Context: an optimization exercise on an open-source flow, tuned for a short achievable clock period and few clock cycles. The choices shown serve that exercise and are no tape-out recipe.
RTL that was checked went through simulation tests only; none was proved equivalent to the original.
The series may have gaps, and a smaller design here may also do less where the tests do not look.
No functional check of the RTL was part of runs 2 to 10.

==> flow/design.v <==
`timescale 1ns / 1ps
module TinyMIPS(clk, rst, data_fromRAM, wrEn, addr_toRAM, data_toRAM);
	input clk, rst;
	output reg wrEn;
	input [15:0] data_fromRAM;
	output reg [15:0] data_toRAM;
	output reg [7:0] addr_toRAM;
	reg [15:0] RF [7:0];
	reg [7:0] ar;            
	reg       afetch;        
	reg       wr;            
	reg [15:0] dr;           
	reg [7:0] pcf;           
	reg [7:0] fr;            
	reg       cfetch;        
	reg       csel;          
	reg       pf;            
	reg [15:0] cdat;
	reg [15:0] cd [0:15];
	reg [3:0] ctg [0:15];
	reg [15:0] cvl;
	reg       fv, f_btb;
	reg [7:0] fpc;
	reg [1:0] qn;
	reg [15:0] q0i, q1i;
	reg [7:0] q0p, q1p;
	reg       q0t, q1t, q0b, q1b;
	reg       ev, e_ann;
	reg       e_alu, e_mul, e_ld, e_st, e_sh, e_beq, e_blt, e_bgt, e_pred, e_btb, e_off1, e_off2;
	reg [2:0] ed;
	reg [15:0] eA, eB, eC;
	reg [1:0] cA, cB, cC;    
	reg [1:0] tA, tB, tC;    
	reg       sAr, sAm, sAl, sBr, sBm, sBl, sCr, sCm, sCl;   
	reg [7:0] e_pc, e_pc1, e_pc2, e_tgt, e_tgt1;
	reg       skip_pend;
	reg       rv, mv, lv;
	reg [2:0] rd_, md, ldd;
	reg [15:0] res_r, mres_r, ld_r;
	reg       memv, wbv;
	reg [2:0] memd, wbd;
	reg       m2v, m3v;
	reg [2:0] m2d, m3d;
	reg       smc_r;
	reg [7:0] smc_pc, smc_pc1;
	reg [3:0] bv;
	reg [7:0] bpc0, bpc1, bpc2, bpc3, btg0, btg1, btg2, btg3, btp0, btp1, btp2, btp3;
	reg [1:0] bptr;
	reg       bi_r;
	reg [7:0] bi_pc, bi_tg, bi_tp;
	always @* begin
		addr_toRAM = ar;
		wrEn = wr;
		data_toRAM = dr;
	end
	wire [15:0] opA = ({16{sAr}} & res_r) | ({16{sAm}} & mres_r) | ({16{sAl}} & ld_r) | ({16{~(sAr | sAm | sAl)}} & eA);
	wire [15:0] opB = ({16{sBr}} & res_r) | ({16{sBm}} & mres_r) | ({16{sBl}} & ld_r) | ({16{~(sBr | sBm | sBl)}} & eB);
	wire [15:0] opC = ({16{sCr}} & res_r) | ({16{sCm}} & mres_r) | ({16{sCl}} & ld_r) | ({16{~(sCr | sCm | sCl)}} & eC);
	wire e_wait = cA[1] | cB[1] | cC[1];
	wire evx = ev & ~e_ann;                    
	wire ex_go = evx & ~e_wait & ~smc_r;
	wire ex_hold = evx & e_st & wr & (&ar);    
	wire [15:0] sum = opB + opC;
	wire sh_zero = (|opC[15:6]) | opC[4];
	wire [15:0] sh = sh_zero ? 16'd0 : (opC[5] ? (opB << opC[3:0]) : (opB >> opC[3:0]));
	wire [15:0] alu = e_sh ? sh : sum;
	wire ex_alu = ex_go & e_alu;
	wire ex_st = ex_go & e_st & ~ex_hold;
	wire ex_ld = ex_go & e_ld;
	wire ex_mem = ex_st | ex_ld;
	wire [7:0] sa = sum[7:0];
	wire tk = (e_beq & (opA == opB)) | (e_blt & (opA < opB)) | (e_bgt & (opA > opB));
	wire e_br = e_beq | e_blt | e_bgt;
	wire taken = tk & ~e_off1 & ~(e_off2 & ~e_pred);
	wire skip_now = ex_go & e_br & tk & e_off2 & ~e_pred;
	wire misp = (ex_go & (e_br ? (taken != e_pred) : e_pred)) | (ev & e_ann & e_pred & ~smc_r);
	reg [15:0] mr0, mr1, mr2, mr3, mr4, mr5, mz0r, mz1r;
	wire mw1 = opB[0] & opC[0];
	wire mw2 = opB[1] & opC[0];
	wire mw3 = opB[0] & opC[1];
	wire mw4 = opB[2] & opC[0];
	wire mw5 = opB[1] & opC[1];
	wire mw6 = opB[0] & opC[2];
	wire mw7 = opB[3] & opC[0];
	wire mw8 = opB[2] & opC[1];
	wire mw9 = opB[1] & opC[2];
	wire mw10 = opB[0] & opC[3];
	wire mw11 = opB[4] & opC[0];
	wire mw12 = opB[3] & opC[1];
	wire mw13 = opB[2] & opC[2];
	wire mw14 = opB[1] & opC[3];
	wire mw15 = opB[0] & opC[4];
	wire mw16 = opB[5] & opC[0];
	wire mw17 = opB[4] & opC[1];
	wire mw18 = opB[3] & opC[2];
	wire mw19 = opB[2] & opC[3];
	wire mw20 = opB[1] & opC[4];
	wire mw21 = opB[0] & opC[5];
	wire mw22 = opB[6] & opC[0];
	wire mw23 = opB[5] & opC[1];
	wire mw24 = opB[4] & opC[2];
	wire mw25 = opB[3] & opC[3];
	wire mw26 = opB[2] & opC[4];
	wire mw27 = opB[1] & opC[5];
	wire mw28 = opB[0] & opC[6];
	wire mw29 = opB[7] & opC[0];
	wire mw30 = opB[6] & opC[1];
	wire mw31 = opB[5] & opC[2];
	wire mw32 = opB[4] & opC[3];
	wire mw33 = opB[3] & opC[4];
	wire mw34 = opB[2] & opC[5];
	wire mw35 = opB[1] & opC[6];
	wire mw36 = opB[0] & opC[7];
	wire mw37 = opB[8] & opC[0];
	wire mw38 = opB[7] & opC[1];
	wire mw39 = opB[6] & opC[2];
	wire mw40 = opB[5] & opC[3];
	wire mw41 = opB[4] & opC[4];
	wire mw42 = opB[3] & opC[5];
	wire mw43 = opB[2] & opC[6];
	wire mw44 = opB[1] & opC[7];
	wire mw45 = opB[0] & opC[8];
	wire mw46 = opB[9] & opC[0];
	wire mw47 = opB[8] & opC[1];
	wire mw48 = opB[7] & opC[2];
	wire mw49 = opB[6] & opC[3];
	wire mw50 = opB[5] & opC[4];
	wire mw51 = opB[4] & opC[5];
	wire mw52 = opB[3] & opC[6];
	wire mw53 = opB[2] & opC[7];
	wire mw54 = opB[1] & opC[8];
	wire mw55 = opB[0] & opC[9];
	wire mw56 = opB[10] & opC[0];
	wire mw57 = opB[9] & opC[1];
	wire mw58 = opB[8] & opC[2];
	wire mw59 = opB[7] & opC[3];
	wire mw60 = opB[6] & opC[4];
	wire mw61 = opB[5] & opC[5];
	wire mw62 = opB[4] & opC[6];
	wire mw63 = opB[3] & opC[7];
	wire mw64 = opB[2] & opC[8];
	wire mw65 = opB[1] & opC[9];
	wire mw66 = opB[0] & opC[10];
	wire mw67 = opB[11] & opC[0];
	wire mw68 = opB[10] & opC[1];
	wire mw69 = opB[9] & opC[2];
	wire mw70 = opB[8] & opC[3];
	wire mw71 = opB[7] & opC[4];
	wire mw72 = opB[6] & opC[5];
	wire mw73 = opB[5] & opC[6];
	wire mw74 = opB[4] & opC[7];
	wire mw75 = opB[3] & opC[8];
	wire mw76 = opB[2] & opC[9];
	wire mw77 = opB[1] & opC[10];
	wire mw78 = opB[0] & opC[11];
	wire mw79 = opB[12] & opC[0];
	wire mw80 = opB[11] & opC[1];
	wire mw81 = opB[10] & opC[2];
	wire mw82 = opB[9] & opC[3];
	wire mw83 = opB[8] & opC[4];
	wire mw84 = opB[7] & opC[5];
	wire mw85 = opB[6] & opC[6];
	wire mw86 = opB[5] & opC[7];
	wire mw87 = opB[4] & opC[8];
	wire mw88 = opB[3] & opC[9];
	wire mw89 = opB[2] & opC[10];
	wire mw90 = opB[1] & opC[11];
	wire mw91 = opB[0] & opC[12];
	wire mw92 = opB[13] & opC[0];
	wire mw93 = opB[12] & opC[1];
	wire mw94 = opB[11] & opC[2];
	wire mw95 = opB[10] & opC[3];
	wire mw96 = opB[9] & opC[4];
	wire mw97 = opB[8] & opC[5];
	wire mw98 = opB[7] & opC[6];
	wire mw99 = opB[6] & opC[7];
	wire mw100 = opB[5] & opC[8];
	wire mw101 = opB[4] & opC[9];
	wire mw102 = opB[3] & opC[10];
	wire mw103 = opB[2] & opC[11];
	wire mw104 = opB[1] & opC[12];
	wire mw105 = opB[0] & opC[13];
	wire mw106 = opB[14] & opC[0];
	wire mw107 = opB[13] & opC[1];
	wire mw108 = opB[12] & opC[2];
	wire mw109 = opB[11] & opC[3];
	wire mw110 = opB[10] & opC[4];
	wire mw111 = opB[9] & opC[5];
	wire mw112 = opB[8] & opC[6];
	wire mw113 = opB[7] & opC[7];
	wire mw114 = opB[6] & opC[8];
	wire mw115 = opB[5] & opC[9];
	wire mw116 = opB[4] & opC[10];
	wire mw117 = opB[3] & opC[11];
	wire mw118 = opB[2] & opC[12];
	wire mw119 = opB[1] & opC[13];
	wire mw120 = opB[0] & opC[14];
	wire mw121 = opB[15] & opC[0];
	wire mw122 = opB[14] & opC[1];
	wire mw123 = opB[13] & opC[2];
	wire mw124 = opB[12] & opC[3];
	wire mw125 = opB[11] & opC[4];
	wire mw126 = opB[10] & opC[5];
	wire mw127 = opB[9] & opC[6];
	wire mw128 = opB[8] & opC[7];
	wire mw129 = opB[7] & opC[8];
	wire mw130 = opB[6] & opC[9];
	wire mw131 = opB[5] & opC[10];
	wire mw132 = opB[4] & opC[11];
	wire mw133 = opB[3] & opC[12];
	wire mw134 = opB[2] & opC[13];
	wire mw135 = opB[1] & opC[14];
	wire mw136 = opB[0] & opC[15];
	wire mw137 = mw92 ^ mw93;
	wire mw138 = mw92 & mw93;
	wire mw139 = mw106 ^ mw107 ^ mw108;
	wire mw140 = (mw106 & mw107) | (mw106 & mw108) | (mw107 & mw108);
	wire mw141 = mw109 ^ mw110;
	wire mw142 = mw109 & mw110;
	wire mw143 = mw121 ^ mw122 ^ mw123;
	wire mw144 = (mw121 & mw122) | (mw121 & mw123) | (mw122 & mw123);
	wire mw145 = mw124 ^ mw125 ^ mw126;
	wire mw146 = (mw124 & mw125) | (mw124 & mw126) | (mw125 & mw126);
	wire mw147 = mw127 ^ mw128;
	wire mw148 = mw127 & mw128;
	wire mw149 = mw46 ^ mw47;
	wire mw150 = mw46 & mw47;
	wire mw151 = mw56 ^ mw57 ^ mw58;
	wire mw152 = (mw56 & mw57) | (mw56 & mw58) | (mw57 & mw58);
	wire mw153 = mw59 ^ mw60;
	wire mw154 = mw59 & mw60;
	wire mw155 = mw67 ^ mw68 ^ mw69;
	wire mw156 = (mw67 & mw68) | (mw67 & mw69) | (mw68 & mw69);
	wire mw157 = mw70 ^ mw71 ^ mw72;
	wire mw158 = (mw70 & mw71) | (mw70 & mw72) | (mw71 & mw72);
	wire mw159 = mw73 ^ mw74;
	wire mw160 = mw73 & mw74;
	wire mw161 = mw79 ^ mw80 ^ mw81;
	wire mw162 = (mw79 & mw80) | (mw79 & mw81) | (mw80 & mw81);
	wire mw163 = mw82 ^ mw83 ^ mw84;
	wire mw164 = (mw82 & mw83) | (mw82 & mw84) | (mw83 & mw84);
	wire mw165 = mw85 ^ mw86 ^ mw87;
	wire mw166 = (mw85 & mw86) | (mw85 & mw87) | (mw86 & mw87);
	wire mw167 = mw88 ^ mw89;
	wire mw168 = mw88 & mw89;
	wire mw169 = mw94 ^ mw95 ^ mw96;
	wire mw170 = (mw94 & mw95) | (mw94 & mw96) | (mw95 & mw96);
	wire mw171 = mw97 ^ mw98 ^ mw99;
	wire mw172 = (mw97 & mw98) | (mw97 & mw99) | (mw98 & mw99);
	wire mw173 = mw100 ^ mw101 ^ mw102;
	wire mw174 = (mw100 & mw101) | (mw100 & mw102) | (mw101 & mw102);
	wire mw175 = mw103 ^ mw104 ^ mw105;
	wire mw176 = (mw103 & mw104) | (mw103 & mw105) | (mw104 & mw105);
	wire mw177 = mw111 ^ mw112 ^ mw113;
	wire mw178 = (mw111 & mw112) | (mw111 & mw113) | (mw112 & mw113);
	wire mw179 = mw114 ^ mw115 ^ mw116;
	wire mw180 = (mw114 & mw115) | (mw114 & mw116) | (mw115 & mw116);
	wire mw181 = mw117 ^ mw118 ^ mw119;
	wire mw182 = (mw117 & mw118) | (mw117 & mw119) | (mw118 & mw119);
	wire mw183 = mw120 ^ mw139 ^ mw141;
	wire mw184 = (mw120 & mw139) | (mw120 & mw141) | (mw139 & mw141);
	wire mw185 = mw129 ^ mw130 ^ mw131;
	wire mw186 = (mw129 & mw130) | (mw129 & mw131) | (mw130 & mw131);
	wire mw187 = mw132 ^ mw133 ^ mw134;
	wire mw188 = (mw132 & mw133) | (mw132 & mw134) | (mw133 & mw134);
	wire mw189 = mw135 ^ mw136 ^ mw143;
	wire mw190 = (mw135 & mw136) | (mw135 & mw143) | (mw136 & mw143);
	wire mw191 = mw145 ^ mw147 ^ mw140;
	wire mw192 = (mw145 & mw147) | (mw145 & mw140) | (mw147 & mw140);
	wire mw193 = mw22 ^ mw23;
	wire mw194 = mw22 & mw23;
	wire mw195 = mw29 ^ mw30 ^ mw31;
	wire mw196 = (mw29 & mw30) | (mw29 & mw31) | (mw30 & mw31);
	wire mw197 = mw32 ^ mw33;
	wire mw198 = mw32 & mw33;
	wire mw199 = mw37 ^ mw38 ^ mw39;
	wire mw200 = (mw37 & mw38) | (mw37 & mw39) | (mw38 & mw39);
	wire mw201 = mw40 ^ mw41 ^ mw42;
	wire mw202 = (mw40 & mw41) | (mw40 & mw42) | (mw41 & mw42);
	wire mw203 = mw43 ^ mw44;
	wire mw204 = mw43 & mw44;
	wire mw205 = mw48 ^ mw49 ^ mw50;
	wire mw206 = (mw48 & mw49) | (mw48 & mw50) | (mw49 & mw50);
	wire mw207 = mw51 ^ mw52 ^ mw53;
	wire mw208 = (mw51 & mw52) | (mw51 & mw53) | (mw52 & mw53);
	wire mw209 = mw54 ^ mw55 ^ mw149;
	wire mw210 = (mw54 & mw55) | (mw54 & mw149) | (mw55 & mw149);
	wire mw211 = mw61 ^ mw62 ^ mw63;
	wire mw212 = (mw61 & mw62) | (mw61 & mw63) | (mw62 & mw63);
	wire mw213 = mw64 ^ mw65 ^ mw66;
	wire mw214 = (mw64 & mw65) | (mw64 & mw66) | (mw65 & mw66);
	wire mw215 = mw151 ^ mw153 ^ mw150;
	wire mw216 = (mw151 & mw153) | (mw151 & mw150) | (mw153 & mw150);
	wire mw217 = mw75 ^ mw76 ^ mw77;
	wire mw218 = (mw75 & mw76) | (mw75 & mw77) | (mw76 & mw77);
	wire mw219 = mw78 ^ mw155 ^ mw157;
	wire mw220 = (mw78 & mw155) | (mw78 & mw157) | (mw155 & mw157);
	wire mw221 = mw159 ^ mw152 ^ mw154;
	wire mw222 = (mw159 & mw152) | (mw159 & mw154) | (mw152 & mw154);
	wire mw223 = mw90 ^ mw91 ^ mw161;
	wire mw224 = (mw90 & mw91) | (mw90 & mw161) | (mw91 & mw161);
	wire mw225 = mw163 ^ mw165 ^ mw167;
	wire mw226 = (mw163 & mw165) | (mw163 & mw167) | (mw165 & mw167);
	wire mw227 = mw156 ^ mw158 ^ mw160;
	wire mw228 = (mw156 & mw158) | (mw156 & mw160) | (mw158 & mw160);
	wire mw229 = mw137 ^ mw169 ^ mw171;
	wire mw230 = (mw137 & mw169) | (mw137 & mw171) | (mw169 & mw171);
	wire mw231 = mw173 ^ mw175 ^ mw162;
	wire mw232 = (mw173 & mw175) | (mw173 & mw162) | (mw175 & mw162);
	wire mw233 = mw164 ^ mw166 ^ mw168;
	wire mw234 = (mw164 & mw166) | (mw164 & mw168) | (mw166 & mw168);
	wire mw235 = mw138 ^ mw177 ^ mw179;
	wire mw236 = (mw138 & mw177) | (mw138 & mw179) | (mw177 & mw179);
	wire mw237 = mw181 ^ mw183 ^ mw170;
	wire mw238 = (mw181 & mw183) | (mw181 & mw170) | (mw183 & mw170);
	wire mw239 = mw172 ^ mw174 ^ mw176;
	wire mw240 = (mw172 & mw174) | (mw172 & mw176) | (mw174 & mw176);
	wire mw241 = mw142 ^ mw185 ^ mw187;
	wire mw242 = (mw142 & mw185) | (mw142 & mw187) | (mw185 & mw187);
	wire mw243 = mw189 ^ mw191 ^ mw178;
	wire mw244 = (mw189 & mw191) | (mw189 & mw178) | (mw191 & mw178);
	wire mw245 = mw180 ^ mw182 ^ mw184;
	wire mw246 = (mw180 & mw182) | (mw180 & mw184) | (mw182 & mw184);
	wire [15:0] mq0 = {mw241, mw235, mw229, mw223, mw217, mw211, mw205, mw45, mw34, mw24, mw16, mw11, mw7, mw4, mw2, mw1};
	wire [15:0] mq1 = {mw243, mw237, mw231, mw225, mw219, mw213, mw207, mw199, mw35, mw25, mw17, mw12, mw8, mw5, mw3, 1'b0};
	wire [15:0] mq2 = {mw245, mw239, mw233, mw227, mw221, mw215, mw209, mw201, mw36, mw26, mw18, mw13, mw9, mw6, 1'b0, 1'b0};
	wire [15:0] mq3 = {mw236, mw230, mw224, mw218, mw212, mw206, mw200, mw203, mw195, mw27, mw19, mw14, mw10, 1'b0, 1'b0, 1'b0};
	wire [15:0] mq4 = {mw238, mw232, mw226, mw220, mw214, mw208, mw202, mw196, mw197, mw28, mw20, mw15, 1'b0, 1'b0, 1'b0, 1'b0};
	wire [15:0] mq5 = {mw240, mw234, mw228, mw222, mw216, mw210, mw204, mw198, mw194, mw193, mw21, 1'b0, 1'b0, 1'b0, 1'b0, 1'b0};
	wire mw247 = mr0[4] ^ mr1[4];
	wire mw248 = mr0[4] & mr1[4];
	wire mw249 = mr0[5] ^ mr1[5] ^ mr2[5];
	wire mw250 = (mr0[5] & mr1[5]) | (mr0[5] & mr2[5]) | (mr1[5] & mr2[5]);
	wire mw251 = mr3[5] ^ mr4[5];
	wire mw252 = mr3[5] & mr4[5];
	wire mw253 = mr0[6] ^ mr1[6] ^ mr2[6];
	wire mw254 = (mr0[6] & mr1[6]) | (mr0[6] & mr2[6]) | (mr1[6] & mr2[6]);
	wire mw255 = mr3[6] ^ mr4[6] ^ mr5[6];
	wire mw256 = (mr3[6] & mr4[6]) | (mr3[6] & mr5[6]) | (mr4[6] & mr5[6]);
	wire mw257 = mr0[7] ^ mr1[7] ^ mr2[7];
	wire mw258 = (mr0[7] & mr1[7]) | (mr0[7] & mr2[7]) | (mr1[7] & mr2[7]);
	wire mw259 = mr3[7] ^ mr4[7] ^ mr5[7];
	wire mw260 = (mr3[7] & mr4[7]) | (mr3[7] & mr5[7]) | (mr4[7] & mr5[7]);
	wire mw261 = mr0[8] ^ mr1[8] ^ mr2[8];
	wire mw262 = (mr0[8] & mr1[8]) | (mr0[8] & mr2[8]) | (mr1[8] & mr2[8]);
	wire mw263 = mr3[8] ^ mr4[8] ^ mr5[8];
	wire mw264 = (mr3[8] & mr4[8]) | (mr3[8] & mr5[8]) | (mr4[8] & mr5[8]);
	wire mw265 = mr0[9] ^ mr1[9] ^ mr2[9];
	wire mw266 = (mr0[9] & mr1[9]) | (mr0[9] & mr2[9]) | (mr1[9] & mr2[9]);
	wire mw267 = mr3[9] ^ mr4[9] ^ mr5[9];
	wire mw268 = (mr3[9] & mr4[9]) | (mr3[9] & mr5[9]) | (mr4[9] & mr5[9]);
	wire mw269 = mr0[10] ^ mr1[10] ^ mr2[10];
	wire mw270 = (mr0[10] & mr1[10]) | (mr0[10] & mr2[10]) | (mr1[10] & mr2[10]);
	wire mw271 = mr3[10] ^ mr4[10] ^ mr5[10];
	wire mw272 = (mr3[10] & mr4[10]) | (mr3[10] & mr5[10]) | (mr4[10] & mr5[10]);
	wire mw273 = mr0[11] ^ mr1[11] ^ mr2[11];
	wire mw274 = (mr0[11] & mr1[11]) | (mr0[11] & mr2[11]) | (mr1[11] & mr2[11]);
	wire mw275 = mr3[11] ^ mr4[11] ^ mr5[11];
	wire mw276 = (mr3[11] & mr4[11]) | (mr3[11] & mr5[11]) | (mr4[11] & mr5[11]);
	wire mw277 = mr0[12] ^ mr1[12] ^ mr2[12];
	wire mw278 = (mr0[12] & mr1[12]) | (mr0[12] & mr2[12]) | (mr1[12] & mr2[12]);
	wire mw279 = mr3[12] ^ mr4[12] ^ mr5[12];
	wire mw280 = (mr3[12] & mr4[12]) | (mr3[12] & mr5[12]) | (mr4[12] & mr5[12]);
	wire mw281 = mr0[13] ^ mr1[13] ^ mr2[13];
	wire mw282 = (mr0[13] & mr1[13]) | (mr0[13] & mr2[13]) | (mr1[13] & mr2[13]);
	wire mw283 = mr3[13] ^ mr4[13] ^ mr5[13];
	wire mw284 = (mr3[13] & mr4[13]) | (mr3[13] & mr5[13]) | (mr4[13] & mr5[13]);
	wire mw285 = mr0[14] ^ mr1[14] ^ mr2[14];
	wire mw286 = (mr0[14] & mr1[14]) | (mr0[14] & mr2[14]) | (mr1[14] & mr2[14]);
	wire mw287 = mr3[14] ^ mr4[14] ^ mr5[14];
	wire mw288 = (mr3[14] & mr4[14]) | (mr3[14] & mr5[14]) | (mr4[14] & mr5[14]);
	wire mw289 = mr0[15] ^ mr1[15] ^ mr2[15];
	wire mw290 = (mr0[15] & mr1[15]) | (mr0[15] & mr2[15]) | (mr1[15] & mr2[15]);
	wire mw291 = mr3[15] ^ mr4[15] ^ mr5[15];
	wire mw292 = (mr3[15] & mr4[15]) | (mr3[15] & mr5[15]) | (mr4[15] & mr5[15]);
	wire mw293 = mr0[3] ^ mr1[3];
	wire mw294 = mr0[3] & mr1[3];
	wire mw295 = mr2[4] ^ mr3[4] ^ mr4[4];
	wire mw296 = (mr2[4] & mr3[4]) | (mr2[4] & mr4[4]) | (mr3[4] & mr4[4]);
	wire mw297 = mr5[5] ^ mw249 ^ mw251;
	wire mw298 = (mr5[5] & mw249) | (mr5[5] & mw251) | (mw249 & mw251);
	wire mw299 = mw253 ^ mw255 ^ mw250;
	wire mw300 = (mw253 & mw255) | (mw253 & mw250) | (mw255 & mw250);
	wire mw301 = mw257 ^ mw259 ^ mw254;
	wire mw302 = (mw257 & mw259) | (mw257 & mw254) | (mw259 & mw254);
	wire mw303 = mw261 ^ mw263 ^ mw258;
	wire mw304 = (mw261 & mw263) | (mw261 & mw258) | (mw263 & mw258);
	wire mw305 = mw265 ^ mw267 ^ mw262;
	wire mw306 = (mw265 & mw267) | (mw265 & mw262) | (mw267 & mw262);
	wire mw307 = mw269 ^ mw271 ^ mw266;
	wire mw308 = (mw269 & mw271) | (mw269 & mw266) | (mw271 & mw266);
	wire mw309 = mw273 ^ mw275 ^ mw270;
	wire mw310 = (mw273 & mw275) | (mw273 & mw270) | (mw275 & mw270);
	wire mw311 = mw277 ^ mw279 ^ mw274;
	wire mw312 = (mw277 & mw279) | (mw277 & mw274) | (mw279 & mw274);
	wire mw313 = mw281 ^ mw283 ^ mw278;
	wire mw314 = (mw281 & mw283) | (mw281 & mw278) | (mw283 & mw278);
	wire mw315 = mw285 ^ mw287 ^ mw282;
	wire mw316 = (mw285 & mw287) | (mw285 & mw282) | (mw287 & mw282);
	wire mw317 = mw289 ^ mw291 ^ mw286;
	wire mw318 = (mw289 & mw291) | (mw289 & mw286) | (mw291 & mw286);
	wire mw319 = mr0[2] ^ mr1[2];
	wire mw320 = mr0[2] & mr1[2];
	wire mw321 = mr2[3] ^ mr3[3] ^ mw293;
	wire mw322 = (mr2[3] & mr3[3]) | (mr2[3] & mw293) | (mr3[3] & mw293);
	wire mw323 = mw247 ^ mw295 ^ mw294;
	wire mw324 = (mw247 & mw295) | (mw247 & mw294) | (mw295 & mw294);
	wire mw325 = mw248 ^ mw297 ^ mw296;
	wire mw326 = (mw248 & mw297) | (mw248 & mw296) | (mw297 & mw296);
	wire mw327 = mw252 ^ mw299 ^ mw298;
	wire mw328 = (mw252 & mw299) | (mw252 & mw298) | (mw299 & mw298);
	wire mw329 = mw256 ^ mw301 ^ mw300;
	wire mw330 = (mw256 & mw301) | (mw256 & mw300) | (mw301 & mw300);
	wire mw331 = mw260 ^ mw303 ^ mw302;
	wire mw332 = (mw260 & mw303) | (mw260 & mw302) | (mw303 & mw302);
	wire mw333 = mw264 ^ mw305 ^ mw304;
	wire mw334 = (mw264 & mw305) | (mw264 & mw304) | (mw305 & mw304);
	wire mw335 = mw268 ^ mw307 ^ mw306;
	wire mw336 = (mw268 & mw307) | (mw268 & mw306) | (mw307 & mw306);
	wire mw337 = mw272 ^ mw309 ^ mw308;
	wire mw338 = (mw272 & mw309) | (mw272 & mw308) | (mw309 & mw308);
	wire mw339 = mw276 ^ mw311 ^ mw310;
	wire mw340 = (mw276 & mw311) | (mw276 & mw310) | (mw311 & mw310);
	wire mw341 = mw280 ^ mw313 ^ mw312;
	wire mw342 = (mw280 & mw313) | (mw280 & mw312) | (mw313 & mw312);
	wire mw343 = mw284 ^ mw315 ^ mw314;
	wire mw344 = (mw284 & mw315) | (mw284 & mw314) | (mw315 & mw314);
	wire mw345 = mw288 ^ mw317 ^ mw316;
	wire mw346 = (mw288 & mw317) | (mw288 & mw316) | (mw317 & mw316);
	wire [15:0] mz0 = {mw345, mw343, mw341, mw339, mw337, mw335, mw333, mw331, mw329, mw327, mw325, mw323, mw321, mr2[2], mr0[1], mr0[0]};
	wire [15:0] mz1 = {mw344, mw342, mw340, mw338, mw336, mw334, mw332, mw330, mw328, mw326, mw324, mw322, mw320, mw319, mr1[1], 1'b0};
	wire [15:0] mres = mz0r + mz1r;
	wire [15:0] fdat = csel ? cdat : data_fromRAM;
	wire [3:0] fop = fdat[15:12];
	wire f_stat = fv & (fop == 4'd8 || fop == 4'd9 || fop == 4'd10) & fdat[5] & ~f_btb;
	wire f_pred = f_stat | (fv & f_btb);
	wire [7:0] f_tgt = fpc + {{2{fdat[5]}}, fdat[5:0]};
	wire [7:0] f_tgt1 = fpc + {{2{fdat[5]}}, fdat[5:0]} + 8'd1;
	wire anyf = afetch | cfetch;
	wire [3:0] bh = {bv[3] & (bpc3 == fr), bv[2] & (bpc2 == fr), bv[1] & (bpc1 == fr), bv[0] & (bpc0 == fr)};
	wire bhit = anyf & (|bh);
	wire [7:0] bt = ({8{bh[0]}} & btg0) | ({8{bh[1]}} & btg1) | ({8{bh[2]}} & btg2) | ({8{bh[3]}} & btg3);
	wire [7:0] bt1 = ({8{bh[0]}} & btp0) | ({8{bh[1]}} & btp1) | ({8{bh[2]}} & btp2) | ({8{bh[3]}} & btp3);
	wire d_valid = (qn != 2'd0) | fv;
	wire [15:0] di = (qn != 2'd0) ? q0i : fdat;
	wire [7:0] dp = (qn != 2'd0) ? q0p : fpc;
	wire d_pred = (qn != 2'd0) ? q0t : f_pred;
	wire d_btb = (qn != 2'd0) ? q0b : f_btb;
	wire [3:0] op = di[15:12];
	wire [2:0] sA = di[11:9], sB = di[8:6], sC = di[5:3];
	wire is_add = op == 4'd0, is_addi = op == 4'd1, is_mul = op == 4'd2, is_srl = op == 4'd3;
	wire is_ld = op == 4'd4, is_st = op == 4'd5, is_cp = op == 4'd6, is_cpi = op == 4'd7;
	wire is_beq = op == 4'd8, is_blt = op == 4'd9, is_bgt = op == 4'd10;
	wire useA = is_st | is_beq | is_blt | is_bgt;
	wire useB = ~is_cpi & (op <= 4'd10);
	wire useC = is_add | is_mul | is_srl;
	wire [15:0] rA = (rv && rd_ == sA) ? res_r : (mv && md == sA) ? mres_r : (lv && ldd == sA) ? ld_r : RF[sA];
	wire [15:0] rB = (rv && rd_ == sB) ? res_r : (mv && md == sB) ? mres_r : (lv && ldd == sB) ? ld_r : RF[sB];
	wire [15:0] rC = (rv && rd_ == sC) ? res_r : (mv && md == sC) ? mres_r : (lv && ldd == sC) ? ld_r : RF[sC];
	wire exw = evx & (e_alu | e_mul | e_ld);
	wire memw = memv & ~(ex_alu & (ed == memd));
	wire [3:0] fwA = (exw && ed == sA) ? (e_alu ? 4'b0100 : e_mul ? 4'b1101 : 4'b1110) :
	                 (m2v && m2d == sA) ? 4'b1001 : (memw && memd == sA) ? 4'b1010 :
	                 (m3v && m3d == sA) ? 4'b0101 : (wbv && wbd == sA) ? 4'b0110 : 4'b0000;
	wire [3:0] fwB = (exw && ed == sB) ? (e_alu ? 4'b0100 : e_mul ? 4'b1101 : 4'b1110) :
	                 (m2v && m2d == sB) ? 4'b1001 : (memw && memd == sB) ? 4'b1010 :
	                 (m3v && m3d == sB) ? 4'b0101 : (wbv && wbd == sB) ? 4'b0110 : 4'b0000;
	wire [3:0] fwC = (exw && ed == sC) ? (e_alu ? 4'b0100 : e_mul ? 4'b1101 : 4'b1110) :
	                 (m2v && m2d == sC) ? 4'b1001 : (memw && memd == sC) ? 4'b1010 :
	                 (m3v && m3d == sC) ? 4'b0101 : (wbv && wbd == sC) ? 4'b0110 : 4'b0000;
	wire smc = ex_st & (((qn != 2'd0) & (q0p == sa)) | ((qn == 2'd2) & (q1p == sa)) |
	                    (fv & (fpc == sa)) | (anyf & (fr == sa)));
	wire flush = misp | smc_r;
	wire ex_free = ~(evx & (e_wait | ex_hold));
	wire cons = d_valid & ex_free;
	wire pred_redir = f_stat & ~flush;
	wire fv_next = anyf & ~flush & ~pred_redir & ~cmiss;
	reg [1:0] qn_next;
	always @* begin
		if (flush) qn_next = 2'd0;
		else qn_next = qn + {1'b0, fv} - {1'b0, cons};
	end
	wire room = (qn_next == 2'd0) | ((qn_next == 2'd1) & ~fv_next);
	wire fetch = ~ex_mem & room;
	wire fill = pf & ~csel & ~smc_r;
	wire cfet = ex_mem & room & ~pred_redir;
	wire cmiss = cfetch & ~(cvl[fr[3:0]] & (ctg[fr[3:0]] == fr[7:4]));
	wire [7:0] redir = smc_r ? smc_pc : ((taken & ~e_ann) ? e_tgt : e_pc1);
	wire [7:0] redir1 = smc_r ? smc_pc1 : ((taken & ~e_ann) ? e_tgt1 : e_pc2);
	wire [7:0] fa_n = pred_redir ? f_tgt : cmiss ? fr : (bhit ? bt : pcf);
	wire [7:0] fa1_n = pred_redir ? f_tgt1 : cmiss ? fr + 8'd1 : (bhit ? bt1 : pcf + 8'd1);
	wire [7:0] fa = flush ? redir : fa_n;
	wire [7:0] fa1 = flush ? redir1 : fa1_n;
	wire b_ins = ex_go & e_br & taken & ~e_btb;
	wire b_del = ex_go & e_br & ~taken & e_btb;
	always @(posedge clk) begin
		if (lv) RF[ldd] <= ld_r;
		if (mv) RF[md] <= mres_r;
		if (rv) RF[rd_] <= res_r;
		res_r <= alu;
		rd_ <= ed;
		mres_r <= mres;
		md <= m3d;
		ld_r <= data_fromRAM;
		ldd <= wbd;
		fpc <= fr;
		memd <= ed;
		wbd <= memd;
		m2d <= ed;
		mr0 <= mq0;
		mr1 <= mq1;
		mr2 <= mq2;
		mr3 <= mq3;
		mr4 <= mq4;
		mr5 <= mq5;
		mz0r <= mz0;
		mz1r <= mz1;
		m3d <= m2d;
		dr <= opA;
		ar <= ex_mem ? sa : fa;
		fr <= fa;
		cdat <= cd[fr[3:0]];
		if (fill) begin
			cd[fpc[3:0]] <= data_fromRAM;
			ctg[fpc[3:0]] <= fpc[7:4];
		end
		smc_pc <= e_pc1;
		smc_pc1 <= e_pc2;
		f_btb <= bhit;
		bi_pc <= e_pc;
		bi_tg <= e_tgt;
		bi_tp <= e_tgt1;
		if (qn == 2'd0 || (qn == 2'd1 && cons)) begin
			q0i <= fdat; q0p <= fpc; q0t <= f_pred; q0b <= f_btb;
		end
		else if (qn == 2'd2 && cons) begin
			q0i <= q1i; q0p <= q1p; q0t <= q1t; q0b <= q1b;
		end
		if (!(qn == 2'd2 && !cons)) begin
			q1i <= fdat; q1p <= fpc; q1t <= f_pred; q1b <= f_btb;
		end
		if (bi_r) begin
			case (bptr)
			2'd0: begin bpc0 <= bi_pc; btg0 <= bi_tg; btp0 <= bi_tp; end
			2'd1: begin bpc1 <= bi_pc; btg1 <= bi_tg; btp1 <= bi_tp; end
			2'd2: begin bpc2 <= bi_pc; btg2 <= bi_tg; btp2 <= bi_tp; end
			default: begin bpc3 <= bi_pc; btg3 <= bi_tg; btp3 <= bi_tp; end
			endcase
		end
		if (ex_free) begin
			e_alu <= is_add | is_addi | is_srl | is_cp | is_cpi;
			e_mul <= is_mul;
			e_ld <= is_ld;
			e_st <= is_st;
			e_sh <= is_srl;
			e_beq <= is_beq;
			e_blt <= is_blt;
			e_bgt <= is_bgt;
			e_pred <= d_pred;
			e_btb <= d_btb;
			e_ann <= skip_now | skip_pend;
			e_off1 <= di[5:0] == 6'd1;
			e_off2 <= di[5:0] == 6'd2;
			ed <= sA;
			cA <= useA ? fwA[3:2] : 2'd0;
			cB <= useB ? fwB[3:2] : 2'd0;
			cC <= useC ? fwC[3:2] : 2'd0;
			tA <= fwA[1:0];
			tB <= fwB[1:0];
			tC <= fwC[1:0];
			e_pc <= dp;
			e_pc1 <= dp + 8'd1;
			e_pc2 <= dp + 8'd2;
			e_tgt <= dp + {{2{di[5]}}, di[5:0]};
			e_tgt1 <= dp + {{2{di[5]}}, di[5:0]} + 8'd1;
		end
		else begin
			if (cA != 2'd0) cA <= cA - 2'd1;
			if (cB != 2'd0) cB <= cB - 2'd1;
			if (cC != 2'd0) cC <= cC - 2'd1;
		end
		eA <= ({16{ex_free}} & rA) | ({16{~ex_free}} & opA);
		eB <= ({16{ex_free}} & (is_cpi ? {7'd0, di[8:0]} : rB)) | ({16{~ex_free}} & opB);
		eC <= ({16{ex_free}} & (useC ? rC : is_addi ? {{10{di[5]}}, di[5:0]} : (is_ld | is_st) ? {10'd0, di[5:0]} : 16'd0)) | ({16{~ex_free}} & opC);
		sAr <= ex_free ? (useA & (fwA == 4'b0100)) : ((cA == 2'd2) & (tA == 2'd0));
		sAm <= ex_free ? (useA & (fwA == 4'b0101)) : ((cA == 2'd2) & (tA == 2'd1));
		sAl <= ex_free ? (useA & (fwA == 4'b0110)) : ((cA == 2'd2) & (tA == 2'd2));
		sBr <= ex_free ? (useB & (fwB == 4'b0100)) : ((cB == 2'd2) & (tB == 2'd0));
		sBm <= ex_free ? (useB & (fwB == 4'b0101)) : ((cB == 2'd2) & (tB == 2'd1));
		sBl <= ex_free ? (useB & (fwB == 4'b0110)) : ((cB == 2'd2) & (tB == 2'd2));
		sCr <= ex_free ? (useC & (fwC == 4'b0100)) : ((cC == 2'd2) & (tC == 2'd0));
		sCm <= ex_free ? (useC & (fwC == 4'b0101)) : ((cC == 2'd2) & (tC == 2'd1));
		sCl <= ex_free ? (useC & (fwC == 4'b0110)) : ((cC == 2'd2) & (tC == 2'd2));
		if (rst) begin
			ar <= 8'd0;
			afetch <= 1'b1;
			cfetch <= 1'b0;
			csel <= 1'b0;
			pf <= 1'b0;
			fr <= 8'd0;
			cvl <= 16'd0;
			wr <= 1'b0;
			pcf <= 8'd1;
			fv <= 1'b0;
			qn <= 2'd0;
			ev <= 1'b0;
			rv <= 1'b0;
			mv <= 1'b0;
			lv <= 1'b0;
			memv <= 1'b0;
			wbv <= 1'b0;
			m2v <= 1'b0;
			m3v <= 1'b0;
			smc_r <= 1'b0;
			bv <= 4'd0;
			bptr <= 2'd0;
			bi_r <= 1'b0;
			skip_pend <= 1'b0;
		end
		else begin
			wr <= ex_st;
			afetch <= fetch;
			cfetch <= cfet;
			csel <= cfetch;
			pf <= afetch;
			fv <= fv_next;
			if (fill) cvl[fpc[3:0]] <= 1'b1;
			if (ex_st) cvl[sa[3:0]] <= 1'b0;
			qn <= qn_next;
			if (fetch | cfet) pcf <= fa1;
			else pcf <= fa;
			if (ex_free | smc_r)
				ev <= cons & ~flush;
			rv <= ex_alu;
			mv <= m3v;
			m3v <= m2v & ~(ex_alu && ed == m2d);
			lv <= wbv;
			memv <= ex_ld;
			wbv <= memw;
			m2v <= ex_go & e_mul;
			smc_r <= smc;
			skip_pend <= (skip_now | skip_pend) & ~cons & ~flush;
			bi_r <= b_ins;
			if (bi_r) begin
				bv[bptr] <= 1'b1;
				bptr <= bptr + 2'd1;
			end
			if (b_del) begin
				if (bpc0 == e_pc) bv[0] <= 1'b0;
				if (bpc1 == e_pc) bv[1] <= 1'b0;
				if (bpc2 == e_pc) bv[2] <= 1'b0;
				if (bpc3 == e_pc) bv[3] <= 1'b0;
			end
			if (ex_st) begin
				if (bpc0 == sa) bv[0] <= 1'b0;
				if (bpc1 == sa) bv[1] <= 1'b0;
				if (bpc2 == sa) bv[2] <= 1'b0;
				if (bpc3 == sa) bv[3] <= 1'b0;
			end
		end
	end
endmodule
==> flow/run.sh <==
#!/bin/bash
# synth_recipe.tcl (not shown) runs the flow's synth.tcl, then flattens the netlist and writes it again
# the make line also repeats each setting of config.mk as NAME=value (left out here)
make -C /OpenROAD-flow-scripts/flow DESIGN_CONFIG=/design/flow/config.mk WORK_HOME=/design/flow/orfs CLKGATE_MAP_FILE= SYNTH_SCRIPT=/design/flow/synth_recipe.tcl finish
==> flow/config.mk <==
export PLATFORM = sky130hd
export DESIGN_NAME = TinyMIPS
export DESIGN_NICKNAME = TinyMIPS
export VERILOG_FILES = /design/flow/design.v
export SDC_FILE = /design/flow/constraint.sdc
export NUM_CORES = 4
export LEC_CHECK = 0
export CAP_MARGIN = 20
export CORE_MARGIN = 2
export CORE_UTILIZATION = 40
export SETUP_SLACK_MARGIN = 4.3
export SLEW_MARGIN = 20
==> flow/constraint.sdc <==
create_clock -name core_clock -period 7.0 [get_ports {clk}]
set_input_delay 1.4000 -clock core_clock [delete_from_list [all_inputs] [get_ports {clk}]]
set_output_delay 1.4000 -clock core_clock [all_outputs]
set_load 0.01 [all_outputs]
==> metrics.md, run 1 <==
| Metric | Value |
|---|---|
| #MultiIn Comb | 2,646 |
| Min-delay src | mr2[2] |
| Clock latency on the worst-skew pair | 0.77 ns |
| Post-Syn Nets | 4,356 |
| GPL Wtd Cong | 0.9074 |
| Pre-CTS worst setup slack | roughly 1.6 ns |
| Max Clk Rate | between 0.2 and 0.3 GHz |
| Initial Util | 40.15% |
| Cell count after placement | 5,702 |
| Hold Slack | 0.3257 ns |
| Status | timing/DRC/antenna clean |
| Hold worst-path end | mz0r[2] |
| First-pass GRT wire length | 245,600 um |
| Post-CTS Setup Bufs | 311 |
| Worst Setup SP | ld_r[9] |
| Largest net degree at the start of global routing | 68 |
| Core Region | between 100,000 and 150,000 um2 |
| Cts hold-fix bufs | 0 |
| Syn_area_per_cell | 12.29 um2 |
| CP Max Fanout | 7 |
| Worst-case clock buffer depth | 3 |
| Number of synthesized flops with an enable pin | 663 |
| Max-cap violations | 0 |
| Invs w/o clock | 221 |
| Commonest cells post-synth | edfxtp_1 (663), nor2_1 (384), dfxtp_1 (371) |
| Final wirelength | 170,200 um |
| Design area | 67,310 um2 |
| Mapped cell area | 51,070 um2 |
| Fin. Hold Viols | 0 |
| Met2 GRT Util | 39.85% |
| First-pass iteration count of the detailed router | 14 |
| Mux contribution to synthesized area | roughly an eighth |
| Async S/R FF share, synth | 0% |
| Area grow syn2layout | 31.78% |
| Critical R2R Capture | pcf[7] |
| Worst path top cell family by delay | simple AND/OR/NAND/NOR gates |
| Routed met2 length | 78,550 um |
| CP Launch Type | flip-flop |
| Detailed route wirelength on metal3 | 15,850 um |
| Final Util | between 50 and 60% |
| Clock Network Area Fraction | 5.653% |
| Synth Area in Simple Gates | 8.724% |
| Primary FF master, synth | edfxtp_1 |
| Antenna violations before repair | 3 |
| Hold crit path type | reg2reg |
| Fraction of area in multi-input gates | 39.11% |
| Largest cells by area after synthesis | edfxtp_1 (39%), dfxtp_1 (15%), mux4_2 (8.3%) |
| Register area share after synthesis | 53.52% |
| Fin nets | 4,830 |
| Number of remaining DRC errors | 0 |
| Warnings, synthesis | 1 |
| Fin crit period | 3.885 ns |
| Die height | 361.3 um |
| CLK BUF | 150 |
| Crit-path max cell delay | 0.77 ns |
| RSZ-0062 raised after global routing | true |
| GRT Resource Usage Total | 25.08% |
| Sequential cell area | 27,440 um2 |
| DR top layer | met5 |
| Die Wd | 361.3 um |
| Antenna-violating nets left | 0 |
| Worst r2r path cells | 14 |
| Yosys reg bits | 1,034 |
| Multi-input gate area | 26,320 um2 |
| Slowest-stage cell, CP | dfxtp_1 |
| Main combinational cell family by area after synthesis | multiplexers |
| Bufs w/o clock | roughly 600 |
| Port buffer count | 42 |
| Post-Syn Instances | 4,156 |
| Global route overflow | 0 |
| Std-Cell Rows | 131 |
| Fin. max-slew vios | 0 |
| Post-route insts no fill | 6,390 |
| Largest area contributor in the netlist | edfxtp_1 |
| Non-clk buf share | 9.979% |
| Tapcells | 1,662 |
| Xor/xnor share of the synthesized area | 4.924% |
| Post-DR vias/cell | 6.013 |
| Buf/Inv on CP | 2 |
| CP endpoint | pcf[7] |
| Met3 GRT Util | 4.643% |
| Fillers | 10,370 |
| Most common cell after layout, fill and taps aside | edfxtp_1 |
| N_diodes | 1 |
| Crit path DAT | about 4.5 ns |
| Placed inst area | 54,490 um2 |
| Crit path depth | 14 |
| Synth Area in Adders | 5.664% |
| Hold path depth | 0 |
| DR iter-0 viols | 5,396 |
| Top-count cell post-synth | edfxtp_1 |
| Largest cell class | flip-flops and latches |
| Setup CP Type | reg2reg |
| Routed vias | 38,423 |
| Grt met1 use | 33.57% |
| CTS tree | yes |
| Relative slew slack | 22.71% |
| M1 WL | 67,030 um |
| Most frequent cells in the layout | edfxtp_1 (663), nor2_1 (327), buf_4 (325) |
| Worst setup margin | 3.115 ns |
| Period utilization | 55.50% |
| Post-CTS Resized | 898 |
| Proportion of cell area occupied by registers | 40.77% |
| DP HPWL | 102,800 um |
| Final setup fails | 0 |
| Global routing's busiest layer | met2 |
| Worst slew pin tran | 1.127 ns |
| Die footprint | 130,600 um2 |
| Vias in the first global route | roughly 37,000 |
| Compound-Gate Fraction of Synth Area | 10.90% |
| Worst EP required | around 7.6 ns |
| Wire per inst | 26.64 um |
| Synth top area share | 38.98% |
| Worst reg-to-reg setup slack | 3.11 ns |
| Synth unique cells | 105 |
Testbench counts for the RTL of run 1, summed over its fixed seeds: cycles 41,481.
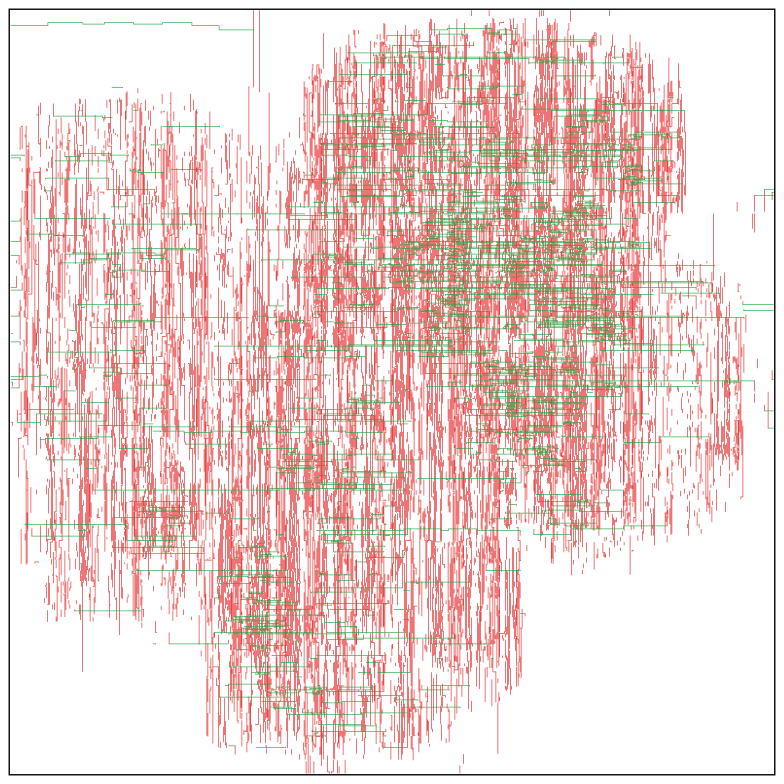
*Routed metal, one color a layer, run 1*
Only two layers are drawn.
green -> M3  # wire length 15,800 um
red -> M2  # wire length 78.6 mm

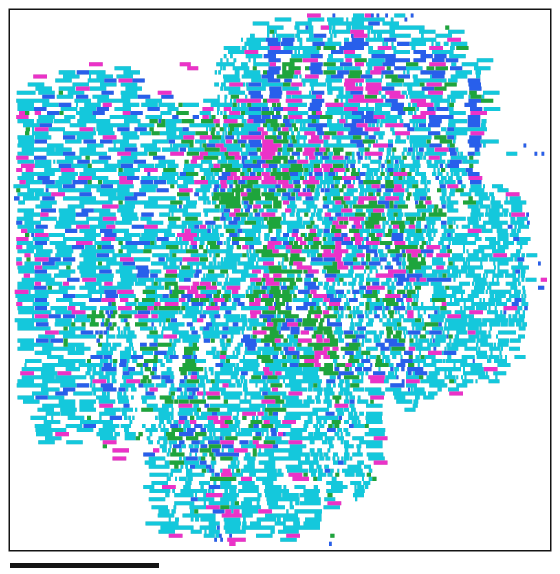
*Drive-strength map, run 1*
The bar under the picture is 100 um long.
magenta -> x6 and larger  # cells 422, share 8.9%
cyan -> x1 and smaller  # cells 2,995, share 63%
green -> x3 and x4  # cells 675, share 14%
blue -> x2  # cells 635, share 13%

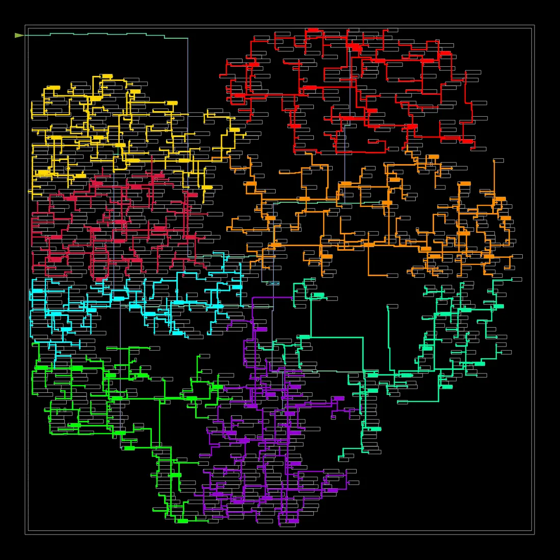
*The clock tree on the layout, run 1*
final sequential cell count: 1,034
H-tree depth: 3
cts bufs inserted: 110
CTS Root Buffer Type: clkbuf_16
clock sink count: 1,034

--- run 2 (changed files replaced; the others as in run 1) ---
==> flow/design.v <==
`timescale 1ns / 1ps
module TinyMIPS(clk, rst, data_fromRAM, wrEn, addr_toRAM, data_toRAM);
	input clk, rst;
	output reg wrEn;
	input [15:0] data_fromRAM;
	output reg [15:0] data_toRAM;
	output reg [7:0] addr_toRAM;
	reg [15:0] RF [7:0];
	reg [7:0] ar;            
	reg       afetch;        
	reg       wr;            
	reg [15:0] dr;           
	reg [7:0] pcf;           
	reg       fv, f_btb;
	reg [7:0] fpc;
	reg [1:0] qn;
	reg [15:0] q0i, q1i;
	reg [7:0] q0p, q1p;
	reg       q0t, q1t, q0b, q1b;
	reg       ev, e_ann;
	reg       e_alu, e_mul, e_ld, e_st, e_sh, e_beq, e_blt, e_bgt, e_pred, e_btb, e_off1, e_off2;
	reg [2:0] ed;
	reg [15:0] eA, eB, eC;
	reg [1:0] cA, cB, cC;    
	reg [1:0] tA, tB, tC;    
	reg [7:0] e_pc, e_pc1, e_pc2, e_tgt, e_tgt1;
	reg       skip_pend;
	reg       rv, mv, lv;
	reg [2:0] rd_, md, ldd;
	reg [15:0] res_r, mres_r, ld_r;
	reg       memv, wbv;
	reg [2:0] memd, wbd;
	reg       m2v;
	reg [2:0] m2d;
	reg       smc_r;
	reg [7:0] smc_pc, smc_pc1;
	reg [3:0] bv;
	reg [7:0] bpc0, bpc1, bpc2, bpc3, btg0, btg1, btg2, btg3, btp0, btp1, btp2, btp3;
	reg [1:0] bptr;
	reg       bi_r;
	reg [7:0] bi_pc, bi_tg, bi_tp;
	always @* begin
		addr_toRAM = ar;
		wrEn = wr;
		data_toRAM = dr;
	end
	wire [15:0] opA = (cA == 2'd1) ? ((tA == 2'd0) ? res_r : (tA == 2'd1) ? mres_r : ld_r) : eA;
	wire [15:0] opB = (cB == 2'd1) ? ((tB == 2'd0) ? res_r : (tB == 2'd1) ? mres_r : ld_r) : eB;
	wire [15:0] opC = (cC == 2'd1) ? ((tC == 2'd0) ? res_r : (tC == 2'd1) ? mres_r : ld_r) : eC;
	wire e_wait = cA[1] | cB[1] | cC[1];
	wire evx = ev & ~e_ann;                    
	wire ex_go = evx & ~e_wait & ~smc_r;
	wire ex_hold = evx & e_st & wr & (&ar);    
	wire [15:0] sum = opB + opC;
	wire sh_zero = (|opC[15:6]) | opC[4];
	wire [15:0] sh = sh_zero ? 16'd0 : (opC[5] ? (opB << opC[3:0]) : (opB >> opC[3:0]));
	wire [15:0] alu = e_sh ? sh : sum;
	wire ex_alu = ex_go & e_alu;
	wire ex_st = ex_go & e_st & ~ex_hold;
	wire ex_ld = ex_go & e_ld;
	wire ex_mem = ex_st | ex_ld;
	wire [7:0] sa = sum[7:0];
	wire tk = (e_beq & (opA == opB)) | (e_blt & (opA < opB)) | (e_bgt & (opA > opB));
	wire e_br = e_beq | e_blt | e_bgt;
	wire taken = tk & ~e_off1 & ~(e_off2 & ~e_pred);
	wire skip_now = ex_go & e_br & tk & e_off2 & ~e_pred;
	wire misp = (ex_go & (e_br ? (taken != e_pred) : e_pred)) | (ev & e_ann & e_pred & ~smc_r);
	wire mw1 = opB[0] & opC[0];
	wire mw2 = opB[1] & opC[0];
	wire mw3 = opB[0] & opC[1];
	wire mw4 = opB[2] & opC[0];
	wire mw5 = opB[1] & opC[1];
	wire mw6 = opB[0] & opC[2];
	wire mw7 = opB[3] & opC[0];
	wire mw8 = opB[2] & opC[1];
	wire mw9 = opB[1] & opC[2];
	wire mw10 = opB[0] & opC[3];
	wire mw11 = opB[4] & opC[0];
	wire mw12 = opB[3] & opC[1];
	wire mw13 = opB[2] & opC[2];
	wire mw14 = opB[1] & opC[3];
	wire mw15 = opB[0] & opC[4];
	wire mw16 = opB[5] & opC[0];
	wire mw17 = opB[4] & opC[1];
	wire mw18 = opB[3] & opC[2];
	wire mw19 = opB[2] & opC[3];
	wire mw20 = opB[1] & opC[4];
	wire mw21 = opB[0] & opC[5];
	wire mw22 = opB[6] & opC[0];
	wire mw23 = opB[5] & opC[1];
	wire mw24 = opB[4] & opC[2];
	wire mw25 = opB[3] & opC[3];
	wire mw26 = opB[2] & opC[4];
	wire mw27 = opB[1] & opC[5];
	wire mw28 = opB[0] & opC[6];
	wire mw29 = opB[7] & opC[0];
	wire mw30 = opB[6] & opC[1];
	wire mw31 = opB[5] & opC[2];
	wire mw32 = opB[4] & opC[3];
	wire mw33 = opB[3] & opC[4];
	wire mw34 = opB[2] & opC[5];
	wire mw35 = opB[1] & opC[6];
	wire mw36 = opB[0] & opC[7];
	wire mw37 = opB[8] & opC[0];
	wire mw38 = opB[7] & opC[1];
	wire mw39 = opB[6] & opC[2];
	wire mw40 = opB[5] & opC[3];
	wire mw41 = opB[4] & opC[4];
	wire mw42 = opB[3] & opC[5];
	wire mw43 = opB[2] & opC[6];
	wire mw44 = opB[1] & opC[7];
	wire mw45 = opB[0] & opC[8];
	wire mw46 = opB[9] & opC[0];
	wire mw47 = opB[8] & opC[1];
	wire mw48 = opB[7] & opC[2];
	wire mw49 = opB[6] & opC[3];
	wire mw50 = opB[5] & opC[4];
	wire mw51 = opB[4] & opC[5];
	wire mw52 = opB[3] & opC[6];
	wire mw53 = opB[2] & opC[7];
	wire mw54 = opB[1] & opC[8];
	wire mw55 = opB[0] & opC[9];
	wire mw56 = opB[10] & opC[0];
	wire mw57 = opB[9] & opC[1];
	wire mw58 = opB[8] & opC[2];
	wire mw59 = opB[7] & opC[3];
	wire mw60 = opB[6] & opC[4];
	wire mw61 = opB[5] & opC[5];
	wire mw62 = opB[4] & opC[6];
	wire mw63 = opB[3] & opC[7];
	wire mw64 = opB[2] & opC[8];
	wire mw65 = opB[1] & opC[9];
	wire mw66 = opB[0] & opC[10];
	wire mw67 = opB[11] & opC[0];
	wire mw68 = opB[10] & opC[1];
	wire mw69 = opB[9] & opC[2];
	wire mw70 = opB[8] & opC[3];
	wire mw71 = opB[7] & opC[4];
	wire mw72 = opB[6] & opC[5];
	wire mw73 = opB[5] & opC[6];
	wire mw74 = opB[4] & opC[7];
	wire mw75 = opB[3] & opC[8];
	wire mw76 = opB[2] & opC[9];
	wire mw77 = opB[1] & opC[10];
	wire mw78 = opB[0] & opC[11];
	wire mw79 = opB[12] & opC[0];
	wire mw80 = opB[11] & opC[1];
	wire mw81 = opB[10] & opC[2];
	wire mw82 = opB[9] & opC[3];
	wire mw83 = opB[8] & opC[4];
	wire mw84 = opB[7] & opC[5];
	wire mw85 = opB[6] & opC[6];
	wire mw86 = opB[5] & opC[7];
	wire mw87 = opB[4] & opC[8];
	wire mw88 = opB[3] & opC[9];
	wire mw89 = opB[2] & opC[10];
	wire mw90 = opB[1] & opC[11];
	wire mw91 = opB[0] & opC[12];
	wire mw92 = opB[13] & opC[0];
	wire mw93 = opB[12] & opC[1];
	wire mw94 = opB[11] & opC[2];
	wire mw95 = opB[10] & opC[3];
	wire mw96 = opB[9] & opC[4];
	wire mw97 = opB[8] & opC[5];
	wire mw98 = opB[7] & opC[6];
	wire mw99 = opB[6] & opC[7];
	wire mw100 = opB[5] & opC[8];
	wire mw101 = opB[4] & opC[9];
	wire mw102 = opB[3] & opC[10];
	wire mw103 = opB[2] & opC[11];
	wire mw104 = opB[1] & opC[12];
	wire mw105 = opB[0] & opC[13];
	wire mw106 = opB[14] & opC[0];
	wire mw107 = opB[13] & opC[1];
	wire mw108 = opB[12] & opC[2];
	wire mw109 = opB[11] & opC[3];
	wire mw110 = opB[10] & opC[4];
	wire mw111 = opB[9] & opC[5];
	wire mw112 = opB[8] & opC[6];
	wire mw113 = opB[7] & opC[7];
	wire mw114 = opB[6] & opC[8];
	wire mw115 = opB[5] & opC[9];
	wire mw116 = opB[4] & opC[10];
	wire mw117 = opB[3] & opC[11];
	wire mw118 = opB[2] & opC[12];
	wire mw119 = opB[1] & opC[13];
	wire mw120 = opB[0] & opC[14];
	wire mw121 = opB[15] & opC[0];
	wire mw122 = opB[14] & opC[1];
	wire mw123 = opB[13] & opC[2];
	wire mw124 = opB[12] & opC[3];
	wire mw125 = opB[11] & opC[4];
	wire mw126 = opB[10] & opC[5];
	wire mw127 = opB[9] & opC[6];
	wire mw128 = opB[8] & opC[7];
	wire mw129 = opB[7] & opC[8];
	wire mw130 = opB[6] & opC[9];
	wire mw131 = opB[5] & opC[10];
	wire mw132 = opB[4] & opC[11];
	wire mw133 = opB[3] & opC[12];
	wire mw134 = opB[2] & opC[13];
	wire mw135 = opB[1] & opC[14];
	wire mw136 = opB[0] & opC[15];
	wire mw137 = mw92 ^ mw93;
	wire mw138 = mw92 & mw93;
	wire mw139 = mw106 ^ mw107 ^ mw108;
	wire mw140 = (mw106 & mw107) | (mw106 & mw108) | (mw107 & mw108);
	wire mw141 = mw109 ^ mw110;
	wire mw142 = mw109 & mw110;
	wire mw143 = mw121 ^ mw122 ^ mw123;
	wire mw144 = (mw121 & mw122) | (mw121 & mw123) | (mw122 & mw123);
	wire mw145 = mw124 ^ mw125 ^ mw126;
	wire mw146 = (mw124 & mw125) | (mw124 & mw126) | (mw125 & mw126);
	wire mw147 = mw127 ^ mw128;
	wire mw148 = mw127 & mw128;
	wire mw149 = mw46 ^ mw47;
	wire mw150 = mw46 & mw47;
	wire mw151 = mw56 ^ mw57 ^ mw58;
	wire mw152 = (mw56 & mw57) | (mw56 & mw58) | (mw57 & mw58);
	wire mw153 = mw59 ^ mw60;
	wire mw154 = mw59 & mw60;
	wire mw155 = mw67 ^ mw68 ^ mw69;
	wire mw156 = (mw67 & mw68) | (mw67 & mw69) | (mw68 & mw69);
	wire mw157 = mw70 ^ mw71 ^ mw72;
	wire mw158 = (mw70 & mw71) | (mw70 & mw72) | (mw71 & mw72);
	wire mw159 = mw73 ^ mw74;
	wire mw160 = mw73 & mw74;
	wire mw161 = mw79 ^ mw80 ^ mw81;
	wire mw162 = (mw79 & mw80) | (mw79 & mw81) | (mw80 & mw81);
	wire mw163 = mw82 ^ mw83 ^ mw84;
	wire mw164 = (mw82 & mw83) | (mw82 & mw84) | (mw83 & mw84);
	wire mw165 = mw85 ^ mw86 ^ mw87;
	wire mw166 = (mw85 & mw86) | (mw85 & mw87) | (mw86 & mw87);
	wire mw167 = mw88 ^ mw89;
	wire mw168 = mw88 & mw89;
	wire mw169 = mw94 ^ mw95 ^ mw96;
	wire mw170 = (mw94 & mw95) | (mw94 & mw96) | (mw95 & mw96);
	wire mw171 = mw97 ^ mw98 ^ mw99;
	wire mw172 = (mw97 & mw98) | (mw97 & mw99) | (mw98 & mw99);
	wire mw173 = mw100 ^ mw101 ^ mw102;
	wire mw174 = (mw100 & mw101) | (mw100 & mw102) | (mw101 & mw102);
	wire mw175 = mw103 ^ mw104 ^ mw105;
	wire mw176 = (mw103 & mw104) | (mw103 & mw105) | (mw104 & mw105);
	wire mw177 = mw111 ^ mw112 ^ mw113;
	wire mw178 = (mw111 & mw112) | (mw111 & mw113) | (mw112 & mw113);
	wire mw179 = mw114 ^ mw115 ^ mw116;
	wire mw180 = (mw114 & mw115) | (mw114 & mw116) | (mw115 & mw116);
	wire mw181 = mw117 ^ mw118 ^ mw119;
	wire mw182 = (mw117 & mw118) | (mw117 & mw119) | (mw118 & mw119);
	wire mw183 = mw120 ^ mw139 ^ mw141;
	wire mw184 = (mw120 & mw139) | (mw120 & mw141) | (mw139 & mw141);
	wire mw185 = mw129 ^ mw130 ^ mw131;
	wire mw186 = (mw129 & mw130) | (mw129 & mw131) | (mw130 & mw131);
	wire mw187 = mw132 ^ mw133 ^ mw134;
	wire mw188 = (mw132 & mw133) | (mw132 & mw134) | (mw133 & mw134);
	wire mw189 = mw135 ^ mw136 ^ mw143;
	wire mw190 = (mw135 & mw136) | (mw135 & mw143) | (mw136 & mw143);
	wire mw191 = mw145 ^ mw147 ^ mw140;
	wire mw192 = (mw145 & mw147) | (mw145 & mw140) | (mw147 & mw140);
	wire mw193 = mw22 ^ mw23;
	wire mw194 = mw22 & mw23;
	wire mw195 = mw29 ^ mw30 ^ mw31;
	wire mw196 = (mw29 & mw30) | (mw29 & mw31) | (mw30 & mw31);
	wire mw197 = mw32 ^ mw33;
	wire mw198 = mw32 & mw33;
	wire mw199 = mw37 ^ mw38 ^ mw39;
	wire mw200 = (mw37 & mw38) | (mw37 & mw39) | (mw38 & mw39);
	wire mw201 = mw40 ^ mw41 ^ mw42;
	wire mw202 = (mw40 & mw41) | (mw40 & mw42) | (mw41 & mw42);
	wire mw203 = mw43 ^ mw44;
	wire mw204 = mw43 & mw44;
	wire mw205 = mw48 ^ mw49 ^ mw50;
	wire mw206 = (mw48 & mw49) | (mw48 & mw50) | (mw49 & mw50);
	wire mw207 = mw51 ^ mw52 ^ mw53;
	wire mw208 = (mw51 & mw52) | (mw51 & mw53) | (mw52 & mw53);
	wire mw209 = mw54 ^ mw55 ^ mw149;
	wire mw210 = (mw54 & mw55) | (mw54 & mw149) | (mw55 & mw149);
	wire mw211 = mw61 ^ mw62 ^ mw63;
	wire mw212 = (mw61 & mw62) | (mw61 & mw63) | (mw62 & mw63);
	wire mw213 = mw64 ^ mw65 ^ mw66;
	wire mw214 = (mw64 & mw65) | (mw64 & mw66) | (mw65 & mw66);
	wire mw215 = mw151 ^ mw153 ^ mw150;
	wire mw216 = (mw151 & mw153) | (mw151 & mw150) | (mw153 & mw150);
	wire mw217 = mw75 ^ mw76 ^ mw77;
	wire mw218 = (mw75 & mw76) | (mw75 & mw77) | (mw76 & mw77);
	wire mw219 = mw78 ^ mw155 ^ mw157;
	wire mw220 = (mw78 & mw155) | (mw78 & mw157) | (mw155 & mw157);
	wire mw221 = mw159 ^ mw152 ^ mw154;
	wire mw222 = (mw159 & mw152) | (mw159 & mw154) | (mw152 & mw154);
	wire mw223 = mw90 ^ mw91 ^ mw161;
	wire mw224 = (mw90 & mw91) | (mw90 & mw161) | (mw91 & mw161);
	wire mw225 = mw163 ^ mw165 ^ mw167;
	wire mw226 = (mw163 & mw165) | (mw163 & mw167) | (mw165 & mw167);
	wire mw227 = mw156 ^ mw158 ^ mw160;
	wire mw228 = (mw156 & mw158) | (mw156 & mw160) | (mw158 & mw160);
	wire mw229 = mw137 ^ mw169 ^ mw171;
	wire mw230 = (mw137 & mw169) | (mw137 & mw171) | (mw169 & mw171);
	wire mw231 = mw173 ^ mw175 ^ mw162;
	wire mw232 = (mw173 & mw175) | (mw173 & mw162) | (mw175 & mw162);
	wire mw233 = mw164 ^ mw166 ^ mw168;
	wire mw234 = (mw164 & mw166) | (mw164 & mw168) | (mw166 & mw168);
	wire mw235 = mw138 ^ mw177 ^ mw179;
	wire mw236 = (mw138 & mw177) | (mw138 & mw179) | (mw177 & mw179);
	wire mw237 = mw181 ^ mw183 ^ mw170;
	wire mw238 = (mw181 & mw183) | (mw181 & mw170) | (mw183 & mw170);
	wire mw239 = mw172 ^ mw174 ^ mw176;
	wire mw240 = (mw172 & mw174) | (mw172 & mw176) | (mw174 & mw176);
	wire mw241 = mw142 ^ mw185 ^ mw187;
	wire mw242 = (mw142 & mw185) | (mw142 & mw187) | (mw185 & mw187);
	wire mw243 = mw189 ^ mw191 ^ mw178;
	wire mw244 = (mw189 & mw191) | (mw189 & mw178) | (mw191 & mw178);
	wire mw245 = mw180 ^ mw182 ^ mw184;
	wire mw246 = (mw180 & mw182) | (mw180 & mw184) | (mw182 & mw184);
	wire mw247 = mw11 ^ mw12;
	wire mw248 = mw11 & mw12;
	wire mw249 = mw16 ^ mw17 ^ mw18;
	wire mw250 = (mw16 & mw17) | (mw16 & mw18) | (mw17 & mw18);
	wire mw251 = mw19 ^ mw20;
	wire mw252 = mw19 & mw20;
	wire mw253 = mw24 ^ mw25 ^ mw26;
	wire mw254 = (mw24 & mw25) | (mw24 & mw26) | (mw25 & mw26);
	wire mw255 = mw27 ^ mw28 ^ mw193;
	wire mw256 = (mw27 & mw28) | (mw27 & mw193) | (mw28 & mw193);
	wire mw257 = mw34 ^ mw35 ^ mw36;
	wire mw258 = (mw34 & mw35) | (mw34 & mw36) | (mw35 & mw36);
	wire mw259 = mw195 ^ mw197 ^ mw194;
	wire mw260 = (mw195 & mw197) | (mw195 & mw194) | (mw197 & mw194);
	wire mw261 = mw45 ^ mw199 ^ mw201;
	wire mw262 = (mw45 & mw199) | (mw45 & mw201) | (mw199 & mw201);
	wire mw263 = mw203 ^ mw196 ^ mw198;
	wire mw264 = (mw203 & mw196) | (mw203 & mw198) | (mw196 & mw198);
	wire mw265 = mw205 ^ mw207 ^ mw209;
	wire mw266 = (mw205 & mw207) | (mw205 & mw209) | (mw207 & mw209);
	wire mw267 = mw200 ^ mw202 ^ mw204;
	wire mw268 = (mw200 & mw202) | (mw200 & mw204) | (mw202 & mw204);
	wire mw269 = mw211 ^ mw213 ^ mw215;
	wire mw270 = (mw211 & mw213) | (mw211 & mw215) | (mw213 & mw215);
	wire mw271 = mw206 ^ mw208 ^ mw210;
	wire mw272 = (mw206 & mw208) | (mw206 & mw210) | (mw208 & mw210);
	wire mw273 = mw217 ^ mw219 ^ mw221;
	wire mw274 = (mw217 & mw219) | (mw217 & mw221) | (mw219 & mw221);
	wire mw275 = mw212 ^ mw214 ^ mw216;
	wire mw276 = (mw212 & mw214) | (mw212 & mw216) | (mw214 & mw216);
	wire mw277 = mw223 ^ mw225 ^ mw227;
	wire mw278 = (mw223 & mw225) | (mw223 & mw227) | (mw225 & mw227);
	wire mw279 = mw218 ^ mw220 ^ mw222;
	wire mw280 = (mw218 & mw220) | (mw218 & mw222) | (mw220 & mw222);
	wire mw281 = mw229 ^ mw231 ^ mw233;
	wire mw282 = (mw229 & mw231) | (mw229 & mw233) | (mw231 & mw233);
	wire mw283 = mw224 ^ mw226 ^ mw228;
	wire mw284 = (mw224 & mw226) | (mw224 & mw228) | (mw226 & mw228);
	wire mw285 = mw235 ^ mw237 ^ mw239;
	wire mw286 = (mw235 & mw237) | (mw235 & mw239) | (mw237 & mw239);
	wire mw287 = mw230 ^ mw232 ^ mw234;
	wire mw288 = (mw230 & mw232) | (mw230 & mw234) | (mw232 & mw234);
	wire mw289 = mw241 ^ mw243 ^ mw245;
	wire mw290 = (mw241 & mw243) | (mw241 & mw245) | (mw243 & mw245);
	wire mw291 = mw236 ^ mw238 ^ mw240;
	wire mw292 = (mw236 & mw238) | (mw236 & mw240) | (mw238 & mw240);
	wire [15:0] mq0 = {mw289, mw285, mw281, mw277, mw273, mw269, mw265, mw261, mw257, mw253, mw21, mw13, mw7, mw4, mw2, mw1};
	wire [15:0] mq1 = {mw291, mw287, mw283, mw279, mw275, mw271, mw267, mw263, mw259, mw255, mw249, mw14, mw8, mw5, mw3, 1'b0};
	wire [15:0] mq2 = {mw286, mw282, mw278, mw274, mw270, mw266, mw262, mw258, mw254, mw250, mw251, mw15, mw9, mw6, 1'b0, 1'b0};
	wire [15:0] mq3 = {mw288, mw284, mw280, mw276, mw272, mw268, mw264, mw260, mw256, mw252, mw248, mw247, mw10, 1'b0, 1'b0, 1'b0};
	reg [15:0] mr0, mr1, mr2, mr3;
	wire [15:0] ms1 = mr0 ^ mr1 ^ mr2;
	wire [15:0] mc1 = ((mr0 & mr1) | (mr0 & mr2) | (mr1 & mr2)) << 1;
	wire [15:0] ms2 = ms1 ^ mc1 ^ mr3;
	wire [15:0] mc2 = ((ms1 & mc1) | (ms1 & mr3) | (mc1 & mr3)) << 1;
	wire [15:0] mres = ms2 + mc2;
	wire [3:0] fop = data_fromRAM[15:12];
	wire f_stat = fv & (fop == 4'd8 || fop == 4'd9 || fop == 4'd10) & data_fromRAM[5] & ~f_btb;
	wire f_pred = f_stat | (fv & f_btb);
	wire [7:0] f_tgt = fpc + {{2{data_fromRAM[5]}}, data_fromRAM[5:0]};
	wire [7:0] f_tgt1 = fpc + {{2{data_fromRAM[5]}}, data_fromRAM[5:0]} + 8'd1;
	wire [3:0] bh = {bv[3] & (bpc3 == ar), bv[2] & (bpc2 == ar), bv[1] & (bpc1 == ar), bv[0] & (bpc0 == ar)};
	wire bhit = afetch & (|bh);
	wire [7:0] bt = ({8{bh[0]}} & btg0) | ({8{bh[1]}} & btg1) | ({8{bh[2]}} & btg2) | ({8{bh[3]}} & btg3);
	wire [7:0] bt1 = ({8{bh[0]}} & btp0) | ({8{bh[1]}} & btp1) | ({8{bh[2]}} & btp2) | ({8{bh[3]}} & btp3);
	wire d_valid = (qn != 2'd0) | fv;
	wire [15:0] di = (qn != 2'd0) ? q0i : data_fromRAM;
	wire [7:0] dp = (qn != 2'd0) ? q0p : fpc;
	wire d_pred = (qn != 2'd0) ? q0t : f_pred;
	wire d_btb = (qn != 2'd0) ? q0b : f_btb;
	wire [3:0] op = di[15:12];
	wire [2:0] sA = di[11:9], sB = di[8:6], sC = di[5:3];
	wire is_add = op == 4'd0, is_addi = op == 4'd1, is_mul = op == 4'd2, is_srl = op == 4'd3;
	wire is_ld = op == 4'd4, is_st = op == 4'd5, is_cp = op == 4'd6, is_cpi = op == 4'd7;
	wire is_beq = op == 4'd8, is_blt = op == 4'd9, is_bgt = op == 4'd10;
	wire useA = is_st | is_beq | is_blt | is_bgt;
	wire useB = ~is_cpi & (op <= 4'd10);
	wire useC = is_add | is_mul | is_srl;
	wire [15:0] rA = (rv && rd_ == sA) ? res_r : (mv && md == sA) ? mres_r : (lv && ldd == sA) ? ld_r : RF[sA];
	wire [15:0] rB = (rv && rd_ == sB) ? res_r : (mv && md == sB) ? mres_r : (lv && ldd == sB) ? ld_r : RF[sB];
	wire [15:0] rC = (rv && rd_ == sC) ? res_r : (mv && md == sC) ? mres_r : (lv && ldd == sC) ? ld_r : RF[sC];
	wire exw = evx & (e_alu | e_mul | e_ld);
	wire memw = memv & ~(ex_alu & (ed == memd));
	wire [3:0] fwA = (exw && ed == sA) ? (e_alu ? 4'b0100 : e_mul ? 4'b1001 : 4'b1110) :
	                 (m2v && m2d == sA) ? 4'b0101 : (memw && memd == sA) ? 4'b1010 : (wbv && wbd == sA) ? 4'b0110 : 4'b0000;
	wire [3:0] fwB = (exw && ed == sB) ? (e_alu ? 4'b0100 : e_mul ? 4'b1001 : 4'b1110) :
	                 (m2v && m2d == sB) ? 4'b0101 : (memw && memd == sB) ? 4'b1010 : (wbv && wbd == sB) ? 4'b0110 : 4'b0000;
	wire [3:0] fwC = (exw && ed == sC) ? (e_alu ? 4'b0100 : e_mul ? 4'b1001 : 4'b1110) :
	                 (m2v && m2d == sC) ? 4'b0101 : (memw && memd == sC) ? 4'b1010 : (wbv && wbd == sC) ? 4'b0110 : 4'b0000;
	wire smc = ex_st & (((qn != 2'd0) & (q0p == sa)) | ((qn == 2'd2) & (q1p == sa)) |
	                    (fv & (fpc == sa)) | (afetch & (ar == sa)));
	wire flush = misp | smc_r;
	wire ex_free = ~(evx & (e_wait | ex_hold));
	wire cons = d_valid & ex_free;
	wire pred_redir = f_stat & ~flush;
	wire fv_next = afetch & ~flush & ~pred_redir;
	reg [1:0] qn_next;
	always @* begin
		if (flush) qn_next = 2'd0;
		else qn_next = qn + {1'b0, fv} - {1'b0, cons};
	end
	wire fetch = ~ex_mem & ((qn_next == 2'd0) | ((qn_next == 2'd1) & ~fv_next));
	wire [7:0] redir = smc_r ? smc_pc : ((taken & ~e_ann) ? e_tgt : e_pc1);
	wire [7:0] redir1 = smc_r ? smc_pc1 : ((taken & ~e_ann) ? e_tgt1 : e_pc2);
	wire [7:0] fa_n = pred_redir ? f_tgt : (bhit ? bt : pcf);
	wire [7:0] fa1_n = pred_redir ? f_tgt1 : (bhit ? bt1 : pcf + 8'd1);
	wire [7:0] fa = flush ? redir : fa_n;
	wire [7:0] fa1 = flush ? redir1 : fa1_n;
	wire b_ins = ex_go & e_br & taken & ~e_btb;
	wire b_del = ex_go & e_br & ~taken & e_btb;
	always @(posedge clk) begin
		if (lv) RF[ldd] <= ld_r;
		if (mv) RF[md] <= mres_r;
		if (rv) RF[rd_] <= res_r;
		res_r <= alu;
		rd_ <= ed;
		mres_r <= mres;
		md <= m2d;
		ld_r <= data_fromRAM;
		ldd <= wbd;
		fpc <= ar;
		memd <= ed;
		wbd <= memd;
		m2d <= ed;
		mr0 <= mq0;
		mr1 <= mq1;
		mr2 <= mq2;
		mr3 <= mq3;
		dr <= opA;
		ar <= ex_mem ? sa : fa;
		smc_pc <= e_pc1;
		smc_pc1 <= e_pc2;
		f_btb <= bhit;
		bi_pc <= e_pc;
		bi_tg <= e_tgt;
		bi_tp <= e_tgt1;
		if (qn == 2'd0 || (qn == 2'd1 && cons)) begin
			q0i <= data_fromRAM; q0p <= fpc; q0t <= f_pred; q0b <= f_btb;
		end
		else if (qn == 2'd2 && cons) begin
			q0i <= q1i; q0p <= q1p; q0t <= q1t; q0b <= q1b;
		end
		if (!(qn == 2'd2 && !cons)) begin
			q1i <= data_fromRAM; q1p <= fpc; q1t <= f_pred; q1b <= f_btb;
		end
		if (bi_r) begin
			case (bptr)
			2'd0: begin bpc0 <= bi_pc; btg0 <= bi_tg; btp0 <= bi_tp; end
			2'd1: begin bpc1 <= bi_pc; btg1 <= bi_tg; btp1 <= bi_tp; end
			2'd2: begin bpc2 <= bi_pc; btg2 <= bi_tg; btp2 <= bi_tp; end
			default: begin bpc3 <= bi_pc; btg3 <= bi_tg; btp3 <= bi_tp; end
			endcase
		end
		if (ex_free) begin
			e_alu <= is_add | is_addi | is_srl | is_cp | is_cpi;
			e_mul <= is_mul;
			e_ld <= is_ld;
			e_st <= is_st;
			e_sh <= is_srl;
			e_beq <= is_beq;
			e_blt <= is_blt;
			e_bgt <= is_bgt;
			e_pred <= d_pred;
			e_btb <= d_btb;
			e_ann <= skip_now | skip_pend;
			e_off1 <= di[5:0] == 6'd1;
			e_off2 <= di[5:0] == 6'd2;
			ed <= sA;
			eA <= rA;
			eB <= is_cpi ? {7'd0, di[8:0]} : rB;
			eC <= useC ? rC : is_addi ? {{10{di[5]}}, di[5:0]} : (is_ld | is_st) ? {10'd0, di[5:0]} : 16'd0;
			cA <= useA ? fwA[3:2] : 2'd0;
			cB <= useB ? fwB[3:2] : 2'd0;
			cC <= useC ? fwC[3:2] : 2'd0;
			tA <= fwA[1:0];
			tB <= fwB[1:0];
			tC <= fwC[1:0];
			e_pc <= dp;
			e_pc1 <= dp + 8'd1;
			e_pc2 <= dp + 8'd2;
			e_tgt <= dp + {{2{di[5]}}, di[5:0]};
			e_tgt1 <= dp + {{2{di[5]}}, di[5:0]} + 8'd1;
		end
		else if (e_wait) begin
			eA <= opA;
			eB <= opB;
			eC <= opC;
			if (cA != 2'd0) cA <= cA - 2'd1;
			if (cB != 2'd0) cB <= cB - 2'd1;
			if (cC != 2'd0) cC <= cC - 2'd1;
		end
		if (rst) begin
			ar <= 8'd0;
			afetch <= 1'b1;
			wr <= 1'b0;
			pcf <= 8'd1;
			fv <= 1'b0;
			qn <= 2'd0;
			ev <= 1'b0;
			rv <= 1'b0;
			mv <= 1'b0;
			lv <= 1'b0;
			memv <= 1'b0;
			wbv <= 1'b0;
			m2v <= 1'b0;
			smc_r <= 1'b0;
			bv <= 4'd0;
			bptr <= 2'd0;
			bi_r <= 1'b0;
			skip_pend <= 1'b0;
		end
		else begin
			wr <= ex_st;
			afetch <= fetch;
			fv <= fv_next;
			qn <= qn_next;
			if (smc) pcf <= e_pc1;
			else if (fetch) pcf <= fa1;
			else pcf <= fa;
			if (ex_free | smc_r)
				ev <= cons & ~flush;
			rv <= ex_alu;
			mv <= m2v;
			lv <= wbv;
			memv <= ex_ld;
			wbv <= memw;
			m2v <= ex_go & e_mul;
			smc_r <= smc;
			skip_pend <= (skip_now | skip_pend) & ~cons & ~flush;
			bi_r <= b_ins;
			if (bi_r) begin
				bv[bptr] <= 1'b1;
				bptr <= bptr + 2'd1;
			end
			if (b_del) begin
				if (bpc0 == e_pc) bv[0] <= 1'b0;
				if (bpc1 == e_pc) bv[1] <= 1'b0;
				if (bpc2 == e_pc) bv[2] <= 1'b0;
				if (bpc3 == e_pc) bv[3] <= 1'b0;
			end
			if (ex_st) begin
				if (bpc0 == sa) bv[0] <= 1'b0;
				if (bpc1 == sa) bv[1] <= 1'b0;
				if (bpc2 == sa) bv[2] <= 1'b0;
				if (bpc3 == sa) bv[3] <= 1'b0;
			end
		end
	end
endmodule
==> run 2 against run 1 <==
  * Synthesized cell count fell by 5.5%
  * Sequential share of layout area fell by 8.8 points
  * Critical endpoint is now pcf[3]
  * First-iteration DRC count fell by 17%
  * Critical path type unchanged
  * Maximum frequency fell by 9.9%
  * Flip-flop and latch count fell by 427
  * Synthesized area fell by 25%
  * Clock-buffer cell count fell by 54
  * Still clean on timing, DRC and antenna
==> metrics.md, run 2 <==
| Metric | Value |
|---|---|
| Status | timing/DRC/antenna clean |
| Relative slew slack | 18.55% (-4.2 points) |
| Fraction of area in multi-input gates | 46.79% (+7.7 points) |
| Warnings, synthesis | 1 (unchanged) |
| Post-DR vias/cell | 6.137 (+2.1%) |
| Max Clk Rate | 0.2318 GHz (-9.9%) |
| Crit path DAT | 4.84 ns (+0.35 ns) |
| Core Region | 95,150 um2 (-25%) |
| Antenna violations before repair | 2 (-1) |
| Antenna-violating nets left | 0 (unchanged) |
| Fin. Hold Viols | 0 (unchanged) |
| Fin nets | 4,428 (-8.3%) |
| Crit path depth | 18 (+4) |
| Post-Syn Nets | 4,123 (-5.3%) |
| CTS Root Buffer Type | clkbuf_16 |
| Period utilization | 61.63% (+6.1 points) |
| Syn_area_per_cell | 9.789 um2 (-20%) |
| Mapped cell area | 38,460 um2 (-25%) |
| Routed met2 length | 64,410 um (-18%) |
| Met3 GRT Util | 8.399% (+3.8 points) |
| Hold crit path type | reg2reg |
| Worst reg-to-reg setup slack | 2.69 ns (-0.43 ns) |
| Die height | 314.1 um (-13%) |
| Cell count after placement | 5,024 (-12%) |
| CP Max Fanout | 9 (+2) |
| Synth unique cells | 100 (-4.8%) |
| Worst EP required | 7.53 ns (-0.07 ns) |
| Final setup fails | 0 (unchanged) |
| DR iter-0 viols | 4,493 (-17%) |
| Sequential cell area | 16,150 um2 (-41%) |
| Hold path depth | 0 (unchanged) |
| CP endpoint | pcf[3] |
| Buf/Inv on CP | 4 (+2) |
| CP Launch Type | flip-flop |
| Tapcells | 1,265 (-24%) |
| Yosys reg bits | 607 (-41%) |
| Final Util | 53.06% (+0.15 points) |
| Detailed route wirelength on metal3 | 19,200 um (+21%) |
| Main combinational cell family by area after synthesis | simple AND/OR/NAND/NOR gates |
| Hold Slack | 0.3345 ns (+0.008755 ns) |
| Largest area contributor in the netlist | edfxtp_1 |
| Global route overflow | 0 (unchanged) |
| Area grow syn2layout | 31.28% |
| Invs w/o clock | 143 (-35%) |
| N_diodes | 0 (-1) |
| Hold worst-path end | mres_r[0] |
| Worst path top cell family by delay | compound AO/OA/AOI/OAI gates |
| #MultiIn Comb | 2,882 (+8.9%) |
| DP HPWL | 87,580 um (-15%) |
| Post-CTS Setup Bufs | 247 (-21%) |
| Proportion of cell area occupied by registers | 31.99% (-8.8 points) |
| Fin crit period | 4.314 ns (+0.4287 ns) |
| Most common cell after layout, fill and taps aside | nand2_1 |
| Register area share after synthesis | 41.77% (-12 points) |
| Post-Syn Instances | 3,929 (-5.5%) |
| Compound-Gate Fraction of Synth Area | 13.36% (+2.5 points) |
| Clock latency on the worst-skew pair | 0.67 ns (-0.10 ns) |
| Critical R2R Capture | pcf[3] |
| Xor/xnor share of the synthesized area | 5.966% (+1.0 points) |
| Commonest cells post-synth | nand2_1 (526), edfxtp_1 (391), mux2i_1 (323) |
| Number of synthesized flops with an enable pin | 391 (-41%) |
| Mux contribution to synthesized area | 12.51% (+0.045 points) |
| Final wirelength | 150,000 um (-12%) |
| RSZ-0062 raised after global routing | true |
| Global routing's busiest layer | met2 |
| Worst setup margin | 2.686 ns (-0.4287 ns) |
| Vias in the first global route | 32,519 (-12%) |
| Synth Area in Simple Gates | 13.86% (+5.1 points) |
| Number of remaining DRC errors | 0 (unchanged) |
| Placed inst area | 40,530 um2 (-26%) |
| Largest cells by area after synthesis | edfxtp_1 (31%), dfxtp_1 (11%), mux2i_1 (8.4%) |
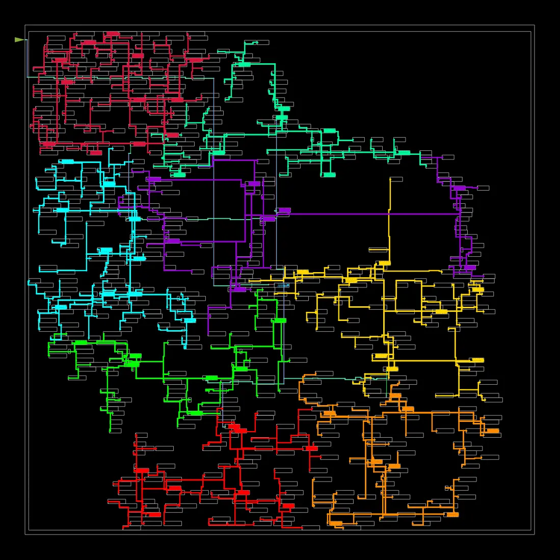
*The clock tree on the layout, run 2*
final sequential cell count: 607
clock sink count: 607
cts bufs inserted: 70

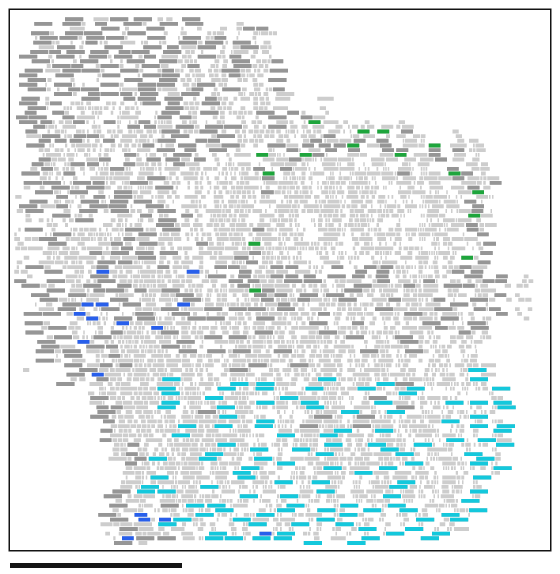
*Sequential cells colored by netlist name, run 2*
The bar under the picture is 100 um long.
green -> mr1  # placed flops 15
blue -> ld_r  # placed flops 16
cyan -> RF  # placed flops 128

==> run 3: changes to the inputs <==
--- a/flow/config.mk
+++ b/flow/config.mk
@@ -8,5 +8,5 @@
 export CAP_MARGIN = 20
 export CORE_MARGIN = 2
 export CORE_UTILIZATION = 40
-export SETUP_SLACK_MARGIN = 4.3
+export SETUP_SLACK_MARGIN = 4.0
 export SLEW_MARGIN = 20
==> run 3 against run 2 <==
  * Register-to-register slack is essentially flat
  * Die area is the same
  * Sequential share of layout area grew 0.37 points
  * Highest routed layer unchanged
==> metrics.md, run 3 <==
| Metric | Value |
|---|---|
| Buf/Inv on CP | 3 (-1) |
| CP endpoint | pcf[5] |
| Number of remaining DRC errors | 0 (unchanged) |
| Synth top area share | 30.53% |
| Antenna violations before repair | 3 (+1) |
| CP Launch Type | flip-flop |
| Period utilization | 61.53% (-0.095 points) |
| Clock sink count | 607 (unchanged) |
| Largest cell class | multi-input combinational cells |
| Reg-to-Reg Start | tC[0] |
| Yosys reg bits | 607 (unchanged) |
| Worst EP required | 7.59 ns (+0.06 ns) |
| Cts bufs inserted | 70 (unchanged) |
| Tapcells | 1,265 (unchanged) |
| Die height | 314.1 um (unchanged) |
| Core Region | 95,150 um2 (unchanged) |
| Worst-path clk slew | 0.06 ns |
| Mux contribution to synthesized area | 12.51% (unchanged) |
| RSZ-0062 raised after global routing | true |
| Routed met2 length | 63,320 um (-1.7%) |
| Clock latency on the worst-skew pair | 0.67 ns (about the same) |
| Invs w/o clock | 142 (-0.70%) |
| Vias in the first global route | 31,505 (-3.1%) |
| Hold path depth | 0 (unchanged) |
| Area grow syn2layout | 29.77% |
| Final setup fails | 0 (unchanged) |
| Main combinational cell family by area after synthesis | simple AND/OR/NAND/NOR gates |
| Final wirelength | 146,500 um (-2.4%) |
| Max Clk Rate | 0.2322 GHz (+0.15%) |
| Mapped cell area | 38,460 um2 (unchanged) |
| Syn_area_per_cell | 9.789 um2 (unchanged) |
| Hold crit path type | reg2reg |
| DR iter-0 viols | 4,416 (-1.7%) |
| First-pass iteration count of the detailed router | 7 |
| Global routing's busiest layer | met2 |
| Antenna-violating nets left | 0 (unchanged) |
| Final sequential cell count | 607 (unchanged) |
| Most common cell after layout, fill and taps aside | nand2_1 |
| Critical R2R Capture | pcf[5] |
| Fraction of area in multi-input gates | 47.11% (+0.32 points) |
| Status | timing/DRC/antenna clean |
| Sequential cell area | 16,150 um2 (about the same) |
| Placed inst area | 40,410 um2 (-0.30%) |
| Relative slew slack | 23.27% (+4.7 points) |
| Cell count after placement | 5,028 (+0.080%) |
| Synth Area in Adders | 7.391% |
| Crit path depth | 18 (unchanged) |
| N_diodes | 0 (unchanged) |
| Bufs w/o clock | around 470 |
| Hold Slack | 0.3436 ns (+0.009166 ns) |
| Post-Syn Instances | 3,929 (unchanged) |
| Synth unique cells | 100 (unchanged) |
| DP HPWL | 87,550 um (about the same) |
| Largest cells by area after synthesis | edfxtp_1 (31%), dfxtp_1 (11%), mux2i_1 (8.4%) |
| Number of synthesized flops with an enable pin | 391 (unchanged) |
| Worst reg-to-reg setup slack | 2.69 ns (about the same) |
| Detailed route wirelength on metal3 | 17,660 um (-8.0%) |
| Fin crit period | 4.307 ns (-0.006640 ns) |
| Cts hold-fix bufs | 0 |
| CLK BUF | 85 |
| Largest area contributor in the netlist | edfxtp_1 |
| Global route overflow | 0 (unchanged) |
| Compound-Gate Fraction of Synth Area | 13.36% (unchanged) |
| Worst path top cell family by delay | simple AND/OR/NAND/NOR gates |
| Post-CTS Setup Bufs | 183 (-26%) |
| CTS Root Buffer Type | clkbuf_16 |
| Initial Util | 40.42% |
| Met3 GRT Util | 5.679% (-2.7 points) |
| #MultiIn Comb | 2,878 (-0.14%) |
| Proportion of cell area occupied by registers | 32.36% (+0.37 points) |
| Post-DR vias/cell | 6.109 (-0.46%) |
| Worst setup margin | 2.693 ns (+0.006640 ns) |
| Hold worst-path end | mres_r[0] |
| Pre-CTS worst setup slack | 1.657 ns |
| Fin nets | 4,367 (-1.4%) |
| Fin. Hold Viols | 0 (unchanged) |
| Commonest cells post-synth | nand2_1 (526), edfxtp_1 (391), mux2i_1 (323) |
| Warnings, synthesis | 1 (unchanged) |
| Register area share after synthesis | 41.77% (unchanged) |
| Worst r2r path cells | 18 |
| CP Max Fanout | 8 (-1) |
| Crit path DAT | 4.90 ns (+0.06 ns) |
| Post-Syn Nets | 4,123 (unchanged) |
| Final Util | 52.45% (-0.61 points) |
| Xor/xnor share of the synthesized area | 5.966% (unchanged) |
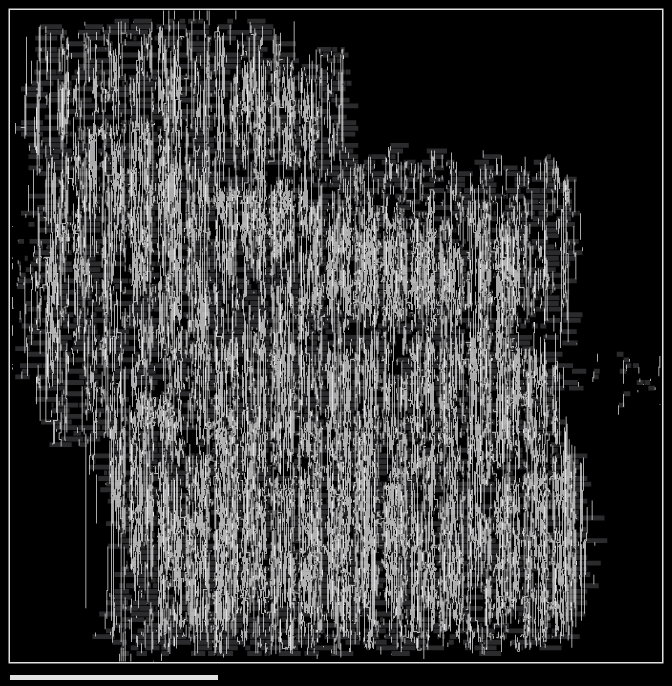
*Met2 routing, run 3*
The bar under the picture is 100 um long. Cells faint in the background.
nets with wire on the layer = 3,567
share of all routed wire = 43%

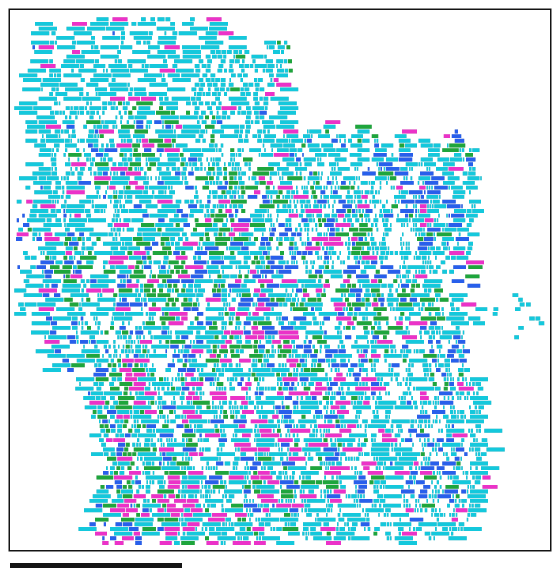
*Drive-strength map, run 3*
The bar under the picture is 100 um long.
green -> x3 and x4  # cells 466, share 11%
cyan -> x1 and smaller  # cells 3,035, share 72%
magenta -> x6 and larger  # cells 298, share 7.0%
blue -> x2  # cells 430, share 10%

==> run 4: a larger rewrite; changed files in full <==
==> flow/design.v <==
`timescale 1ns / 1ps
module TinyMIPS(clk, rst, data_fromRAM, wrEn, addr_toRAM, data_toRAM);
	input clk, rst;
	output reg wrEn;
	input [15:0] data_fromRAM;
	output reg [15:0] data_toRAM;
	output reg [7:0] addr_toRAM;
	reg [15:0] RF [7:0];
	reg [7:0] ar;            
	reg       afetch;        
	reg       wr;            
	reg [15:0] dr;           
	reg [7:0] pcf;           
	reg       fv;
	reg [7:0] fpc;
	reg [1:0] qn;
	reg [15:0] q0i, q1i;
	reg [7:0] q0p, q1p;
	reg       q0t, q1t;
	reg       ev;
	reg [1:0] e_wc;          
	reg       e_alu, e_mul, e_ld, e_st, e_sh, e_beq, e_blt, e_bgt, e_pred;
	reg [2:0] ed, esA, esB, esC;
	reg       e_pA, e_pB, e_pC;  
	reg [15:0] eA, eB, eC;
	reg [7:0] e_pc1, e_pc2, e_tgt, e_tgt1;
	reg       memv, wbv;
	reg [2:0] memd, wbd;
	reg       m2v;
	reg [2:0] m2d;
	reg       smc_r;
	reg [7:0] smc_pc, smc_pc1;
	always @* begin
		addr_toRAM = ar;
		wrEn = wr;
		data_toRAM = dr;
	end
	wire [15:0] sum = eB + eC;
	wire sh_zero = (|eC[15:6]) | eC[4];
	wire [15:0] sh = sh_zero ? 16'd0 : (eC[5] ? (eB << eC[3:0]) : (eB >> eC[3:0]));
	wire [15:0] alu = e_sh ? sh : sum;
	wire e_wait = e_wc != 2'd0;
	wire ex_go = ev & ~e_wait & ~smc_r;
	wire ex_hold = ev & e_st & wr & (&ar);    
	wire ex_alu = ex_go & e_alu;
	wire ex_st = ex_go & e_st & ~ex_hold;
	wire ex_ld = ex_go & e_ld;
	wire ex_mem = ex_st | ex_ld;
	wire [7:0] sa = sum[7:0];
	wire taken = (e_beq & (eA == eB)) | (e_blt & (eA < eB)) | (e_bgt & (eA > eB));
	wire misp = ex_go & (e_beq | e_blt | e_bgt) & (taken != e_pred);
	wire mw1 = eB[0] & eC[0];
	wire mw2 = eB[1] & eC[0];
	wire mw3 = eB[0] & eC[1];
	wire mw4 = eB[2] & eC[0];
	wire mw5 = eB[1] & eC[1];
	wire mw6 = eB[0] & eC[2];
	wire mw7 = eB[3] & eC[0];
	wire mw8 = eB[2] & eC[1];
	wire mw9 = eB[1] & eC[2];
	wire mw10 = eB[0] & eC[3];
	wire mw11 = eB[4] & eC[0];
	wire mw12 = eB[3] & eC[1];
	wire mw13 = eB[2] & eC[2];
	wire mw14 = eB[1] & eC[3];
	wire mw15 = eB[0] & eC[4];
	wire mw16 = eB[5] & eC[0];
	wire mw17 = eB[4] & eC[1];
	wire mw18 = eB[3] & eC[2];
	wire mw19 = eB[2] & eC[3];
	wire mw20 = eB[1] & eC[4];
	wire mw21 = eB[0] & eC[5];
	wire mw22 = eB[6] & eC[0];
	wire mw23 = eB[5] & eC[1];
	wire mw24 = eB[4] & eC[2];
	wire mw25 = eB[3] & eC[3];
	wire mw26 = eB[2] & eC[4];
	wire mw27 = eB[1] & eC[5];
	wire mw28 = eB[0] & eC[6];
	wire mw29 = eB[7] & eC[0];
	wire mw30 = eB[6] & eC[1];
	wire mw31 = eB[5] & eC[2];
	wire mw32 = eB[4] & eC[3];
	wire mw33 = eB[3] & eC[4];
	wire mw34 = eB[2] & eC[5];
	wire mw35 = eB[1] & eC[6];
	wire mw36 = eB[0] & eC[7];
	wire mw37 = eB[8] & eC[0];
	wire mw38 = eB[7] & eC[1];
	wire mw39 = eB[6] & eC[2];
	wire mw40 = eB[5] & eC[3];
	wire mw41 = eB[4] & eC[4];
	wire mw42 = eB[3] & eC[5];
	wire mw43 = eB[2] & eC[6];
	wire mw44 = eB[1] & eC[7];
	wire mw45 = eB[0] & eC[8];
	wire mw46 = eB[9] & eC[0];
	wire mw47 = eB[8] & eC[1];
	wire mw48 = eB[7] & eC[2];
	wire mw49 = eB[6] & eC[3];
	wire mw50 = eB[5] & eC[4];
	wire mw51 = eB[4] & eC[5];
	wire mw52 = eB[3] & eC[6];
	wire mw53 = eB[2] & eC[7];
	wire mw54 = eB[1] & eC[8];
	wire mw55 = eB[0] & eC[9];
	wire mw56 = eB[10] & eC[0];
	wire mw57 = eB[9] & eC[1];
	wire mw58 = eB[8] & eC[2];
	wire mw59 = eB[7] & eC[3];
	wire mw60 = eB[6] & eC[4];
	wire mw61 = eB[5] & eC[5];
	wire mw62 = eB[4] & eC[6];
	wire mw63 = eB[3] & eC[7];
	wire mw64 = eB[2] & eC[8];
	wire mw65 = eB[1] & eC[9];
	wire mw66 = eB[0] & eC[10];
	wire mw67 = eB[11] & eC[0];
	wire mw68 = eB[10] & eC[1];
	wire mw69 = eB[9] & eC[2];
	wire mw70 = eB[8] & eC[3];
	wire mw71 = eB[7] & eC[4];
	wire mw72 = eB[6] & eC[5];
	wire mw73 = eB[5] & eC[6];
	wire mw74 = eB[4] & eC[7];
	wire mw75 = eB[3] & eC[8];
	wire mw76 = eB[2] & eC[9];
	wire mw77 = eB[1] & eC[10];
	wire mw78 = eB[0] & eC[11];
	wire mw79 = eB[12] & eC[0];
	wire mw80 = eB[11] & eC[1];
	wire mw81 = eB[10] & eC[2];
	wire mw82 = eB[9] & eC[3];
	wire mw83 = eB[8] & eC[4];
	wire mw84 = eB[7] & eC[5];
	wire mw85 = eB[6] & eC[6];
	wire mw86 = eB[5] & eC[7];
	wire mw87 = eB[4] & eC[8];
	wire mw88 = eB[3] & eC[9];
	wire mw89 = eB[2] & eC[10];
	wire mw90 = eB[1] & eC[11];
	wire mw91 = eB[0] & eC[12];
	wire mw92 = eB[13] & eC[0];
	wire mw93 = eB[12] & eC[1];
	wire mw94 = eB[11] & eC[2];
	wire mw95 = eB[10] & eC[3];
	wire mw96 = eB[9] & eC[4];
	wire mw97 = eB[8] & eC[5];
	wire mw98 = eB[7] & eC[6];
	wire mw99 = eB[6] & eC[7];
	wire mw100 = eB[5] & eC[8];
	wire mw101 = eB[4] & eC[9];
	wire mw102 = eB[3] & eC[10];
	wire mw103 = eB[2] & eC[11];
	wire mw104 = eB[1] & eC[12];
	wire mw105 = eB[0] & eC[13];
	wire mw106 = eB[14] & eC[0];
	wire mw107 = eB[13] & eC[1];
	wire mw108 = eB[12] & eC[2];
	wire mw109 = eB[11] & eC[3];
	wire mw110 = eB[10] & eC[4];
	wire mw111 = eB[9] & eC[5];
	wire mw112 = eB[8] & eC[6];
	wire mw113 = eB[7] & eC[7];
	wire mw114 = eB[6] & eC[8];
	wire mw115 = eB[5] & eC[9];
	wire mw116 = eB[4] & eC[10];
	wire mw117 = eB[3] & eC[11];
	wire mw118 = eB[2] & eC[12];
	wire mw119 = eB[1] & eC[13];
	wire mw120 = eB[0] & eC[14];
	wire mw121 = eB[15] & eC[0];
	wire mw122 = eB[14] & eC[1];
	wire mw123 = eB[13] & eC[2];
	wire mw124 = eB[12] & eC[3];
	wire mw125 = eB[11] & eC[4];
	wire mw126 = eB[10] & eC[5];
	wire mw127 = eB[9] & eC[6];
	wire mw128 = eB[8] & eC[7];
	wire mw129 = eB[7] & eC[8];
	wire mw130 = eB[6] & eC[9];
	wire mw131 = eB[5] & eC[10];
	wire mw132 = eB[4] & eC[11];
	wire mw133 = eB[3] & eC[12];
	wire mw134 = eB[2] & eC[13];
	wire mw135 = eB[1] & eC[14];
	wire mw136 = eB[0] & eC[15];
	wire mw137 = mw92 ^ mw93;
	wire mw138 = mw92 & mw93;
	wire mw139 = mw106 ^ mw107 ^ mw108;
	wire mw140 = (mw106 & mw107) | (mw106 & mw108) | (mw107 & mw108);
	wire mw141 = mw109 ^ mw110;
	wire mw142 = mw109 & mw110;
	wire mw143 = mw121 ^ mw122 ^ mw123;
	wire mw144 = (mw121 & mw122) | (mw121 & mw123) | (mw122 & mw123);
	wire mw145 = mw124 ^ mw125 ^ mw126;
	wire mw146 = (mw124 & mw125) | (mw124 & mw126) | (mw125 & mw126);
	wire mw147 = mw127 ^ mw128;
	wire mw148 = mw127 & mw128;
	wire mw149 = mw46 ^ mw47;
	wire mw150 = mw46 & mw47;
	wire mw151 = mw56 ^ mw57 ^ mw58;
	wire mw152 = (mw56 & mw57) | (mw56 & mw58) | (mw57 & mw58);
	wire mw153 = mw59 ^ mw60;
	wire mw154 = mw59 & mw60;
	wire mw155 = mw67 ^ mw68 ^ mw69;
	wire mw156 = (mw67 & mw68) | (mw67 & mw69) | (mw68 & mw69);
	wire mw157 = mw70 ^ mw71 ^ mw72;
	wire mw158 = (mw70 & mw71) | (mw70 & mw72) | (mw71 & mw72);
	wire mw159 = mw73 ^ mw74;
	wire mw160 = mw73 & mw74;
	wire mw161 = mw79 ^ mw80 ^ mw81;
	wire mw162 = (mw79 & mw80) | (mw79 & mw81) | (mw80 & mw81);
	wire mw163 = mw82 ^ mw83 ^ mw84;
	wire mw164 = (mw82 & mw83) | (mw82 & mw84) | (mw83 & mw84);
	wire mw165 = mw85 ^ mw86 ^ mw87;
	wire mw166 = (mw85 & mw86) | (mw85 & mw87) | (mw86 & mw87);
	wire mw167 = mw88 ^ mw89;
	wire mw168 = mw88 & mw89;
	wire mw169 = mw94 ^ mw95 ^ mw96;
	wire mw170 = (mw94 & mw95) | (mw94 & mw96) | (mw95 & mw96);
	wire mw171 = mw97 ^ mw98 ^ mw99;
	wire mw172 = (mw97 & mw98) | (mw97 & mw99) | (mw98 & mw99);
	wire mw173 = mw100 ^ mw101 ^ mw102;
	wire mw174 = (mw100 & mw101) | (mw100 & mw102) | (mw101 & mw102);
	wire mw175 = mw103 ^ mw104 ^ mw105;
	wire mw176 = (mw103 & mw104) | (mw103 & mw105) | (mw104 & mw105);
	wire mw177 = mw111 ^ mw112 ^ mw113;
	wire mw178 = (mw111 & mw112) | (mw111 & mw113) | (mw112 & mw113);
	wire mw179 = mw114 ^ mw115 ^ mw116;
	wire mw180 = (mw114 & mw115) | (mw114 & mw116) | (mw115 & mw116);
	wire mw181 = mw117 ^ mw118 ^ mw119;
	wire mw182 = (mw117 & mw118) | (mw117 & mw119) | (mw118 & mw119);
	wire mw183 = mw120 ^ mw139 ^ mw141;
	wire mw184 = (mw120 & mw139) | (mw120 & mw141) | (mw139 & mw141);
	wire mw185 = mw129 ^ mw130 ^ mw131;
	wire mw186 = (mw129 & mw130) | (mw129 & mw131) | (mw130 & mw131);
	wire mw187 = mw132 ^ mw133 ^ mw134;
	wire mw188 = (mw132 & mw133) | (mw132 & mw134) | (mw133 & mw134);
	wire mw189 = mw135 ^ mw136 ^ mw143;
	wire mw190 = (mw135 & mw136) | (mw135 & mw143) | (mw136 & mw143);
	wire mw191 = mw145 ^ mw147 ^ mw140;
	wire mw192 = (mw145 & mw147) | (mw145 & mw140) | (mw147 & mw140);
	wire mw193 = mw22 ^ mw23;
	wire mw194 = mw22 & mw23;
	wire mw195 = mw29 ^ mw30 ^ mw31;
	wire mw196 = (mw29 & mw30) | (mw29 & mw31) | (mw30 & mw31);
	wire mw197 = mw32 ^ mw33;
	wire mw198 = mw32 & mw33;
	wire mw199 = mw37 ^ mw38 ^ mw39;
	wire mw200 = (mw37 & mw38) | (mw37 & mw39) | (mw38 & mw39);
	wire mw201 = mw40 ^ mw41 ^ mw42;
	wire mw202 = (mw40 & mw41) | (mw40 & mw42) | (mw41 & mw42);
	wire mw203 = mw43 ^ mw44;
	wire mw204 = mw43 & mw44;
	wire mw205 = mw48 ^ mw49 ^ mw50;
	wire mw206 = (mw48 & mw49) | (mw48 & mw50) | (mw49 & mw50);
	wire mw207 = mw51 ^ mw52 ^ mw53;
	wire mw208 = (mw51 & mw52) | (mw51 & mw53) | (mw52 & mw53);
	wire mw209 = mw54 ^ mw55 ^ mw149;
	wire mw210 = (mw54 & mw55) | (mw54 & mw149) | (mw55 & mw149);
	wire mw211 = mw61 ^ mw62 ^ mw63;
	wire mw212 = (mw61 & mw62) | (mw61 & mw63) | (mw62 & mw63);
	wire mw213 = mw64 ^ mw65 ^ mw66;
	wire mw214 = (mw64 & mw65) | (mw64 & mw66) | (mw65 & mw66);
	wire mw215 = mw151 ^ mw153 ^ mw150;
	wire mw216 = (mw151 & mw153) | (mw151 & mw150) | (mw153 & mw150);
	wire mw217 = mw75 ^ mw76 ^ mw77;
	wire mw218 = (mw75 & mw76) | (mw75 & mw77) | (mw76 & mw77);
	wire mw219 = mw78 ^ mw155 ^ mw157;
	wire mw220 = (mw78 & mw155) | (mw78 & mw157) | (mw155 & mw157);
	wire mw221 = mw159 ^ mw152 ^ mw154;
	wire mw222 = (mw159 & mw152) | (mw159 & mw154) | (mw152 & mw154);
	wire mw223 = mw90 ^ mw91 ^ mw161;
	wire mw224 = (mw90 & mw91) | (mw90 & mw161) | (mw91 & mw161);
	wire mw225 = mw163 ^ mw165 ^ mw167;
	wire mw226 = (mw163 & mw165) | (mw163 & mw167) | (mw165 & mw167);
	wire mw227 = mw156 ^ mw158 ^ mw160;
	wire mw228 = (mw156 & mw158) | (mw156 & mw160) | (mw158 & mw160);
	wire mw229 = mw137 ^ mw169 ^ mw171;
	wire mw230 = (mw137 & mw169) | (mw137 & mw171) | (mw169 & mw171);
	wire mw231 = mw173 ^ mw175 ^ mw162;
	wire mw232 = (mw173 & mw175) | (mw173 & mw162) | (mw175 & mw162);
	wire mw233 = mw164 ^ mw166 ^ mw168;
	wire mw234 = (mw164 & mw166) | (mw164 & mw168) | (mw166 & mw168);
	wire mw235 = mw138 ^ mw177 ^ mw179;
	wire mw236 = (mw138 & mw177) | (mw138 & mw179) | (mw177 & mw179);
	wire mw237 = mw181 ^ mw183 ^ mw170;
	wire mw238 = (mw181 & mw183) | (mw181 & mw170) | (mw183 & mw170);
	wire mw239 = mw172 ^ mw174 ^ mw176;
	wire mw240 = (mw172 & mw174) | (mw172 & mw176) | (mw174 & mw176);
	wire mw241 = mw142 ^ mw185 ^ mw187;
	wire mw242 = (mw142 & mw185) | (mw142 & mw187) | (mw185 & mw187);
	wire mw243 = mw189 ^ mw191 ^ mw178;
	wire mw244 = (mw189 & mw191) | (mw189 & mw178) | (mw191 & mw178);
	wire mw245 = mw180 ^ mw182 ^ mw184;
	wire mw246 = (mw180 & mw182) | (mw180 & mw184) | (mw182 & mw184);
	wire mw247 = mw11 ^ mw12;
	wire mw248 = mw11 & mw12;
	wire mw249 = mw16 ^ mw17 ^ mw18;
	wire mw250 = (mw16 & mw17) | (mw16 & mw18) | (mw17 & mw18);
	wire mw251 = mw19 ^ mw20;
	wire mw252 = mw19 & mw20;
	wire mw253 = mw24 ^ mw25 ^ mw26;
	wire mw254 = (mw24 & mw25) | (mw24 & mw26) | (mw25 & mw26);
	wire mw255 = mw27 ^ mw28 ^ mw193;
	wire mw256 = (mw27 & mw28) | (mw27 & mw193) | (mw28 & mw193);
	wire mw257 = mw34 ^ mw35 ^ mw36;
	wire mw258 = (mw34 & mw35) | (mw34 & mw36) | (mw35 & mw36);
	wire mw259 = mw195 ^ mw197 ^ mw194;
	wire mw260 = (mw195 & mw197) | (mw195 & mw194) | (mw197 & mw194);
	wire mw261 = mw45 ^ mw199 ^ mw201;
	wire mw262 = (mw45 & mw199) | (mw45 & mw201) | (mw199 & mw201);
	wire mw263 = mw203 ^ mw196 ^ mw198;
	wire mw264 = (mw203 & mw196) | (mw203 & mw198) | (mw196 & mw198);
	wire mw265 = mw205 ^ mw207 ^ mw209;
	wire mw266 = (mw205 & mw207) | (mw205 & mw209) | (mw207 & mw209);
	wire mw267 = mw200 ^ mw202 ^ mw204;
	wire mw268 = (mw200 & mw202) | (mw200 & mw204) | (mw202 & mw204);
	wire mw269 = mw211 ^ mw213 ^ mw215;
	wire mw270 = (mw211 & mw213) | (mw211 & mw215) | (mw213 & mw215);
	wire mw271 = mw206 ^ mw208 ^ mw210;
	wire mw272 = (mw206 & mw208) | (mw206 & mw210) | (mw208 & mw210);
	wire mw273 = mw217 ^ mw219 ^ mw221;
	wire mw274 = (mw217 & mw219) | (mw217 & mw221) | (mw219 & mw221);
	wire mw275 = mw212 ^ mw214 ^ mw216;
	wire mw276 = (mw212 & mw214) | (mw212 & mw216) | (mw214 & mw216);
	wire mw277 = mw223 ^ mw225 ^ mw227;
	wire mw278 = (mw223 & mw225) | (mw223 & mw227) | (mw225 & mw227);
	wire mw279 = mw218 ^ mw220 ^ mw222;
	wire mw280 = (mw218 & mw220) | (mw218 & mw222) | (mw220 & mw222);
	wire mw281 = mw229 ^ mw231 ^ mw233;
	wire mw282 = (mw229 & mw231) | (mw229 & mw233) | (mw231 & mw233);
	wire mw283 = mw224 ^ mw226 ^ mw228;
	wire mw284 = (mw224 & mw226) | (mw224 & mw228) | (mw226 & mw228);
	wire mw285 = mw235 ^ mw237 ^ mw239;
	wire mw286 = (mw235 & mw237) | (mw235 & mw239) | (mw237 & mw239);
	wire mw287 = mw230 ^ mw232 ^ mw234;
	wire mw288 = (mw230 & mw232) | (mw230 & mw234) | (mw232 & mw234);
	wire mw289 = mw241 ^ mw243 ^ mw245;
	wire mw290 = (mw241 & mw243) | (mw241 & mw245) | (mw243 & mw245);
	wire mw291 = mw236 ^ mw238 ^ mw240;
	wire mw292 = (mw236 & mw238) | (mw236 & mw240) | (mw238 & mw240);
	wire [15:0] mq0 = {mw289, mw285, mw281, mw277, mw273, mw269, mw265, mw261, mw257, mw253, mw21, mw13, mw7, mw4, mw2, mw1};
	wire [15:0] mq1 = {mw291, mw287, mw283, mw279, mw275, mw271, mw267, mw263, mw259, mw255, mw249, mw14, mw8, mw5, mw3, 1'b0};
	wire [15:0] mq2 = {mw286, mw282, mw278, mw274, mw270, mw266, mw262, mw258, mw254, mw250, mw251, mw15, mw9, mw6, 1'b0, 1'b0};
	wire [15:0] mq3 = {mw288, mw284, mw280, mw276, mw272, mw268, mw264, mw260, mw256, mw252, mw248, mw247, mw10, 1'b0, 1'b0, 1'b0};
	reg [15:0] mr0, mr1, mr2, mr3;
	wire [15:0] ms1 = mr0 ^ mr1 ^ mr2;
	wire [15:0] mc1 = ((mr0 & mr1) | (mr0 & mr2) | (mr1 & mr2)) << 1;
	wire [15:0] ms2 = ms1 ^ mc1 ^ mr3;
	wire [15:0] mc2 = ((ms1 & mc1) | (ms1 & mr3) | (mc1 & mr3)) << 1;
	wire [15:0] mres = ms2 + mc2;
	wire [3:0] fop = data_fromRAM[15:12];
	wire f_pred = fv & (fop == 4'd8 || fop == 4'd9 || fop == 4'd10) & data_fromRAM[5];
	wire [7:0] f_tgt = fpc + {{2{data_fromRAM[5]}}, data_fromRAM[5:0]};
	wire [7:0] f_tgt1 = fpc + {{2{data_fromRAM[5]}}, data_fromRAM[5:0]} + 8'd1;
	wire d_valid = (qn != 2'd0) | fv;
	wire [15:0] di = (qn != 2'd0) ? q0i : data_fromRAM;
	wire [7:0] dp = (qn != 2'd0) ? q0p : fpc;
	wire d_pred = (qn != 2'd0) ? q0t : f_pred;
	wire [3:0] op = di[15:12];
	wire [2:0] sA = di[11:9], sB = di[8:6], sC = di[5:3];
	wire is_add = op == 4'd0, is_addi = op == 4'd1, is_mul = op == 4'd2, is_srl = op == 4'd3;
	wire is_ld = op == 4'd4, is_st = op == 4'd5, is_cp = op == 4'd6, is_cpi = op == 4'd7;
	wire is_beq = op == 4'd8, is_blt = op == 4'd9, is_bgt = op == 4'd10;
	wire useA = is_st | is_beq | is_blt | is_bgt;
	wire useB = ~is_cpi & (op <= 4'd10);
	wire useC = is_add | is_mul | is_srl;
	wire [15:0] rA = (ex_alu && ed == sA) ? alu : (m2v && m2d == sA) ? mres : (wbv && wbd == sA) ? data_fromRAM : RF[sA];
	wire [15:0] rB = (ex_alu && ed == sB) ? alu : (m2v && m2d == sB) ? mres : (wbv && wbd == sB) ? data_fromRAM : RF[sB];
	wire [15:0] rC = (ex_alu && ed == sC) ? alu : (m2v && m2d == sC) ? mres : (wbv && wbd == sC) ? data_fromRAM : RF[sC];
	wire lA = ev & e_ld & (ed == sA), lB = ev & e_ld & (ed == sB), lC = ev & e_ld & (ed == sC);
	wire oA = (ev & e_mul & (ed == sA)) | (memv & (memd == sA) & ~(ex_alu & (ed == sA)));
	wire oB = (ev & e_mul & (ed == sB)) | (memv & (memd == sB) & ~(ex_alu & (ed == sB)));
	wire oC = (ev & e_mul & (ed == sC)) | (memv & (memd == sC) & ~(ex_alu & (ed == sC)));
	wire w2 = (useA & lA) | (useB & lB) | (useC & lC);
	wire w1 = (useA & oA) | (useB & oB) | (useC & oC);
	wire smc = ex_st & (((qn != 2'd0) & (q0p == sa)) | ((qn == 2'd2) & (q1p == sa)) |
	                    (fv & (fpc == sa)) | (afetch & (ar == sa)));
	wire misp_k = misp & ~smc_r;
	wire flush = misp_k | smc_r;
	wire ex_free = ~(ev & (e_wait | ex_hold));
	wire cons = d_valid & ex_free;
	wire pred_redir = f_pred & ~flush;
	wire fv_next = afetch & ~flush & ~pred_redir;
	reg [1:0] qn_next;
	always @* begin
		if (flush) qn_next = 2'd0;
		else qn_next = qn + {1'b0, fv} - {1'b0, cons};
	end
	wire fetch = ~ex_mem & ((qn_next == 2'd0) | ((qn_next == 2'd1) & ~fv_next));
	wire [7:0] redir = smc_r ? smc_pc : (taken ? e_tgt : e_pc1);
	wire [7:0] redir1 = smc_r ? smc_pc1 : (taken ? e_tgt1 : e_pc2);
	wire [7:0] fa = flush ? redir : (pred_redir ? f_tgt : pcf);
	wire [7:0] fa1 = flush ? redir1 : (pred_redir ? f_tgt1 : pcf + 8'd1);
	always @(posedge clk) begin
		if (ex_alu) RF[ed] <= alu;
		if (m2v && !(ex_alu && ed == m2d)) RF[m2d] <= mres;
		if (wbv && !(ex_alu && ed == wbd) && !(m2v && m2d == wbd)) RF[wbd] <= data_fromRAM;
		fpc <= ar;
		memd <= ed;
		wbd <= memd;
		m2d <= ed;
		mr0 <= mq0;
		mr1 <= mq1;
		mr2 <= mq2;
		mr3 <= mq3;
		dr <= eA;
		ar <= ex_mem ? sa : fa;
		smc_pc <= e_pc1;
		smc_pc1 <= e_pc2;
		if (qn == 2'd0 || (qn == 2'd1 && cons)) begin
			q0i <= data_fromRAM; q0p <= fpc; q0t <= f_pred;
		end
		else if (qn == 2'd2 && cons) begin
			q0i <= q1i; q0p <= q1p; q0t <= q1t;
		end
		if (!(qn == 2'd2 && !cons)) begin
			q1i <= data_fromRAM; q1p <= fpc; q1t <= f_pred;
		end
		if (ex_free) begin
			e_alu <= is_add | is_addi | is_srl | is_cp | is_cpi;
			e_mul <= is_mul;
			e_ld <= is_ld;
			e_st <= is_st;
			e_sh <= is_srl;
			e_beq <= is_beq;
			e_blt <= is_blt;
			e_bgt <= is_bgt;
			e_pred <= d_pred;
			ed <= sA;
			esA <= sA;
			esB <= sB;
			esC <= sC;
			e_pA <= useA & (lA | oA);
			e_pB <= useB & (lB | oB);
			e_pC <= useC & (lC | oC);
			eA <= rA;
			eB <= is_cpi ? {7'd0, di[8:0]} : rB;
			eC <= useC ? rC : is_addi ? {{10{di[5]}}, di[5:0]} : (is_ld | is_st) ? {10'd0, di[5:0]} : 16'd0;
			e_pc1 <= dp + 8'd1;
			e_pc2 <= dp + 8'd2;
			e_tgt <= dp + {{2{di[5]}}, di[5:0]};
			e_tgt1 <= dp + {{2{di[5]}}, di[5:0]} + 8'd1;
		end
		else if (e_wait) begin
			if (e_pA) begin
				if (m2v && m2d == esA) eA <= mres; else if (wbv && wbd == esA) eA <= data_fromRAM;
			end
			if (e_pB) begin
				if (m2v && m2d == esB) eB <= mres; else if (wbv && wbd == esB) eB <= data_fromRAM;
			end
			if (e_pC) begin
				if (m2v && m2d == esC) eC <= mres; else if (wbv && wbd == esC) eC <= data_fromRAM;
			end
		end
		if (rst) begin
			ar <= 8'd0;
			afetch <= 1'b1;
			wr <= 1'b0;
			pcf <= 8'd1;
			fv <= 1'b0;
			qn <= 2'd0;
			ev <= 1'b0;
			e_wc <= 2'd0;
			memv <= 1'b0;
			wbv <= 1'b0;
			m2v <= 1'b0;
			smc_r <= 1'b0;
		end
		else begin
			wr <= ex_st;
			afetch <= fetch;
			fv <= fv_next;
			qn <= qn_next;
			if (smc) pcf <= e_pc1;
			else if (fetch) pcf <= fa1;
			else pcf <= fa;
			if (ex_free | smc_r) begin
				ev <= cons & ~flush;
				e_wc <= (cons & ~flush) ? (w2 ? 2'd2 : w1 ? 2'd1 : 2'd0) : 2'd0;
			end
			else if (e_wait)
				e_wc <= e_wc - 2'd1;
			memv <= ex_ld;
			wbv <= memv & ~(ex_alu && ed == memd);
			m2v <= ex_go & e_mul;
			smc_r <= smc;
		end
	end
endmodule
==> flow/config.mk <==
export PLATFORM = sky130hd
export DESIGN_NAME = TinyMIPS
export DESIGN_NICKNAME = TinyMIPS
export VERILOG_FILES = /design/flow/design.v
export SDC_FILE = /design/flow/constraint.sdc
export NUM_CORES = 4
export LEC_CHECK = 0
export CAP_MARGIN = 20
export CORE_MARGIN = 2
export CORE_UTILIZATION = 40
export SLEW_MARGIN = 20
==> run 4 against run 3 <==
  * Still clean
  * Global-route usage up 0.40 points
  * Final cell count down 17%
  * Register-to-register slack got worse by 0.66 ns
  * Synthesized cell count decreased by 8.7%
  * Largest cell class unchanged
==> metrics.md, run 4 <==
| Metric | Value |
|---|---|
| Status | timing/DRC/antenna clean |
| Hold crit path type | reg2reg |
| Compound-Gate Fraction of Synth Area | 15.86% (+2.5 points) |
| Crit. End Element | flip-flop |
| Fin Setup TNS | 0 ns |
| Final Util | 44.44% (-8.0 points) |
| Clock Network Area Fraction | 5.123% |
| Buf/Inv on CP | 1 (-2) |
| Fin nets | 3,662 (-16%) |
| Final sequential cell count | 411 (-32%) |
| Synth Area in Simple Gates | around a fifth |
| Worst reg-to-reg setup slack | 2.03 ns (-0.66 ns) |
| Detailed route wirelength on metal3 | 11,170 um (-37%) |
| Post-Syn Nets | 3,769 (-8.6%) |
| Port buffer count | 42 |
| #MultiIn Comb | 2,753 (-4.3%) |
| Crit-path max cell delay | 0.71 ns |
| Crit path depth | 12 (-6) |
| DR top layer | met4 |
| Hold Slack | 0.3647 ns (+0.02112 ns) |
| Syn_area_per_cell | 8.543 um2 (-13%) |
| Layout cells sized above 1 | 8.686% |
| First-pass GRT wire length | ~170,000 um |
| Worst r2r path cells | 12 (-6) |
| Worst EP required | 7.34 ns (-0.25 ns) |
| Met3 GRT Util | 4.439% (-1.2 points) |
| Mapped cell area | 30,660 um2 (-20%) |
| Area grow syn2layout | 10.08% |
| Setup CP Type | reg2reg |
| Final setup fails | 0 (unchanged) |
| CP Max Fanout | 36 (+28) |
| Cts hold-fix bufs | 0 (unchanged) |
| Crit path DAT | 5.31 ns (+0.41 ns) |
| Most common cell after layout, fill and taps aside | nand2_1 |
| Sequential cell area | 11,020 um2 (-32%) |
| Worst-case clock buffer depth | 3 |
| RSZ-0062 raised after global routing | false |
| CP endpoint | eA[14] |
| Synth top area share | 27.33% (-3.2 points) |
| Multi-input gate area | around 18,000 um2 |
| Register area share after synthesis | 35.95% (-5.8 points) |
| Synth Area in Adders | 8.701% (+1.3 points) |
| CTS Root Buffer Type | clkbuf_16 |
| First-pass iteration count of the detailed router | 7 (unchanged) |
| Grt met1 use | between 40% and 50% |
| GPL Wtd Cong | 0.9458 |
| Worst-path clk slew | 0.06 ns (about the same) |
| Core Region | 75,950 um2 (-20%) |
| Worst path top cell family by delay | simple AND/OR/NAND/NOR gates |
| Std-Cell Rows | a little over 100 |
| Routed vias | 27,413 |
| Met2 GRT Util | ~44% |
| Xor/xnor share of the synthesized area | 4.975% (-0.99 points) |
| Max Clk Rate | 0.2012 GHz (-13%) |
| Global route overflow | 0 (unchanged) |
| Primary FF master, synth | edfxtp_1 |
| DP HPWL | 78,160 um (-11%) |
| Min-delay src | e_pc2[3] |
| Main combinational cell family by area after synthesis | simple AND/OR/NAND/NOR gates |
| Global routing's busiest layer | met2 |
| Largest register FFs | between 100 and 150 |
| Commonest cells post-synth | nand2_1 (759), edfxtp_1 (279), nor2_1 (254) |
| Fin. max-slew vios | 0 |
| Slowest-stage cell, CP | nor3_1 |
| Fraction of area in multi-input gates | 53.45% (+6.3 points) |
| Cts bufs inserted | 49 (-30%) |
| Final wirelength | 114,300 um (-22%) |
| Non-clk buf share | under 10% |
| M1 WL | 47,980 um |
| Post-CTS Resized | 0 |
| Relative slew slack | 18.81% (-4.5 points) |
| Fillers | roughly 7,300 |
| I/O Pins | 43 |
| Clk_skew | 0.02053 ns |
| Reg-to-Reg Start | eC[0] |
| H-tree depth | 2 |
| Hold worst-path end | smc_pc1[3] |
| Tapcells | 1,030 (-19%) |
| Fin. Hold Viols | 0 (unchanged) |
| Fin crit period | 4.971 ns (+0.6640 ns) |
| Die Wd | 280.9 um |
| Initial Util | 40.37% (-0.052 points) |
| Clock sink count | 411 (-32%) |
| Largest area contributor in the netlist | edfxtp_1 |
| CLK BUF | 58 (-32%) |
| GRT Resource Usage Total | 28.61% |
| Post-DR vias/cell | 6.018 (-1.5%) |
| Wire per inst | ~25 um |
| Die footprint | 78,880 um2 |
| Yosys reg bits | 411 (-32%) |
| Most frequent cells in the layout | nand2_1 (759), edfxtp_1 (279), nor2_1 (253) |
| Post-route insts no fill | 4,555 |
| Number of synthesized flops with an enable pin | 279 (-29%) |
| Worst Setup SP | eC[0] |
| Post-CTS Setup Bufs | 0 (-100%) |
| Worst setup margin | 2.029 ns (-0.6640 ns) |
| Antenna-violating nets left | 0 (unchanged) |
| Vias in the first global route | 25,323 (-20%) |
| Async S/R FF share, synth | 0% |
| N_diodes | 2 (+2) |
| Synth unique cells | 92 (-8.0%) |
| Largest net degree at the start of global routing | between 60 and 70 |
| Design area | approximately 34,000 um2 |
| Critical R2R Capture | eA[14] |
| Largest cells by area after synthesis | edfxtp_1 (27%), nand2_1 (9.3%), dfxtp_1 (8.6%) |
| Max-cap violations | 0 |
| Hold path depth | 0 (unchanged) |
| Critical path, cell by cell | buf_4 > ha_1 > fa_1 > a211oi_1 > o21bai_1 > a2111o_1 > nand2_1 > o211ai_1 > nand4_1 > nand3_1 > nor3_1 > o22ai_1 |
| Placed inst area | 32,000 um2 (-21%) |
| Largest cell class | multi-input combinational cells |
| Die height | 280.9 um (-11%) |
| Clock latency on the worst-skew pair | 0.62 ns (-0.05 ns) |
| Bufs w/o clock | 147 (-69%) |
| Proportion of cell area occupied by registers | 32.65% (+0.29 points) |
| CP Launch Type | flip-flop |
| Top-count cell post-synth | nand2_1 |
| Pre-CTS worst setup slack | 1.563 ns (-0.09405 ns) |
| Period utilization | 71.02% (+9.5 points) |
| Antenna violations before repair | 0 (-3) |
| Warnings, synthesis | 1 (unchanged) |
| DR iter-0 viols | 3,727 (-16%) |
| CTS tree | yes |
| Mux contribution to synthesized area | 8.048% (-4.5 points) |
| Cell count after placement | 4,460 (-11%) |
| Invs w/o clock | 120 (-15%) |
| Number of remaining DRC errors | 0 (unchanged) |
| Post-Syn Instances | 3,589 (-8.7%) |
| Worst slew pin tran | about 1.2 ns |
| Routed met2 length | 49,900 um (-21%) |
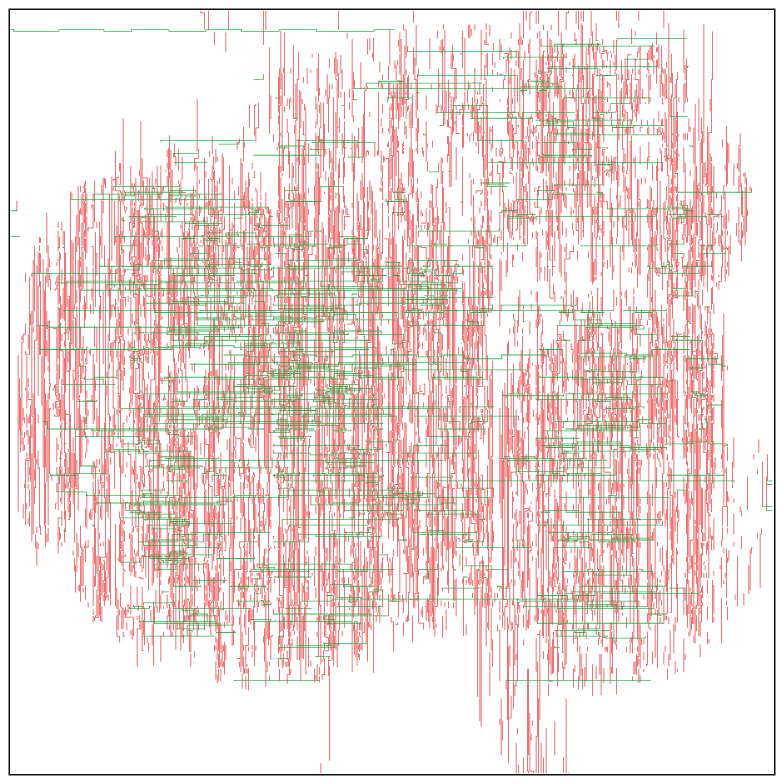
*Routed metal, one color a layer, run 4*
Only two layers are drawn.
green -> M3  # wire length 11,200 um
red -> M2  # wire length 49.9 mm

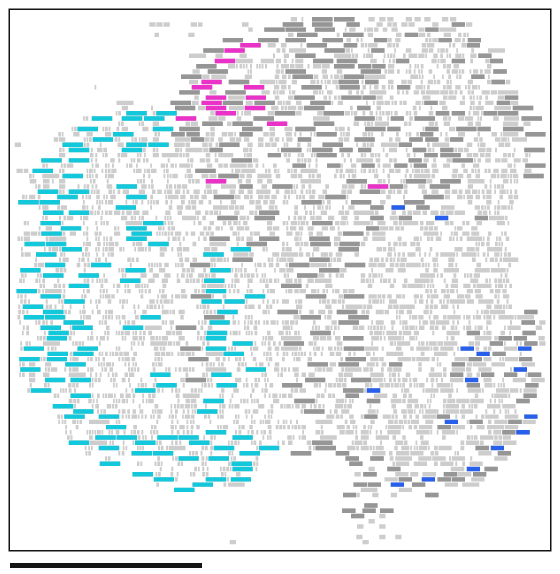
*Sequential cells colored by netlist name, run 4*
The bar under the picture is 100 um long.
cyan -> RF  # placed flops 128
blue -> mr1  # placed flops 15
magenta -> q0i  # placed flops 16, where top center
not colored = 252

==> run 5: changes to the inputs <==
--- a/flow/design.v
+++ b/flow/design.v
@@ -28,6 +28,11 @@
 	reg [2:0] memd, wbd;
 	reg       m2v;
 	reg [2:0] m2d;
+	reg [3:0] bv;
+	reg [7:0] bpc0, bpc1, bpc2, bpc3, btg0, btg1, btg2, btg3, btp0, btp1, btp2, btp3;
+	reg [1:0] bptr;
+	reg       f_btb, q0b, q1b, e_btb;
+	reg [7:0] e_pc;
 	reg       smc_r;
 	reg [7:0] smc_pc, smc_pc1;
 	always @* begin
@@ -48,7 +53,8 @@
 	wire ex_mem = ex_st | ex_ld;
 	wire [7:0] sa = sum[7:0];
 	wire taken = (e_beq & (eA == eB)) | (e_blt & (eA < eB)) | (e_bgt & (eA > eB));
-	wire misp = ex_go & (e_beq | e_blt | e_bgt) & (taken != e_pred);
+	wire e_br = e_beq | e_blt | e_bgt;
+	wire misp = ex_go & (e_br ? (taken != e_pred) : e_pred);
 	wire mw1 = eB[0] & eC[0];
 	wire mw2 = eB[1] & eC[0];
 	wire mw3 = eB[0] & eC[1];
@@ -352,13 +358,19 @@
 	wire [15:0] mc2 = ((ms1 & mc1) | (ms1 & mr3) | (mc1 & mr3)) << 1;
 	wire [15:0] mres = ms2 + mc2;
 	wire [3:0] fop = data_fromRAM[15:12];
-	wire f_pred = fv & (fop == 4'd8 || fop == 4'd9 || fop == 4'd10) & data_fromRAM[5];
+	wire f_stat = fv & (fop == 4'd8 || fop == 4'd9 || fop == 4'd10) & data_fromRAM[5] & ~f_btb;
+	wire f_pred = f_stat | (fv & f_btb);
+	wire [3:0] bh = {bv[3] & (bpc3 == ar), bv[2] & (bpc2 == ar), bv[1] & (bpc1 == ar), bv[0] & (bpc0 == ar)};
+	wire bhit = afetch & (|bh);
+	wire [7:0] bt = ({8{bh[0]}} & btg0) | ({8{bh[1]}} & btg1) | ({8{bh[2]}} & btg2) | ({8{bh[3]}} & btg3);
+	wire [7:0] bt1 = ({8{bh[0]}} & btp0) | ({8{bh[1]}} & btp1) | ({8{bh[2]}} & btp2) | ({8{bh[3]}} & btp3);
 	wire [7:0] f_tgt = fpc + {{2{data_fromRAM[5]}}, data_fromRAM[5:0]};
 	wire [7:0] f_tgt1 = fpc + {{2{data_fromRAM[5]}}, data_fromRAM[5:0]} + 8'd1;
 	wire d_valid = (qn != 2'd0) | fv;
 	wire [15:0] di = (qn != 2'd0) ? q0i : data_fromRAM;
 	wire [7:0] dp = (qn != 2'd0) ? q0p : fpc;
 	wire d_pred = (qn != 2'd0) ? q0t : f_pred;
+	wire d_btb = (qn != 2'd0) ? q0b : f_btb;
 	wire [3:0] op = di[15:12];
 	wire [2:0] sA = di[11:9], sB = di[8:6], sC = di[5:3];
 	wire is_add = op == 4'd0, is_addi = op == 4'd1, is_mul = op == 4'd2, is_srl = op == 4'd3;
@@ -382,7 +394,7 @@
 	wire flush = misp_k | smc_r;
 	wire ex_free = ~(ev & (e_wait | ex_hold));
 	wire cons = d_valid & ex_free;
-	wire pred_redir = f_pred & ~flush;
+	wire pred_redir = f_stat & ~flush;
 	wire fv_next = afetch & ~flush & ~pred_redir;
 	reg [1:0] qn_next;
 	always @* begin
@@ -392,8 +404,10 @@
 	wire fetch = ~ex_mem & ((qn_next == 2'd0) | ((qn_next == 2'd1) & ~fv_next));
 	wire [7:0] redir = smc_r ? smc_pc : (taken ? e_tgt : e_pc1);
 	wire [7:0] redir1 = smc_r ? smc_pc1 : (taken ? e_tgt1 : e_pc2);
-	wire [7:0] fa = flush ? redir : (pred_redir ? f_tgt : pcf);
-	wire [7:0] fa1 = flush ? redir1 : (pred_redir ? f_tgt1 : pcf + 8'd1);
+	wire [7:0] fa = flush ? redir : (pred_redir ? f_tgt : (bhit ? bt : pcf));
+	wire [7:0] fa1 = flush ? redir1 : (pred_redir ? f_tgt1 : (bhit ? bt1 : pcf + 8'd1));
+	wire b_ins = ex_go & e_br & taken & ~e_btb;
+	wire b_del = ex_go & e_br & ~taken & e_btb;
 	always @(posedge clk) begin
 		if (ex_alu) RF[ed] <= alu;
 		if (m2v && !(ex_alu && ed == m2d)) RF[m2d] <= mres;
@@ -411,13 +425,22 @@
 		smc_pc <= e_pc1;
 		smc_pc1 <= e_pc2;
 		if (qn == 2'd0 || (qn == 2'd1 && cons)) begin
-			q0i <= data_fromRAM; q0p <= fpc; q0t <= f_pred;
+			q0i <= data_fromRAM; q0p <= fpc; q0t <= f_pred; q0b <= f_btb;
 		end
 		else if (qn == 2'd2 && cons) begin
-			q0i <= q1i; q0p <= q1p; q0t <= q1t;
+			q0i <= q1i; q0p <= q1p; q0t <= q1t; q0b <= q1b;
 		end
 		if (!(qn == 2'd2 && !cons)) begin
-			q1i <= data_fromRAM; q1p <= fpc; q1t <= f_pred;
+			q1i <= data_fromRAM; q1p <= fpc; q1t <= f_pred; q1b <= f_btb;
+		end
+		f_btb <= bhit;
+		if (b_ins) begin
+			case (bptr)
+			2'd0: begin bpc0 <= e_pc; btg0 <= e_tgt; btp0 <= e_tgt1; end
+			2'd1: begin bpc1 <= e_pc; btg1 <= e_tgt; btp1 <= e_tgt1; end
+			2'd2: begin bpc2 <= e_pc; btg2 <= e_tgt; btp2 <= e_tgt1; end
+			default: begin bpc3 <= e_pc; btg3 <= e_tgt; btp3 <= e_tgt1; end
+			endcase
 		end
 		if (ex_free) begin
 			e_alu <= is_add | is_addi | is_srl | is_cp | is_cpi;
@@ -429,6 +452,8 @@
 			e_blt <= is_blt;
 			e_bgt <= is_bgt;
 			e_pred <= d_pred;
+			e_btb <= d_btb;
+			e_pc <= dp;
 			ed <= sA;
 			esA <= sA;
 			esB <= sB;
@@ -468,6 +493,8 @@
 			wbv <= 1'b0;
 			m2v <= 1'b0;
 			smc_r <= 1'b0;
+			bv <= 4'd0;
+			bptr <= 2'd0;
 		end
 		else begin
 			wr <= ex_st;
@@ -487,6 +514,22 @@
 			wbv <= memv & ~(ex_alu && ed == memd);
 			m2v <= ex_go & e_mul;
 			smc_r <= smc;
+			if (b_ins) begin
+				bv[bptr] <= 1'b1;
+				bptr <= bptr + 2'd1;
+			end
+			if (b_del) begin
+				if (bpc0 == e_pc) bv[0] <= 1'b0;
+				if (bpc1 == e_pc) bv[1] <= 1'b0;
+				if (bpc2 == e_pc) bv[2] <= 1'b0;
+				if (bpc3 == e_pc) bv[3] <= 1'b0;
+			end
+			if (ex_st) begin
+				if (bpc0 == sa) bv[0] <= 1'b0;
+				if (bpc1 == sa) bv[1] <= 1'b0;
+				if (bpc2 == sa) bv[2] <= 1'b0;
+				if (bpc3 == sa) bv[3] <= 1'b0;
+			end
 		end
 	end
 endmodule
--- a/flow/config.mk
+++ b/flow/config.mk
@@ -8,4 +8,5 @@
 export CAP_MARGIN = 20
 export CORE_MARGIN = 2
 export CORE_UTILIZATION = 40
+export SETUP_SLACK_MARGIN = 4.2
 export SLEW_MARGIN = 20
==> run 5 against run 4 <==
  * Still clean
  * Core utilization grew 9.7 points
  * Synthesized area grew 17%
  * Non-clock buffer count is 393 higher
==> metrics.md, run 5 <==
| Metric | Value |
|---|---|
| Status | timing/DRC/antenna clean |
| Hold Slack | 0.3638 ns (-0.0009770 ns) |
| Worst r2r path cells | 15 (+3) |
| Worst-case clock buffer depth | 3 (unchanged) |
| Clock latency on the worst-skew pair | 0.68 ns (+0.06 ns) |
| Slowest-stage cell, CP | fa_1 |
| CP endpoint | eC[15] |
| GRT Resource Usage Total | 31.18% (+2.6 points) |
| Non-clk buf share | 13.59% (+10 points) |
| Syn_area_per_cell | 9.139 um2 (+7.0%) |
| Proportion of cell area occupied by registers | 30.01% (-2.6 points) |
| Top-count cell post-synth | nand2_1 |
| RSZ-0062 raised after global routing | true |
| Warnings, synthesis | 1 (unchanged) |
| Setup CP Type | reg2reg |
| Global route overflow | 0 (unchanged) |
| Routed vias | 34,112 (+24%) |
| Worst reg-to-reg setup slack | 3.11 ns (+1.08 ns) |
| Invs w/o clock | 136 (+13%) |
| Buf/Inv on CP | 2 (+1) |
| Worst setup margin | 3.108 ns (+1.080 ns) |
| Die height | 303.7 um (+8.1%) |
| Largest net degree at the start of global routing | 47 (-30%) |
| Max Clk Rate | 0.2570 GHz (+28%) |
| Port buffer count | 42 (unchanged) |
| Post-Syn Nets | 4,118 (+9.3%) |
| Reg-to-Reg Start | mr1[3] |
| First-pass iteration count of the detailed router | 9 (+2) |
| Worst slew pin tran | 1.109 ns (-0.1090 ns) |
| Mapped cell area | 35,930 um2 (+17%) |
| Final sequential cell count | 524 (+27%) |
| Fin Setup TNS | 0 ns (unchanged) |
| Largest cell class | multi-input combinational cells |
| Synth Area in Simple Gates | 18.30% (-2.6 points) |
| Critical path, cell by cell | fa_1 > fa_1 > ha_2 > inv_2 > fa_2 > nor2b_2 > o21ai_2 > a21boi_2 > o211ai_1 > a31oi_2 > xnor2_2 > buf_6 > nor2_2 > a211oi_2 > o32ai_2 |
| Crit-path max cell delay | 0.54 ns (-0.17 ns) |
| Multi-input gate area | 22,870 um2 (+27%) |
| Fin. max-slew vios | 0 (unchanged) |
| Register area share after synthesis | 39.92% (+4.0 points) |
| Crit. End Element | flip-flop |
| Met3 GRT Util | 7.819% (+3.4 points) |
| Most common cell after layout, fill and taps aside | nand2_1 |
| Area grow syn2layout | 33.49% |
| Number of remaining DRC errors | 0 (unchanged) |
| Xor/xnor share of the synthesized area | 6.563% (+1.6 points) |
| Worst-path clk slew | 0.06 ns (about the same) |
| CLK BUF | 71 (+22%) |
| M1 WL | 57,780 um (+20%) |
| Synth unique cells | 96 (+4.3%) |
| Wire per inst | 27.74 um (+11%) |
| Fraction of area in multi-input gates | 47.68% (-5.8 points) |
| H-tree depth | 2 (unchanged) |
| CP Max Fanout | 7 (-81%) |
| Cts hold-fix bufs | 0 (unchanged) |
| Mux contribution to synthesized area | 6.400% (-1.6 points) |
| Post-Syn Instances | 3,932 (+9.6%) |
| I/O Pins | 43 (unchanged) |
| CTS tree | yes |
| Detailed route wirelength on metal3 | 17,380 um (+56%) |
| Main combinational cell family by area after synthesis | simple AND/OR/NAND/NOR gates |
| Placed inst area | 37,760 um2 (+18%) |
| N_diodes | 1 (-1) |
| Cts bufs inserted | 60 (+22%) |
| Yosys reg bits | 524 (+27%) |
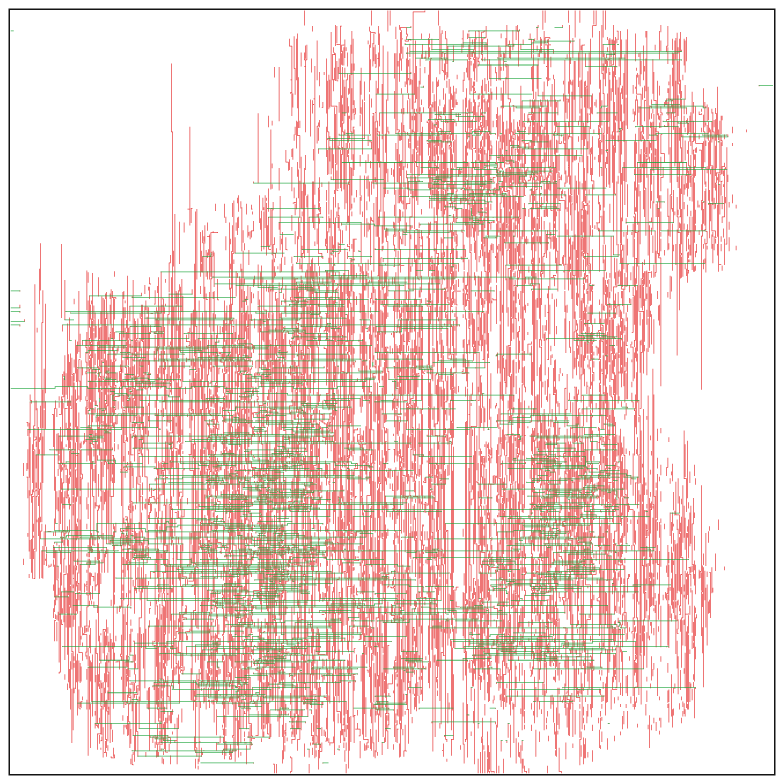
*Routed metal, one color a layer, run 5*
Only two layers are drawn.
red -> M2  # wire length 66.7 mm
green -> M3  # wire length 17,400 um

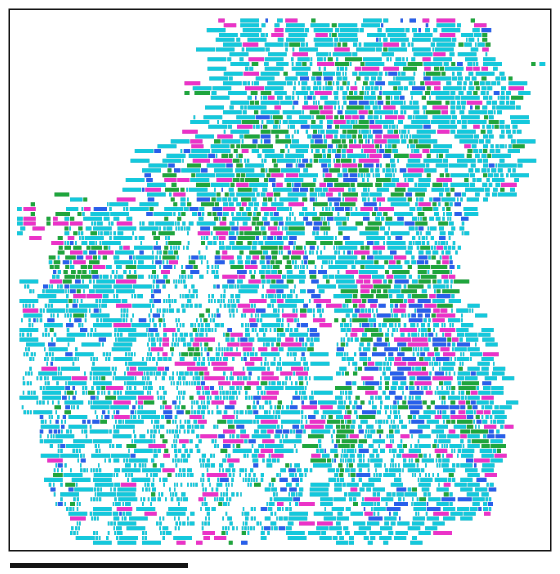
*Drive-strength map, run 5*
The bar under the picture is 100 um long.
blue -> x2  # cells 357, share 8.3%
cyan -> x1 and smaller  # cells 3,085, share 72%
green -> x3 and x4  # cells 522, share 12%
magenta -> x6 and larger  # cells 335, share 7.8%

==> run 6: changes to the inputs <==
--- a/flow/config.mk
+++ b/flow/config.mk
@@ -8,5 +8,5 @@
 export CAP_MARGIN = 20
 export CORE_MARGIN = 2
 export CORE_UTILIZATION = 40
-export SETUP_SLACK_MARGIN = 4.2
+export SETUP_SLACK_MARGIN = 4.5
 export SLEW_MARGIN = 20
==> run 6 against run 5 <==
  * Still clean
  * Die area stayed put
  * Final cell count is 2.2% higher
  * Synthesized area stayed put
  * Hold slack better by 0.0055 ns
  * Synthesized cell count stayed put
  * Via count is 3.9% higher
  * Clock skew is 0.015 ns lower
  * Wire length is 6.5% higher
  * Flip-flop and latch count stayed put
  * Sequential share of layout area is 1.6 points lower
  * Core utilization is 3.0 points higher
  * Largest cell class unchanged
==> metrics.md, run 6 <==
| Metric | Value |
|---|---|
| Routed met2 length | 69,210 um |
| #MultiIn Comb | between 2,000 and 3,000 |
| Worst r2r path cells | 15 (unchanged) |
| Buf/Inv on CP | 2 (unchanged) |
| CP Max Fanout | 7 (unchanged) |
| Fillers | between 7,000 and 8,000 |
| Detailed route wirelength on metal3 | 20,140 um (+16%) |
| Fin Setup TNS | 0 ns (unchanged) |
| Syn_area_per_cell | 9.139 um2 (unchanged) |
| Status | timing/DRC/antenna clean |
| First-pass GRT wire length | 224,800 um |
| Grt met1 use | 42.06% |
| Area grow syn2layout | 40.89% |
| Die footprint | 92,250 um2 |
| Mux contribution to synthesized area | 6.400% (unchanged) |
| Fin. max-slew vios | 0 (unchanged) |
| Top-count cell post-synth | nand2_1 |
| Design area | between 50,000 and 60,000 um2 |
| Global routing's busiest layer | met2 |
| Final sequential cell count | 524 (unchanged) |
| Vias in the first global route | 32,881 |
| Register area share after synthesis | 39.92% (unchanged) |
| Post-Syn Instances | 3,932 (unchanged) |
| CTS tree | yes |
| Setup CP Type | reg2reg |
| Non-clk buf share | 15.51% (+1.9 points) |
| Post-Syn Nets | 4,118 (unchanged) |
| GRT Resource Usage Total | 32.53% (+1.3 points) |
| Worst setup margin | 3.175 ns (+0.06654 ns) |
| Clock latency on the worst-skew pair | 0.65 ns (-0.03 ns) |
| Cts bufs inserted | 66 (+10%) |
| Hold Slack | 0.3693 ns (+0.005509 ns) |
| Reg-to-Reg Start | mr0[3] |
| Async S/R FF share, synth | 0% |
| CTS Root Buffer Type | clkbuf_16 |
| Synth unique cells | 96 (unchanged) |
| Largest cells by area after synthesis | edfxtp_1 (32%), dfxtp_1 (7.7%), nand2_1 (6.9%) |
| Fraction of area in multi-input gates | 47.33% (-0.36 points) |
| Yosys reg bits | 524 (unchanged) |
| Worst reg-to-reg setup slack | 3.18 ns (+0.07 ns) |
| Wire per inst | 28.90 um (+4.2%) |
| Mapped cell area | 35,930 um2 (unchanged) |
| Max-cap violations | 0 |
| Synth Area in Adders | 7.632% |
| Global route overflow | 0 (unchanged) |
| CP endpoint | eB[15] |
| Synth Area in Simple Gates | 18.30% (unchanged) |
| Slowest-stage cell, CP | fa_1 |
| Die height | 303.7 um (unchanged) |
| Most common cell after layout, fill and taps aside | nand2_1 |
| Warnings, synthesis | 1 (unchanged) |
| Main combinational cell family by area after synthesis | simple AND/OR/NAND/NOR gates |
| Fin. Hold Viols | 0 |
| Crit-path max cell delay | 0.50 ns (-0.04 ns) |
| RSZ-0062 raised after global routing | true |
| Largest net degree at the start of global routing | 66 (+40%) |
| I/O Pins | 43 (unchanged) |
| Bufs w/o clock | 653 |
| Routed vias | 35,430 (+3.9%) |
| Number of remaining DRC errors | 0 (unchanged) |
| Worst-path clk slew | 0.06 ns (about the same) |
| Multi-input gate area | 23,960 um2 (+4.8%) |
| Largest cell class | multi-input combinational cells |
| CLK BUF | 84 (+18%) |
| Proportion of cell area occupied by registers | 28.45% (-1.6 points) |
| Critical R2R Capture | eB[15] |
| N_diodes | 2 (+1) |
| Met3 GRT Util | 8.217% (+0.40 points) |
| Hold crit path type | reg2reg |
| Max Clk Rate | 0.2614 GHz (+1.7%) |
| Worst-case clock buffer depth | 3 (unchanged) |
| First-pass iteration count of the detailed router | 9 (unchanged) |
| Antenna-violating nets left | 0 |
| CP dominant cell by count | fa_1 |
| Xor/xnor share of the synthesized area | 6.563% (unchanged) |
| Worst Setup SP | mr0[3] |
| Port buffer count | 42 (unchanged) |
| Worst slew pin tran | 0.9126 ns (-0.1962 ns) |
| Placed inst area | 37,960 um2 (+0.54%) |
| Clk_skew | 0.02692 ns |
| Crit. End Element | flip-flop |
| M1 WL | 59,000 um (+2.1%) |
| Invs w/o clock | 136 (unchanged) |
| Critical path, cell by cell | fa_1 > fa_1 > ha_2 > inv_2 > fa_2 > nor2b_2 > o21ai_2 > a21boi_2 > o211ai_1 > a31oi_2 > xnor2_2 > buf_12 > nor2_1 > a211oi_2 > o32ai_2 |
| Cts hold-fix bufs | 0 (unchanged) |
| H-tree depth | 3 (+1) |
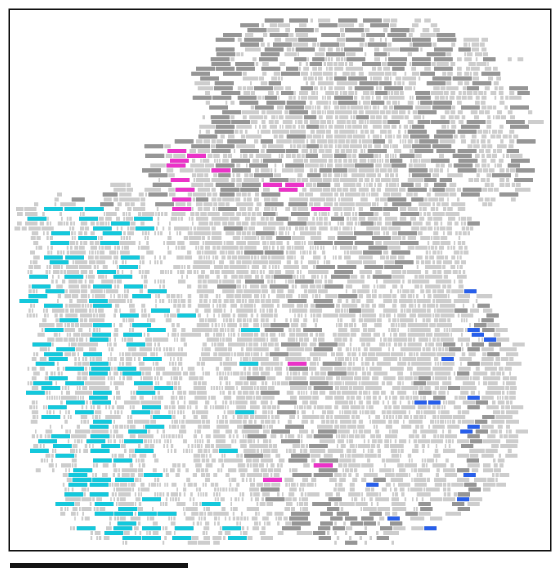
*Sequential cells colored by netlist name, run 6*
The bar under the picture is 100 um long.
magenta -> q0i  # placed flops 16
cyan -> RF  # placed flops 128
blue -> mr1  # placed flops 15
not colored = 365

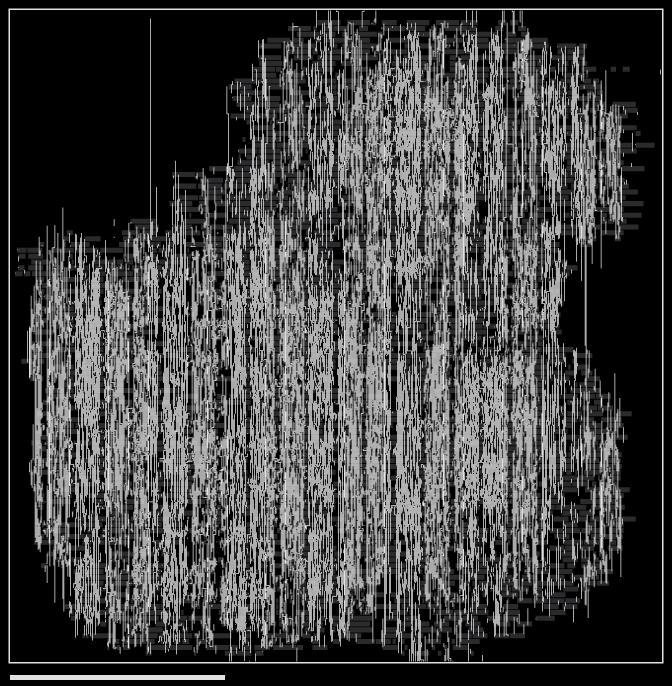
*Met2 routing, run 6*
The bar under the picture is 100 um long. Cells faint in the background.
main direction = vertical
wire length on this layer = 69.2 mm
longest straight run = 106 um
share of all routed wire = 43%
nets with wire on the layer = 3,647

## Run 7: files that changed since run 6, shown whole
==> flow/design.v <==
`timescale 1ns / 1ps
module TinyMIPS(clk, rst, data_fromRAM, wrEn, addr_toRAM, data_toRAM);
	input clk, rst;
	output reg wrEn;
	input [15:0] data_fromRAM;
	output reg [15:0] data_toRAM;
	output reg [7:0] addr_toRAM;
	reg [2:0] st, stN;
	reg [7:0] PC, PCN;
	reg [15:0] IW, IWN;
	reg [15:0] T1, T1N, T2, T2N;
	reg [15:0] RF [7:0];
	reg        rfWe;
	reg [2:0]  rfAddr;
	reg [15:0] rfData;
	always @(posedge clk) begin
		st <= stN;
		PC <= PCN;
		IW <= IWN;
		T1 <= T1N;
		T2 <= T2N;
		if (rfWe)
			RF[rfAddr] <= rfData;
	end
	always @ * begin
		wrEn = 1'b0;
		PCN = PC;
		IWN = IW;
		stN = 3'd0;
		addr_toRAM = PC;
		data_toRAM = 16'd0;
		T1N = T1;
		T2N = T2;
		rfWe = 1'b0;
		rfAddr = IW[11:9];
		rfData = 16'd0;
		if (rst) begin
			stN = 3'd0;
			PCN = 8'd0;
		end
		else begin
			case (st)
				3'd0: begin  
					addr_toRAM = PC;
					stN = 3'd1;
				end
				3'd1: begin  
					IWN = data_fromRAM;
					if(data_fromRAM[15:12] == 4'b0000) begin  
						T1N = RF[data_fromRAM[8:6]];
						stN = 3'd2;
					end
					else if(data_fromRAM[15:12] == 4'b0001) begin  
						T1N = RF[data_fromRAM[8:6]];
						stN = 3'd2;
					end
					else if(data_fromRAM[15:12] == 4'b0111) begin  
						rfWe = 1'b1;
						rfAddr = data_fromRAM[11:9];
						rfData = {7'd0,data_fromRAM[8:0]};
						PCN = PC + 8'd1;
						stN = 3'd0;
					end
					else if(data_fromRAM[15:12] == 4'b1001) begin  
						T1N = RF[data_fromRAM[11:9]];
						stN = 3'd2;
					end
					else if(data_fromRAM[15:12] == 4'b0010) begin  
						T1N = RF[data_fromRAM[8:6]];
						stN = 3'd2;
					end
					else if(data_fromRAM[15:12] == 4'b0011) begin  
						T1N = RF[data_fromRAM[8:6]];
						stN = 3'd2;
					end
					else if (data_fromRAM[15:12] == 4'b0100) begin  
						T1N = RF[data_fromRAM[8:6]];
						stN = 3'd2;
					end
					else if (data_fromRAM[15:12] == 4'b0101) begin  
						T1N = RF[data_fromRAM[8:6]];
						stN = 3'd2;
					end
					else if (data_fromRAM[15:12] == 4'b0110) begin  
						T1N = RF[data_fromRAM[8:6]];
						stN = 3'd2;
					end
					else if (data_fromRAM[15:12] == 4'b1000) begin  
						T1N = RF[data_fromRAM[11:9]];
						stN = 3'd2;
					end
					else if (data_fromRAM[15:12] == 4'b1010) begin  
						T1N = RF[data_fromRAM[11:9]];
						stN = 3'd2;
					end
					else begin  
						PCN = PC + 8'd1;
						stN = 3'd0;
					end
				end
				3'd2: begin  
					if (IW[15:12]==4'b0000) begin  
						T2N = RF[IW[5:3]];
						stN = 3'd3;
					end
					else if (IW[15:12]==4'b0001) begin  
						rfWe = 1'b1;
						rfData = T1 + {{10{IW[5]}}, IW[5:0]};
						PCN = PC + 8'd1;
						stN = 3'd0;
					end
					else if(IW[15:12] == 4'b1001) begin  
						T2N = RF[IW[8:6]];
						stN = 3'd3;
					end
					else if (IW[15:12] == 4'b0010) begin  
						T2N = RF[IW[5:3]];
						stN = 3'd3;
					end
					else if (IW[15:12] == 4'b0011) begin  
						T2N = RF[IW[5:3]];
						stN = 3'd3;
					end
					else if (IW[15:12] == 4'b0100) begin  
						T2N = T1 + IW[5:0];
						stN = 3'd3;
					end
					else if (IW[15:12] == 4'b0101) begin  
						T2N = T1 + IW[5:0];
						stN = 3'd3;
					end
					else if (IW[15:12] == 4'b0110) begin  
						rfWe = 1'b1;
						rfData = T1;
						PCN = PC + 8'd1;
						stN = 3'd0;
					end
					else if (IW[15:12] == 4'b1000) begin  
						T2N = RF[IW[8:6]];
						stN = 3'd3;
					end
					else if (IW[15:12] == 4'b1010) begin  
						T2N = RF[IW[8:6]];
						stN = 3'd3;
					end
				end
				3'd3: begin  
					if (IW[15:12]==4'b0000) begin  
						rfWe = 1'b1;
						rfData = T1 + T2;
						PCN = PC + 8'd1;
						stN = 3'd0;
					end
					else if (IW[15:12]==4'b1001) begin  
						PCN = (T1 < T2) ? (PC + {{2{IW[5]}}, IW[5:0]}) : (PC + 8'd1);
						stN = 3'd0;
					end
					else if(IW[15:12] == 4'b0010) begin  
						rfWe = 1'b1;
						rfData = T1 * T2;
						PCN = PC + 8'd1;
						stN = 3'd0;
					end
					else if(IW[15:12] == 4'b0011) begin  
						rfWe = 1'b1;
						rfData = ( T2 < 32 ) ? (T1 >> T2) : (T1 << (T2-32));
						PCN = PC + 8'd1;
						stN = 3'd0;
					end
					else if(IW[15:12] == 4'b0100) begin  
						addr_toRAM = T2[7:0];
						stN = 3'd4;
					end
					else if(IW[15:12] == 4'b0101) begin  
						wrEn = 1'b1;
						data_toRAM = RF[IW[11:9]];
						addr_toRAM = T2[7:0];
						PCN = PC + 8'd1;
						stN = 3'd0;
					end
					else if(IW[15:12] == 4'b1000) begin  
						PCN = (T1 == T2) ? (PC + {{2{IW[5]}}, IW[5:0]}): (PC + 8'd1);
						stN = 3'd0;
					end
					else if(IW[15:12] == 4'b1010) begin  
						PCN = (T1 > T2) ? (PC + {{2{IW[5]}}, IW[5:0]}): (PC + 8'd1);
						stN = 3'd0;
					end
				end
				3'd4: begin  
					rfWe = 1'b1;
					rfData = data_fromRAM;
					PCN = PC + 8'd1;
					stN = 3'd0;
				end
				default: stN = 3'd0;
			endcase
		end
	end
endmodule
==> flow/config.mk <==
export PLATFORM = sky130hd
export DESIGN_NAME = TinyMIPS
export DESIGN_NICKNAME = TinyMIPS
export VERILOG_FILES = /design/flow/design.v
export SDC_FILE = /design/flow/constraint.sdc
export NUM_CORES = 4
export LEC_CHECK = 0
export CAP_MARGIN = 20
export CORE_MARGIN = 2
export CORE_UTILIZATION = 40
export SLEW_MARGIN = 20
==> run 7 against run 6 <==
  * Critical path depth grew 4
  * Synthesized area is 44% lower
  * Global-route usage fell by 7.1 points
  * Design area shrank 57%
  * Hold slack improved by 0.11 ns
  * Synthesized cell count decreased by 53%
  * Maximum frequency down 41%
  * Setup slack worse by 2.6 ns
  * Via count decreased by 56%
  * Non-clock buffer count decreased by 548
==> metrics.md, run 7 <==
| Metric | Value |
|---|---|
| Hold crit path type | reg2reg |
| Met2 GRT Util | 41.78% |
| Worst-case clock buffer depth | 2 (-1) |
| Syn_area_per_cell | 10.74 um2 (+18%) |
| Sequential cell area | 5689 um2 |
| Routed vias | 15,625 (-56%) |
| Post-CTS Resized | 0 |
| Worst Setup SP | T1[7] |
| Cts hold-fix bufs | 0 (unchanged) |
| Fraction of area in multi-input gates | 60.43% (+13 points) |
| Largest cells by area after synthesis | edfxtp_1 (26%), mux4_2 (19%), fa_1 (8.3%) |
| Most common cell after layout, fill and taps aside | edfxtp_1 |
| Detailed route wirelength on metal3 | 5311 um (-74%) |
| Synth Area in Adders | 14.78% (+7.1 points) |
| Largest net degree at the start of global routing | 43 (-35%) |
| Global route overflow | 0 (unchanged) |
| Vias in the first global route | 15,664 (-52%) |
| Yosys reg bits | 196 (-63%) |
| Worst reg-to-reg setup slack | 0.53 ns (-2.65 ns) |
| Post-CTS Setup Bufs | 0 |
| Worst path top cell family by delay | adder cells |
| Fin crit period | 6.472 ns |
| Hold Slack | 0.4780 ns (+0.1088 ns) |
| Clk_skew | 0.01854 ns (-0.008378 ns) |
| DP HPWL | 45,720 um |
| Global routing's busiest layer | met2 |
| Std-Cell Rows | 81 |
| CP Max Fanout | 13 (+6) |
| First-pass iteration count of the detailed router | 7 (-2) |
| Design area | 21,840 um2 (-57%) |
| M1 WL | 26,530 um (-55%) |
| Non-clk buf share | 4.057% (-11 points) |
| Crit. End Element | flip-flop |
| Post-DR vias/cell | 6.164 |
| Crit-path max cell delay | 0.62 ns (+0.12 ns) |
| Wire per inst | 25.38 um (-12%) |
| Die footprint | 51,700 um2 (-44%) |
| Setup CP Type | reg2reg |
| N_diodes | 1 (-1) |
| Proportion of cell area occupied by registers | 26.05% (-2.4 points) |
| Port buffer count | 42 (unchanged) |
| Final sequential cell count | 196 (-63%) |
| #MultiIn Comb | 1,375 (-54%) |
| Grt met1 use | 33.78% (-8.3 points) |
| Largest register FFs | 128 |
| Warnings, synthesis | 1 (unchanged) |
| CP endpoint | RF[1][15] |
| Clock latency on the worst-skew pair | 0.46 ns (-0.19 ns) |
| Fin Setup TNS | 0 ns (unchanged) |
| Tapcells | 664 |
| Pre-CTS worst setup slack | 0.5909 ns |
| First-pass GRT wire length | 97,550 um (-57%) |
| Die height | 227.4 um (-25%) |
| Area grow syn2layout | 9.403% |
| Hold path depth | 1 |
| Top-count cell post-synth | edfxtp_1 |
| Bufs w/o clock | 105 (-84%) |
| Invs w/o clock | 162 (+19%) |
| Slowest-stage cell, CP | edfxtp_1 |
| CTS Root Buffer Type | clkbuf_16 |
| Clock Network Area Fraction | 2.865% |
| Post-route insts no fill | between 2,000 and 3,000 |
| Worst r2r path cells | 19 (+4) |
| Compound-Gate Fraction of Synth Area | 11.68% |
| Synth Area in Simple Gates | 11.72% (-6.6 points) |
| Synth unique cells | 85 (-11%) |
| Main combinational cell family by area after synthesis | multiplexers |
| Critical R2R Capture | RF[1][15] |
| Worst setup margin | 0.5278 ns (-2.647 ns) |
| Primary FF master, synth | edfxtp_1 |
| GRT Resource Usage Total | 25.43% (-7.1 points) |
| Max-cap violations | 0 (unchanged) |
| Xor/xnor share of the synthesized area | 3.510% (-3.1 points) |
| Status | timing/DRC/antenna clean |
| Mux contribution to synthesized area | 24.16% (+18 points) |
| Critical path, cell by cell | and2_1 > fa_1 > inv_1 > fa_1 > fa_1 > fa_1 > inv_1 > fa_1 > inv_1 > fa_1 > inv_1 > ha_1 > a21oi_1 > o21bai_1 > a41o_1 > a31oi_1 > xnor2_1 > a221oi_1 > o32ai_1 |
| Register area share after synthesis | 28.48% (-11 points) |
| Fin. Hold Viols | 0 (unchanged) |
| Fillers | 4,625 (-35%) |
| Reg-to-Reg Start | T1[7] |
| GPL Wtd Cong | 0.9503 |
| Cell count after placement | 2,501 |
| CLK BUF | 19 (-77%) |
| Fin. max-slew vios | 0 (unchanged) |
| Multi-input gate area | 13,200 um2 (-45%) |
| Largest area contributor in the netlist | edfxtp_1 |
| Met3 GRT Util | 4.582% (-3.6 points) |
| Initial Util | 40.69% |
| Routed met2 length | 30,280 um (-56%) |
| CP dominant cell by count | fa_1 |
| Max Clk Rate | 0.1545 GHz (-41%) |
| CTS tree | yes |
| Crit path depth | 19 |
| Synth top area share | 26.48% |
| Post-Syn Instances | 1,858 (-53%) |
| Mapped cell area | 19,960 um2 (-44%) |
| Worst EP required | 7.12 ns |
| Async S/R FF share, synth | 0% (unchanged) |
| Post-Syn Nets | 2,062 (-50%) |
| Placed inst area | 21,190 um2 (-44%) |
| Commonest cells post-synth | edfxtp_1 (176), mux4_2 (164), inv_1 (160) |
| DR iter-0 viols | 1,706 |
| RSZ-0062 raised after global routing | false |
| I/O Pins | 43 (unchanged) |
| Antenna-violating nets left | 0 (unchanged) |
| Buf/Inv on CP | 4 (+2) |
| Worst-path clk slew | 0.07 ns (about the same) |
| Number of remaining DRC errors | 0 (unchanged) |
| Largest cell class | multi-input combinational cells |
| Worst slew pin tran | 1.123 ns (+0.2099 ns) |
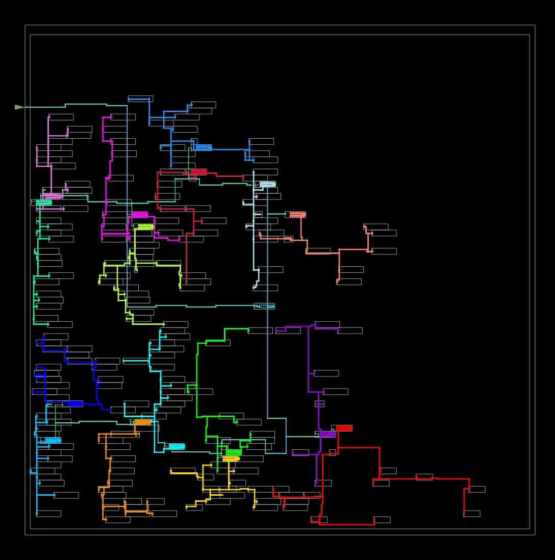
*The clock tree on the layout, run 7*
H-tree depth: 4
cts bufs inserted: 17

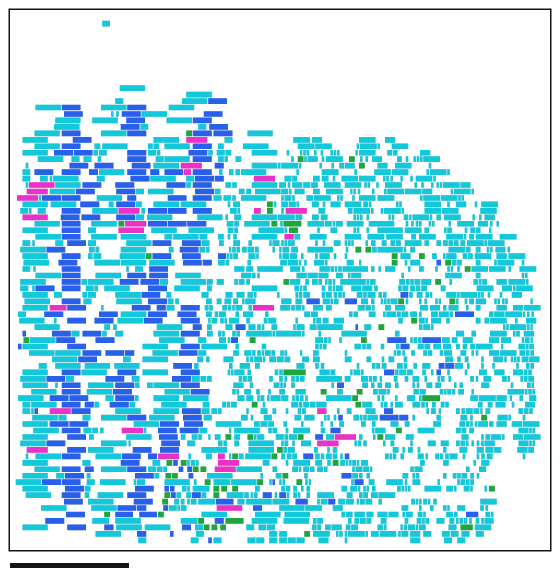
*Drive-strength map, run 7*
The bar under the picture is 50 um long.
magenta -> x6 and larger  # cells 27, share 1.4%
cyan -> x1 and smaller  # cells 1,545, share 83%
blue -> x2  # cells 228, share 12%
green -> x3 and x4  # cells 70, share 3.7%

==> run 8: changes to the inputs <==
==> flow/design.v (replaced) <==
`timescale 1ns / 1ps
module TinyMIPS(clk, rst, data_fromRAM, wrEn, addr_toRAM, data_toRAM);
	input clk, rst;
	output reg wrEn;
	input [15:0] data_fromRAM;
	output reg [15:0] data_toRAM;
	output reg [7:0] addr_toRAM;
	reg [15:0] RF [7:0];
	reg [7:0] fpc;           
	reg       fv;            
	reg [7:0] fa;            
	reg       dv;            
	reg [15:0] dir;
	reg [7:0] dpc;
	reg       ev, eph;
	reg       e_wr, e_mul, e_ld, e_st, e_sh, e_beq, e_blt, e_bgt;
	reg [2:0] ed;
	reg [15:0] eA, eB, eC;
	reg [7:0] e_tgt, e_tgt1;
	wire [15:0] sum = eB + eC;
	wire sh_zero = (|eC[15:6]) | eC[4];
	wire [15:0] sh = sh_zero ? 16'd0 : (eC[5] ? (eB << eC[3:0]) : (eB >> eC[3:0]));
	wire lt = eA < eB;
	wire eq = eA == eB;
	wire gt = eB < eA;
	wire taken = ev & ((e_beq & eq) | (e_blt & lt) | (e_bgt & gt));
	wire e_ph0 = ev & ~eph & (e_mul | e_ld);
	wire e_fin = ~e_ph0;
	wire port_busy = ev & ((e_ld & ~eph) | e_st);
	wire e_wnow = ev & e_wr & e_fin;
	wire [15:0] e_res = e_sh ? sh : ((e_ld & eph) ? data_fromRAM : sum);
	wire [7:0] maddr = sum[7:0];
	reg [15:0] ms, mc;
	integer i;
	reg [15:0] r0, r1, r2, t0, t1;
	always @* begin
		r0 = eC[0] ? eB : 16'd0;
		r1 = eC[1] ? (eB << 1) : 16'd0;
		ms = 16'd0; mc = 16'd0;
		ms = r0 ^ r1;
		mc = (r0 & r1) << 1;
		for (i = 2; i < 16; i = i + 1) begin
			r2 = eC[i] ? (eB << i) : 16'd0;
			t0 = ms ^ mc ^ r2;
			t1 = ((ms & mc) | (ms & r2) | (mc & r2)) << 1;
			ms = t0; mc = t1;
		end
	end
	wire d_has = dv | fv;
	wire [15:0] di = dv ? dir : data_fromRAM;
	wire [7:0] dp = dv ? dpc : fa;
	wire [3:0] op = di[15:12];
	wire [2:0] sA = di[11:9], sB = di[8:6], sC = di[5:3];
	wire [15:0] rA = (e_wnow && ed == sA) ? e_res : RF[sA];
	wire [15:0] rB = (e_wnow && ed == sB) ? e_res : RF[sB];
	wire [15:0] rC = (e_wnow && ed == sC) ? e_res : RF[sC];
	wire st_kill = ev & e_st & d_has & (maddr == dp);
	wire squash = taken | st_kill;
	wire d_adv = d_has & e_fin & ~squash;
	wire fetch = ~port_busy & (~d_has | e_fin);
	wire [7:0] tgt = dp + {{2{di[5]}}, di[5:0]};
	always @* begin
		wrEn = ev & e_st;
		data_toRAM = eA;
		addr_toRAM = port_busy ? maddr : (taken ? e_tgt : fpc);
	end
	always @(posedge clk) begin
		if (e_wnow)
			RF[ed] <= e_res;
		if (rst) begin
			fpc <= 8'd0;
			fv <= 1'b0;
			dv <= 1'b0;
			ev <= 1'b0;
		end
		else begin
			fv <= fetch;
			fa <= taken ? e_tgt : fpc;
			if (st_kill)
				fpc <= dp;
			else if (fetch)
				fpc <= taken ? e_tgt1 : fpc + 8'd1;
			dv <= d_has & ~e_fin;
			if (d_has & ~e_fin) begin
				dir <= di;
				dpc <= dp;
			end
			if (d_adv) begin
				ev <= 1'b1;
				eph <= 1'b0;
				ed <= sA;
				e_wr <= (op <= 4'd4) | (op == 4'd6) | (op == 4'd7);
				e_mul <= op == 4'd2;
				e_ld <= op == 4'd4;
				e_st <= op == 4'd5;
				e_sh <= op == 4'd3;
				e_beq <= op == 4'd8;
				e_blt <= op == 4'd9;
				e_bgt <= op == 4'd10;
				eA <= rA;
				eB <= (op == 4'd7) ? {7'd0, di[8:0]} : rB;
				eC <= (op == 4'd0 || op == 4'd2 || op == 4'd3) ? rC :
				      (op == 4'd1) ? {{10{di[5]}}, di[5:0]} :
				      (op == 4'd4 || op == 4'd5) ? {10'd0, di[5:0]} : 16'd0;
				e_tgt <= tgt;
				e_tgt1 <= tgt + 8'd1;
			end
			else if (e_fin)
				ev <= 1'b0;
			else begin
				eph <= 1'b1;
				if (e_mul) begin
					eB <= ms;
					eC <= mc;
				end
			end
		end
	end
endmodule
==> run 8 against run 7 <==
  * First-iteration DRC count up 8.4%
  * Synthesized area down 2.7%
  * Wire length up 3.4%
  * Now fails the layout checks on negative setup slack
  * Clock-buffer cell count up 19
  * Critical endpoint is now eB[15]
  * Non-clock buffer count up 41
==> metrics.md, run 8 <==
| Metric | Value |
|---|---|
| Std-Cell Rows | 80 (-1.2%) |
| Mapped cell area | 19,410 um2 (-2.7%) |
| Worst EP required | 7.37 ns (+0.25 ns) |
| Area grow syn2layout | 13.06% |
| Setup CP Type | reg2reg |
| Fillers | 4,451 (-3.8%) |
| Proportion of cell area occupied by registers | 33.29% (+7.2 points) |
| SO Viols | negative setup slack |
| Xor/xnor share of the synthesized area | 3.448% (-0.062 points) |
| Largest area contributor in the netlist | edfxtp_1 |
| Placed inst area | 20,920 um2 (-1.3%) |
| DR iter-0 viols | 1,849 (+8.4%) |
| Worst r2r path cells | 27 (+8) |
| Worst path top cell family by delay | adder cells |
| Antenna-violating nets left | 0 (unchanged) |
| Worst reg-to-reg setup slack | -1.35 ns (-1.88 ns) |
| Cts bufs inserted | 30 (+13) |
| Worst setup margin | -1.354 ns (-1.882 ns) |
| Fin Setup TNS | -2.395 ns (-2.395 ns) |
| First-pass iteration count of the detailed router | 5 (-2) |
| Initial Util | 40.58% (-0.11 points) |
| Synth top area share | 36.50% (+10 points) |
| M1 WL | 27,910 um (+5.2%) |
| Yosys reg bits | 247 (+26%) |
| CTS tree | yes |
| Fin crit period | 8.354 ns (+1.882 ns) |
| Met2 GRT Util | 42.92% (+1.1 points) |
| Non-clk buf share | 5.660% (+1.6 points) |
| Post-Syn Instances | 2,106 (+13%) |
| Buf/Inv on CP | 5 (+1) |
| Status | failed layout checks |
| I/O Pins | 43 (unchanged) |
| Clk_skew | 0.04810 ns (+0.02956 ns) |
| GPL Wtd Cong | 0.9191 (-3.3%) |
| Final setup fails | 3 |
| N_diodes | 0 (-1) |
| H-tree depth | 1 (-3) |
| Clock latency on the worst-skew pair | 0.62 ns (+0.16 ns) |
| Final sequential cell count | 247 (+26%) |
| Worst Setup SP | eC[1] |
| Synth unique cells | 76 (-11%) |
| Post-Syn Nets | 2,273 (+10%) |
| Invs w/o clock | 110 (-32%) |
| Global routing's busiest layer | met2 |
| Cts hold-fix bufs | 0 (unchanged) |
| Max-cap violations | 0 (unchanged) |
| Largest cell class | multi-input combinational cells |
| Crit. End Element | flip-flop |
| Reg-to-Reg Start | eC[1] |
| Largest net degree at the start of global routing | 67 (+56%) |
| Wire per inst | 24.02 um (-5.3%) |
| Post-CTS Setup Bufs | 2 (+2) |
| Synth Area in Adders | 13.20% (-1.6 points) |
| Cell count after placement | 2,708 (+8.3%) |
| Routed met2 length | 30,820 um (+1.8%) |
| Vias in the first global route | 16,056 (+2.5%) |
| Syn_area_per_cell | 9.219 um2 (-14%) |
| Die height | 224.3 um (-1.4%) |
| CP Max Fanout | 7 (-6) |
| Met3 GRT Util | 2.626% (-2.0 points) |
| CTS Root Buffer Type | clkbuf_16 |
| Clock Network Area Fraction | 4.195% (+1.3 points) |
| CP endpoint | eB[15] |
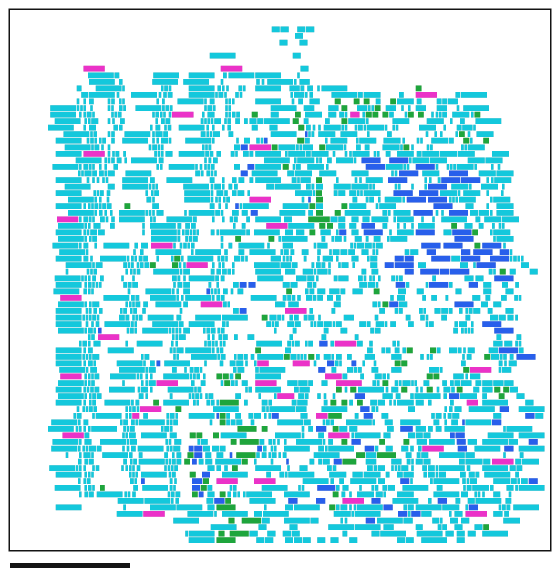
*Drive-strength map, run 8*
The bar under the picture is 50 um long.
blue -> x2  # cells 116, share 5.4%
magenta -> x6 and larger  # cells 39, share 1.8%
cyan -> x1 and smaller  # cells 1,880, share 87%
green -> x3 and x4  # cells 119, share 5.5%

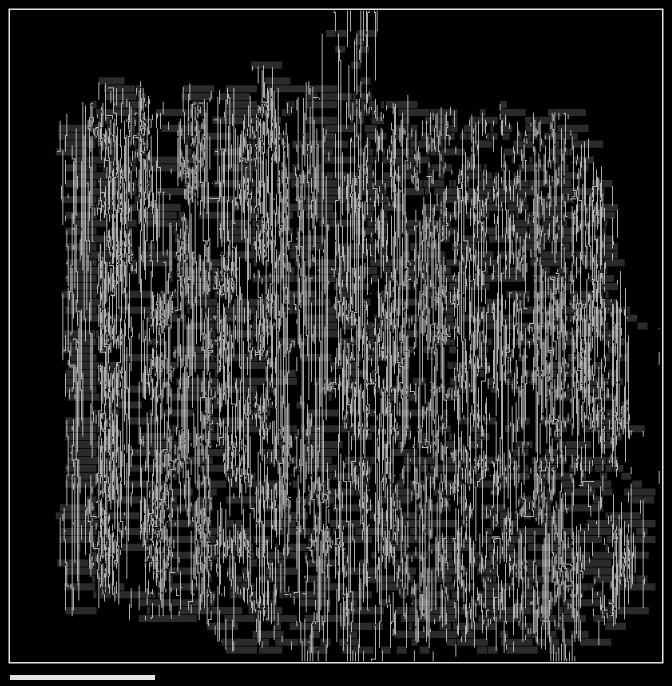
*Met2 routing, run 8*
The bar under the picture is 50 um long. Cells faint in the background.
main direction = vertical
nets with wire on the layer = 1,896
wire length on this layer = 30.8 mm
longest straight run = 110 um

--- run 9 (changed files replaced; the others as in run 8) ---
==> flow/design.v <==
`timescale 1ns / 1ps
module TinyMIPS(clk, rst, data_fromRAM, wrEn, addr_toRAM, data_toRAM);
	input clk, rst;
	output reg wrEn;
	input [15:0] data_fromRAM;
	output reg [15:0] data_toRAM;
	output reg [7:0] addr_toRAM;
	reg [15:0] RF [7:0];
	reg [7:0] ar;            
	reg       afetch;        
	reg       wr;            
	reg [15:0] dr;           
	reg [7:0] pcf;           
	reg [7:0] fr;            
	reg       cfetch;        
	reg       csel;          
	reg       pf;            
	reg [15:0] cdat;
	reg [15:0] cd [0:15];
	reg [3:0] ctg [0:15];
	reg [15:0] cvl;
	reg       fv, f_btb;
	reg [7:0] fpc;
	reg [1:0] qn;
	reg [15:0] q0i, q1i;
	reg [7:0] q0p, q1p;
	reg       q0t, q1t, q0b, q1b;
	reg       ev, e_ann;
	reg       e_alu, e_mul, e_ld, e_st, e_sh, e_beq, e_blt, e_bgt, e_pred, e_btb, e_off1, e_off2;
	reg [2:0] ed;
	reg [15:0] eA, eB, eC;
	reg [1:0] cA, cB, cC;    
	reg [1:0] tA, tB, tC;    
	reg       sAr, sAm, sAl, sBr, sBm, sBl, sCr, sCm, sCl;   
	reg [7:0] e_pc;
	reg [5:0] e_imm;
	reg       skip_pend;
	reg       rv, mv, lv;
	reg [2:0] rd_, md, ldd;
	reg [15:0] res_r, mres_r, ld_r;
	reg       memv, wbv;
	reg [2:0] memd, wbd;
	reg       m2v, m3v;
	reg [2:0] m2d, m3d;
	reg [7:0] smc_pc, smc_pc1;
	reg [3:0] bv;
	reg [7:0] bpc0, bpc1, bpc2, bpc3, btg0, btg1, btg2, btg3, btp0, btp1, btp2, btp3;
	reg [1:0] bptr;
	reg       bi_r, bd_r;
	reg [7:0] bi_pc, bi_tg, bi_tp;
	always @* begin
		addr_toRAM = ar;
		wrEn = wr;
		data_toRAM = dr;
	end
	wire [15:0] opA = ({16{sAr}} & res_r) | ({16{sAm}} & mres_r) | ({16{sAl}} & ld_r) | ({16{~(sAr | sAm | sAl)}} & eA);
	wire [15:0] opB = ({16{sBr}} & res_r) | ({16{sBm}} & mres_r) | ({16{sBl}} & ld_r) | ({16{~(sBr | sBm | sBl)}} & eB);
	wire [15:0] opC = ({16{sCr}} & res_r) | ({16{sCm}} & mres_r) | ({16{sCl}} & ld_r) | ({16{~(sCr | sCm | sCl)}} & eC);
	wire e_wait = cA[1] | cB[1] | cC[1] | (e_mul & (sBr | sBm | sBl | sCr | sCm | sCl));
	wire evx = ev & ~e_ann;                    
	wire ex_go = evx & ~e_wait & ~smc;
	wire ex_hold = evx & e_st & wr & (&ar);    
	wire [15:0] sum;
	TinyMIPS_add16 u_add (.a(opB), .b(opC), .s(sum));
	wire sh_zero = (|opC[15:6]) | opC[4];
	wire [15:0] sh = sh_zero ? 16'd0 : (opC[5] ? (opB << opC[3:0]) : (opB >> opC[3:0]));
	wire [15:0] alu = e_sh ? sh : sum;
	wire ex_alu = ex_go & e_alu;
	wire ex_st = ex_go & e_st & ~ex_hold;
	wire ex_ld = ex_go & e_ld;
	wire ex_mem = ex_st | ex_ld;
	wire [7:0] sa = sum[7:0];
	wire tk = (e_beq & (opA == opB)) | (e_blt & (opA < opB)) | (e_bgt & (opA > opB));
	wire e_br = e_beq | e_blt | e_bgt;
	wire [7:0] e_pc1 = e_pc + 8'd1;
	wire [7:0] e_pc2 = e_pc + 8'd2;
	wire [7:0] e_tgt = e_pc + {{2{e_imm[5]}}, e_imm};
	wire [7:0] e_tgt1 = e_pc + {{2{e_imm[5]}}, e_imm} + 8'd1;
	wire taken = tk & ~e_off1 & ~(e_off2 & ~e_pred);
	wire skip_now = ex_go & e_br & tk & e_off2 & ~e_pred;
	wire misp = (ex_go & (e_br ? (taken != e_pred) : e_pred)) | (ev & e_ann & e_pred & ~smc);
	reg [15:0] mr0, mr1, mr2, mr3, mr4, mr5, mz0r, mz1r;
	wire mw1 = eB[0] & eC[0];
	wire mw2 = eB[1] & eC[0];
	wire mw3 = eB[0] & eC[1];
	wire mw4 = eB[2] & eC[0];
	wire mw5 = eB[1] & eC[1];
	wire mw6 = eB[0] & eC[2];
	wire mw7 = eB[3] & eC[0];
	wire mw8 = eB[2] & eC[1];
	wire mw9 = eB[1] & eC[2];
	wire mw10 = eB[0] & eC[3];
	wire mw11 = eB[4] & eC[0];
	wire mw12 = eB[3] & eC[1];
	wire mw13 = eB[2] & eC[2];
	wire mw14 = eB[1] & eC[3];
	wire mw15 = eB[0] & eC[4];
	wire mw16 = eB[5] & eC[0];
	wire mw17 = eB[4] & eC[1];
	wire mw18 = eB[3] & eC[2];
	wire mw19 = eB[2] & eC[3];
	wire mw20 = eB[1] & eC[4];
	wire mw21 = eB[0] & eC[5];
	wire mw22 = eB[6] & eC[0];
	wire mw23 = eB[5] & eC[1];
	wire mw24 = eB[4] & eC[2];
	wire mw25 = eB[3] & eC[3];
	wire mw26 = eB[2] & eC[4];
	wire mw27 = eB[1] & eC[5];
	wire mw28 = eB[0] & eC[6];
	wire mw29 = eB[7] & eC[0];
	wire mw30 = eB[6] & eC[1];
	wire mw31 = eB[5] & eC[2];
	wire mw32 = eB[4] & eC[3];
	wire mw33 = eB[3] & eC[4];
	wire mw34 = eB[2] & eC[5];
	wire mw35 = eB[1] & eC[6];
	wire mw36 = eB[0] & eC[7];
	wire mw37 = eB[8] & eC[0];
	wire mw38 = eB[7] & eC[1];
	wire mw39 = eB[6] & eC[2];
	wire mw40 = eB[5] & eC[3];
	wire mw41 = eB[4] & eC[4];
	wire mw42 = eB[3] & eC[5];
	wire mw43 = eB[2] & eC[6];
	wire mw44 = eB[1] & eC[7];
	wire mw45 = eB[0] & eC[8];
	wire mw46 = eB[9] & eC[0];
	wire mw47 = eB[8] & eC[1];
	wire mw48 = eB[7] & eC[2];
	wire mw49 = eB[6] & eC[3];
	wire mw50 = eB[5] & eC[4];
	wire mw51 = eB[4] & eC[5];
	wire mw52 = eB[3] & eC[6];
	wire mw53 = eB[2] & eC[7];
	wire mw54 = eB[1] & eC[8];
	wire mw55 = eB[0] & eC[9];
	wire mw56 = eB[10] & eC[0];
	wire mw57 = eB[9] & eC[1];
	wire mw58 = eB[8] & eC[2];
	wire mw59 = eB[7] & eC[3];
	wire mw60 = eB[6] & eC[4];
	wire mw61 = eB[5] & eC[5];
	wire mw62 = eB[4] & eC[6];
	wire mw63 = eB[3] & eC[7];
	wire mw64 = eB[2] & eC[8];
	wire mw65 = eB[1] & eC[9];
	wire mw66 = eB[0] & eC[10];
	wire mw67 = eB[11] & eC[0];
	wire mw68 = eB[10] & eC[1];
	wire mw69 = eB[9] & eC[2];
	wire mw70 = eB[8] & eC[3];
	wire mw71 = eB[7] & eC[4];
	wire mw72 = eB[6] & eC[5];
	wire mw73 = eB[5] & eC[6];
	wire mw74 = eB[4] & eC[7];
	wire mw75 = eB[3] & eC[8];
	wire mw76 = eB[2] & eC[9];
	wire mw77 = eB[1] & eC[10];
	wire mw78 = eB[0] & eC[11];
	wire mw79 = eB[12] & eC[0];
	wire mw80 = eB[11] & eC[1];
	wire mw81 = eB[10] & eC[2];
	wire mw82 = eB[9] & eC[3];
	wire mw83 = eB[8] & eC[4];
	wire mw84 = eB[7] & eC[5];
	wire mw85 = eB[6] & eC[6];
	wire mw86 = eB[5] & eC[7];
	wire mw87 = eB[4] & eC[8];
	wire mw88 = eB[3] & eC[9];
	wire mw89 = eB[2] & eC[10];
	wire mw90 = eB[1] & eC[11];
	wire mw91 = eB[0] & eC[12];
	wire mw92 = eB[13] & eC[0];
	wire mw93 = eB[12] & eC[1];
	wire mw94 = eB[11] & eC[2];
	wire mw95 = eB[10] & eC[3];
	wire mw96 = eB[9] & eC[4];
	wire mw97 = eB[8] & eC[5];
	wire mw98 = eB[7] & eC[6];
	wire mw99 = eB[6] & eC[7];
	wire mw100 = eB[5] & eC[8];
	wire mw101 = eB[4] & eC[9];
	wire mw102 = eB[3] & eC[10];
	wire mw103 = eB[2] & eC[11];
	wire mw104 = eB[1] & eC[12];
	wire mw105 = eB[0] & eC[13];
	wire mw106 = eB[14] & eC[0];
	wire mw107 = eB[13] & eC[1];
	wire mw108 = eB[12] & eC[2];
	wire mw109 = eB[11] & eC[3];
	wire mw110 = eB[10] & eC[4];
	wire mw111 = eB[9] & eC[5];
	wire mw112 = eB[8] & eC[6];
	wire mw113 = eB[7] & eC[7];
	wire mw114 = eB[6] & eC[8];
	wire mw115 = eB[5] & eC[9];
	wire mw116 = eB[4] & eC[10];
	wire mw117 = eB[3] & eC[11];
	wire mw118 = eB[2] & eC[12];
	wire mw119 = eB[1] & eC[13];
	wire mw120 = eB[0] & eC[14];
	wire mw121 = eB[15] & eC[0];
	wire mw122 = eB[14] & eC[1];
	wire mw123 = eB[13] & eC[2];
	wire mw124 = eB[12] & eC[3];
	wire mw125 = eB[11] & eC[4];
	wire mw126 = eB[10] & eC[5];
	wire mw127 = eB[9] & eC[6];
	wire mw128 = eB[8] & eC[7];
	wire mw129 = eB[7] & eC[8];
	wire mw130 = eB[6] & eC[9];
	wire mw131 = eB[5] & eC[10];
	wire mw132 = eB[4] & eC[11];
	wire mw133 = eB[3] & eC[12];
	wire mw134 = eB[2] & eC[13];
	wire mw135 = eB[1] & eC[14];
	wire mw136 = eB[0] & eC[15];
	wire mw137 = mw92 ^ mw93;
	wire mw138 = mw92 & mw93;
	wire mw139 = mw106 ^ mw107 ^ mw108;
	wire mw140 = (mw106 & mw107) | (mw106 & mw108) | (mw107 & mw108);
	wire mw141 = mw109 ^ mw110;
	wire mw142 = mw109 & mw110;
	wire mw143 = mw121 ^ mw122 ^ mw123;
	wire mw144 = (mw121 & mw122) | (mw121 & mw123) | (mw122 & mw123);
	wire mw145 = mw124 ^ mw125 ^ mw126;
	wire mw146 = (mw124 & mw125) | (mw124 & mw126) | (mw125 & mw126);
	wire mw147 = mw127 ^ mw128;
	wire mw148 = mw127 & mw128;
	wire mw149 = mw46 ^ mw47;
	wire mw150 = mw46 & mw47;
	wire mw151 = mw56 ^ mw57 ^ mw58;
	wire mw152 = (mw56 & mw57) | (mw56 & mw58) | (mw57 & mw58);
	wire mw153 = mw59 ^ mw60;
	wire mw154 = mw59 & mw60;
	wire mw155 = mw67 ^ mw68 ^ mw69;
	wire mw156 = (mw67 & mw68) | (mw67 & mw69) | (mw68 & mw69);
	wire mw157 = mw70 ^ mw71 ^ mw72;
	wire mw158 = (mw70 & mw71) | (mw70 & mw72) | (mw71 & mw72);
	wire mw159 = mw73 ^ mw74;
	wire mw160 = mw73 & mw74;
	wire mw161 = mw79 ^ mw80 ^ mw81;
	wire mw162 = (mw79 & mw80) | (mw79 & mw81) | (mw80 & mw81);
	wire mw163 = mw82 ^ mw83 ^ mw84;
	wire mw164 = (mw82 & mw83) | (mw82 & mw84) | (mw83 & mw84);
	wire mw165 = mw85 ^ mw86 ^ mw87;
	wire mw166 = (mw85 & mw86) | (mw85 & mw87) | (mw86 & mw87);
	wire mw167 = mw88 ^ mw89;
	wire mw168 = mw88 & mw89;
	wire mw169 = mw94 ^ mw95 ^ mw96;
	wire mw170 = (mw94 & mw95) | (mw94 & mw96) | (mw95 & mw96);
	wire mw171 = mw97 ^ mw98 ^ mw99;
	wire mw172 = (mw97 & mw98) | (mw97 & mw99) | (mw98 & mw99);
	wire mw173 = mw100 ^ mw101 ^ mw102;
	wire mw174 = (mw100 & mw101) | (mw100 & mw102) | (mw101 & mw102);
	wire mw175 = mw103 ^ mw104 ^ mw105;
	wire mw176 = (mw103 & mw104) | (mw103 & mw105) | (mw104 & mw105);
	wire mw177 = mw111 ^ mw112 ^ mw113;
	wire mw178 = (mw111 & mw112) | (mw111 & mw113) | (mw112 & mw113);
	wire mw179 = mw114 ^ mw115 ^ mw116;
	wire mw180 = (mw114 & mw115) | (mw114 & mw116) | (mw115 & mw116);
	wire mw181 = mw117 ^ mw118 ^ mw119;
	wire mw182 = (mw117 & mw118) | (mw117 & mw119) | (mw118 & mw119);
	wire mw183 = mw120 ^ mw139 ^ mw141;
	wire mw184 = (mw120 & mw139) | (mw120 & mw141) | (mw139 & mw141);
	wire mw185 = mw129 ^ mw130 ^ mw131;
	wire mw186 = (mw129 & mw130) | (mw129 & mw131) | (mw130 & mw131);
	wire mw187 = mw132 ^ mw133 ^ mw134;
	wire mw188 = (mw132 & mw133) | (mw132 & mw134) | (mw133 & mw134);
	wire mw189 = mw135 ^ mw136 ^ mw143;
	wire mw190 = (mw135 & mw136) | (mw135 & mw143) | (mw136 & mw143);
	wire mw191 = mw145 ^ mw147 ^ mw140;
	wire mw192 = (mw145 & mw147) | (mw145 & mw140) | (mw147 & mw140);
	wire mw193 = mw22 ^ mw23;
	wire mw194 = mw22 & mw23;
	wire mw195 = mw29 ^ mw30 ^ mw31;
	wire mw196 = (mw29 & mw30) | (mw29 & mw31) | (mw30 & mw31);
	wire mw197 = mw32 ^ mw33;
	wire mw198 = mw32 & mw33;
	wire mw199 = mw37 ^ mw38 ^ mw39;
	wire mw200 = (mw37 & mw38) | (mw37 & mw39) | (mw38 & mw39);
	wire mw201 = mw40 ^ mw41 ^ mw42;
	wire mw202 = (mw40 & mw41) | (mw40 & mw42) | (mw41 & mw42);
	wire mw203 = mw43 ^ mw44;
	wire mw204 = mw43 & mw44;
	wire mw205 = mw48 ^ mw49 ^ mw50;
	wire mw206 = (mw48 & mw49) | (mw48 & mw50) | (mw49 & mw50);
	wire mw207 = mw51 ^ mw52 ^ mw53;
	wire mw208 = (mw51 & mw52) | (mw51 & mw53) | (mw52 & mw53);
	wire mw209 = mw54 ^ mw55 ^ mw149;
	wire mw210 = (mw54 & mw55) | (mw54 & mw149) | (mw55 & mw149);
	wire mw211 = mw61 ^ mw62 ^ mw63;
	wire mw212 = (mw61 & mw62) | (mw61 & mw63) | (mw62 & mw63);
	wire mw213 = mw64 ^ mw65 ^ mw66;
	wire mw214 = (mw64 & mw65) | (mw64 & mw66) | (mw65 & mw66);
	wire mw215 = mw151 ^ mw153 ^ mw150;
	wire mw216 = (mw151 & mw153) | (mw151 & mw150) | (mw153 & mw150);
	wire mw217 = mw75 ^ mw76 ^ mw77;
	wire mw218 = (mw75 & mw76) | (mw75 & mw77) | (mw76 & mw77);
	wire mw219 = mw78 ^ mw155 ^ mw157;
	wire mw220 = (mw78 & mw155) | (mw78 & mw157) | (mw155 & mw157);
	wire mw221 = mw159 ^ mw152 ^ mw154;
	wire mw222 = (mw159 & mw152) | (mw159 & mw154) | (mw152 & mw154);
	wire mw223 = mw90 ^ mw91 ^ mw161;
	wire mw224 = (mw90 & mw91) | (mw90 & mw161) | (mw91 & mw161);
	wire mw225 = mw163 ^ mw165 ^ mw167;
	wire mw226 = (mw163 & mw165) | (mw163 & mw167) | (mw165 & mw167);
	wire mw227 = mw156 ^ mw158 ^ mw160;
	wire mw228 = (mw156 & mw158) | (mw156 & mw160) | (mw158 & mw160);
	wire mw229 = mw137 ^ mw169 ^ mw171;
	wire mw230 = (mw137 & mw169) | (mw137 & mw171) | (mw169 & mw171);
	wire mw231 = mw173 ^ mw175 ^ mw162;
	wire mw232 = (mw173 & mw175) | (mw173 & mw162) | (mw175 & mw162);
	wire mw233 = mw164 ^ mw166 ^ mw168;
	wire mw234 = (mw164 & mw166) | (mw164 & mw168) | (mw166 & mw168);
	wire mw235 = mw138 ^ mw177 ^ mw179;
	wire mw236 = (mw138 & mw177) | (mw138 & mw179) | (mw177 & mw179);
	wire mw237 = mw181 ^ mw183 ^ mw170;
	wire mw238 = (mw181 & mw183) | (mw181 & mw170) | (mw183 & mw170);
	wire mw239 = mw172 ^ mw174 ^ mw176;
	wire mw240 = (mw172 & mw174) | (mw172 & mw176) | (mw174 & mw176);
	wire mw241 = mw142 ^ mw185 ^ mw187;
	wire mw242 = (mw142 & mw185) | (mw142 & mw187) | (mw185 & mw187);
	wire mw243 = mw189 ^ mw191 ^ mw178;
	wire mw244 = (mw189 & mw191) | (mw189 & mw178) | (mw191 & mw178);
	wire mw245 = mw180 ^ mw182 ^ mw184;
	wire mw246 = (mw180 & mw182) | (mw180 & mw184) | (mw182 & mw184);
	wire [15:0] mq0 = {mw241, mw235, mw229, mw223, mw217, mw211, mw205, mw45, mw34, mw24, mw16, mw11, mw7, mw4, mw2, mw1};
	wire [15:0] mq1 = {mw243, mw237, mw231, mw225, mw219, mw213, mw207, mw199, mw35, mw25, mw17, mw12, mw8, mw5, mw3, 1'b0};
	wire [15:0] mq2 = {mw245, mw239, mw233, mw227, mw221, mw215, mw209, mw201, mw36, mw26, mw18, mw13, mw9, mw6, 1'b0, 1'b0};
	wire [15:0] mq3 = {mw236, mw230, mw224, mw218, mw212, mw206, mw200, mw203, mw195, mw27, mw19, mw14, mw10, 1'b0, 1'b0, 1'b0};
	wire [15:0] mq4 = {mw238, mw232, mw226, mw220, mw214, mw208, mw202, mw196, mw197, mw28, mw20, mw15, 1'b0, 1'b0, 1'b0, 1'b0};
	wire [15:0] mq5 = {mw240, mw234, mw228, mw222, mw216, mw210, mw204, mw198, mw194, mw193, mw21, 1'b0, 1'b0, 1'b0, 1'b0, 1'b0};
	wire mw247 = mr0[4] ^ mr1[4];
	wire mw248 = mr0[4] & mr1[4];
	wire mw249 = mr0[5] ^ mr1[5] ^ mr2[5];
	wire mw250 = (mr0[5] & mr1[5]) | (mr0[5] & mr2[5]) | (mr1[5] & mr2[5]);
	wire mw251 = mr3[5] ^ mr4[5];
	wire mw252 = mr3[5] & mr4[5];
	wire mw253 = mr0[6] ^ mr1[6] ^ mr2[6];
	wire mw254 = (mr0[6] & mr1[6]) | (mr0[6] & mr2[6]) | (mr1[6] & mr2[6]);
	wire mw255 = mr3[6] ^ mr4[6] ^ mr5[6];
	wire mw256 = (mr3[6] & mr4[6]) | (mr3[6] & mr5[6]) | (mr4[6] & mr5[6]);
	wire mw257 = mr0[7] ^ mr1[7] ^ mr2[7];
	wire mw258 = (mr0[7] & mr1[7]) | (mr0[7] & mr2[7]) | (mr1[7] & mr2[7]);
	wire mw259 = mr3[7] ^ mr4[7] ^ mr5[7];
	wire mw260 = (mr3[7] & mr4[7]) | (mr3[7] & mr5[7]) | (mr4[7] & mr5[7]);
	wire mw261 = mr0[8] ^ mr1[8] ^ mr2[8];
	wire mw262 = (mr0[8] & mr1[8]) | (mr0[8] & mr2[8]) | (mr1[8] & mr2[8]);
	wire mw263 = mr3[8] ^ mr4[8] ^ mr5[8];
	wire mw264 = (mr3[8] & mr4[8]) | (mr3[8] & mr5[8]) | (mr4[8] & mr5[8]);
	wire mw265 = mr0[9] ^ mr1[9] ^ mr2[9];
	wire mw266 = (mr0[9] & mr1[9]) | (mr0[9] & mr2[9]) | (mr1[9] & mr2[9]);
	wire mw267 = mr3[9] ^ mr4[9] ^ mr5[9];
	wire mw268 = (mr3[9] & mr4[9]) | (mr3[9] & mr5[9]) | (mr4[9] & mr5[9]);
	wire mw269 = mr0[10] ^ mr1[10] ^ mr2[10];
	wire mw270 = (mr0[10] & mr1[10]) | (mr0[10] & mr2[10]) | (mr1[10] & mr2[10]);
	wire mw271 = mr3[10] ^ mr4[10] ^ mr5[10];
	wire mw272 = (mr3[10] & mr4[10]) | (mr3[10] & mr5[10]) | (mr4[10] & mr5[10]);
	wire mw273 = mr0[11] ^ mr1[11] ^ mr2[11];
	wire mw274 = (mr0[11] & mr1[11]) | (mr0[11] & mr2[11]) | (mr1[11] & mr2[11]);
	wire mw275 = mr3[11] ^ mr4[11] ^ mr5[11];
	wire mw276 = (mr3[11] & mr4[11]) | (mr3[11] & mr5[11]) | (mr4[11] & mr5[11]);
	wire mw277 = mr0[12] ^ mr1[12] ^ mr2[12];
	wire mw278 = (mr0[12] & mr1[12]) | (mr0[12] & mr2[12]) | (mr1[12] & mr2[12]);
	wire mw279 = mr3[12] ^ mr4[12] ^ mr5[12];
	wire mw280 = (mr3[12] & mr4[12]) | (mr3[12] & mr5[12]) | (mr4[12] & mr5[12]);
	wire mw281 = mr0[13] ^ mr1[13] ^ mr2[13];
	wire mw282 = (mr0[13] & mr1[13]) | (mr0[13] & mr2[13]) | (mr1[13] & mr2[13]);
	wire mw283 = mr3[13] ^ mr4[13] ^ mr5[13];
	wire mw284 = (mr3[13] & mr4[13]) | (mr3[13] & mr5[13]) | (mr4[13] & mr5[13]);
	wire mw285 = mr0[14] ^ mr1[14] ^ mr2[14];
	wire mw286 = (mr0[14] & mr1[14]) | (mr0[14] & mr2[14]) | (mr1[14] & mr2[14]);
	wire mw287 = mr3[14] ^ mr4[14] ^ mr5[14];
	wire mw288 = (mr3[14] & mr4[14]) | (mr3[14] & mr5[14]) | (mr4[14] & mr5[14]);
	wire mw289 = mr0[15] ^ mr1[15] ^ mr2[15];
	wire mw290 = (mr0[15] & mr1[15]) | (mr0[15] & mr2[15]) | (mr1[15] & mr2[15]);
	wire mw291 = mr3[15] ^ mr4[15] ^ mr5[15];
	wire mw292 = (mr3[15] & mr4[15]) | (mr3[15] & mr5[15]) | (mr4[15] & mr5[15]);
	wire mw293 = mr0[3] ^ mr1[3];
	wire mw294 = mr0[3] & mr1[3];
	wire mw295 = mr2[4] ^ mr3[4] ^ mr4[4];
	wire mw296 = (mr2[4] & mr3[4]) | (mr2[4] & mr4[4]) | (mr3[4] & mr4[4]);
	wire mw297 = mr5[5] ^ mw249 ^ mw251;
	wire mw298 = (mr5[5] & mw249) | (mr5[5] & mw251) | (mw249 & mw251);
	wire mw299 = mw253 ^ mw255 ^ mw250;
	wire mw300 = (mw253 & mw255) | (mw253 & mw250) | (mw255 & mw250);
	wire mw301 = mw257 ^ mw259 ^ mw254;
	wire mw302 = (mw257 & mw259) | (mw257 & mw254) | (mw259 & mw254);
	wire mw303 = mw261 ^ mw263 ^ mw258;
	wire mw304 = (mw261 & mw263) | (mw261 & mw258) | (mw263 & mw258);
	wire mw305 = mw265 ^ mw267 ^ mw262;
	wire mw306 = (mw265 & mw267) | (mw265 & mw262) | (mw267 & mw262);
	wire mw307 = mw269 ^ mw271 ^ mw266;
	wire mw308 = (mw269 & mw271) | (mw269 & mw266) | (mw271 & mw266);
	wire mw309 = mw273 ^ mw275 ^ mw270;
	wire mw310 = (mw273 & mw275) | (mw273 & mw270) | (mw275 & mw270);
	wire mw311 = mw277 ^ mw279 ^ mw274;
	wire mw312 = (mw277 & mw279) | (mw277 & mw274) | (mw279 & mw274);
	wire mw313 = mw281 ^ mw283 ^ mw278;
	wire mw314 = (mw281 & mw283) | (mw281 & mw278) | (mw283 & mw278);
	wire mw315 = mw285 ^ mw287 ^ mw282;
	wire mw316 = (mw285 & mw287) | (mw285 & mw282) | (mw287 & mw282);
	wire mw317 = mw289 ^ mw291 ^ mw286;
	wire mw318 = (mw289 & mw291) | (mw289 & mw286) | (mw291 & mw286);
	wire mw319 = mr0[2] ^ mr1[2];
	wire mw320 = mr0[2] & mr1[2];
	wire mw321 = mr2[3] ^ mr3[3] ^ mw293;
	wire mw322 = (mr2[3] & mr3[3]) | (mr2[3] & mw293) | (mr3[3] & mw293);
	wire mw323 = mw247 ^ mw295 ^ mw294;
	wire mw324 = (mw247 & mw295) | (mw247 & mw294) | (mw295 & mw294);
	wire mw325 = mw248 ^ mw297 ^ mw296;
	wire mw326 = (mw248 & mw297) | (mw248 & mw296) | (mw297 & mw296);
	wire mw327 = mw252 ^ mw299 ^ mw298;
	wire mw328 = (mw252 & mw299) | (mw252 & mw298) | (mw299 & mw298);
	wire mw329 = mw256 ^ mw301 ^ mw300;
	wire mw330 = (mw256 & mw301) | (mw256 & mw300) | (mw301 & mw300);
	wire mw331 = mw260 ^ mw303 ^ mw302;
	wire mw332 = (mw260 & mw303) | (mw260 & mw302) | (mw303 & mw302);
	wire mw333 = mw264 ^ mw305 ^ mw304;
	wire mw334 = (mw264 & mw305) | (mw264 & mw304) | (mw305 & mw304);
	wire mw335 = mw268 ^ mw307 ^ mw306;
	wire mw336 = (mw268 & mw307) | (mw268 & mw306) | (mw307 & mw306);
	wire mw337 = mw272 ^ mw309 ^ mw308;
	wire mw338 = (mw272 & mw309) | (mw272 & mw308) | (mw309 & mw308);
	wire mw339 = mw276 ^ mw311 ^ mw310;
	wire mw340 = (mw276 & mw311) | (mw276 & mw310) | (mw311 & mw310);
	wire mw341 = mw280 ^ mw313 ^ mw312;
	wire mw342 = (mw280 & mw313) | (mw280 & mw312) | (mw313 & mw312);
	wire mw343 = mw284 ^ mw315 ^ mw314;
	wire mw344 = (mw284 & mw315) | (mw284 & mw314) | (mw315 & mw314);
	wire mw345 = mw288 ^ mw317 ^ mw316;
	wire mw346 = (mw288 & mw317) | (mw288 & mw316) | (mw317 & mw316);
	wire [15:0] mz0 = {mw345, mw343, mw341, mw339, mw337, mw335, mw333, mw331, mw329, mw327, mw325, mw323, mw321, mr2[2], mr0[1], mr0[0]};
	wire [15:0] mz1 = {mw344, mw342, mw340, mw338, mw336, mw334, mw332, mw330, mw328, mw326, mw324, mw322, mw320, mw319, mr1[1], 1'b0};
	wire [15:0] mres;
	TinyMIPS_add16 u_madd (.a(mz0r), .b(mz1r), .s(mres));
	wire [15:0] fdat = csel ? cdat : data_fromRAM;
	wire [3:0] fop = fdat[15:12];
	wire f_stat = fv & (fop == 4'd8 || fop == 4'd9 || fop == 4'd10) & fdat[5] & ~f_btb;
	wire f_pred = f_stat | (fv & f_btb);
	wire [7:0] f_tgt = fpc + {{2{fdat[5]}}, fdat[5:0]};
	wire [7:0] f_tgt1 = fpc + {{2{fdat[5]}}, fdat[5:0]} + 8'd1;
	wire anyf = afetch | cfetch;
	wire cmiss = cfetch & (~(cvl[fr[3:0]] & (ctg[fr[3:0]] == fr[7:4])) | (wr & (fr == ar)));
	wire [3:0] bh = {bv[3] & (bpc3 == fr), bv[2] & (bpc2 == fr), bv[1] & (bpc1 == fr), bv[0] & (bpc0 == fr)};
	wire bhit = anyf & (|bh);
	wire [7:0] bt = ({8{bh[0]}} & btg0) | ({8{bh[1]}} & btg1) | ({8{bh[2]}} & btg2) | ({8{bh[3]}} & btg3);
	wire [7:0] bt1 = ({8{bh[0]}} & btp0) | ({8{bh[1]}} & btp1) | ({8{bh[2]}} & btp2) | ({8{bh[3]}} & btp3);
	wire d_valid = (qn != 2'd0) | fv;
	wire [15:0] di = (qn != 2'd0) ? q0i : fdat;
	wire [7:0] dp = (qn != 2'd0) ? q0p : fpc;
	wire d_pred = (qn != 2'd0) ? q0t : f_pred;
	wire d_btb = (qn != 2'd0) ? q0b : f_btb;
	wire [3:0] op = di[15:12];
	wire [2:0] sA = di[11:9], sB = di[8:6], sC = di[5:3];
	wire is_add = op == 4'd0, is_addi = op == 4'd1, is_mul = op == 4'd2, is_srl = op == 4'd3;
	wire is_ld = op == 4'd4, is_st = op == 4'd5, is_cp = op == 4'd6, is_cpi = op == 4'd7;
	wire is_beq = op == 4'd8, is_blt = op == 4'd9, is_bgt = op == 4'd10;
	wire useA = is_st | is_beq | is_blt | is_bgt;
	wire useB = ~is_cpi & (op <= 4'd10);
	wire useC = is_add | is_mul | is_srl;
	wire [15:0] rA = (rv && rd_ == sA) ? res_r : (mv && md == sA) ? mres_r : (lv && ldd == sA) ? ld_r : RF[sA];
	wire [15:0] rB = (rv && rd_ == sB) ? res_r : (mv && md == sB) ? mres_r : (lv && ldd == sB) ? ld_r : RF[sB];
	wire [15:0] rC = (rv && rd_ == sC) ? res_r : (mv && md == sC) ? mres_r : (lv && ldd == sC) ? ld_r : RF[sC];
	wire exw = evx & (e_alu | e_mul | e_ld);
	wire memw = memv & ~(ex_alu & (ed == memd));
	wire [3:0] fwA = (exw && ed == sA) ? (e_alu ? 4'b0100 : e_mul ? 4'b1101 : 4'b1110) :
	                 (m2v && m2d == sA) ? 4'b1001 : (memw && memd == sA) ? 4'b1010 :
	                 (m3v && m3d == sA) ? 4'b0101 : (wbv && wbd == sA) ? 4'b0110 : 4'b0000;
	wire [3:0] fwB = (exw && ed == sB) ? (e_alu ? 4'b0100 : e_mul ? 4'b1101 : 4'b1110) :
	                 (m2v && m2d == sB) ? 4'b1001 : (memw && memd == sB) ? 4'b1010 :
	                 (m3v && m3d == sB) ? 4'b0101 : (wbv && wbd == sB) ? 4'b0110 : 4'b0000;
	wire [3:0] fwC = (exw && ed == sC) ? (e_alu ? 4'b0100 : e_mul ? 4'b1101 : 4'b1110) :
	                 (m2v && m2d == sC) ? 4'b1001 : (memw && memd == sC) ? 4'b1010 :
	                 (m3v && m3d == sC) ? 4'b0101 : (wbv && wbd == sC) ? 4'b0110 : 4'b0000;
	wire smc = wr & ((ev & (e_pc == ar)) | ((qn != 2'd0) & (q0p == ar)) | ((qn == 2'd2) & (q1p == ar)) |
	                 (fv & (fpc == ar)));
	wire flush = misp | smc;
	wire ex_free = ~(evx & (e_wait | ex_hold));
	wire cons = d_valid & ex_free;
	wire pred_redir = f_stat & ~flush;
	wire fv_nf = anyf & ~f_stat & ~cmiss;
	wire [1:0] qn_nf = qn + {1'b0, fv} - {1'b0, cons};
	wire room = (qn_nf == 2'd0) | ((qn_nf == 2'd1) & ~fv_nf);
	wire fetch = ~ex_mem & room;
	wire fill = pf & ~csel;
	wire cfet = ex_mem & room & ~f_stat;
	wire [7:0] redir = smc ? smc_pc : ((taken & ~e_ann) ? e_tgt : e_pc1);
	wire [7:0] redir1 = smc ? smc_pc1 : ((taken & ~e_ann) ? e_tgt1 : e_pc2);
	wire [7:0] fa_n = f_stat ? f_tgt : cmiss ? fr : (bhit ? bt : pcf);
	wire [7:0] fa1_n = f_stat ? f_tgt1 : cmiss ? fr + 8'd1 : (bhit ? bt1 : pcf + 8'd1);
	wire b_ins = ex_go & e_br & taken & ~e_btb;
	wire b_del = ex_go & e_br & ~taken & e_btb;
	always @(posedge clk) begin
		if (lv) RF[ldd] <= ld_r;
		if (mv) RF[md] <= mres_r;
		if (rv) RF[rd_] <= res_r;
		res_r <= alu;
		rd_ <= ed;
		mres_r <= mres;
		md <= m3d;
		ld_r <= data_fromRAM;
		ldd <= wbd;
		fpc <= fr;
		memd <= ed;
		wbd <= memd;
		m2d <= ed;
		mr0 <= mq0;
		mr1 <= mq1;
		mr2 <= mq2;
		mr3 <= mq3;
		mr4 <= mq4;
		mr5 <= mq5;
		mz0r <= mz0;
		mz1r <= mz1;
		m3d <= m2d;
		dr <= opA;
		ar <= ex_mem ? sa : (flush ? redir : fa_n);
		fr <= flush ? redir : fa_n;
		cdat <= cd[fr[3:0]];
		if (fill) begin
			cd[fpc[3:0]] <= data_fromRAM;
			ctg[fpc[3:0]] <= fpc[7:4];
		end
		if (ex_st) begin
			smc_pc <= e_pc1;
			smc_pc1 <= e_pc2;
		end
		f_btb <= bhit;
		bi_pc <= e_pc;
		bi_tg <= e_tgt;
		bi_tp <= e_tgt1;
		if (qn == 2'd0 || (qn == 2'd1 && cons)) begin
			q0i <= fdat; q0p <= fpc; q0t <= f_pred; q0b <= f_btb;
		end
		else if (qn == 2'd2 && cons) begin
			q0i <= q1i; q0p <= q1p; q0t <= q1t; q0b <= q1b;
		end
		if (!(qn == 2'd2 && !cons)) begin
			q1i <= fdat; q1p <= fpc; q1t <= f_pred; q1b <= f_btb;
		end
		if (bi_r) begin
			case (bptr)
			2'd0: begin bpc0 <= bi_pc; btg0 <= bi_tg; btp0 <= bi_tp; end
			2'd1: begin bpc1 <= bi_pc; btg1 <= bi_tg; btp1 <= bi_tp; end
			2'd2: begin bpc2 <= bi_pc; btg2 <= bi_tg; btp2 <= bi_tp; end
			default: begin bpc3 <= bi_pc; btg3 <= bi_tg; btp3 <= bi_tp; end
			endcase
		end
		if (ex_free) begin
			e_alu <= is_add | is_addi | is_srl | is_cp | is_cpi;
			e_mul <= is_mul;
			e_ld <= is_ld;
			e_st <= is_st;
			e_sh <= is_srl;
			e_beq <= is_beq;
			e_blt <= is_blt;
			e_bgt <= is_bgt;
			e_pred <= d_pred;
			e_btb <= d_btb;
			e_ann <= skip_now | skip_pend;
			e_off1 <= di[5:0] == 6'd1;
			e_off2 <= di[5:0] == 6'd2;
			ed <= sA;
			cA <= useA ? fwA[3:2] : 2'd0;
			cB <= useB ? fwB[3:2] : 2'd0;
			cC <= useC ? fwC[3:2] : 2'd0;
			tA <= fwA[1:0];
			tB <= fwB[1:0];
			tC <= fwC[1:0];
			e_pc <= dp;
			e_imm <= di[5:0];
		end
		else begin
			if (cA != 2'd0) cA <= cA - 2'd1;
			if (cB != 2'd0) cB <= cB - 2'd1;
			if (cC != 2'd0) cC <= cC - 2'd1;
		end
		eA <= ({16{ex_free}} & rA) | ({16{~ex_free}} & opA);
		eB <= ({16{ex_free}} & (is_cpi ? {7'd0, di[8:0]} : rB)) | ({16{~ex_free}} & opB);
		eC <= ({16{ex_free}} & (useC ? rC : is_addi ? {{10{di[5]}}, di[5:0]} : (is_ld | is_st) ? {10'd0, di[5:0]} : 16'd0)) | ({16{~ex_free}} & opC);
		sAr <= ex_free ? (useA & (fwA == 4'b0100)) : ((cA == 2'd2) & (tA == 2'd0));
		sAm <= ex_free ? (useA & (fwA == 4'b0101)) : ((cA == 2'd2) & (tA == 2'd1));
		sAl <= ex_free ? (useA & (fwA == 4'b0110)) : ((cA == 2'd2) & (tA == 2'd2));
		sBr <= ex_free ? (useB & (fwB == 4'b0100)) : ((cB == 2'd2) & (tB == 2'd0));
		sBm <= ex_free ? (useB & (fwB == 4'b0101)) : ((cB == 2'd2) & (tB == 2'd1));
		sBl <= ex_free ? (useB & (fwB == 4'b0110)) : ((cB == 2'd2) & (tB == 2'd2));
		sCr <= ex_free ? (useC & (fwC == 4'b0100)) : ((cC == 2'd2) & (tC == 2'd0));
		sCm <= ex_free ? (useC & (fwC == 4'b0101)) : ((cC == 2'd2) & (tC == 2'd1));
		sCl <= ex_free ? (useC & (fwC == 4'b0110)) : ((cC == 2'd2) & (tC == 2'd2));
		if (rst) begin
			ar <= 8'd0;
			afetch <= 1'b1;
			cfetch <= 1'b0;
			csel <= 1'b0;
			pf <= 1'b0;
			fr <= 8'd0;
			cvl <= 16'd0;
			wr <= 1'b0;
			pcf <= 8'd1;
			fv <= 1'b0;
			qn <= 2'd0;
			ev <= 1'b0;
			rv <= 1'b0;
			mv <= 1'b0;
			lv <= 1'b0;
			memv <= 1'b0;
			wbv <= 1'b0;
			m2v <= 1'b0;
			m3v <= 1'b0;
			bv <= 4'd0;
			bptr <= 2'd0;
			bi_r <= 1'b0;
			bd_r <= 1'b0;
			skip_pend <= 1'b0;
		end
		else begin
			wr <= ex_st;
			afetch <= flush | fetch;
			cfetch <= ~flush & cfet;
			csel <= cfetch;
			pf <= afetch;
			fv <= ~flush & fv_nf;
			if (fill) cvl[fpc[3:0]] <= 1'b1;
			if (wr) cvl[ar[3:0]] <= 1'b0;
			qn <= flush ? 2'd0 : qn_nf;
			pcf <= flush ? redir1 : ((fetch | cfet) ? fa1_n : fa_n);
			if (ex_free | smc)
				ev <= cons & ~flush;
			rv <= ex_alu;
			mv <= m3v;
			m3v <= m2v & ~(ex_alu && ed == m2d);
			lv <= wbv;
			memv <= ex_ld;
			wbv <= memw;
			m2v <= ex_go & e_mul;
			skip_pend <= (skip_now | skip_pend) & ~cons & ~flush;
			bi_r <= b_ins;
			bd_r <= b_del;
			if (bi_r) begin
				bv[bptr] <= 1'b1;
				bptr <= bptr + 2'd1;
			end
			if (bd_r) begin
				if (bpc0 == bi_pc) bv[0] <= 1'b0;
				if (bpc1 == bi_pc) bv[1] <= 1'b0;
				if (bpc2 == bi_pc) bv[2] <= 1'b0;
				if (bpc3 == bi_pc) bv[3] <= 1'b0;
			end
			if (wr) begin
				if (bpc0 == ar) bv[0] <= 1'b0;
				if (bpc1 == ar) bv[1] <= 1'b0;
				if (bpc2 == ar) bv[2] <= 1'b0;
				if (bpc3 == ar) bv[3] <= 1'b0;
			end
		end
	end
endmodule
module TinyMIPS_add16(a, b, s);
	input [15:0] a, b;
	output [15:0] s;
	wire [15:0] g0 = a & b, p0 = a ^ b;
	wire [15:0] g1, p1, g2, p2, g3, p3, g4;
	genvar i;
	generate for (i = 0; i < 16; i = i + 1) begin : pf
		if (i >= 1) begin : a1
			assign g1[i] = g0[i] | (p0[i] & g0[i-1]);
			assign p1[i] = p0[i] & p0[i-1];
		end else begin : b1
			assign g1[i] = g0[i];
			assign p1[i] = p0[i];
		end
		if (i >= 2) begin : a2
			assign g2[i] = g1[i] | (p1[i] & g1[i-2]);
			assign p2[i] = p1[i] & p1[i-2];
		end else begin : b2
			assign g2[i] = g1[i];
			assign p2[i] = p1[i];
		end
		if (i >= 4) begin : a3
			assign g3[i] = g2[i] | (p2[i] & g2[i-4]);
			assign p3[i] = p2[i] & p2[i-4];
		end else begin : b3
			assign g3[i] = g2[i];
			assign p3[i] = p2[i];
		end
		if (i >= 8) begin : a4
			assign g4[i] = g3[i] | (p3[i] & g3[i-8]);
		end else begin : b4
			assign g4[i] = g3[i];
		end
	end endgenerate
	assign s = p0 ^ {g4[14:0], 1'b0};
endmodule
==> flow/config.mk <==
export PLATFORM = sky130hd
export DESIGN_NAME = TinyMIPS
export DESIGN_NICKNAME = TinyMIPS
export VERILOG_FILES = /design/flow/design.v
export SDC_FILE = /design/flow/constraint.sdc
export NUM_CORES = 4
export LEC_CHECK = 0
export CAP_MARGIN = 20
export CORE_MARGIN = 2
export CORE_UTILIZATION = 40
export SETUP_SLACK_MARGIN = 4.3
export SLEW_MARGIN = 20
==> run 9 against run 8 <==
  * Now clean on timing, DRC and antenna
  * Via count up 120%
  * Critical path depth decreased by 10
  * Critical path type unchanged
  * Maximum frequency rose by 100%
  * Register-to-register slack better by 4.2 ns
  * Global-route usage fell by 1.5 points
  * Hold slack got worse by 0.22 ns
  * Sequential share of layout area is 8.5 points higher
  * Final cell count increased by 130%
==> metrics.md, run 9 <==
| Metric | Value |
|---|---|
| RSZ-0062 raised after global routing | true |
| Wire per inst | 25.84 um (+7.6%) |
| Worst reg-to-reg setup slack | 2.87 ns (+4.23 ns) |
| Die Wd | 359.4 um |
| Period utilization | 58.94% |
| Post-DR vias/cell | 5.866 |
| Area grow syn2layout | 27.22% |
| Final sequential cell count | 1,010 (+310%) |
| Synth unique cells | 96 (+26%) |
| Clock Network Area Fraction | 6.131% (+1.9 points) |
| Xor/xnor share of the synthesized area | 4.976% (+1.5 points) |
| Primary FF master, synth | edfxtp_1 |
| Syn_area_per_cell | 12.00 um2 (+30%) |
| Critical R2R Capture | pcf[2] |
| Die footprint | 129,100 um2 |
| GRT Resource Usage Total | between 20% and 30% |
| GPL Wtd Cong | 0.9230 (+0.42%) |
| Global route overflow | 0 |
| Worst setup margin | 2.874 ns (+4.228 ns) |
| Worst r2r path cells | 17 (-37%) |
| CLK BUF | approximately 150 |
| Final wirelength | 164,300 um |
| Cts bufs inserted | 110 (+270%) |
| CTS Root Buffer Type | clkbuf_16 |
| Cell count after placement | 5,753 (+110%) |
| Largest cell class | flip-flops and latches |
| Worst slew pin tran | 1.245 ns |
| Hold path depth | 0 |
| Synth top area share | 38.88% (+2.4 points) |
| Std-Cell Rows | 130 (+63%) |
| Post-Syn Instances | 4,211 (+100%) |
| Crit-path max cell delay | 0.44 ns |
| Relative slew slack | between 10 and 15% |
| Warnings, synthesis | 1 |
| Largest register FFs | 256 |
| Detailed route wirelength on metal3 | 15,140 um |
| Hold Slack | 0.3351 ns |
| Crit path DAT | around 4.8 ns |
| CP Max Fanout | 9 (+2) |
| Fin Setup TNS | 0 ns (+2.395 ns) |
| Die height | 359.4 um (+60%) |
| Crit. End Element | flip-flop |
| N_diodes | 3 (+3) |
| Antenna-violating nets left | 0 (unchanged) |
| Sequential cell area | 26,860 um2 |
| Largest net degree at the start of global routing | 59 (-12%) |
| Synth Area in Simple Gates | 9.712% |
| H-tree depth | 3 (+2) |
| Main combinational cell family by area after synthesis | multiplexers |
| Invs w/o clock | 203 (+85%) |
| Fin crit period | 4.126 ns (-4.228 ns) |
| Status | timing/DRC/antenna clean |
| First-pass iteration count of the detailed router | 10 (+5) |
| M1 WL | 67,280 um (+140%) |
| Worst-path clk slew | 0.06 ns |
| DR iter-0 viols | 4,672 (+150%) |
| Worst EP required | 7.67 ns (+0.30 ns) |
| Worst Setup SP | sAr |
| Post-Syn Nets | 4,413 (+94%) |
| Setup CP Type | reg2reg |
| Post-CTS Setup Bufs | 273 (+271) |
| Yosys reg bits | 1,010 (+310%) |
| Synth Area in Adders | 5.816% (-7.4 points) |
| Global routing's busiest layer | met2 |
| I/O Pins | 43 (unchanged) |
| Fin nets | between 4,000 and 5,000 |
| Proportion of cell area occupied by registers | 41.80% (+8.5 points) |
| Initial Util | 40.28% (-0.30 points) |
| Routed met2 length | 74,580 um (+140%) |
| Clk_skew | 0.06374 ns (+0.01564 ns) |
| Vias in the first global route | 36,027 (+120%) |
| Met2 GRT Util | 38.72% (-4.2 points) |
| Cts hold-fix bufs | 0 (unchanged) |
| First-pass GRT wire length | 240,400 um |
| Largest area contributor in the netlist | edfxtp_1 |
| Max-cap violations | 0 (unchanged) |
| Fin. max-slew vios | 0 |
| Clock sink count | a little over 1,000 |
| CP endpoint | pcf[2] |
| Worst path top cell family by delay | compound AO/OA/AOI/OAI gates |
| Met3 GRT Util | 4.812% (+2.2 points) |
| Reg-to-Reg Start | sAr |
| Placed inst area | 53,620 um2 (+160%) |
| Clock latency on the worst-skew pair | 0.76 ns (+0.14 ns) |
| CTS tree | yes |
| Non-clk buf share | 9.044% (+3.4 points) |
| Mapped cell area | 50,510 um2 (+160%) |
| Final setup fails | 0 (-3) |
| Buf/Inv on CP | 4 (-1) |
| Fillers | 10,536 (+140%) |
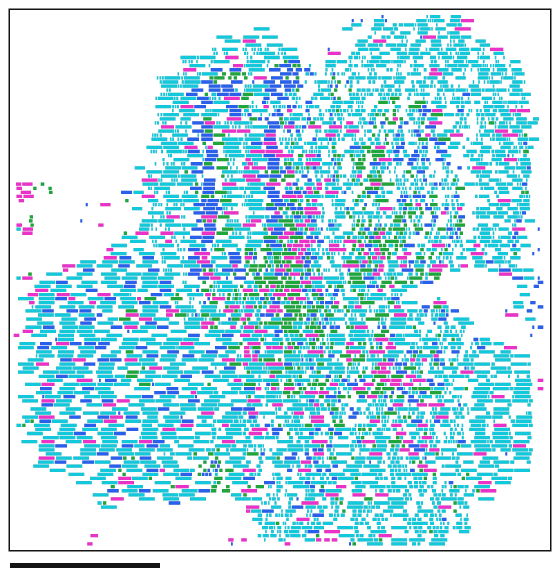
*Drive-strength map, run 9*
The bar under the picture is 100 um long.
green -> x3 and x4  # cells 553, share 12%
cyan -> x1 and smaller  # cells 3,264, share 69%
magenta -> x6 and larger  # cells 349, share 7.4%
blue -> x2  # cells 541, share 11%

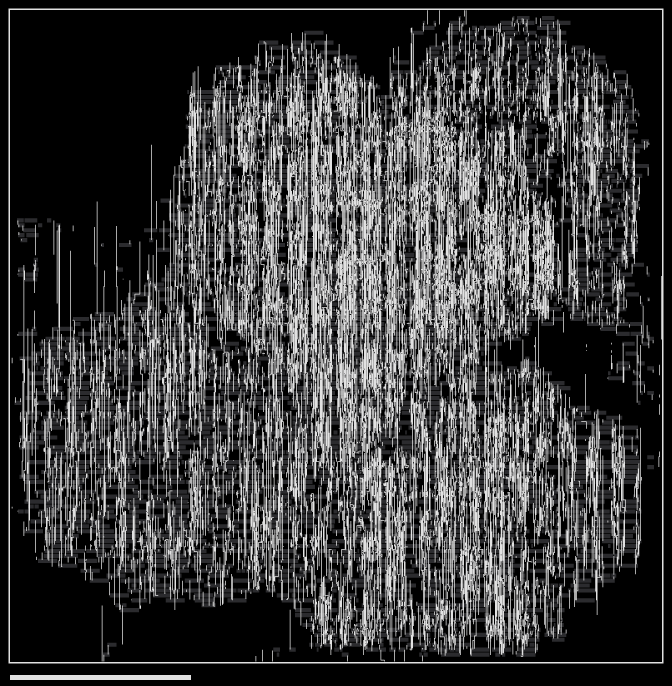
*Met2 routing, run 9*
The bar under the picture is 100 um long. Cells faint in the background.
share of all routed wire = 45%
main direction = vertical
nets with wire on the layer = 4,018
longest straight run = 87.7 um

==> run 10: changes to the inputs <==
--- a/flow/design.v
+++ b/flow/design.v
@@ -32,6 +32,7 @@
 	reg [1:0] cA, cB, cC;    
 	reg [1:0] tA, tB, tC;    
 	reg       sAr, sAm, sAl, sBr, sBm, sBl, sCr, sCm, sCl;   
+	reg       sAe, sBe, sCe;                                 
 	reg [7:0] e_pc;
 	reg [5:0] e_imm;
 	reg       skip_pend;
@@ -53,9 +54,9 @@
 		wrEn = wr;
 		data_toRAM = dr;
 	end
-	wire [15:0] opA = ({16{sAr}} & res_r) | ({16{sAm}} & mres_r) | ({16{sAl}} & ld_r) | ({16{~(sAr | sAm | sAl)}} & eA);
-	wire [15:0] opB = ({16{sBr}} & res_r) | ({16{sBm}} & mres_r) | ({16{sBl}} & ld_r) | ({16{~(sBr | sBm | sBl)}} & eB);
-	wire [15:0] opC = ({16{sCr}} & res_r) | ({16{sCm}} & mres_r) | ({16{sCl}} & ld_r) | ({16{~(sCr | sCm | sCl)}} & eC);
+	wire [15:0] opA = ({16{sAr}} & res_r) | ({16{sAm}} & mres_r) | ({16{sAl}} & ld_r) | ({16{sAe}} & eA);
+	wire [15:0] opB = ({16{sBr}} & res_r) | ({16{sBm}} & mres_r) | ({16{sBl}} & ld_r) | ({16{sBe}} & eB);
+	wire [15:0] opC = ({16{sCr}} & res_r) | ({16{sCm}} & mres_r) | ({16{sCl}} & ld_r) | ({16{sCe}} & eC);
 	wire e_wait = cA[1] | cB[1] | cC[1] | (e_mul & (sBr | sBm | sBl | sCr | sCm | sCl));
 	wire evx = ev & ~e_ann;                    
 	wire ex_go = evx & ~e_wait & ~smc;
@@ -590,6 +591,9 @@
 		sCr <= ex_free ? (useC & (fwC == 4'b0100)) : ((cC == 2'd2) & (tC == 2'd0));
 		sCm <= ex_free ? (useC & (fwC == 4'b0101)) : ((cC == 2'd2) & (tC == 2'd1));
 		sCl <= ex_free ? (useC & (fwC == 4'b0110)) : ((cC == 2'd2) & (tC == 2'd2));
+		sAe <= ex_free ? ~(useA & (fwA[3:2] == 2'd1)) : (cA != 2'd2);
+		sBe <= ex_free ? ~(useB & (fwB[3:2] == 2'd1)) : (cB != 2'd2);
+		sCe <= ex_free ? ~(useC & (fwC[3:2] == 2'd1)) : (cC != 2'd2);
 		if (rst) begin
 			ar <= 8'd0;
 			afetch <= 1'b1;
==> run 10 against run 9 <==
  * Largest cell class unchanged
  * Wire length decreased by 2.5%
  * First-iteration DRC count is 11% lower
  * Non-clock buffer count down 66
  * Hold slack worse by 0.0070 ns
  * Clock-buffer cell count decreased by 13
  * Still clean
  * Sequential share of layout area increased by 0.59 points
==> metrics.md, run 10 <==
| Metric | Value |
|---|---|
| Status | timing/DRC/antenna clean |
| First-pass GRT wire length | 234,600 um (-2.4%) |
| Fin nets | 4,762 (-1.1%) |
| Cell count after placement | 5,762 (+0.16%) |
| Synth unique cells | 96 (unchanged) |
| Critical path, cell by cell | buf_8 > a22o_4 > a221oi_4 > ha_4 > and4_4 > a221oi_4 > o311ai_2 > a32oi_2 > nand2_2 > a221o_2 > buf_12 > or4_4 > and3_4 > o21a_1 |
| Placed inst area | 53,820 um2 (+0.37%) |
| Warnings, synthesis | 1 (unchanged) |
| Hold crit path type | reg2reg |
| Top-count cell post-synth | edfxtp_1 |
| Relative slew slack | 20.63% (+6.0 points) |
| DP HPWL | about 97,000 um |
| CTS Root Buffer Type | clkbuf_16 |
| Final setup fails | 0 (unchanged) |
| M1 WL | 64,840 um (-3.6%) |
| Max Clk Rate | 0.2555 GHz |
| Hold path depth | 0 (unchanged) |
| Setup CP Type | reg2reg |
| Compound-Gate Fraction of Synth Area | between 10 and 15% |
| Detailed route wirelength on metal3 | 12,480 um (-18%) |
| Fin crit period | 3.913 ns (-0.2126 ns) |
| Die footprint | 129,900 um2 (+0.55%) |
| Largest cell class | flip-flops and latches |
| Final wirelength | 160,300 um (-2.5%) |
| Synth Area in Adders | 5.784% (-0.032 points) |
| Reg-to-Reg Start | sBr |
| Global routing's busiest layer | met2 |
| Crit-path max cell delay | 0.43 ns (about the same) |
| Async S/R FF share, synth | 0% |
| Worst EP required | 7.66 ns (about the same) |
| Primary FF master, synth | edfxtp_1 |
| Post-DR vias/cell | 5.869 (about the same) |
| Die Wd | 360.4 um (+0.27%) |
| Most common cell after layout, fill and taps aside | edfxtp_1 |
| Fin. max-slew vios | 0 (unchanged) |
| GRT Resource Usage Total | 23.98% (-0.73 points) |
| Max-cap violations | 0 (unchanged) |
| Buf/Inv on CP | 2 (-2) |
| Vias in the first global route | 35,896 (-0.36%) |
| Multi-input gate area | between 20,000 and 25,000 um2 |
| Worst reg-to-reg setup slack | 3.09 ns (+0.21 ns) |
| Std-Cell Rows | 130 (unchanged) |
| Routed met2 length | 73,720 um (-1.2%) |
| Die height | 360.4 um (+0.27%) |
| Hold Slack | 0.3281 ns (-0.006976 ns) |
| First-pass iteration count of the detailed router | 7 (-3) |
| Fin. Hold Viols | 0 |
| Worst path top cell family by delay | compound AO/OA/AOI/OAI gates |
| Syn_area_per_cell | 11.95 um2 (-0.37%) |
| RSZ-0062 raised after global routing | true |
| Period utilization | 55.90% (-3.0 points) |
| Crit. End Element | flip-flop |
| CLK BUF | 132 (-9.0%) |
| GPL Wtd Cong | 0.9294 (+0.69%) |
| Largest area contributor in the netlist | edfxtp_1 |
| Synth Area in Simple Gates | 9.331% (-0.38 points) |
| Largest net degree at the start of global routing | 64 (+8.5%) |
| Hold worst-path end | mz0r[0] |
| Clock latency on the worst-skew pair | 0.77 ns (about the same) |
| Wire per inst | 25.43 um (-1.6%) |
| Worst Setup SP | sBr |
| CP endpoint | ar[3] |
| Fin Setup TNS | 0 ns (unchanged) |
| Grt met1 use | about a third |
| Met2 GRT Util | 37.95% (-0.77 points) |
| Final sequential cell count | 1,013 (+0.30%) |
| Number of remaining DRC errors | 0 |
| Fillers | 10,673 (+1.3%) |
| Worst setup margin | 3.087 ns (+0.2126 ns) |
| Global route overflow | 0 (unchanged) |
| Invs w/o clock | 201 (-0.99%) |
| Proportion of cell area occupied by registers | 42.39% (+0.59 points) |
| Post-Syn Instances | 4,250 (+0.93%) |
| Largest register FFs | 256 (unchanged) |
| Main combinational cell family by area after synthesis | multiplexers |
| Layout cells sized above 1 | 30.31% |
| Worst r2r path cells | 14 (-3) |
| Clk_skew | 0.07056 ns (+0.006824 ns) |
| Non-clk buf share | 8.168% (-0.88 points) |
| Sequential cell area | 27,000 um2 (+0.53%) |
| Design area | 63,710 um2 |
| CTS tree | yes |
| Yosys reg bits | 1,013 (+0.30%) |
| I/O Pins | 43 (unchanged) |
| Mapped cell area | 50,790 um2 (+0.56%) |
| Min-delay src | mr0[0] |
| Register area share after synthesis | 52.81% |
| Antenna-violating nets left | 0 (unchanged) |
| Post-Syn Nets | 4,452 (+0.88%) |
| Critical R2R Capture | ar[3] |
| Post-CTS Setup Bufs | 216 (-21%) |
| DR iter-0 viols | 4,152 (-11%) |
| Crit path DAT | 4.57 ns (-0.22 ns) |
| CP Max Fanout | 8 (-1) |
| Initial Util | 40.35% (+0.067 points) |
| N_diodes | 1 (-2) |
| Worst-path clk slew | 0.06 ns (about the same) |
| Xor/xnor share of the synthesized area | 5.035% (+0.059 points) |
| Synth top area share | 38.66% (-0.22 points) |
| Met3 GRT Util | 3.338% (-1.5 points) |
| Mux contribution to synthesized area | 11.89% |
| Cts hold-fix bufs | 0 (unchanged) |
| Clock Network Area Fraction | 5.811% (-0.32 points) |
| Worst slew pin tran | 1.157 ns (-0.08735 ns) |
| Area grow syn2layout | 25.43% |
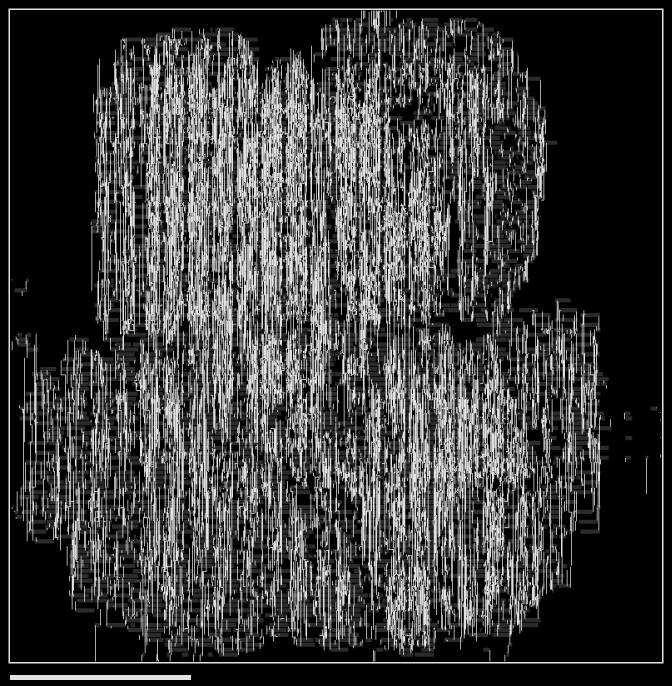
*Met2 routing, run 10*
The bar under the picture is 100 um long. Cells faint in the background.
share of all routed wire = 46%
longest straight run = 138 um
nets with wire on the layer = 3,928
main direction = vertical

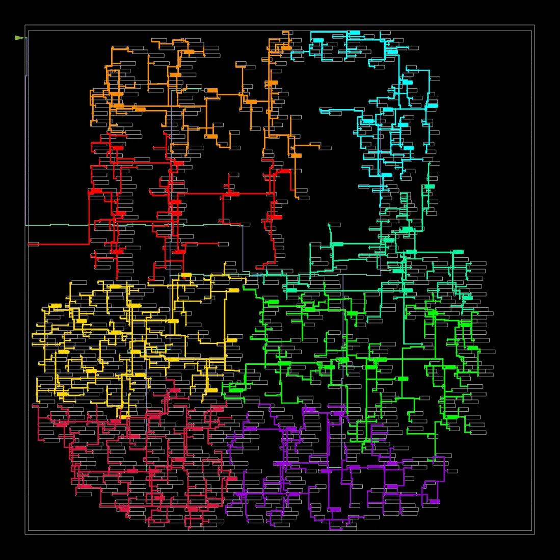
*The clock tree on the layout, run 10*
H-tree depth: 3
cts bufs inserted: 106
clock sink count: 1,013

==> run 11: changes to the inputs <==
--- a/flow/design.v
+++ b/flow/design.v
@@ -36,6 +36,8 @@
 	reg [7:0] e_pc;
 	reg [5:0] e_imm;
 	reg       skip_pend;
+	reg       misp_r;            
+	reg [7:0] redir_r, redir1_r;
 	reg       rv, mv, lv;
 	reg [2:0] rd_, md, ldd;
 	reg [15:0] res_r, mres_r, ld_r;
@@ -59,7 +61,7 @@
 	wire [15:0] opC = ({16{sCr}} & res_r) | ({16{sCm}} & mres_r) | ({16{sCl}} & ld_r) | ({16{sCe}} & eC);
 	wire e_wait = cA[1] | cB[1] | cC[1] | (e_mul & (sBr | sBm | sBl | sCr | sCm | sCl));
 	wire evx = ev & ~e_ann;                    
-	wire ex_go = evx & ~e_wait & ~smc;
+	wire ex_go = evx & ~e_wait & ~smc & ~misp_r;
 	wire ex_hold = evx & e_st & wr & (&ar);    
 	wire [15:0] sum;
 	TinyMIPS_add16 u_add (.a(opB), .b(opC), .s(sum));
@@ -79,7 +81,7 @@
 	wire [7:0] e_tgt1 = e_pc + {{2{e_imm[5]}}, e_imm} + 8'd1;
 	wire taken = tk & ~e_off1 & ~(e_off2 & ~e_pred);
 	wire skip_now = ex_go & e_br & tk & e_off2 & ~e_pred;
-	wire misp = (ex_go & (e_br ? (taken != e_pred) : e_pred)) | (ev & e_ann & e_pred & ~smc);
+	wire misp = (ex_go & (e_br ? (taken != e_pred) : e_pred)) | (ev & e_ann & e_pred & ~smc & ~misp_r);
 	reg [15:0] mr0, mr1, mr2, mr3, mr4, mr5, mz0r, mz1r;
 	wire mw1 = eB[0] & eC[0];
 	wire mw2 = eB[1] & eC[0];
@@ -478,7 +480,7 @@
 	                 (m3v && m3d == sC) ? 4'b0101 : (wbv && wbd == sC) ? 4'b0110 : 4'b0000;
 	wire smc = wr & ((ev & (e_pc == ar)) | ((qn != 2'd0) & (q0p == ar)) | ((qn == 2'd2) & (q1p == ar)) |
 	                 (fv & (fpc == ar)));
-	wire flush = misp | smc;
+	wire flush = misp_r | smc;
 	wire ex_free = ~(evx & (e_wait | ex_hold));
 	wire cons = d_valid & ex_free;
 	wire pred_redir = f_stat & ~flush;
@@ -488,8 +490,8 @@
 	wire fetch = ~ex_mem & room;
 	wire fill = pf & ~csel;
 	wire cfet = ex_mem & room & ~f_stat;
-	wire [7:0] redir = smc ? smc_pc : ((taken & ~e_ann) ? e_tgt : e_pc1);
-	wire [7:0] redir1 = smc ? smc_pc1 : ((taken & ~e_ann) ? e_tgt1 : e_pc2);
+	wire [7:0] redir = smc ? smc_pc : redir_r;
+	wire [7:0] redir1 = smc ? smc_pc1 : redir1_r;
 	wire [7:0] fa_n = f_stat ? f_tgt : cmiss ? fr : (bhit ? bt : pcf);
 	wire [7:0] fa1_n = f_stat ? f_tgt1 : cmiss ? fr + 8'd1 : (bhit ? bt1 : pcf + 8'd1);
 	wire b_ins = ex_go & e_br & taken & ~e_btb;
@@ -525,6 +527,8 @@
 			cd[fpc[3:0]] <= data_fromRAM;
 			ctg[fpc[3:0]] <= fpc[7:4];
 		end
+		redir_r <= (taken & ~e_ann) ? e_tgt : e_pc1;
+		redir1_r <= (taken & ~e_ann) ? e_tgt1 : e_pc2;
 		if (ex_st) begin
 			smc_pc <= e_pc1;
 			smc_pc1 <= e_pc2;
@@ -619,6 +623,7 @@
 			bi_r <= 1'b0;
 			bd_r <= 1'b0;
 			skip_pend <= 1'b0;
+			misp_r <= 1'b0;
 		end
 		else begin
 			wr <= ex_st;
@@ -631,8 +636,9 @@
 			if (wr) cvl[ar[3:0]] <= 1'b0;
 			qn <= flush ? 2'd0 : qn_nf;
 			pcf <= flush ? redir1 : ((fetch | cfet) ? fa1_n : fa_n);
-			if (ex_free | smc)
+			if (ex_free | flush)
 				ev <= cons & ~flush;
+			misp_r <= misp & ~flush;
 			rv <= ex_alu;
 			mv <= m3v;
 			m3v <= m2v & ~(ex_alu && ed == m2d);
==> run 11 against run 10 <==
  * Maximum frequency increased by 16%
  * Die area increased by 0.88%
  * Final cell count increased by 2.4%
  * Register-to-register slack improved by 0.53 ns
  * Synthesized area increased by 0.89%
  * Hold slack about the same
  * Sequential share of layout area decreased by 1.1 points
  * Global-route usage increased by 1.2 points
==> metrics.md, run 11 <==
| Metric | Value |
|---|---|
| Status | timing/DRC/antenna clean |
| Final setup fails | 0 (unchanged) |
| Final sequential cell count | 1,030 (+1.7%) |
| Worst EP required | 7.64 ns (-0.02 ns) |
| Hold worst-path end | mz0r[1] |
| Fin crit period | 3.381 ns (-0.5324 ns) |
| Placed inst area | 54,320 um2 (+0.93%) |
| Final wirelength | 171,300 um (+6.8%) |
| Primary FF master, synth | edfxtp_1 |
| Met3 GRT Util | 4.558% (+1.2 points) |
| Async S/R FF share, synth | 0% (unchanged) |
| Grt met1 use | 34.38% (+2.3 points) |
| CP endpoint | redir_r[6] |
| Crit. End Element | flip-flop |
| Worst-path clk slew | 0.06 ns (about the same) |
| I/O Pins | 43 (unchanged) |
| GPL Wtd Cong | 0.9533 (+2.6%) |
| Clock latency on the worst-skew pair | 0.76 ns (about the same) |
| Layout cells sized above 1 | 32.99% (+2.7 points) |
| Antenna-violating nets left | 0 (unchanged) |
| CTS tree | yes |
| Die Wd | 361.9 um (+0.44%) |
| DR iter-0 viols | 4,602 (+11%) |
| Met2 GRT Util | 39.05% (+1.1 points) |
| Multi-input gate area | 25,610 um2 (+2.7%) |
| Clock sink count | 1,030 (+1.7%) |
| Worst r2r path cells | 14 (unchanged) |
| Largest net degree at the start of global routing | 77 (+20%) |
| Proportion of cell area occupied by registers | 41.28% (-1.1 points) |
| Wire per inst | 26.54 um (+4.3%) |
| Number of remaining DRC errors | 0 (unchanged) |
| Setup CP Type | reg2reg |
| RSZ-0062 raised after global routing | true |
| Yosys reg bits | 1,030 (+1.7%) |
| Crit path DAT | 4.02 ns (-0.55 ns) |
| Synth unique cells | 99 (+3.1%) |
| Worst setup margin | 3.619 ns (+0.5324 ns) |
| Detailed route wirelength on metal3 | 16,800 um (+35%) |
| Warnings, synthesis | 1 (unchanged) |
| Buf/Inv on CP | 3 (+1) |
| CLK BUF | 129 (-2.3%) |
| Register area share after synthesis | 53.01% (+0.20 points) |
| Global route overflow | 0 (unchanged) |
| Initial Util | 40.24% (-0.11 points) |
| Post-DR vias/cell | 6.003 (+2.3%) |
| Die height | 361.9 um (+0.44%) |
| Main combinational cell family by area after synthesis | multiplexers |
| DP HPWL | 100,300 um (+3.1%) |
| Relative slew slack | 17.68% (-2.9 points) |
| Post-Syn Nets | 4,470 (+0.40%) |
| Most common cell after layout, fill and taps aside | edfxtp_1 |
| Worst slew pin tran | 1.200 ns (+0.04302 ns) |
| Fin Setup TNS | 0 ns (unchanged) |
| Die footprint | 131,000 um2 (+0.88%) |
| Synth top area share | 38.32% (-0.34 points) |
| Syn_area_per_cell | 12.01 um2 (+0.46%) |
| Post-CTS Setup Bufs | 272 (+26%) |
| Cts bufs inserted | 108 (+1.9%) |
| Sequential cell area | 27,370 um2 (+1.3%) |
| Compound-Gate Fraction of Synth Area | 11.24% (-0.12 points) |
| Non-clk buf share | 9.824% (+1.7 points) |
| Fin. max-slew vios | 0 (unchanged) |
| Hold crit path type | reg2reg |
Testbench counts for the RTL of run 11, summed over its fixed seeds: cycles 42,685.
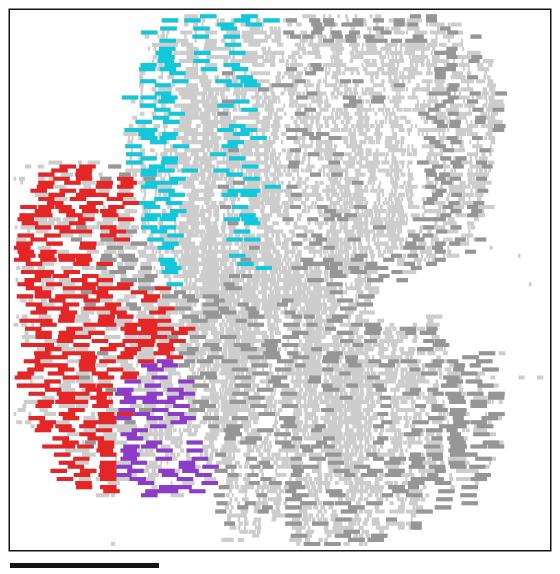
*Sequential cells colored by netlist name, run 11*
The bar under the picture is 100 um long.
red -> cd  # placed flops 256
purple -> ctg  # placed flops 64, where lower left
cyan -> RF  # placed flops 128
not colored = 582

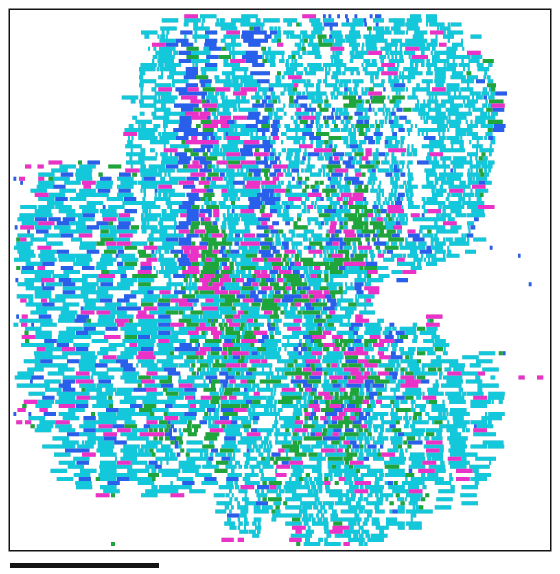
*Drive-strength map, run 11*
The bar under the picture is 100 um long.
cyan -> x1 and smaller  # cells 3,211, share 67%
blue -> x2  # cells 576, share 12%
green -> x3 and x4  # cells 614, share 13%
magenta -> x6 and larger  # cells 391, share 8.2%

==> run 12: changes to the inputs <==
--- a/flow/config.mk
+++ b/flow/config.mk
@@ -8,5 +8,5 @@
 export CAP_MARGIN = 20
 export CORE_MARGIN = 2
 export CORE_UTILIZATION = 40
-export SETUP_SLACK_MARGIN = 4.3
+export SETUP_SLACK_MARGIN = 4.5
 export SLEW_MARGIN = 20
==> run 12 against run 11 <==
  * Maximum frequency up 0.12%
  * Non-clock buffer count grew 88
  * Critical path depth decreased by 1
  * Global-route usage rose by 0.28 points
  * Setup slack gained 0.0039 ns
  * Sequential share of layout area is 0.62 points lower
  * Flip-flop and latch count unchanged
  * Synthesized cell count unchanged
  * Critical path type unchanged
  * Critical endpoint is now redir1_r[1]
  * Largest cell class unchanged
==> metrics.md, run 12 <==
| Metric | Value |
|---|---|
| Crit path DAT | 4.00 ns (-0.02 ns) |
| Global route overflow | 0 (unchanged) |
| Clock latency on the worst-skew pair | 0.74 ns (-0.02 ns) |
| Placed inst area | 54,460 um2 (+0.24%) |
| Synth top area share | 38.32% (unchanged) |
| Worst slew pin tran | 1.282 ns (+0.08180 ns) |
| Setup CP Type | reg2reg |
| Die footprint | 131,000 um2 (unchanged) |
| Layout cells sized above 1 | 35.33% (+2.3 points) |
| Fin. max-slew vios | 0 (unchanged) |
| Initial Util | 40.24% (unchanged) |
| Compound-Gate Fraction of Synth Area | 11.24% (unchanged) |
| Synth unique cells | 99 (unchanged) |
| DR iter-0 viols | 5,007 (+8.8%) |
| Worst EP required | 7.62 ns (-0.02 ns) |
| Number of remaining DRC errors | 0 (unchanged) |
| Most common cell after layout, fill and taps aside | edfxtp_1 |
| Post-Syn Nets | 4,470 (unchanged) |
| Largest cell class | flip-flops and latches |
| Register area share after synthesis | 53.01% (unchanged) |
| RSZ-0062 raised after global routing | true |
| Final setup fails | 0 (unchanged) |
| DP HPWL | 101,500 um (+1.3%) |
| Period utilization | 48.24% |
| Wire per inst | 27.16 um (+2.4%) |
| Sequential cell area | 27,390 um2 (about the same) |
| Detailed route wirelength on metal3 | 17,630 um (+5.0%) |
| Worst setup margin | 3.623 ns (+0.003930 ns) |
| Warnings, synthesis | 1 (unchanged) |
| Grt met1 use | 34.28% (-0.10 points) |
| Cts bufs inserted | 106 (-1.9%) |
| Syn_area_per_cell | 12.01 um2 (unchanged) |
| GPL Wtd Cong | 0.9446 (-0.91%) |
| Antenna-violating nets left | 0 (unchanged) |
| Die Wd | 361.9 um (unchanged) |
| Met2 GRT Util | 40.02% (+0.97 points) |
| CTS tree | yes |
| Post-CTS Setup Bufs | 318 (+17%) |
| Crit. End Element | flip-flop |
| Status | timing/DRC/antenna clean |
| Buf/Inv on CP | 2 (-1) |
| Hold crit path type | reg2reg |
| Fin Setup TNS | 0 ns (unchanged) |
| Worst r2r path cells | 13 (-1) |
| Async S/R FF share, synth | 0% (unchanged) |
| Die height | 361.9 um (unchanged) |
| Yosys reg bits | 1,030 (unchanged) |
| Worst-path clk slew | 0.06 ns (about the same) |
| Proportion of cell area occupied by registers | 40.66% (-0.62 points) |
| Fin crit period | 3.377 ns (-0.003930 ns) |
| Main combinational cell family by area after synthesis | multiplexers |
| CP endpoint | redir1_r[1] |
| Non-clk buf share | 11.20% (+1.4 points) |
| Relative slew slack | 12.07% (-5.6 points) |
| Met3 GRT Util | 4.656% (+0.099 points) |
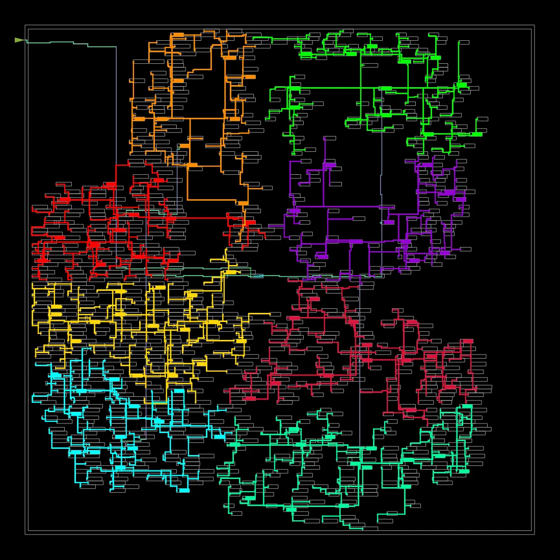
*The clock tree on the layout, run 12*
final sequential cell count: 1,030
clock sink count: 1,030

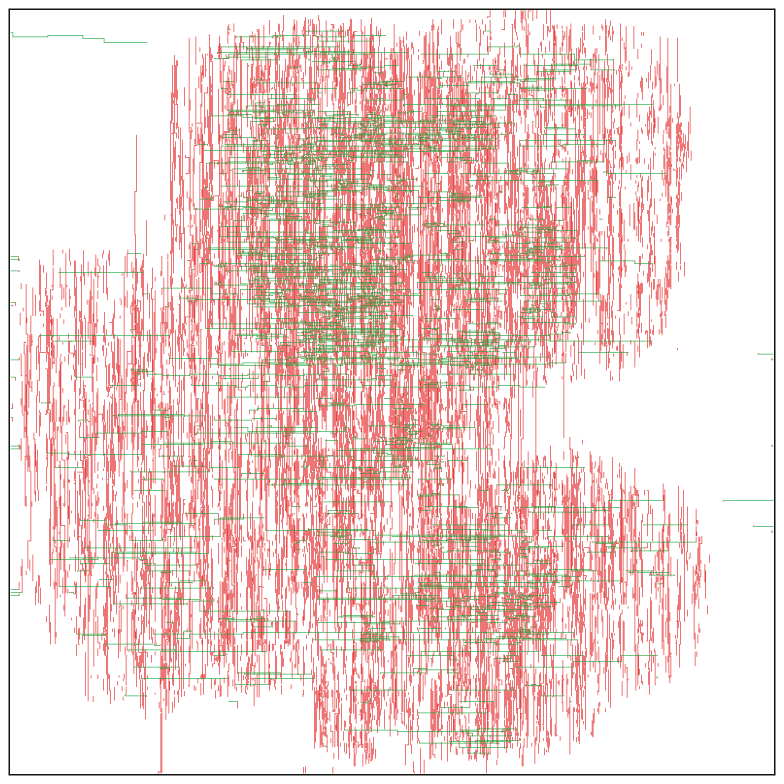
*Routed metal, one color a layer, run 12*
Only two layers are drawn.
red -> M2  # wire length 80.2 mm
green -> M3  # wire length 17,600 um

==> run 13: changes to the inputs <==
--- a/flow/config.mk
+++ b/flow/config.mk
@@ -7,6 +7,6 @@
 export LEC_CHECK = 0
 export CAP_MARGIN = 20
 export CORE_MARGIN = 2
-export CORE_UTILIZATION = 40
-export SETUP_SLACK_MARGIN = 4.5
+export CORE_UTILIZATION = 30
+export SETUP_SLACK_MARGIN = 4.3
 export SLEW_MARGIN = 20
==> run 13 against run 12 <==
  * Still clean
  * Setup slack improved by 0.034 ns
  * Design area shrank 1.1%
  * Final cell count is 7.4% higher
  * First-iteration DRC count is 20% lower
  * Sequential share of layout area is 0.43 points higher
==> metrics.md, run 13 <==
| Metric | Value |
|---|---|
| Status | timing/DRC/antenna clean |
| Worst r2r path cells | 17 (+4) |
| Largest net degree at the start of global routing | just under 80 |
| Worst slew pin tran | 1.144 ns (-0.1384 ns) |
| Hold path depth | 0 |
| Synth unique cells | 99 (unchanged) |
| Hold worst-path end | mz0r[2] |
| Met2 GRT Util | 30.15% (-9.9 points) |
| Area grow syn2layout | 30.02% |
| Final wirelength | about 170,000 um |
| Wire per inst | 24.17 um (-11%) |
| Global route overflow | 0 (unchanged) |
| Core Region | 169,500 um2 |
| Crit path DAT | 4.04 ns (+0.04 ns) |
| First-pass GRT wire length | around 250,000 um |
| Buf/Inv on CP | 3 (+1) |
| Die height | 417.3 um (+15%) |
| Layout cells sized above 1 | 33.58% (-1.7 points) |
| RSZ-0062 raised after global routing | true |
| Antenna-violating nets left | 0 (unchanged) |
| Cts bufs inserted | 105 (-0.94%) |
| Fin. max-slew vios | 0 (unchanged) |
| Main combinational cell family by area after synthesis | multiplexers |
| Most common cell after layout, fill and taps aside | edfxtp_1 |
| Non-clk buf share | 9.847% (-1.4 points) |
| Fin Setup TNS | 0 ns (unchanged) |
| Syn_area_per_cell | 12.01 um2 (unchanged) |
| CP endpoint | pcf[6] |
| Synth top area share | 38.32% (unchanged) |
| Worst setup margin | 3.658 ns (+0.03444 ns) |
| Post-Syn Instances | approximately 4,300 |
| Clock sink count | 1,030 (unchanged) |
| Number of remaining DRC errors | 0 (unchanged) |
| Bufs w/o clock | roughly 600 |
| Crit path depth | 15 |
| Yosys reg bits | 1,030 (unchanged) |
| Die Wd | 417.3 um (+15%) |
| Sequential cell area | 27,370 um2 (about the same) |
| Final sequential cell count | 1,030 (unchanged) |
| Compound-Gate Fraction of Synth Area | 11.24% (unchanged) |
| Register area share after synthesis | 53.01% (unchanged) |
| Setup CP Type | in2reg |
| Detailed route wirelength on metal3 | 13,740 um (-22%) |
| Placed inst area | 55,010 um2 (+1.0%) |
| Async S/R FF share, synth | 0% (unchanged) |
| Largest cell class | flip-flops and latches |
| Post-CTS Setup Bufs | 316 (-0.63%) |
| Period utilization | 47.75% (-0.49 points) |
| Hold crit path type | reg2reg |
| Worst-path clk slew | 0.07 ns (about the same) |
| Worst EP required | 7.70 ns (+0.08 ns) |
| Warnings, synthesis | 1 (unchanged) |
| Crit. End Element | flip-flop |
| Grt met1 use | 23.57% (-11 points) |
| CTS tree | yes |
| GPL Wtd Cong | 0.8954 (-5.2%) |
| Clock latency on the worst-skew pair | 0.77 ns (+0.03 ns) |
| DP HPWL | 98,550 um (-2.9%) |
| Fin crit period | 3.342 ns (-0.03444 ns) |
| DR iter-0 viols | 4,030 (-20%) |
| Die footprint | 174,100 um2 (+33%) |
| Initial Util | 30.24% (-10 points) |
| Std-Cell Rows | 151 |
| Met3 GRT Util | 3.431% (-1.2 points) |
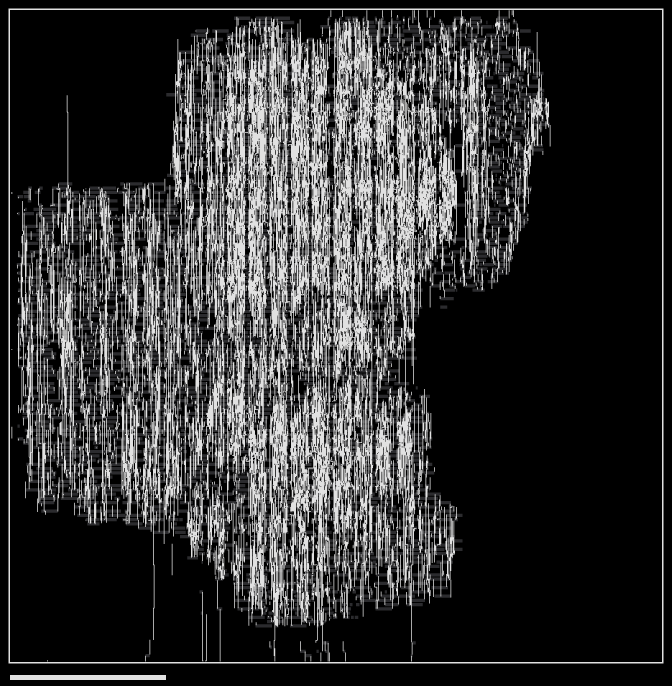
*Met2 routing, run 13*
The bar under the picture is 100 um long. Cells faint in the background.
longest straight run = 92.1 um
share of all routed wire = 47%

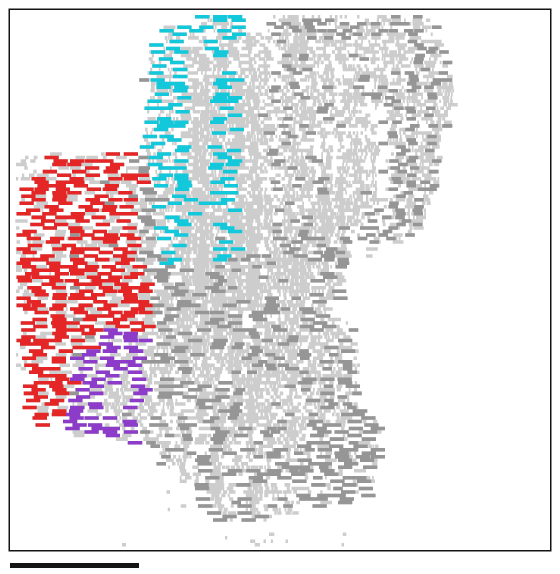
*Sequential cells colored by netlist name, run 13*
The bar under the picture is 100 um long.
cyan -> RF  # placed flops 128
red -> cd  # placed flops 256, where middle left
purple -> ctg  # placed flops 64
not colored = 582

==> run 14: changes to the inputs <==
--- a/flow/design.v
+++ b/flow/design.v
@@ -37,7 +37,7 @@
 	reg [5:0] e_imm;
 	reg       skip_pend;
 	reg       misp_r;            
-	reg [7:0] redir_r, redir1_r;
+	reg [7:0] redir_r, redir1_r, redir2_r;
 	reg       rv, mv, lv;
 	reg [2:0] rd_, md, ldd;
 	reg [15:0] res_r, mres_r, ld_r;
@@ -59,7 +59,7 @@
 	wire [15:0] opA = ({16{sAr}} & res_r) | ({16{sAm}} & mres_r) | ({16{sAl}} & ld_r) | ({16{sAe}} & eA);
 	wire [15:0] opB = ({16{sBr}} & res_r) | ({16{sBm}} & mres_r) | ({16{sBl}} & ld_r) | ({16{sBe}} & eB);
 	wire [15:0] opC = ({16{sCr}} & res_r) | ({16{sCm}} & mres_r) | ({16{sCl}} & ld_r) | ({16{sCe}} & eC);
-	wire e_wait = cA[1] | cB[1] | cC[1] | (e_mul & (sBr | sBm | sBl | sCr | sCm | sCl));
+	reg e_wait;
 	wire evx = ev & ~e_ann;                    
 	wire ex_go = evx & ~e_wait & ~smc & ~misp_r;
 	wire ex_hold = evx & e_st & wr & (&ar);    
@@ -79,6 +79,8 @@
 	wire [7:0] e_pc2 = e_pc + 8'd2;
 	wire [7:0] e_tgt = e_pc + {{2{e_imm[5]}}, e_imm};
 	wire [7:0] e_tgt1 = e_pc + {{2{e_imm[5]}}, e_imm} + 8'd1;
+	wire [7:0] e_tgt2 = e_pc + {{2{e_imm[5]}}, e_imm} + 8'd2;
+	wire [7:0] e_pc3 = e_pc + 8'd3;
 	wire taken = tk & ~e_off1 & ~(e_off2 & ~e_pred);
 	wire skip_now = ex_go & e_br & tk & e_off2 & ~e_pred;
 	wire misp = (ex_go & (e_br ? (taken != e_pred) : e_pred)) | (ev & e_ann & e_pred & ~smc & ~misp_r);
@@ -490,8 +492,9 @@
 	wire fetch = ~ex_mem & room;
 	wire fill = pf & ~csel;
 	wire cfet = ex_mem & room & ~f_stat;
-	wire [7:0] redir = smc ? smc_pc : redir_r;
-	wire [7:0] redir1 = smc ? smc_pc1 : redir1_r;
+	wire credir = misp_r & ~smc & cvl[redir_r[3:0]] & (ctg[redir_r[3:0]] == redir_r[7:4]);
+	wire [7:0] redir = smc ? smc_pc : credir ? redir1_r : redir_r;
+	wire [7:0] redir1 = smc ? smc_pc1 : credir ? redir2_r : redir1_r;
 	wire [7:0] fa_n = f_stat ? f_tgt : cmiss ? fr : (bhit ? bt : pcf);
 	wire [7:0] fa1_n = f_stat ? f_tgt1 : cmiss ? fr + 8'd1 : (bhit ? bt1 : pcf + 8'd1);
 	wire b_ins = ex_go & e_br & taken & ~e_btb;
@@ -506,7 +509,7 @@
 		md <= m3d;
 		ld_r <= data_fromRAM;
 		ldd <= wbd;
-		fpc <= fr;
+		fpc <= credir ? redir_r : fr;
 		memd <= ed;
 		wbd <= memd;
 		m2d <= ed;
@@ -522,18 +525,19 @@
 		dr <= opA;
 		ar <= ex_mem ? sa : (flush ? redir : fa_n);
 		fr <= flush ? redir : fa_n;
-		cdat <= cd[fr[3:0]];
+		cdat <= cd[credir ? redir_r[3:0] : fr[3:0]];
 		if (fill) begin
 			cd[fpc[3:0]] <= data_fromRAM;
 			ctg[fpc[3:0]] <= fpc[7:4];
 		end
 		redir_r <= (taken & ~e_ann) ? e_tgt : e_pc1;
 		redir1_r <= (taken & ~e_ann) ? e_tgt1 : e_pc2;
+		redir2_r <= (taken & ~e_ann) ? e_tgt2 : e_pc3;
 		if (ex_st) begin
 			smc_pc <= e_pc1;
 			smc_pc1 <= e_pc2;
 		end
-		f_btb <= bhit;
+		f_btb <= bhit & ~credir;
 		bi_pc <= e_pc;
 		bi_tg <= e_tgt;
 		bi_tp <= e_tgt1;
@@ -595,6 +599,9 @@
 		sCr <= ex_free ? (useC & (fwC == 4'b0100)) : ((cC == 2'd2) & (tC == 2'd0));
 		sCm <= ex_free ? (useC & (fwC == 4'b0101)) : ((cC == 2'd2) & (tC == 2'd1));
 		sCl <= ex_free ? (useC & (fwC == 4'b0110)) : ((cC == 2'd2) & (tC == 2'd2));
+		e_wait <= ex_free ? ((useA & fwA[3]) | (useB & fwB[3]) | (useC & fwC[3]) |
+		                     (is_mul & ((useB & (fwB[3:2] == 2'd1)) | (useC & (fwC[3:2] == 2'd1))))) :
+		                    ((cA == 2'd3) | (cB == 2'd3) | (cC == 2'd3) | (e_mul & ((cB == 2'd2) | (cC == 2'd2))));
 		sAe <= ex_free ? ~(useA & (fwA[3:2] == 2'd1)) : (cA != 2'd2);
 		sBe <= ex_free ? ~(useB & (fwB[3:2] == 2'd1)) : (cB != 2'd2);
 		sCe <= ex_free ? ~(useC & (fwC[3:2] == 2'd1)) : (cC != 2'd2);
@@ -629,9 +636,9 @@
 			wr <= ex_st;
 			afetch <= flush | fetch;
 			cfetch <= ~flush & cfet;
-			csel <= cfetch;
+			csel <= cfetch | credir;
 			pf <= afetch;
-			fv <= ~flush & fv_nf;
+			fv <= credir | (~flush & fv_nf);
 			if (fill) cvl[fpc[3:0]] <= 1'b1;
 			if (wr) cvl[ar[3:0]] <= 1'b0;
 			qn <= flush ? 2'd0 : qn_nf;
--- a/flow/config.mk
+++ b/flow/config.mk
@@ -7,6 +7,6 @@
 export LEC_CHECK = 0
 export CAP_MARGIN = 20
 export CORE_MARGIN = 2
-export CORE_UTILIZATION = 30
+export CORE_UTILIZATION = 40
 export SETUP_SLACK_MARGIN = 4.3
 export SLEW_MARGIN = 20
==> run 14 against run 13 <==
  * Synthesized cell count up 6.3%
  * Hold slack worse by 0.0050 ns
  * Via count up 3.8%
  * Die area down 23%
  * First-iteration DRC count up 6.8%
  * Still clean on timing, DRC and antenna
  * Maximum frequency down 9.0%
  * Setup slack worse by 0.33 ns
  * Highest routed layer unchanged
  * Flip-flop and latch count up 8
==> metrics.md, run 14 <==
| Metric | Value |
|---|---|
| Status | timing/DRC/antenna clean |
| Compound-Gate Fraction of Synth Area | 11.85% (+0.62 points) |
| Worst slew pin tran | 1.281 ns (+0.1376 ns) |
| Worst EP required | 7.63 ns (-0.07 ns) |
| Most common cell after layout, fill and taps aside | edfxtp_1 |
| Global route overflow | 0 (unchanged) |
| Post-Syn Instances | 4,538 (+6.3%) |
| Period utilization | 52.44% (+4.7 points) |
| Final setup fails | 0 |
| Setup CP Type | reg2reg |
| Mapped cell area | 52,550 um2 |
| Vias in the first global route | between 30,000 and 40,000 |
| DR top layer | met5 |
| Core Region | 130,000 um2 (-23%) |
| Met3 GRT Util | 4.401% (+0.97 points) |
| Fin. max-slew vios | 0 (unchanged) |
| Main combinational cell family by area after synthesis | compound AO/OA/AOI/OAI gates |
| H-tree depth | 3 |
| Clock Network Area Fraction | 5.392% |
| Die height | 366.5 um (-12%) |
| CP endpoint | cdat[7] |
| Final Util | 52.39% |
| Post-CTS Resized | just under 900 |
| Crit. End Element | flip-flop |
| Fraction of area in multi-input gates | 38.97% |
| Crit path depth | 16 (+1) |
| Xor/xnor share of the synthesized area | between 4 and 5% |
| Global routing's busiest layer | met2 |
| Final sequential cell count | 1,038 (+0.78%) |
| Antenna-violating nets left | 0 (unchanged) |
| DP HPWL | 103,500 um (+5.0%) |
| Number of remaining DRC errors | 0 (unchanged) |
| N_diodes | 0 |
| Hold path depth | 0 (unchanged) |
| Critical R2R Capture | cdat[7] |
| First-pass GRT wire length | 253,100 um (+2.8%) |
| Multi-input gate area | 26,540 um2 |
| Routed vias | 39,628 |
| GPL Wtd Cong | 0.9216 (+2.9%) |
| Primary FF master, synth | edfxtp_1 |
| Worst setup margin | 3.329 ns (-0.3286 ns) |
| Wire per inst | 25.34 um (+4.9%) |
| Min-delay src | mr1[1] |
| Max Clk Rate | about 0.27 GHz |
| Sequential cell area | 27,530 um2 (+0.57%) |
| Number of synthesized flops with an enable pin | 654 |
| Cts bufs inserted | 109 (+3.8%) |
| DR iter-0 viols | 4,304 (+6.8%) |
| Yosys reg bits | 1,038 (+0.78%) |
| Post-route insts no fill | 6,807 |
| Register area share after synthesis | 52.00% (-1.0 points) |
| GRT Resource Usage Total | 24.80% |
| Clock latency on the worst-skew pair | 0.80 ns (+0.03 ns) |
| Largest area contributor in the netlist | edfxtp_1 |
| Synth Area in Simple Gates | 9.511% |
| Mux contribution to synthesized area | 11.63% |
| First-pass iteration count of the detailed router | 6 |
| Synth unique cells | 92 (-7.1%) |
| Worst Setup SP | redir2_r[0] |
| Syn_area_per_cell | 11.58 um2 (-3.6%) |
| Largest cells by area after synthesis | edfxtp_1 (37%), dfxtp_1 (15%), mux4_2 (5.6%) |
| Relative slew slack | 12.13% |
| Design area | 68,100 um2 |
| Die footprint | 134,300 um2 (-23%) |
| Buf/Inv on CP | 6 (+3) |
| Commonest cells post-synth | edfxtp_1 (654), dfxtp_1 (384), nor2_1 (363) |
| Initial Util | 40.43% (+10 points) |
| Fillers | 10,751 |
| Critical path, cell by cell | buf_12 > mux4_2 > mux4_2 > nand2b_4 > o311ai_4 > a21oi_2 > o211a_4 > mux2i_4 > buf_6 > buf_16 > buf_12 > buf_12 > buf_16 > mux2_4 > a21oi_2 > o221ai_2 |
| Most frequent cells in the layout | edfxtp_1 (654), buf_4 (337), nor2_1 (324) |
| Hold crit path type | reg2reg |
| Fin Setup TNS | 0 ns (unchanged) |
| Placed inst area | 55,480 um2 (+0.86%) |
| CP Launch Type | flip-flop |
| Clock sink count | 1,038 (+0.78%) |
| Die Wd | 366.5 um (-12%) |
| Synth Area in Adders | 5.762% |
| Pre-CTS worst setup slack | 1.630 ns |
| Top-count cell post-synth | edfxtp_1 |
| Grt met1 use | 34.65% (+11 points) |
| Met2 GRT Util | 37.96% (+7.8 points) |
| Largest net degree at the start of global routing | 63 (-18%) |
| Hold worst-path end | mz1r[1] |
| Final wirelength | 172,500 um (+1.7%) |
| RSZ-0062 raised after global routing | true |
| Crit path DAT | 4.30 ns (+0.26 ns) |
| Worst-case clock buffer depth | 3 |
| Worst-path clk slew | 0.07 ns (about the same) |
| Slowest-stage cell, CP | mux4_2 |
| CP dominant cell by count | buf_12 |
| Antenna violations before repair | 3 |
| Cts hold-fix bufs | 0 |
| Async S/R FF share, synth | 0% (unchanged) |
| Crit-path max cell delay | approximately 0.55 ns |
| Layout cells sized above 1 | 32.16% (-1.4 points) |
| CTS tree | yes |
| CP Max Fanout | 6 |
| Tapcells | around 1,700 |
| Post-CTS Setup Bufs | 333 (+5.4%) |
| Largest cell class | flip-flops and latches |
| Clk_skew | 0.09653 ns |
| Post-Syn Nets | 4,748 |
| Area grow syn2layout | 29.58% |
| Detailed route wirelength on metal3 | 14,830 um (+8.0%) |
| Fin nets | 5,186 |
| Fin crit period | 3.671 ns (+0.3286 ns) |
| Routed met2 length | 76,390 um |
| M1 WL | a little over 70,000 um |
| Worst path top cell family by delay | multiplexers |
| CLK BUF | 150 |
| Non-clk buf share | 10.72% (+0.87 points) |
| Synth top area share | 37.37% (-0.95 points) |
| Bufs w/o clock | 623 (+4.7%) |
| CTS Root Buffer Type | clkbuf_16 |
| Worst r2r path cells | 16 (-1) |
| Largest register FFs | 256 |
| Warnings, synthesis | 1 (unchanged) |
| #MultiIn Comb | 2,989 |
| Worst reg-to-reg setup slack | 3.33 ns |
| I/O Pins | 43 |
| Std-Cell Rows | 132 (-13%) |
Testbench counts for the RTL of run 14, summed over its fixed seeds: cycles 42,078.
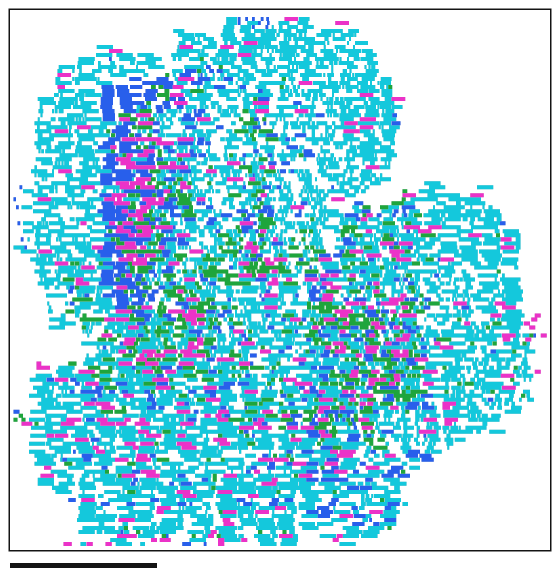
*Drive-strength map, run 14*
The bar under the picture is 100 um long.
magenta -> x6 and larger  # cells 403, share 8.0%
cyan -> x1 and smaller  # cells 3,436, share 68%
green -> x3 and x4  # cells 618, share 12%
blue -> x2  # cells 608, share 12%

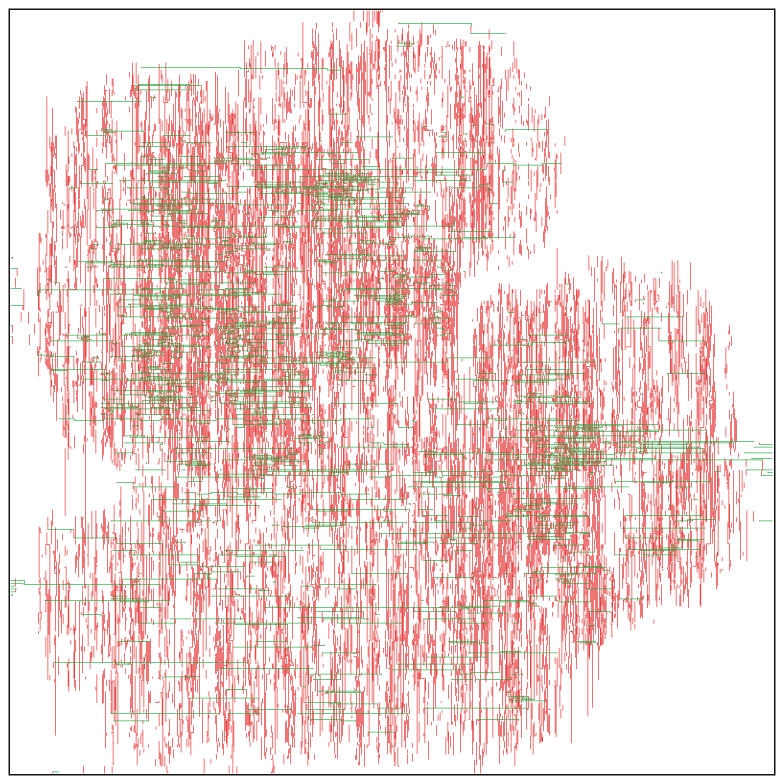
*Routed metal, one color a layer, run 14*
Only two layers are drawn.
green -> M3  # wire length 14,800 um
red -> M2  # wire length 76.4 mm

==> afterwards: timing with drivers on the ports <==
In the flow no input, the clock included, has a driving cell. The finished layouts below were timed again as built, in two steps.
Step 1 (the two cells are an assumption about what drives the block):
set clk [get_ports {clk}]
set_driving_cell -lib_cell sky130_fd_sc_hd__clkbuf_16 $clk
set_driving_cell -lib_cell sky130_fd_sc_hd__buf_2 [delete_from_list [all_inputs] $clk]
Step 2 also shifts input and output timing later by t, the mid clock arrival at the registers, as if the neighbouring blocks saw the same clock.
a / b / c = ideal ports / drivers / drivers and shift; a / b = the first two.
run | t (ns) | slack for setup (ns) | worst hold slack (ns) | worst setup path at the end
run 1 | 0.808 | 3.115 / 3.115 / 2.604 | 0.326 / 0.326 / 0.326 | input to register
run 2 | 0.724 | 2.686 / 2.686 / 2.686 | 0.334 / 0.334 / 0.334 | register to register
run 3 | 0.726 | 2.693 / 2.693 / 2.693 | 0.344 / 0.344 / 0.344 | register to register
run 4 | 0.678 | 2.029 / 2.029 / 1.538 | 0.365 / 0.365 / 0.365 | input to register
run 5 | 0.722 | 3.108 / 3.108 / 2.903 | 0.364 / 0.364 / 0.364 | input to register
run 6 | 0.706 | 3.175 / 3.175 / 2.819 | 0.369 / 0.369 / 0.369 | input to register
run 7 | 0.514 | 0.528 / 0.528 / 0.528 | 0.478 / 0.478 / 0.478 | register to register
run 8 | 0.658 | -1.354 / -1.354 / -1.354 | 0.555 / 0.555 / 0.555 | register to register
run 9 | 0.797 | 2.874 / 2.874 / 2.298 | 0.335 / 0.335 / 0.335 | input to register
run 10 | 0.800 | 3.087 / 3.087 / 2.400 | 0.328 / 0.328 / 0.328 | input to register
run 11 | 0.812 | 3.619 / 3.619 / 2.920 | 0.328 / 0.328 / 0.328 | input to register
run 12 | 0.796 | 3.623 / 3.623 / 2.908 | 0.325 / 0.325 / 0.325 | input to register
run 13 | 0.803 | 3.658 / 3.661 / 2.901 | 0.328 / 0.328 / 0.328 | input to register
run 14 | 0.825 | 3.329 / 3.329 / 2.742 | 0.323 / 0.323 / 0.323 | input to register
For run 13, which loses most, drivers alone change the setup slack by +0.003 ns; drivers and shift together by -0.757 ns.
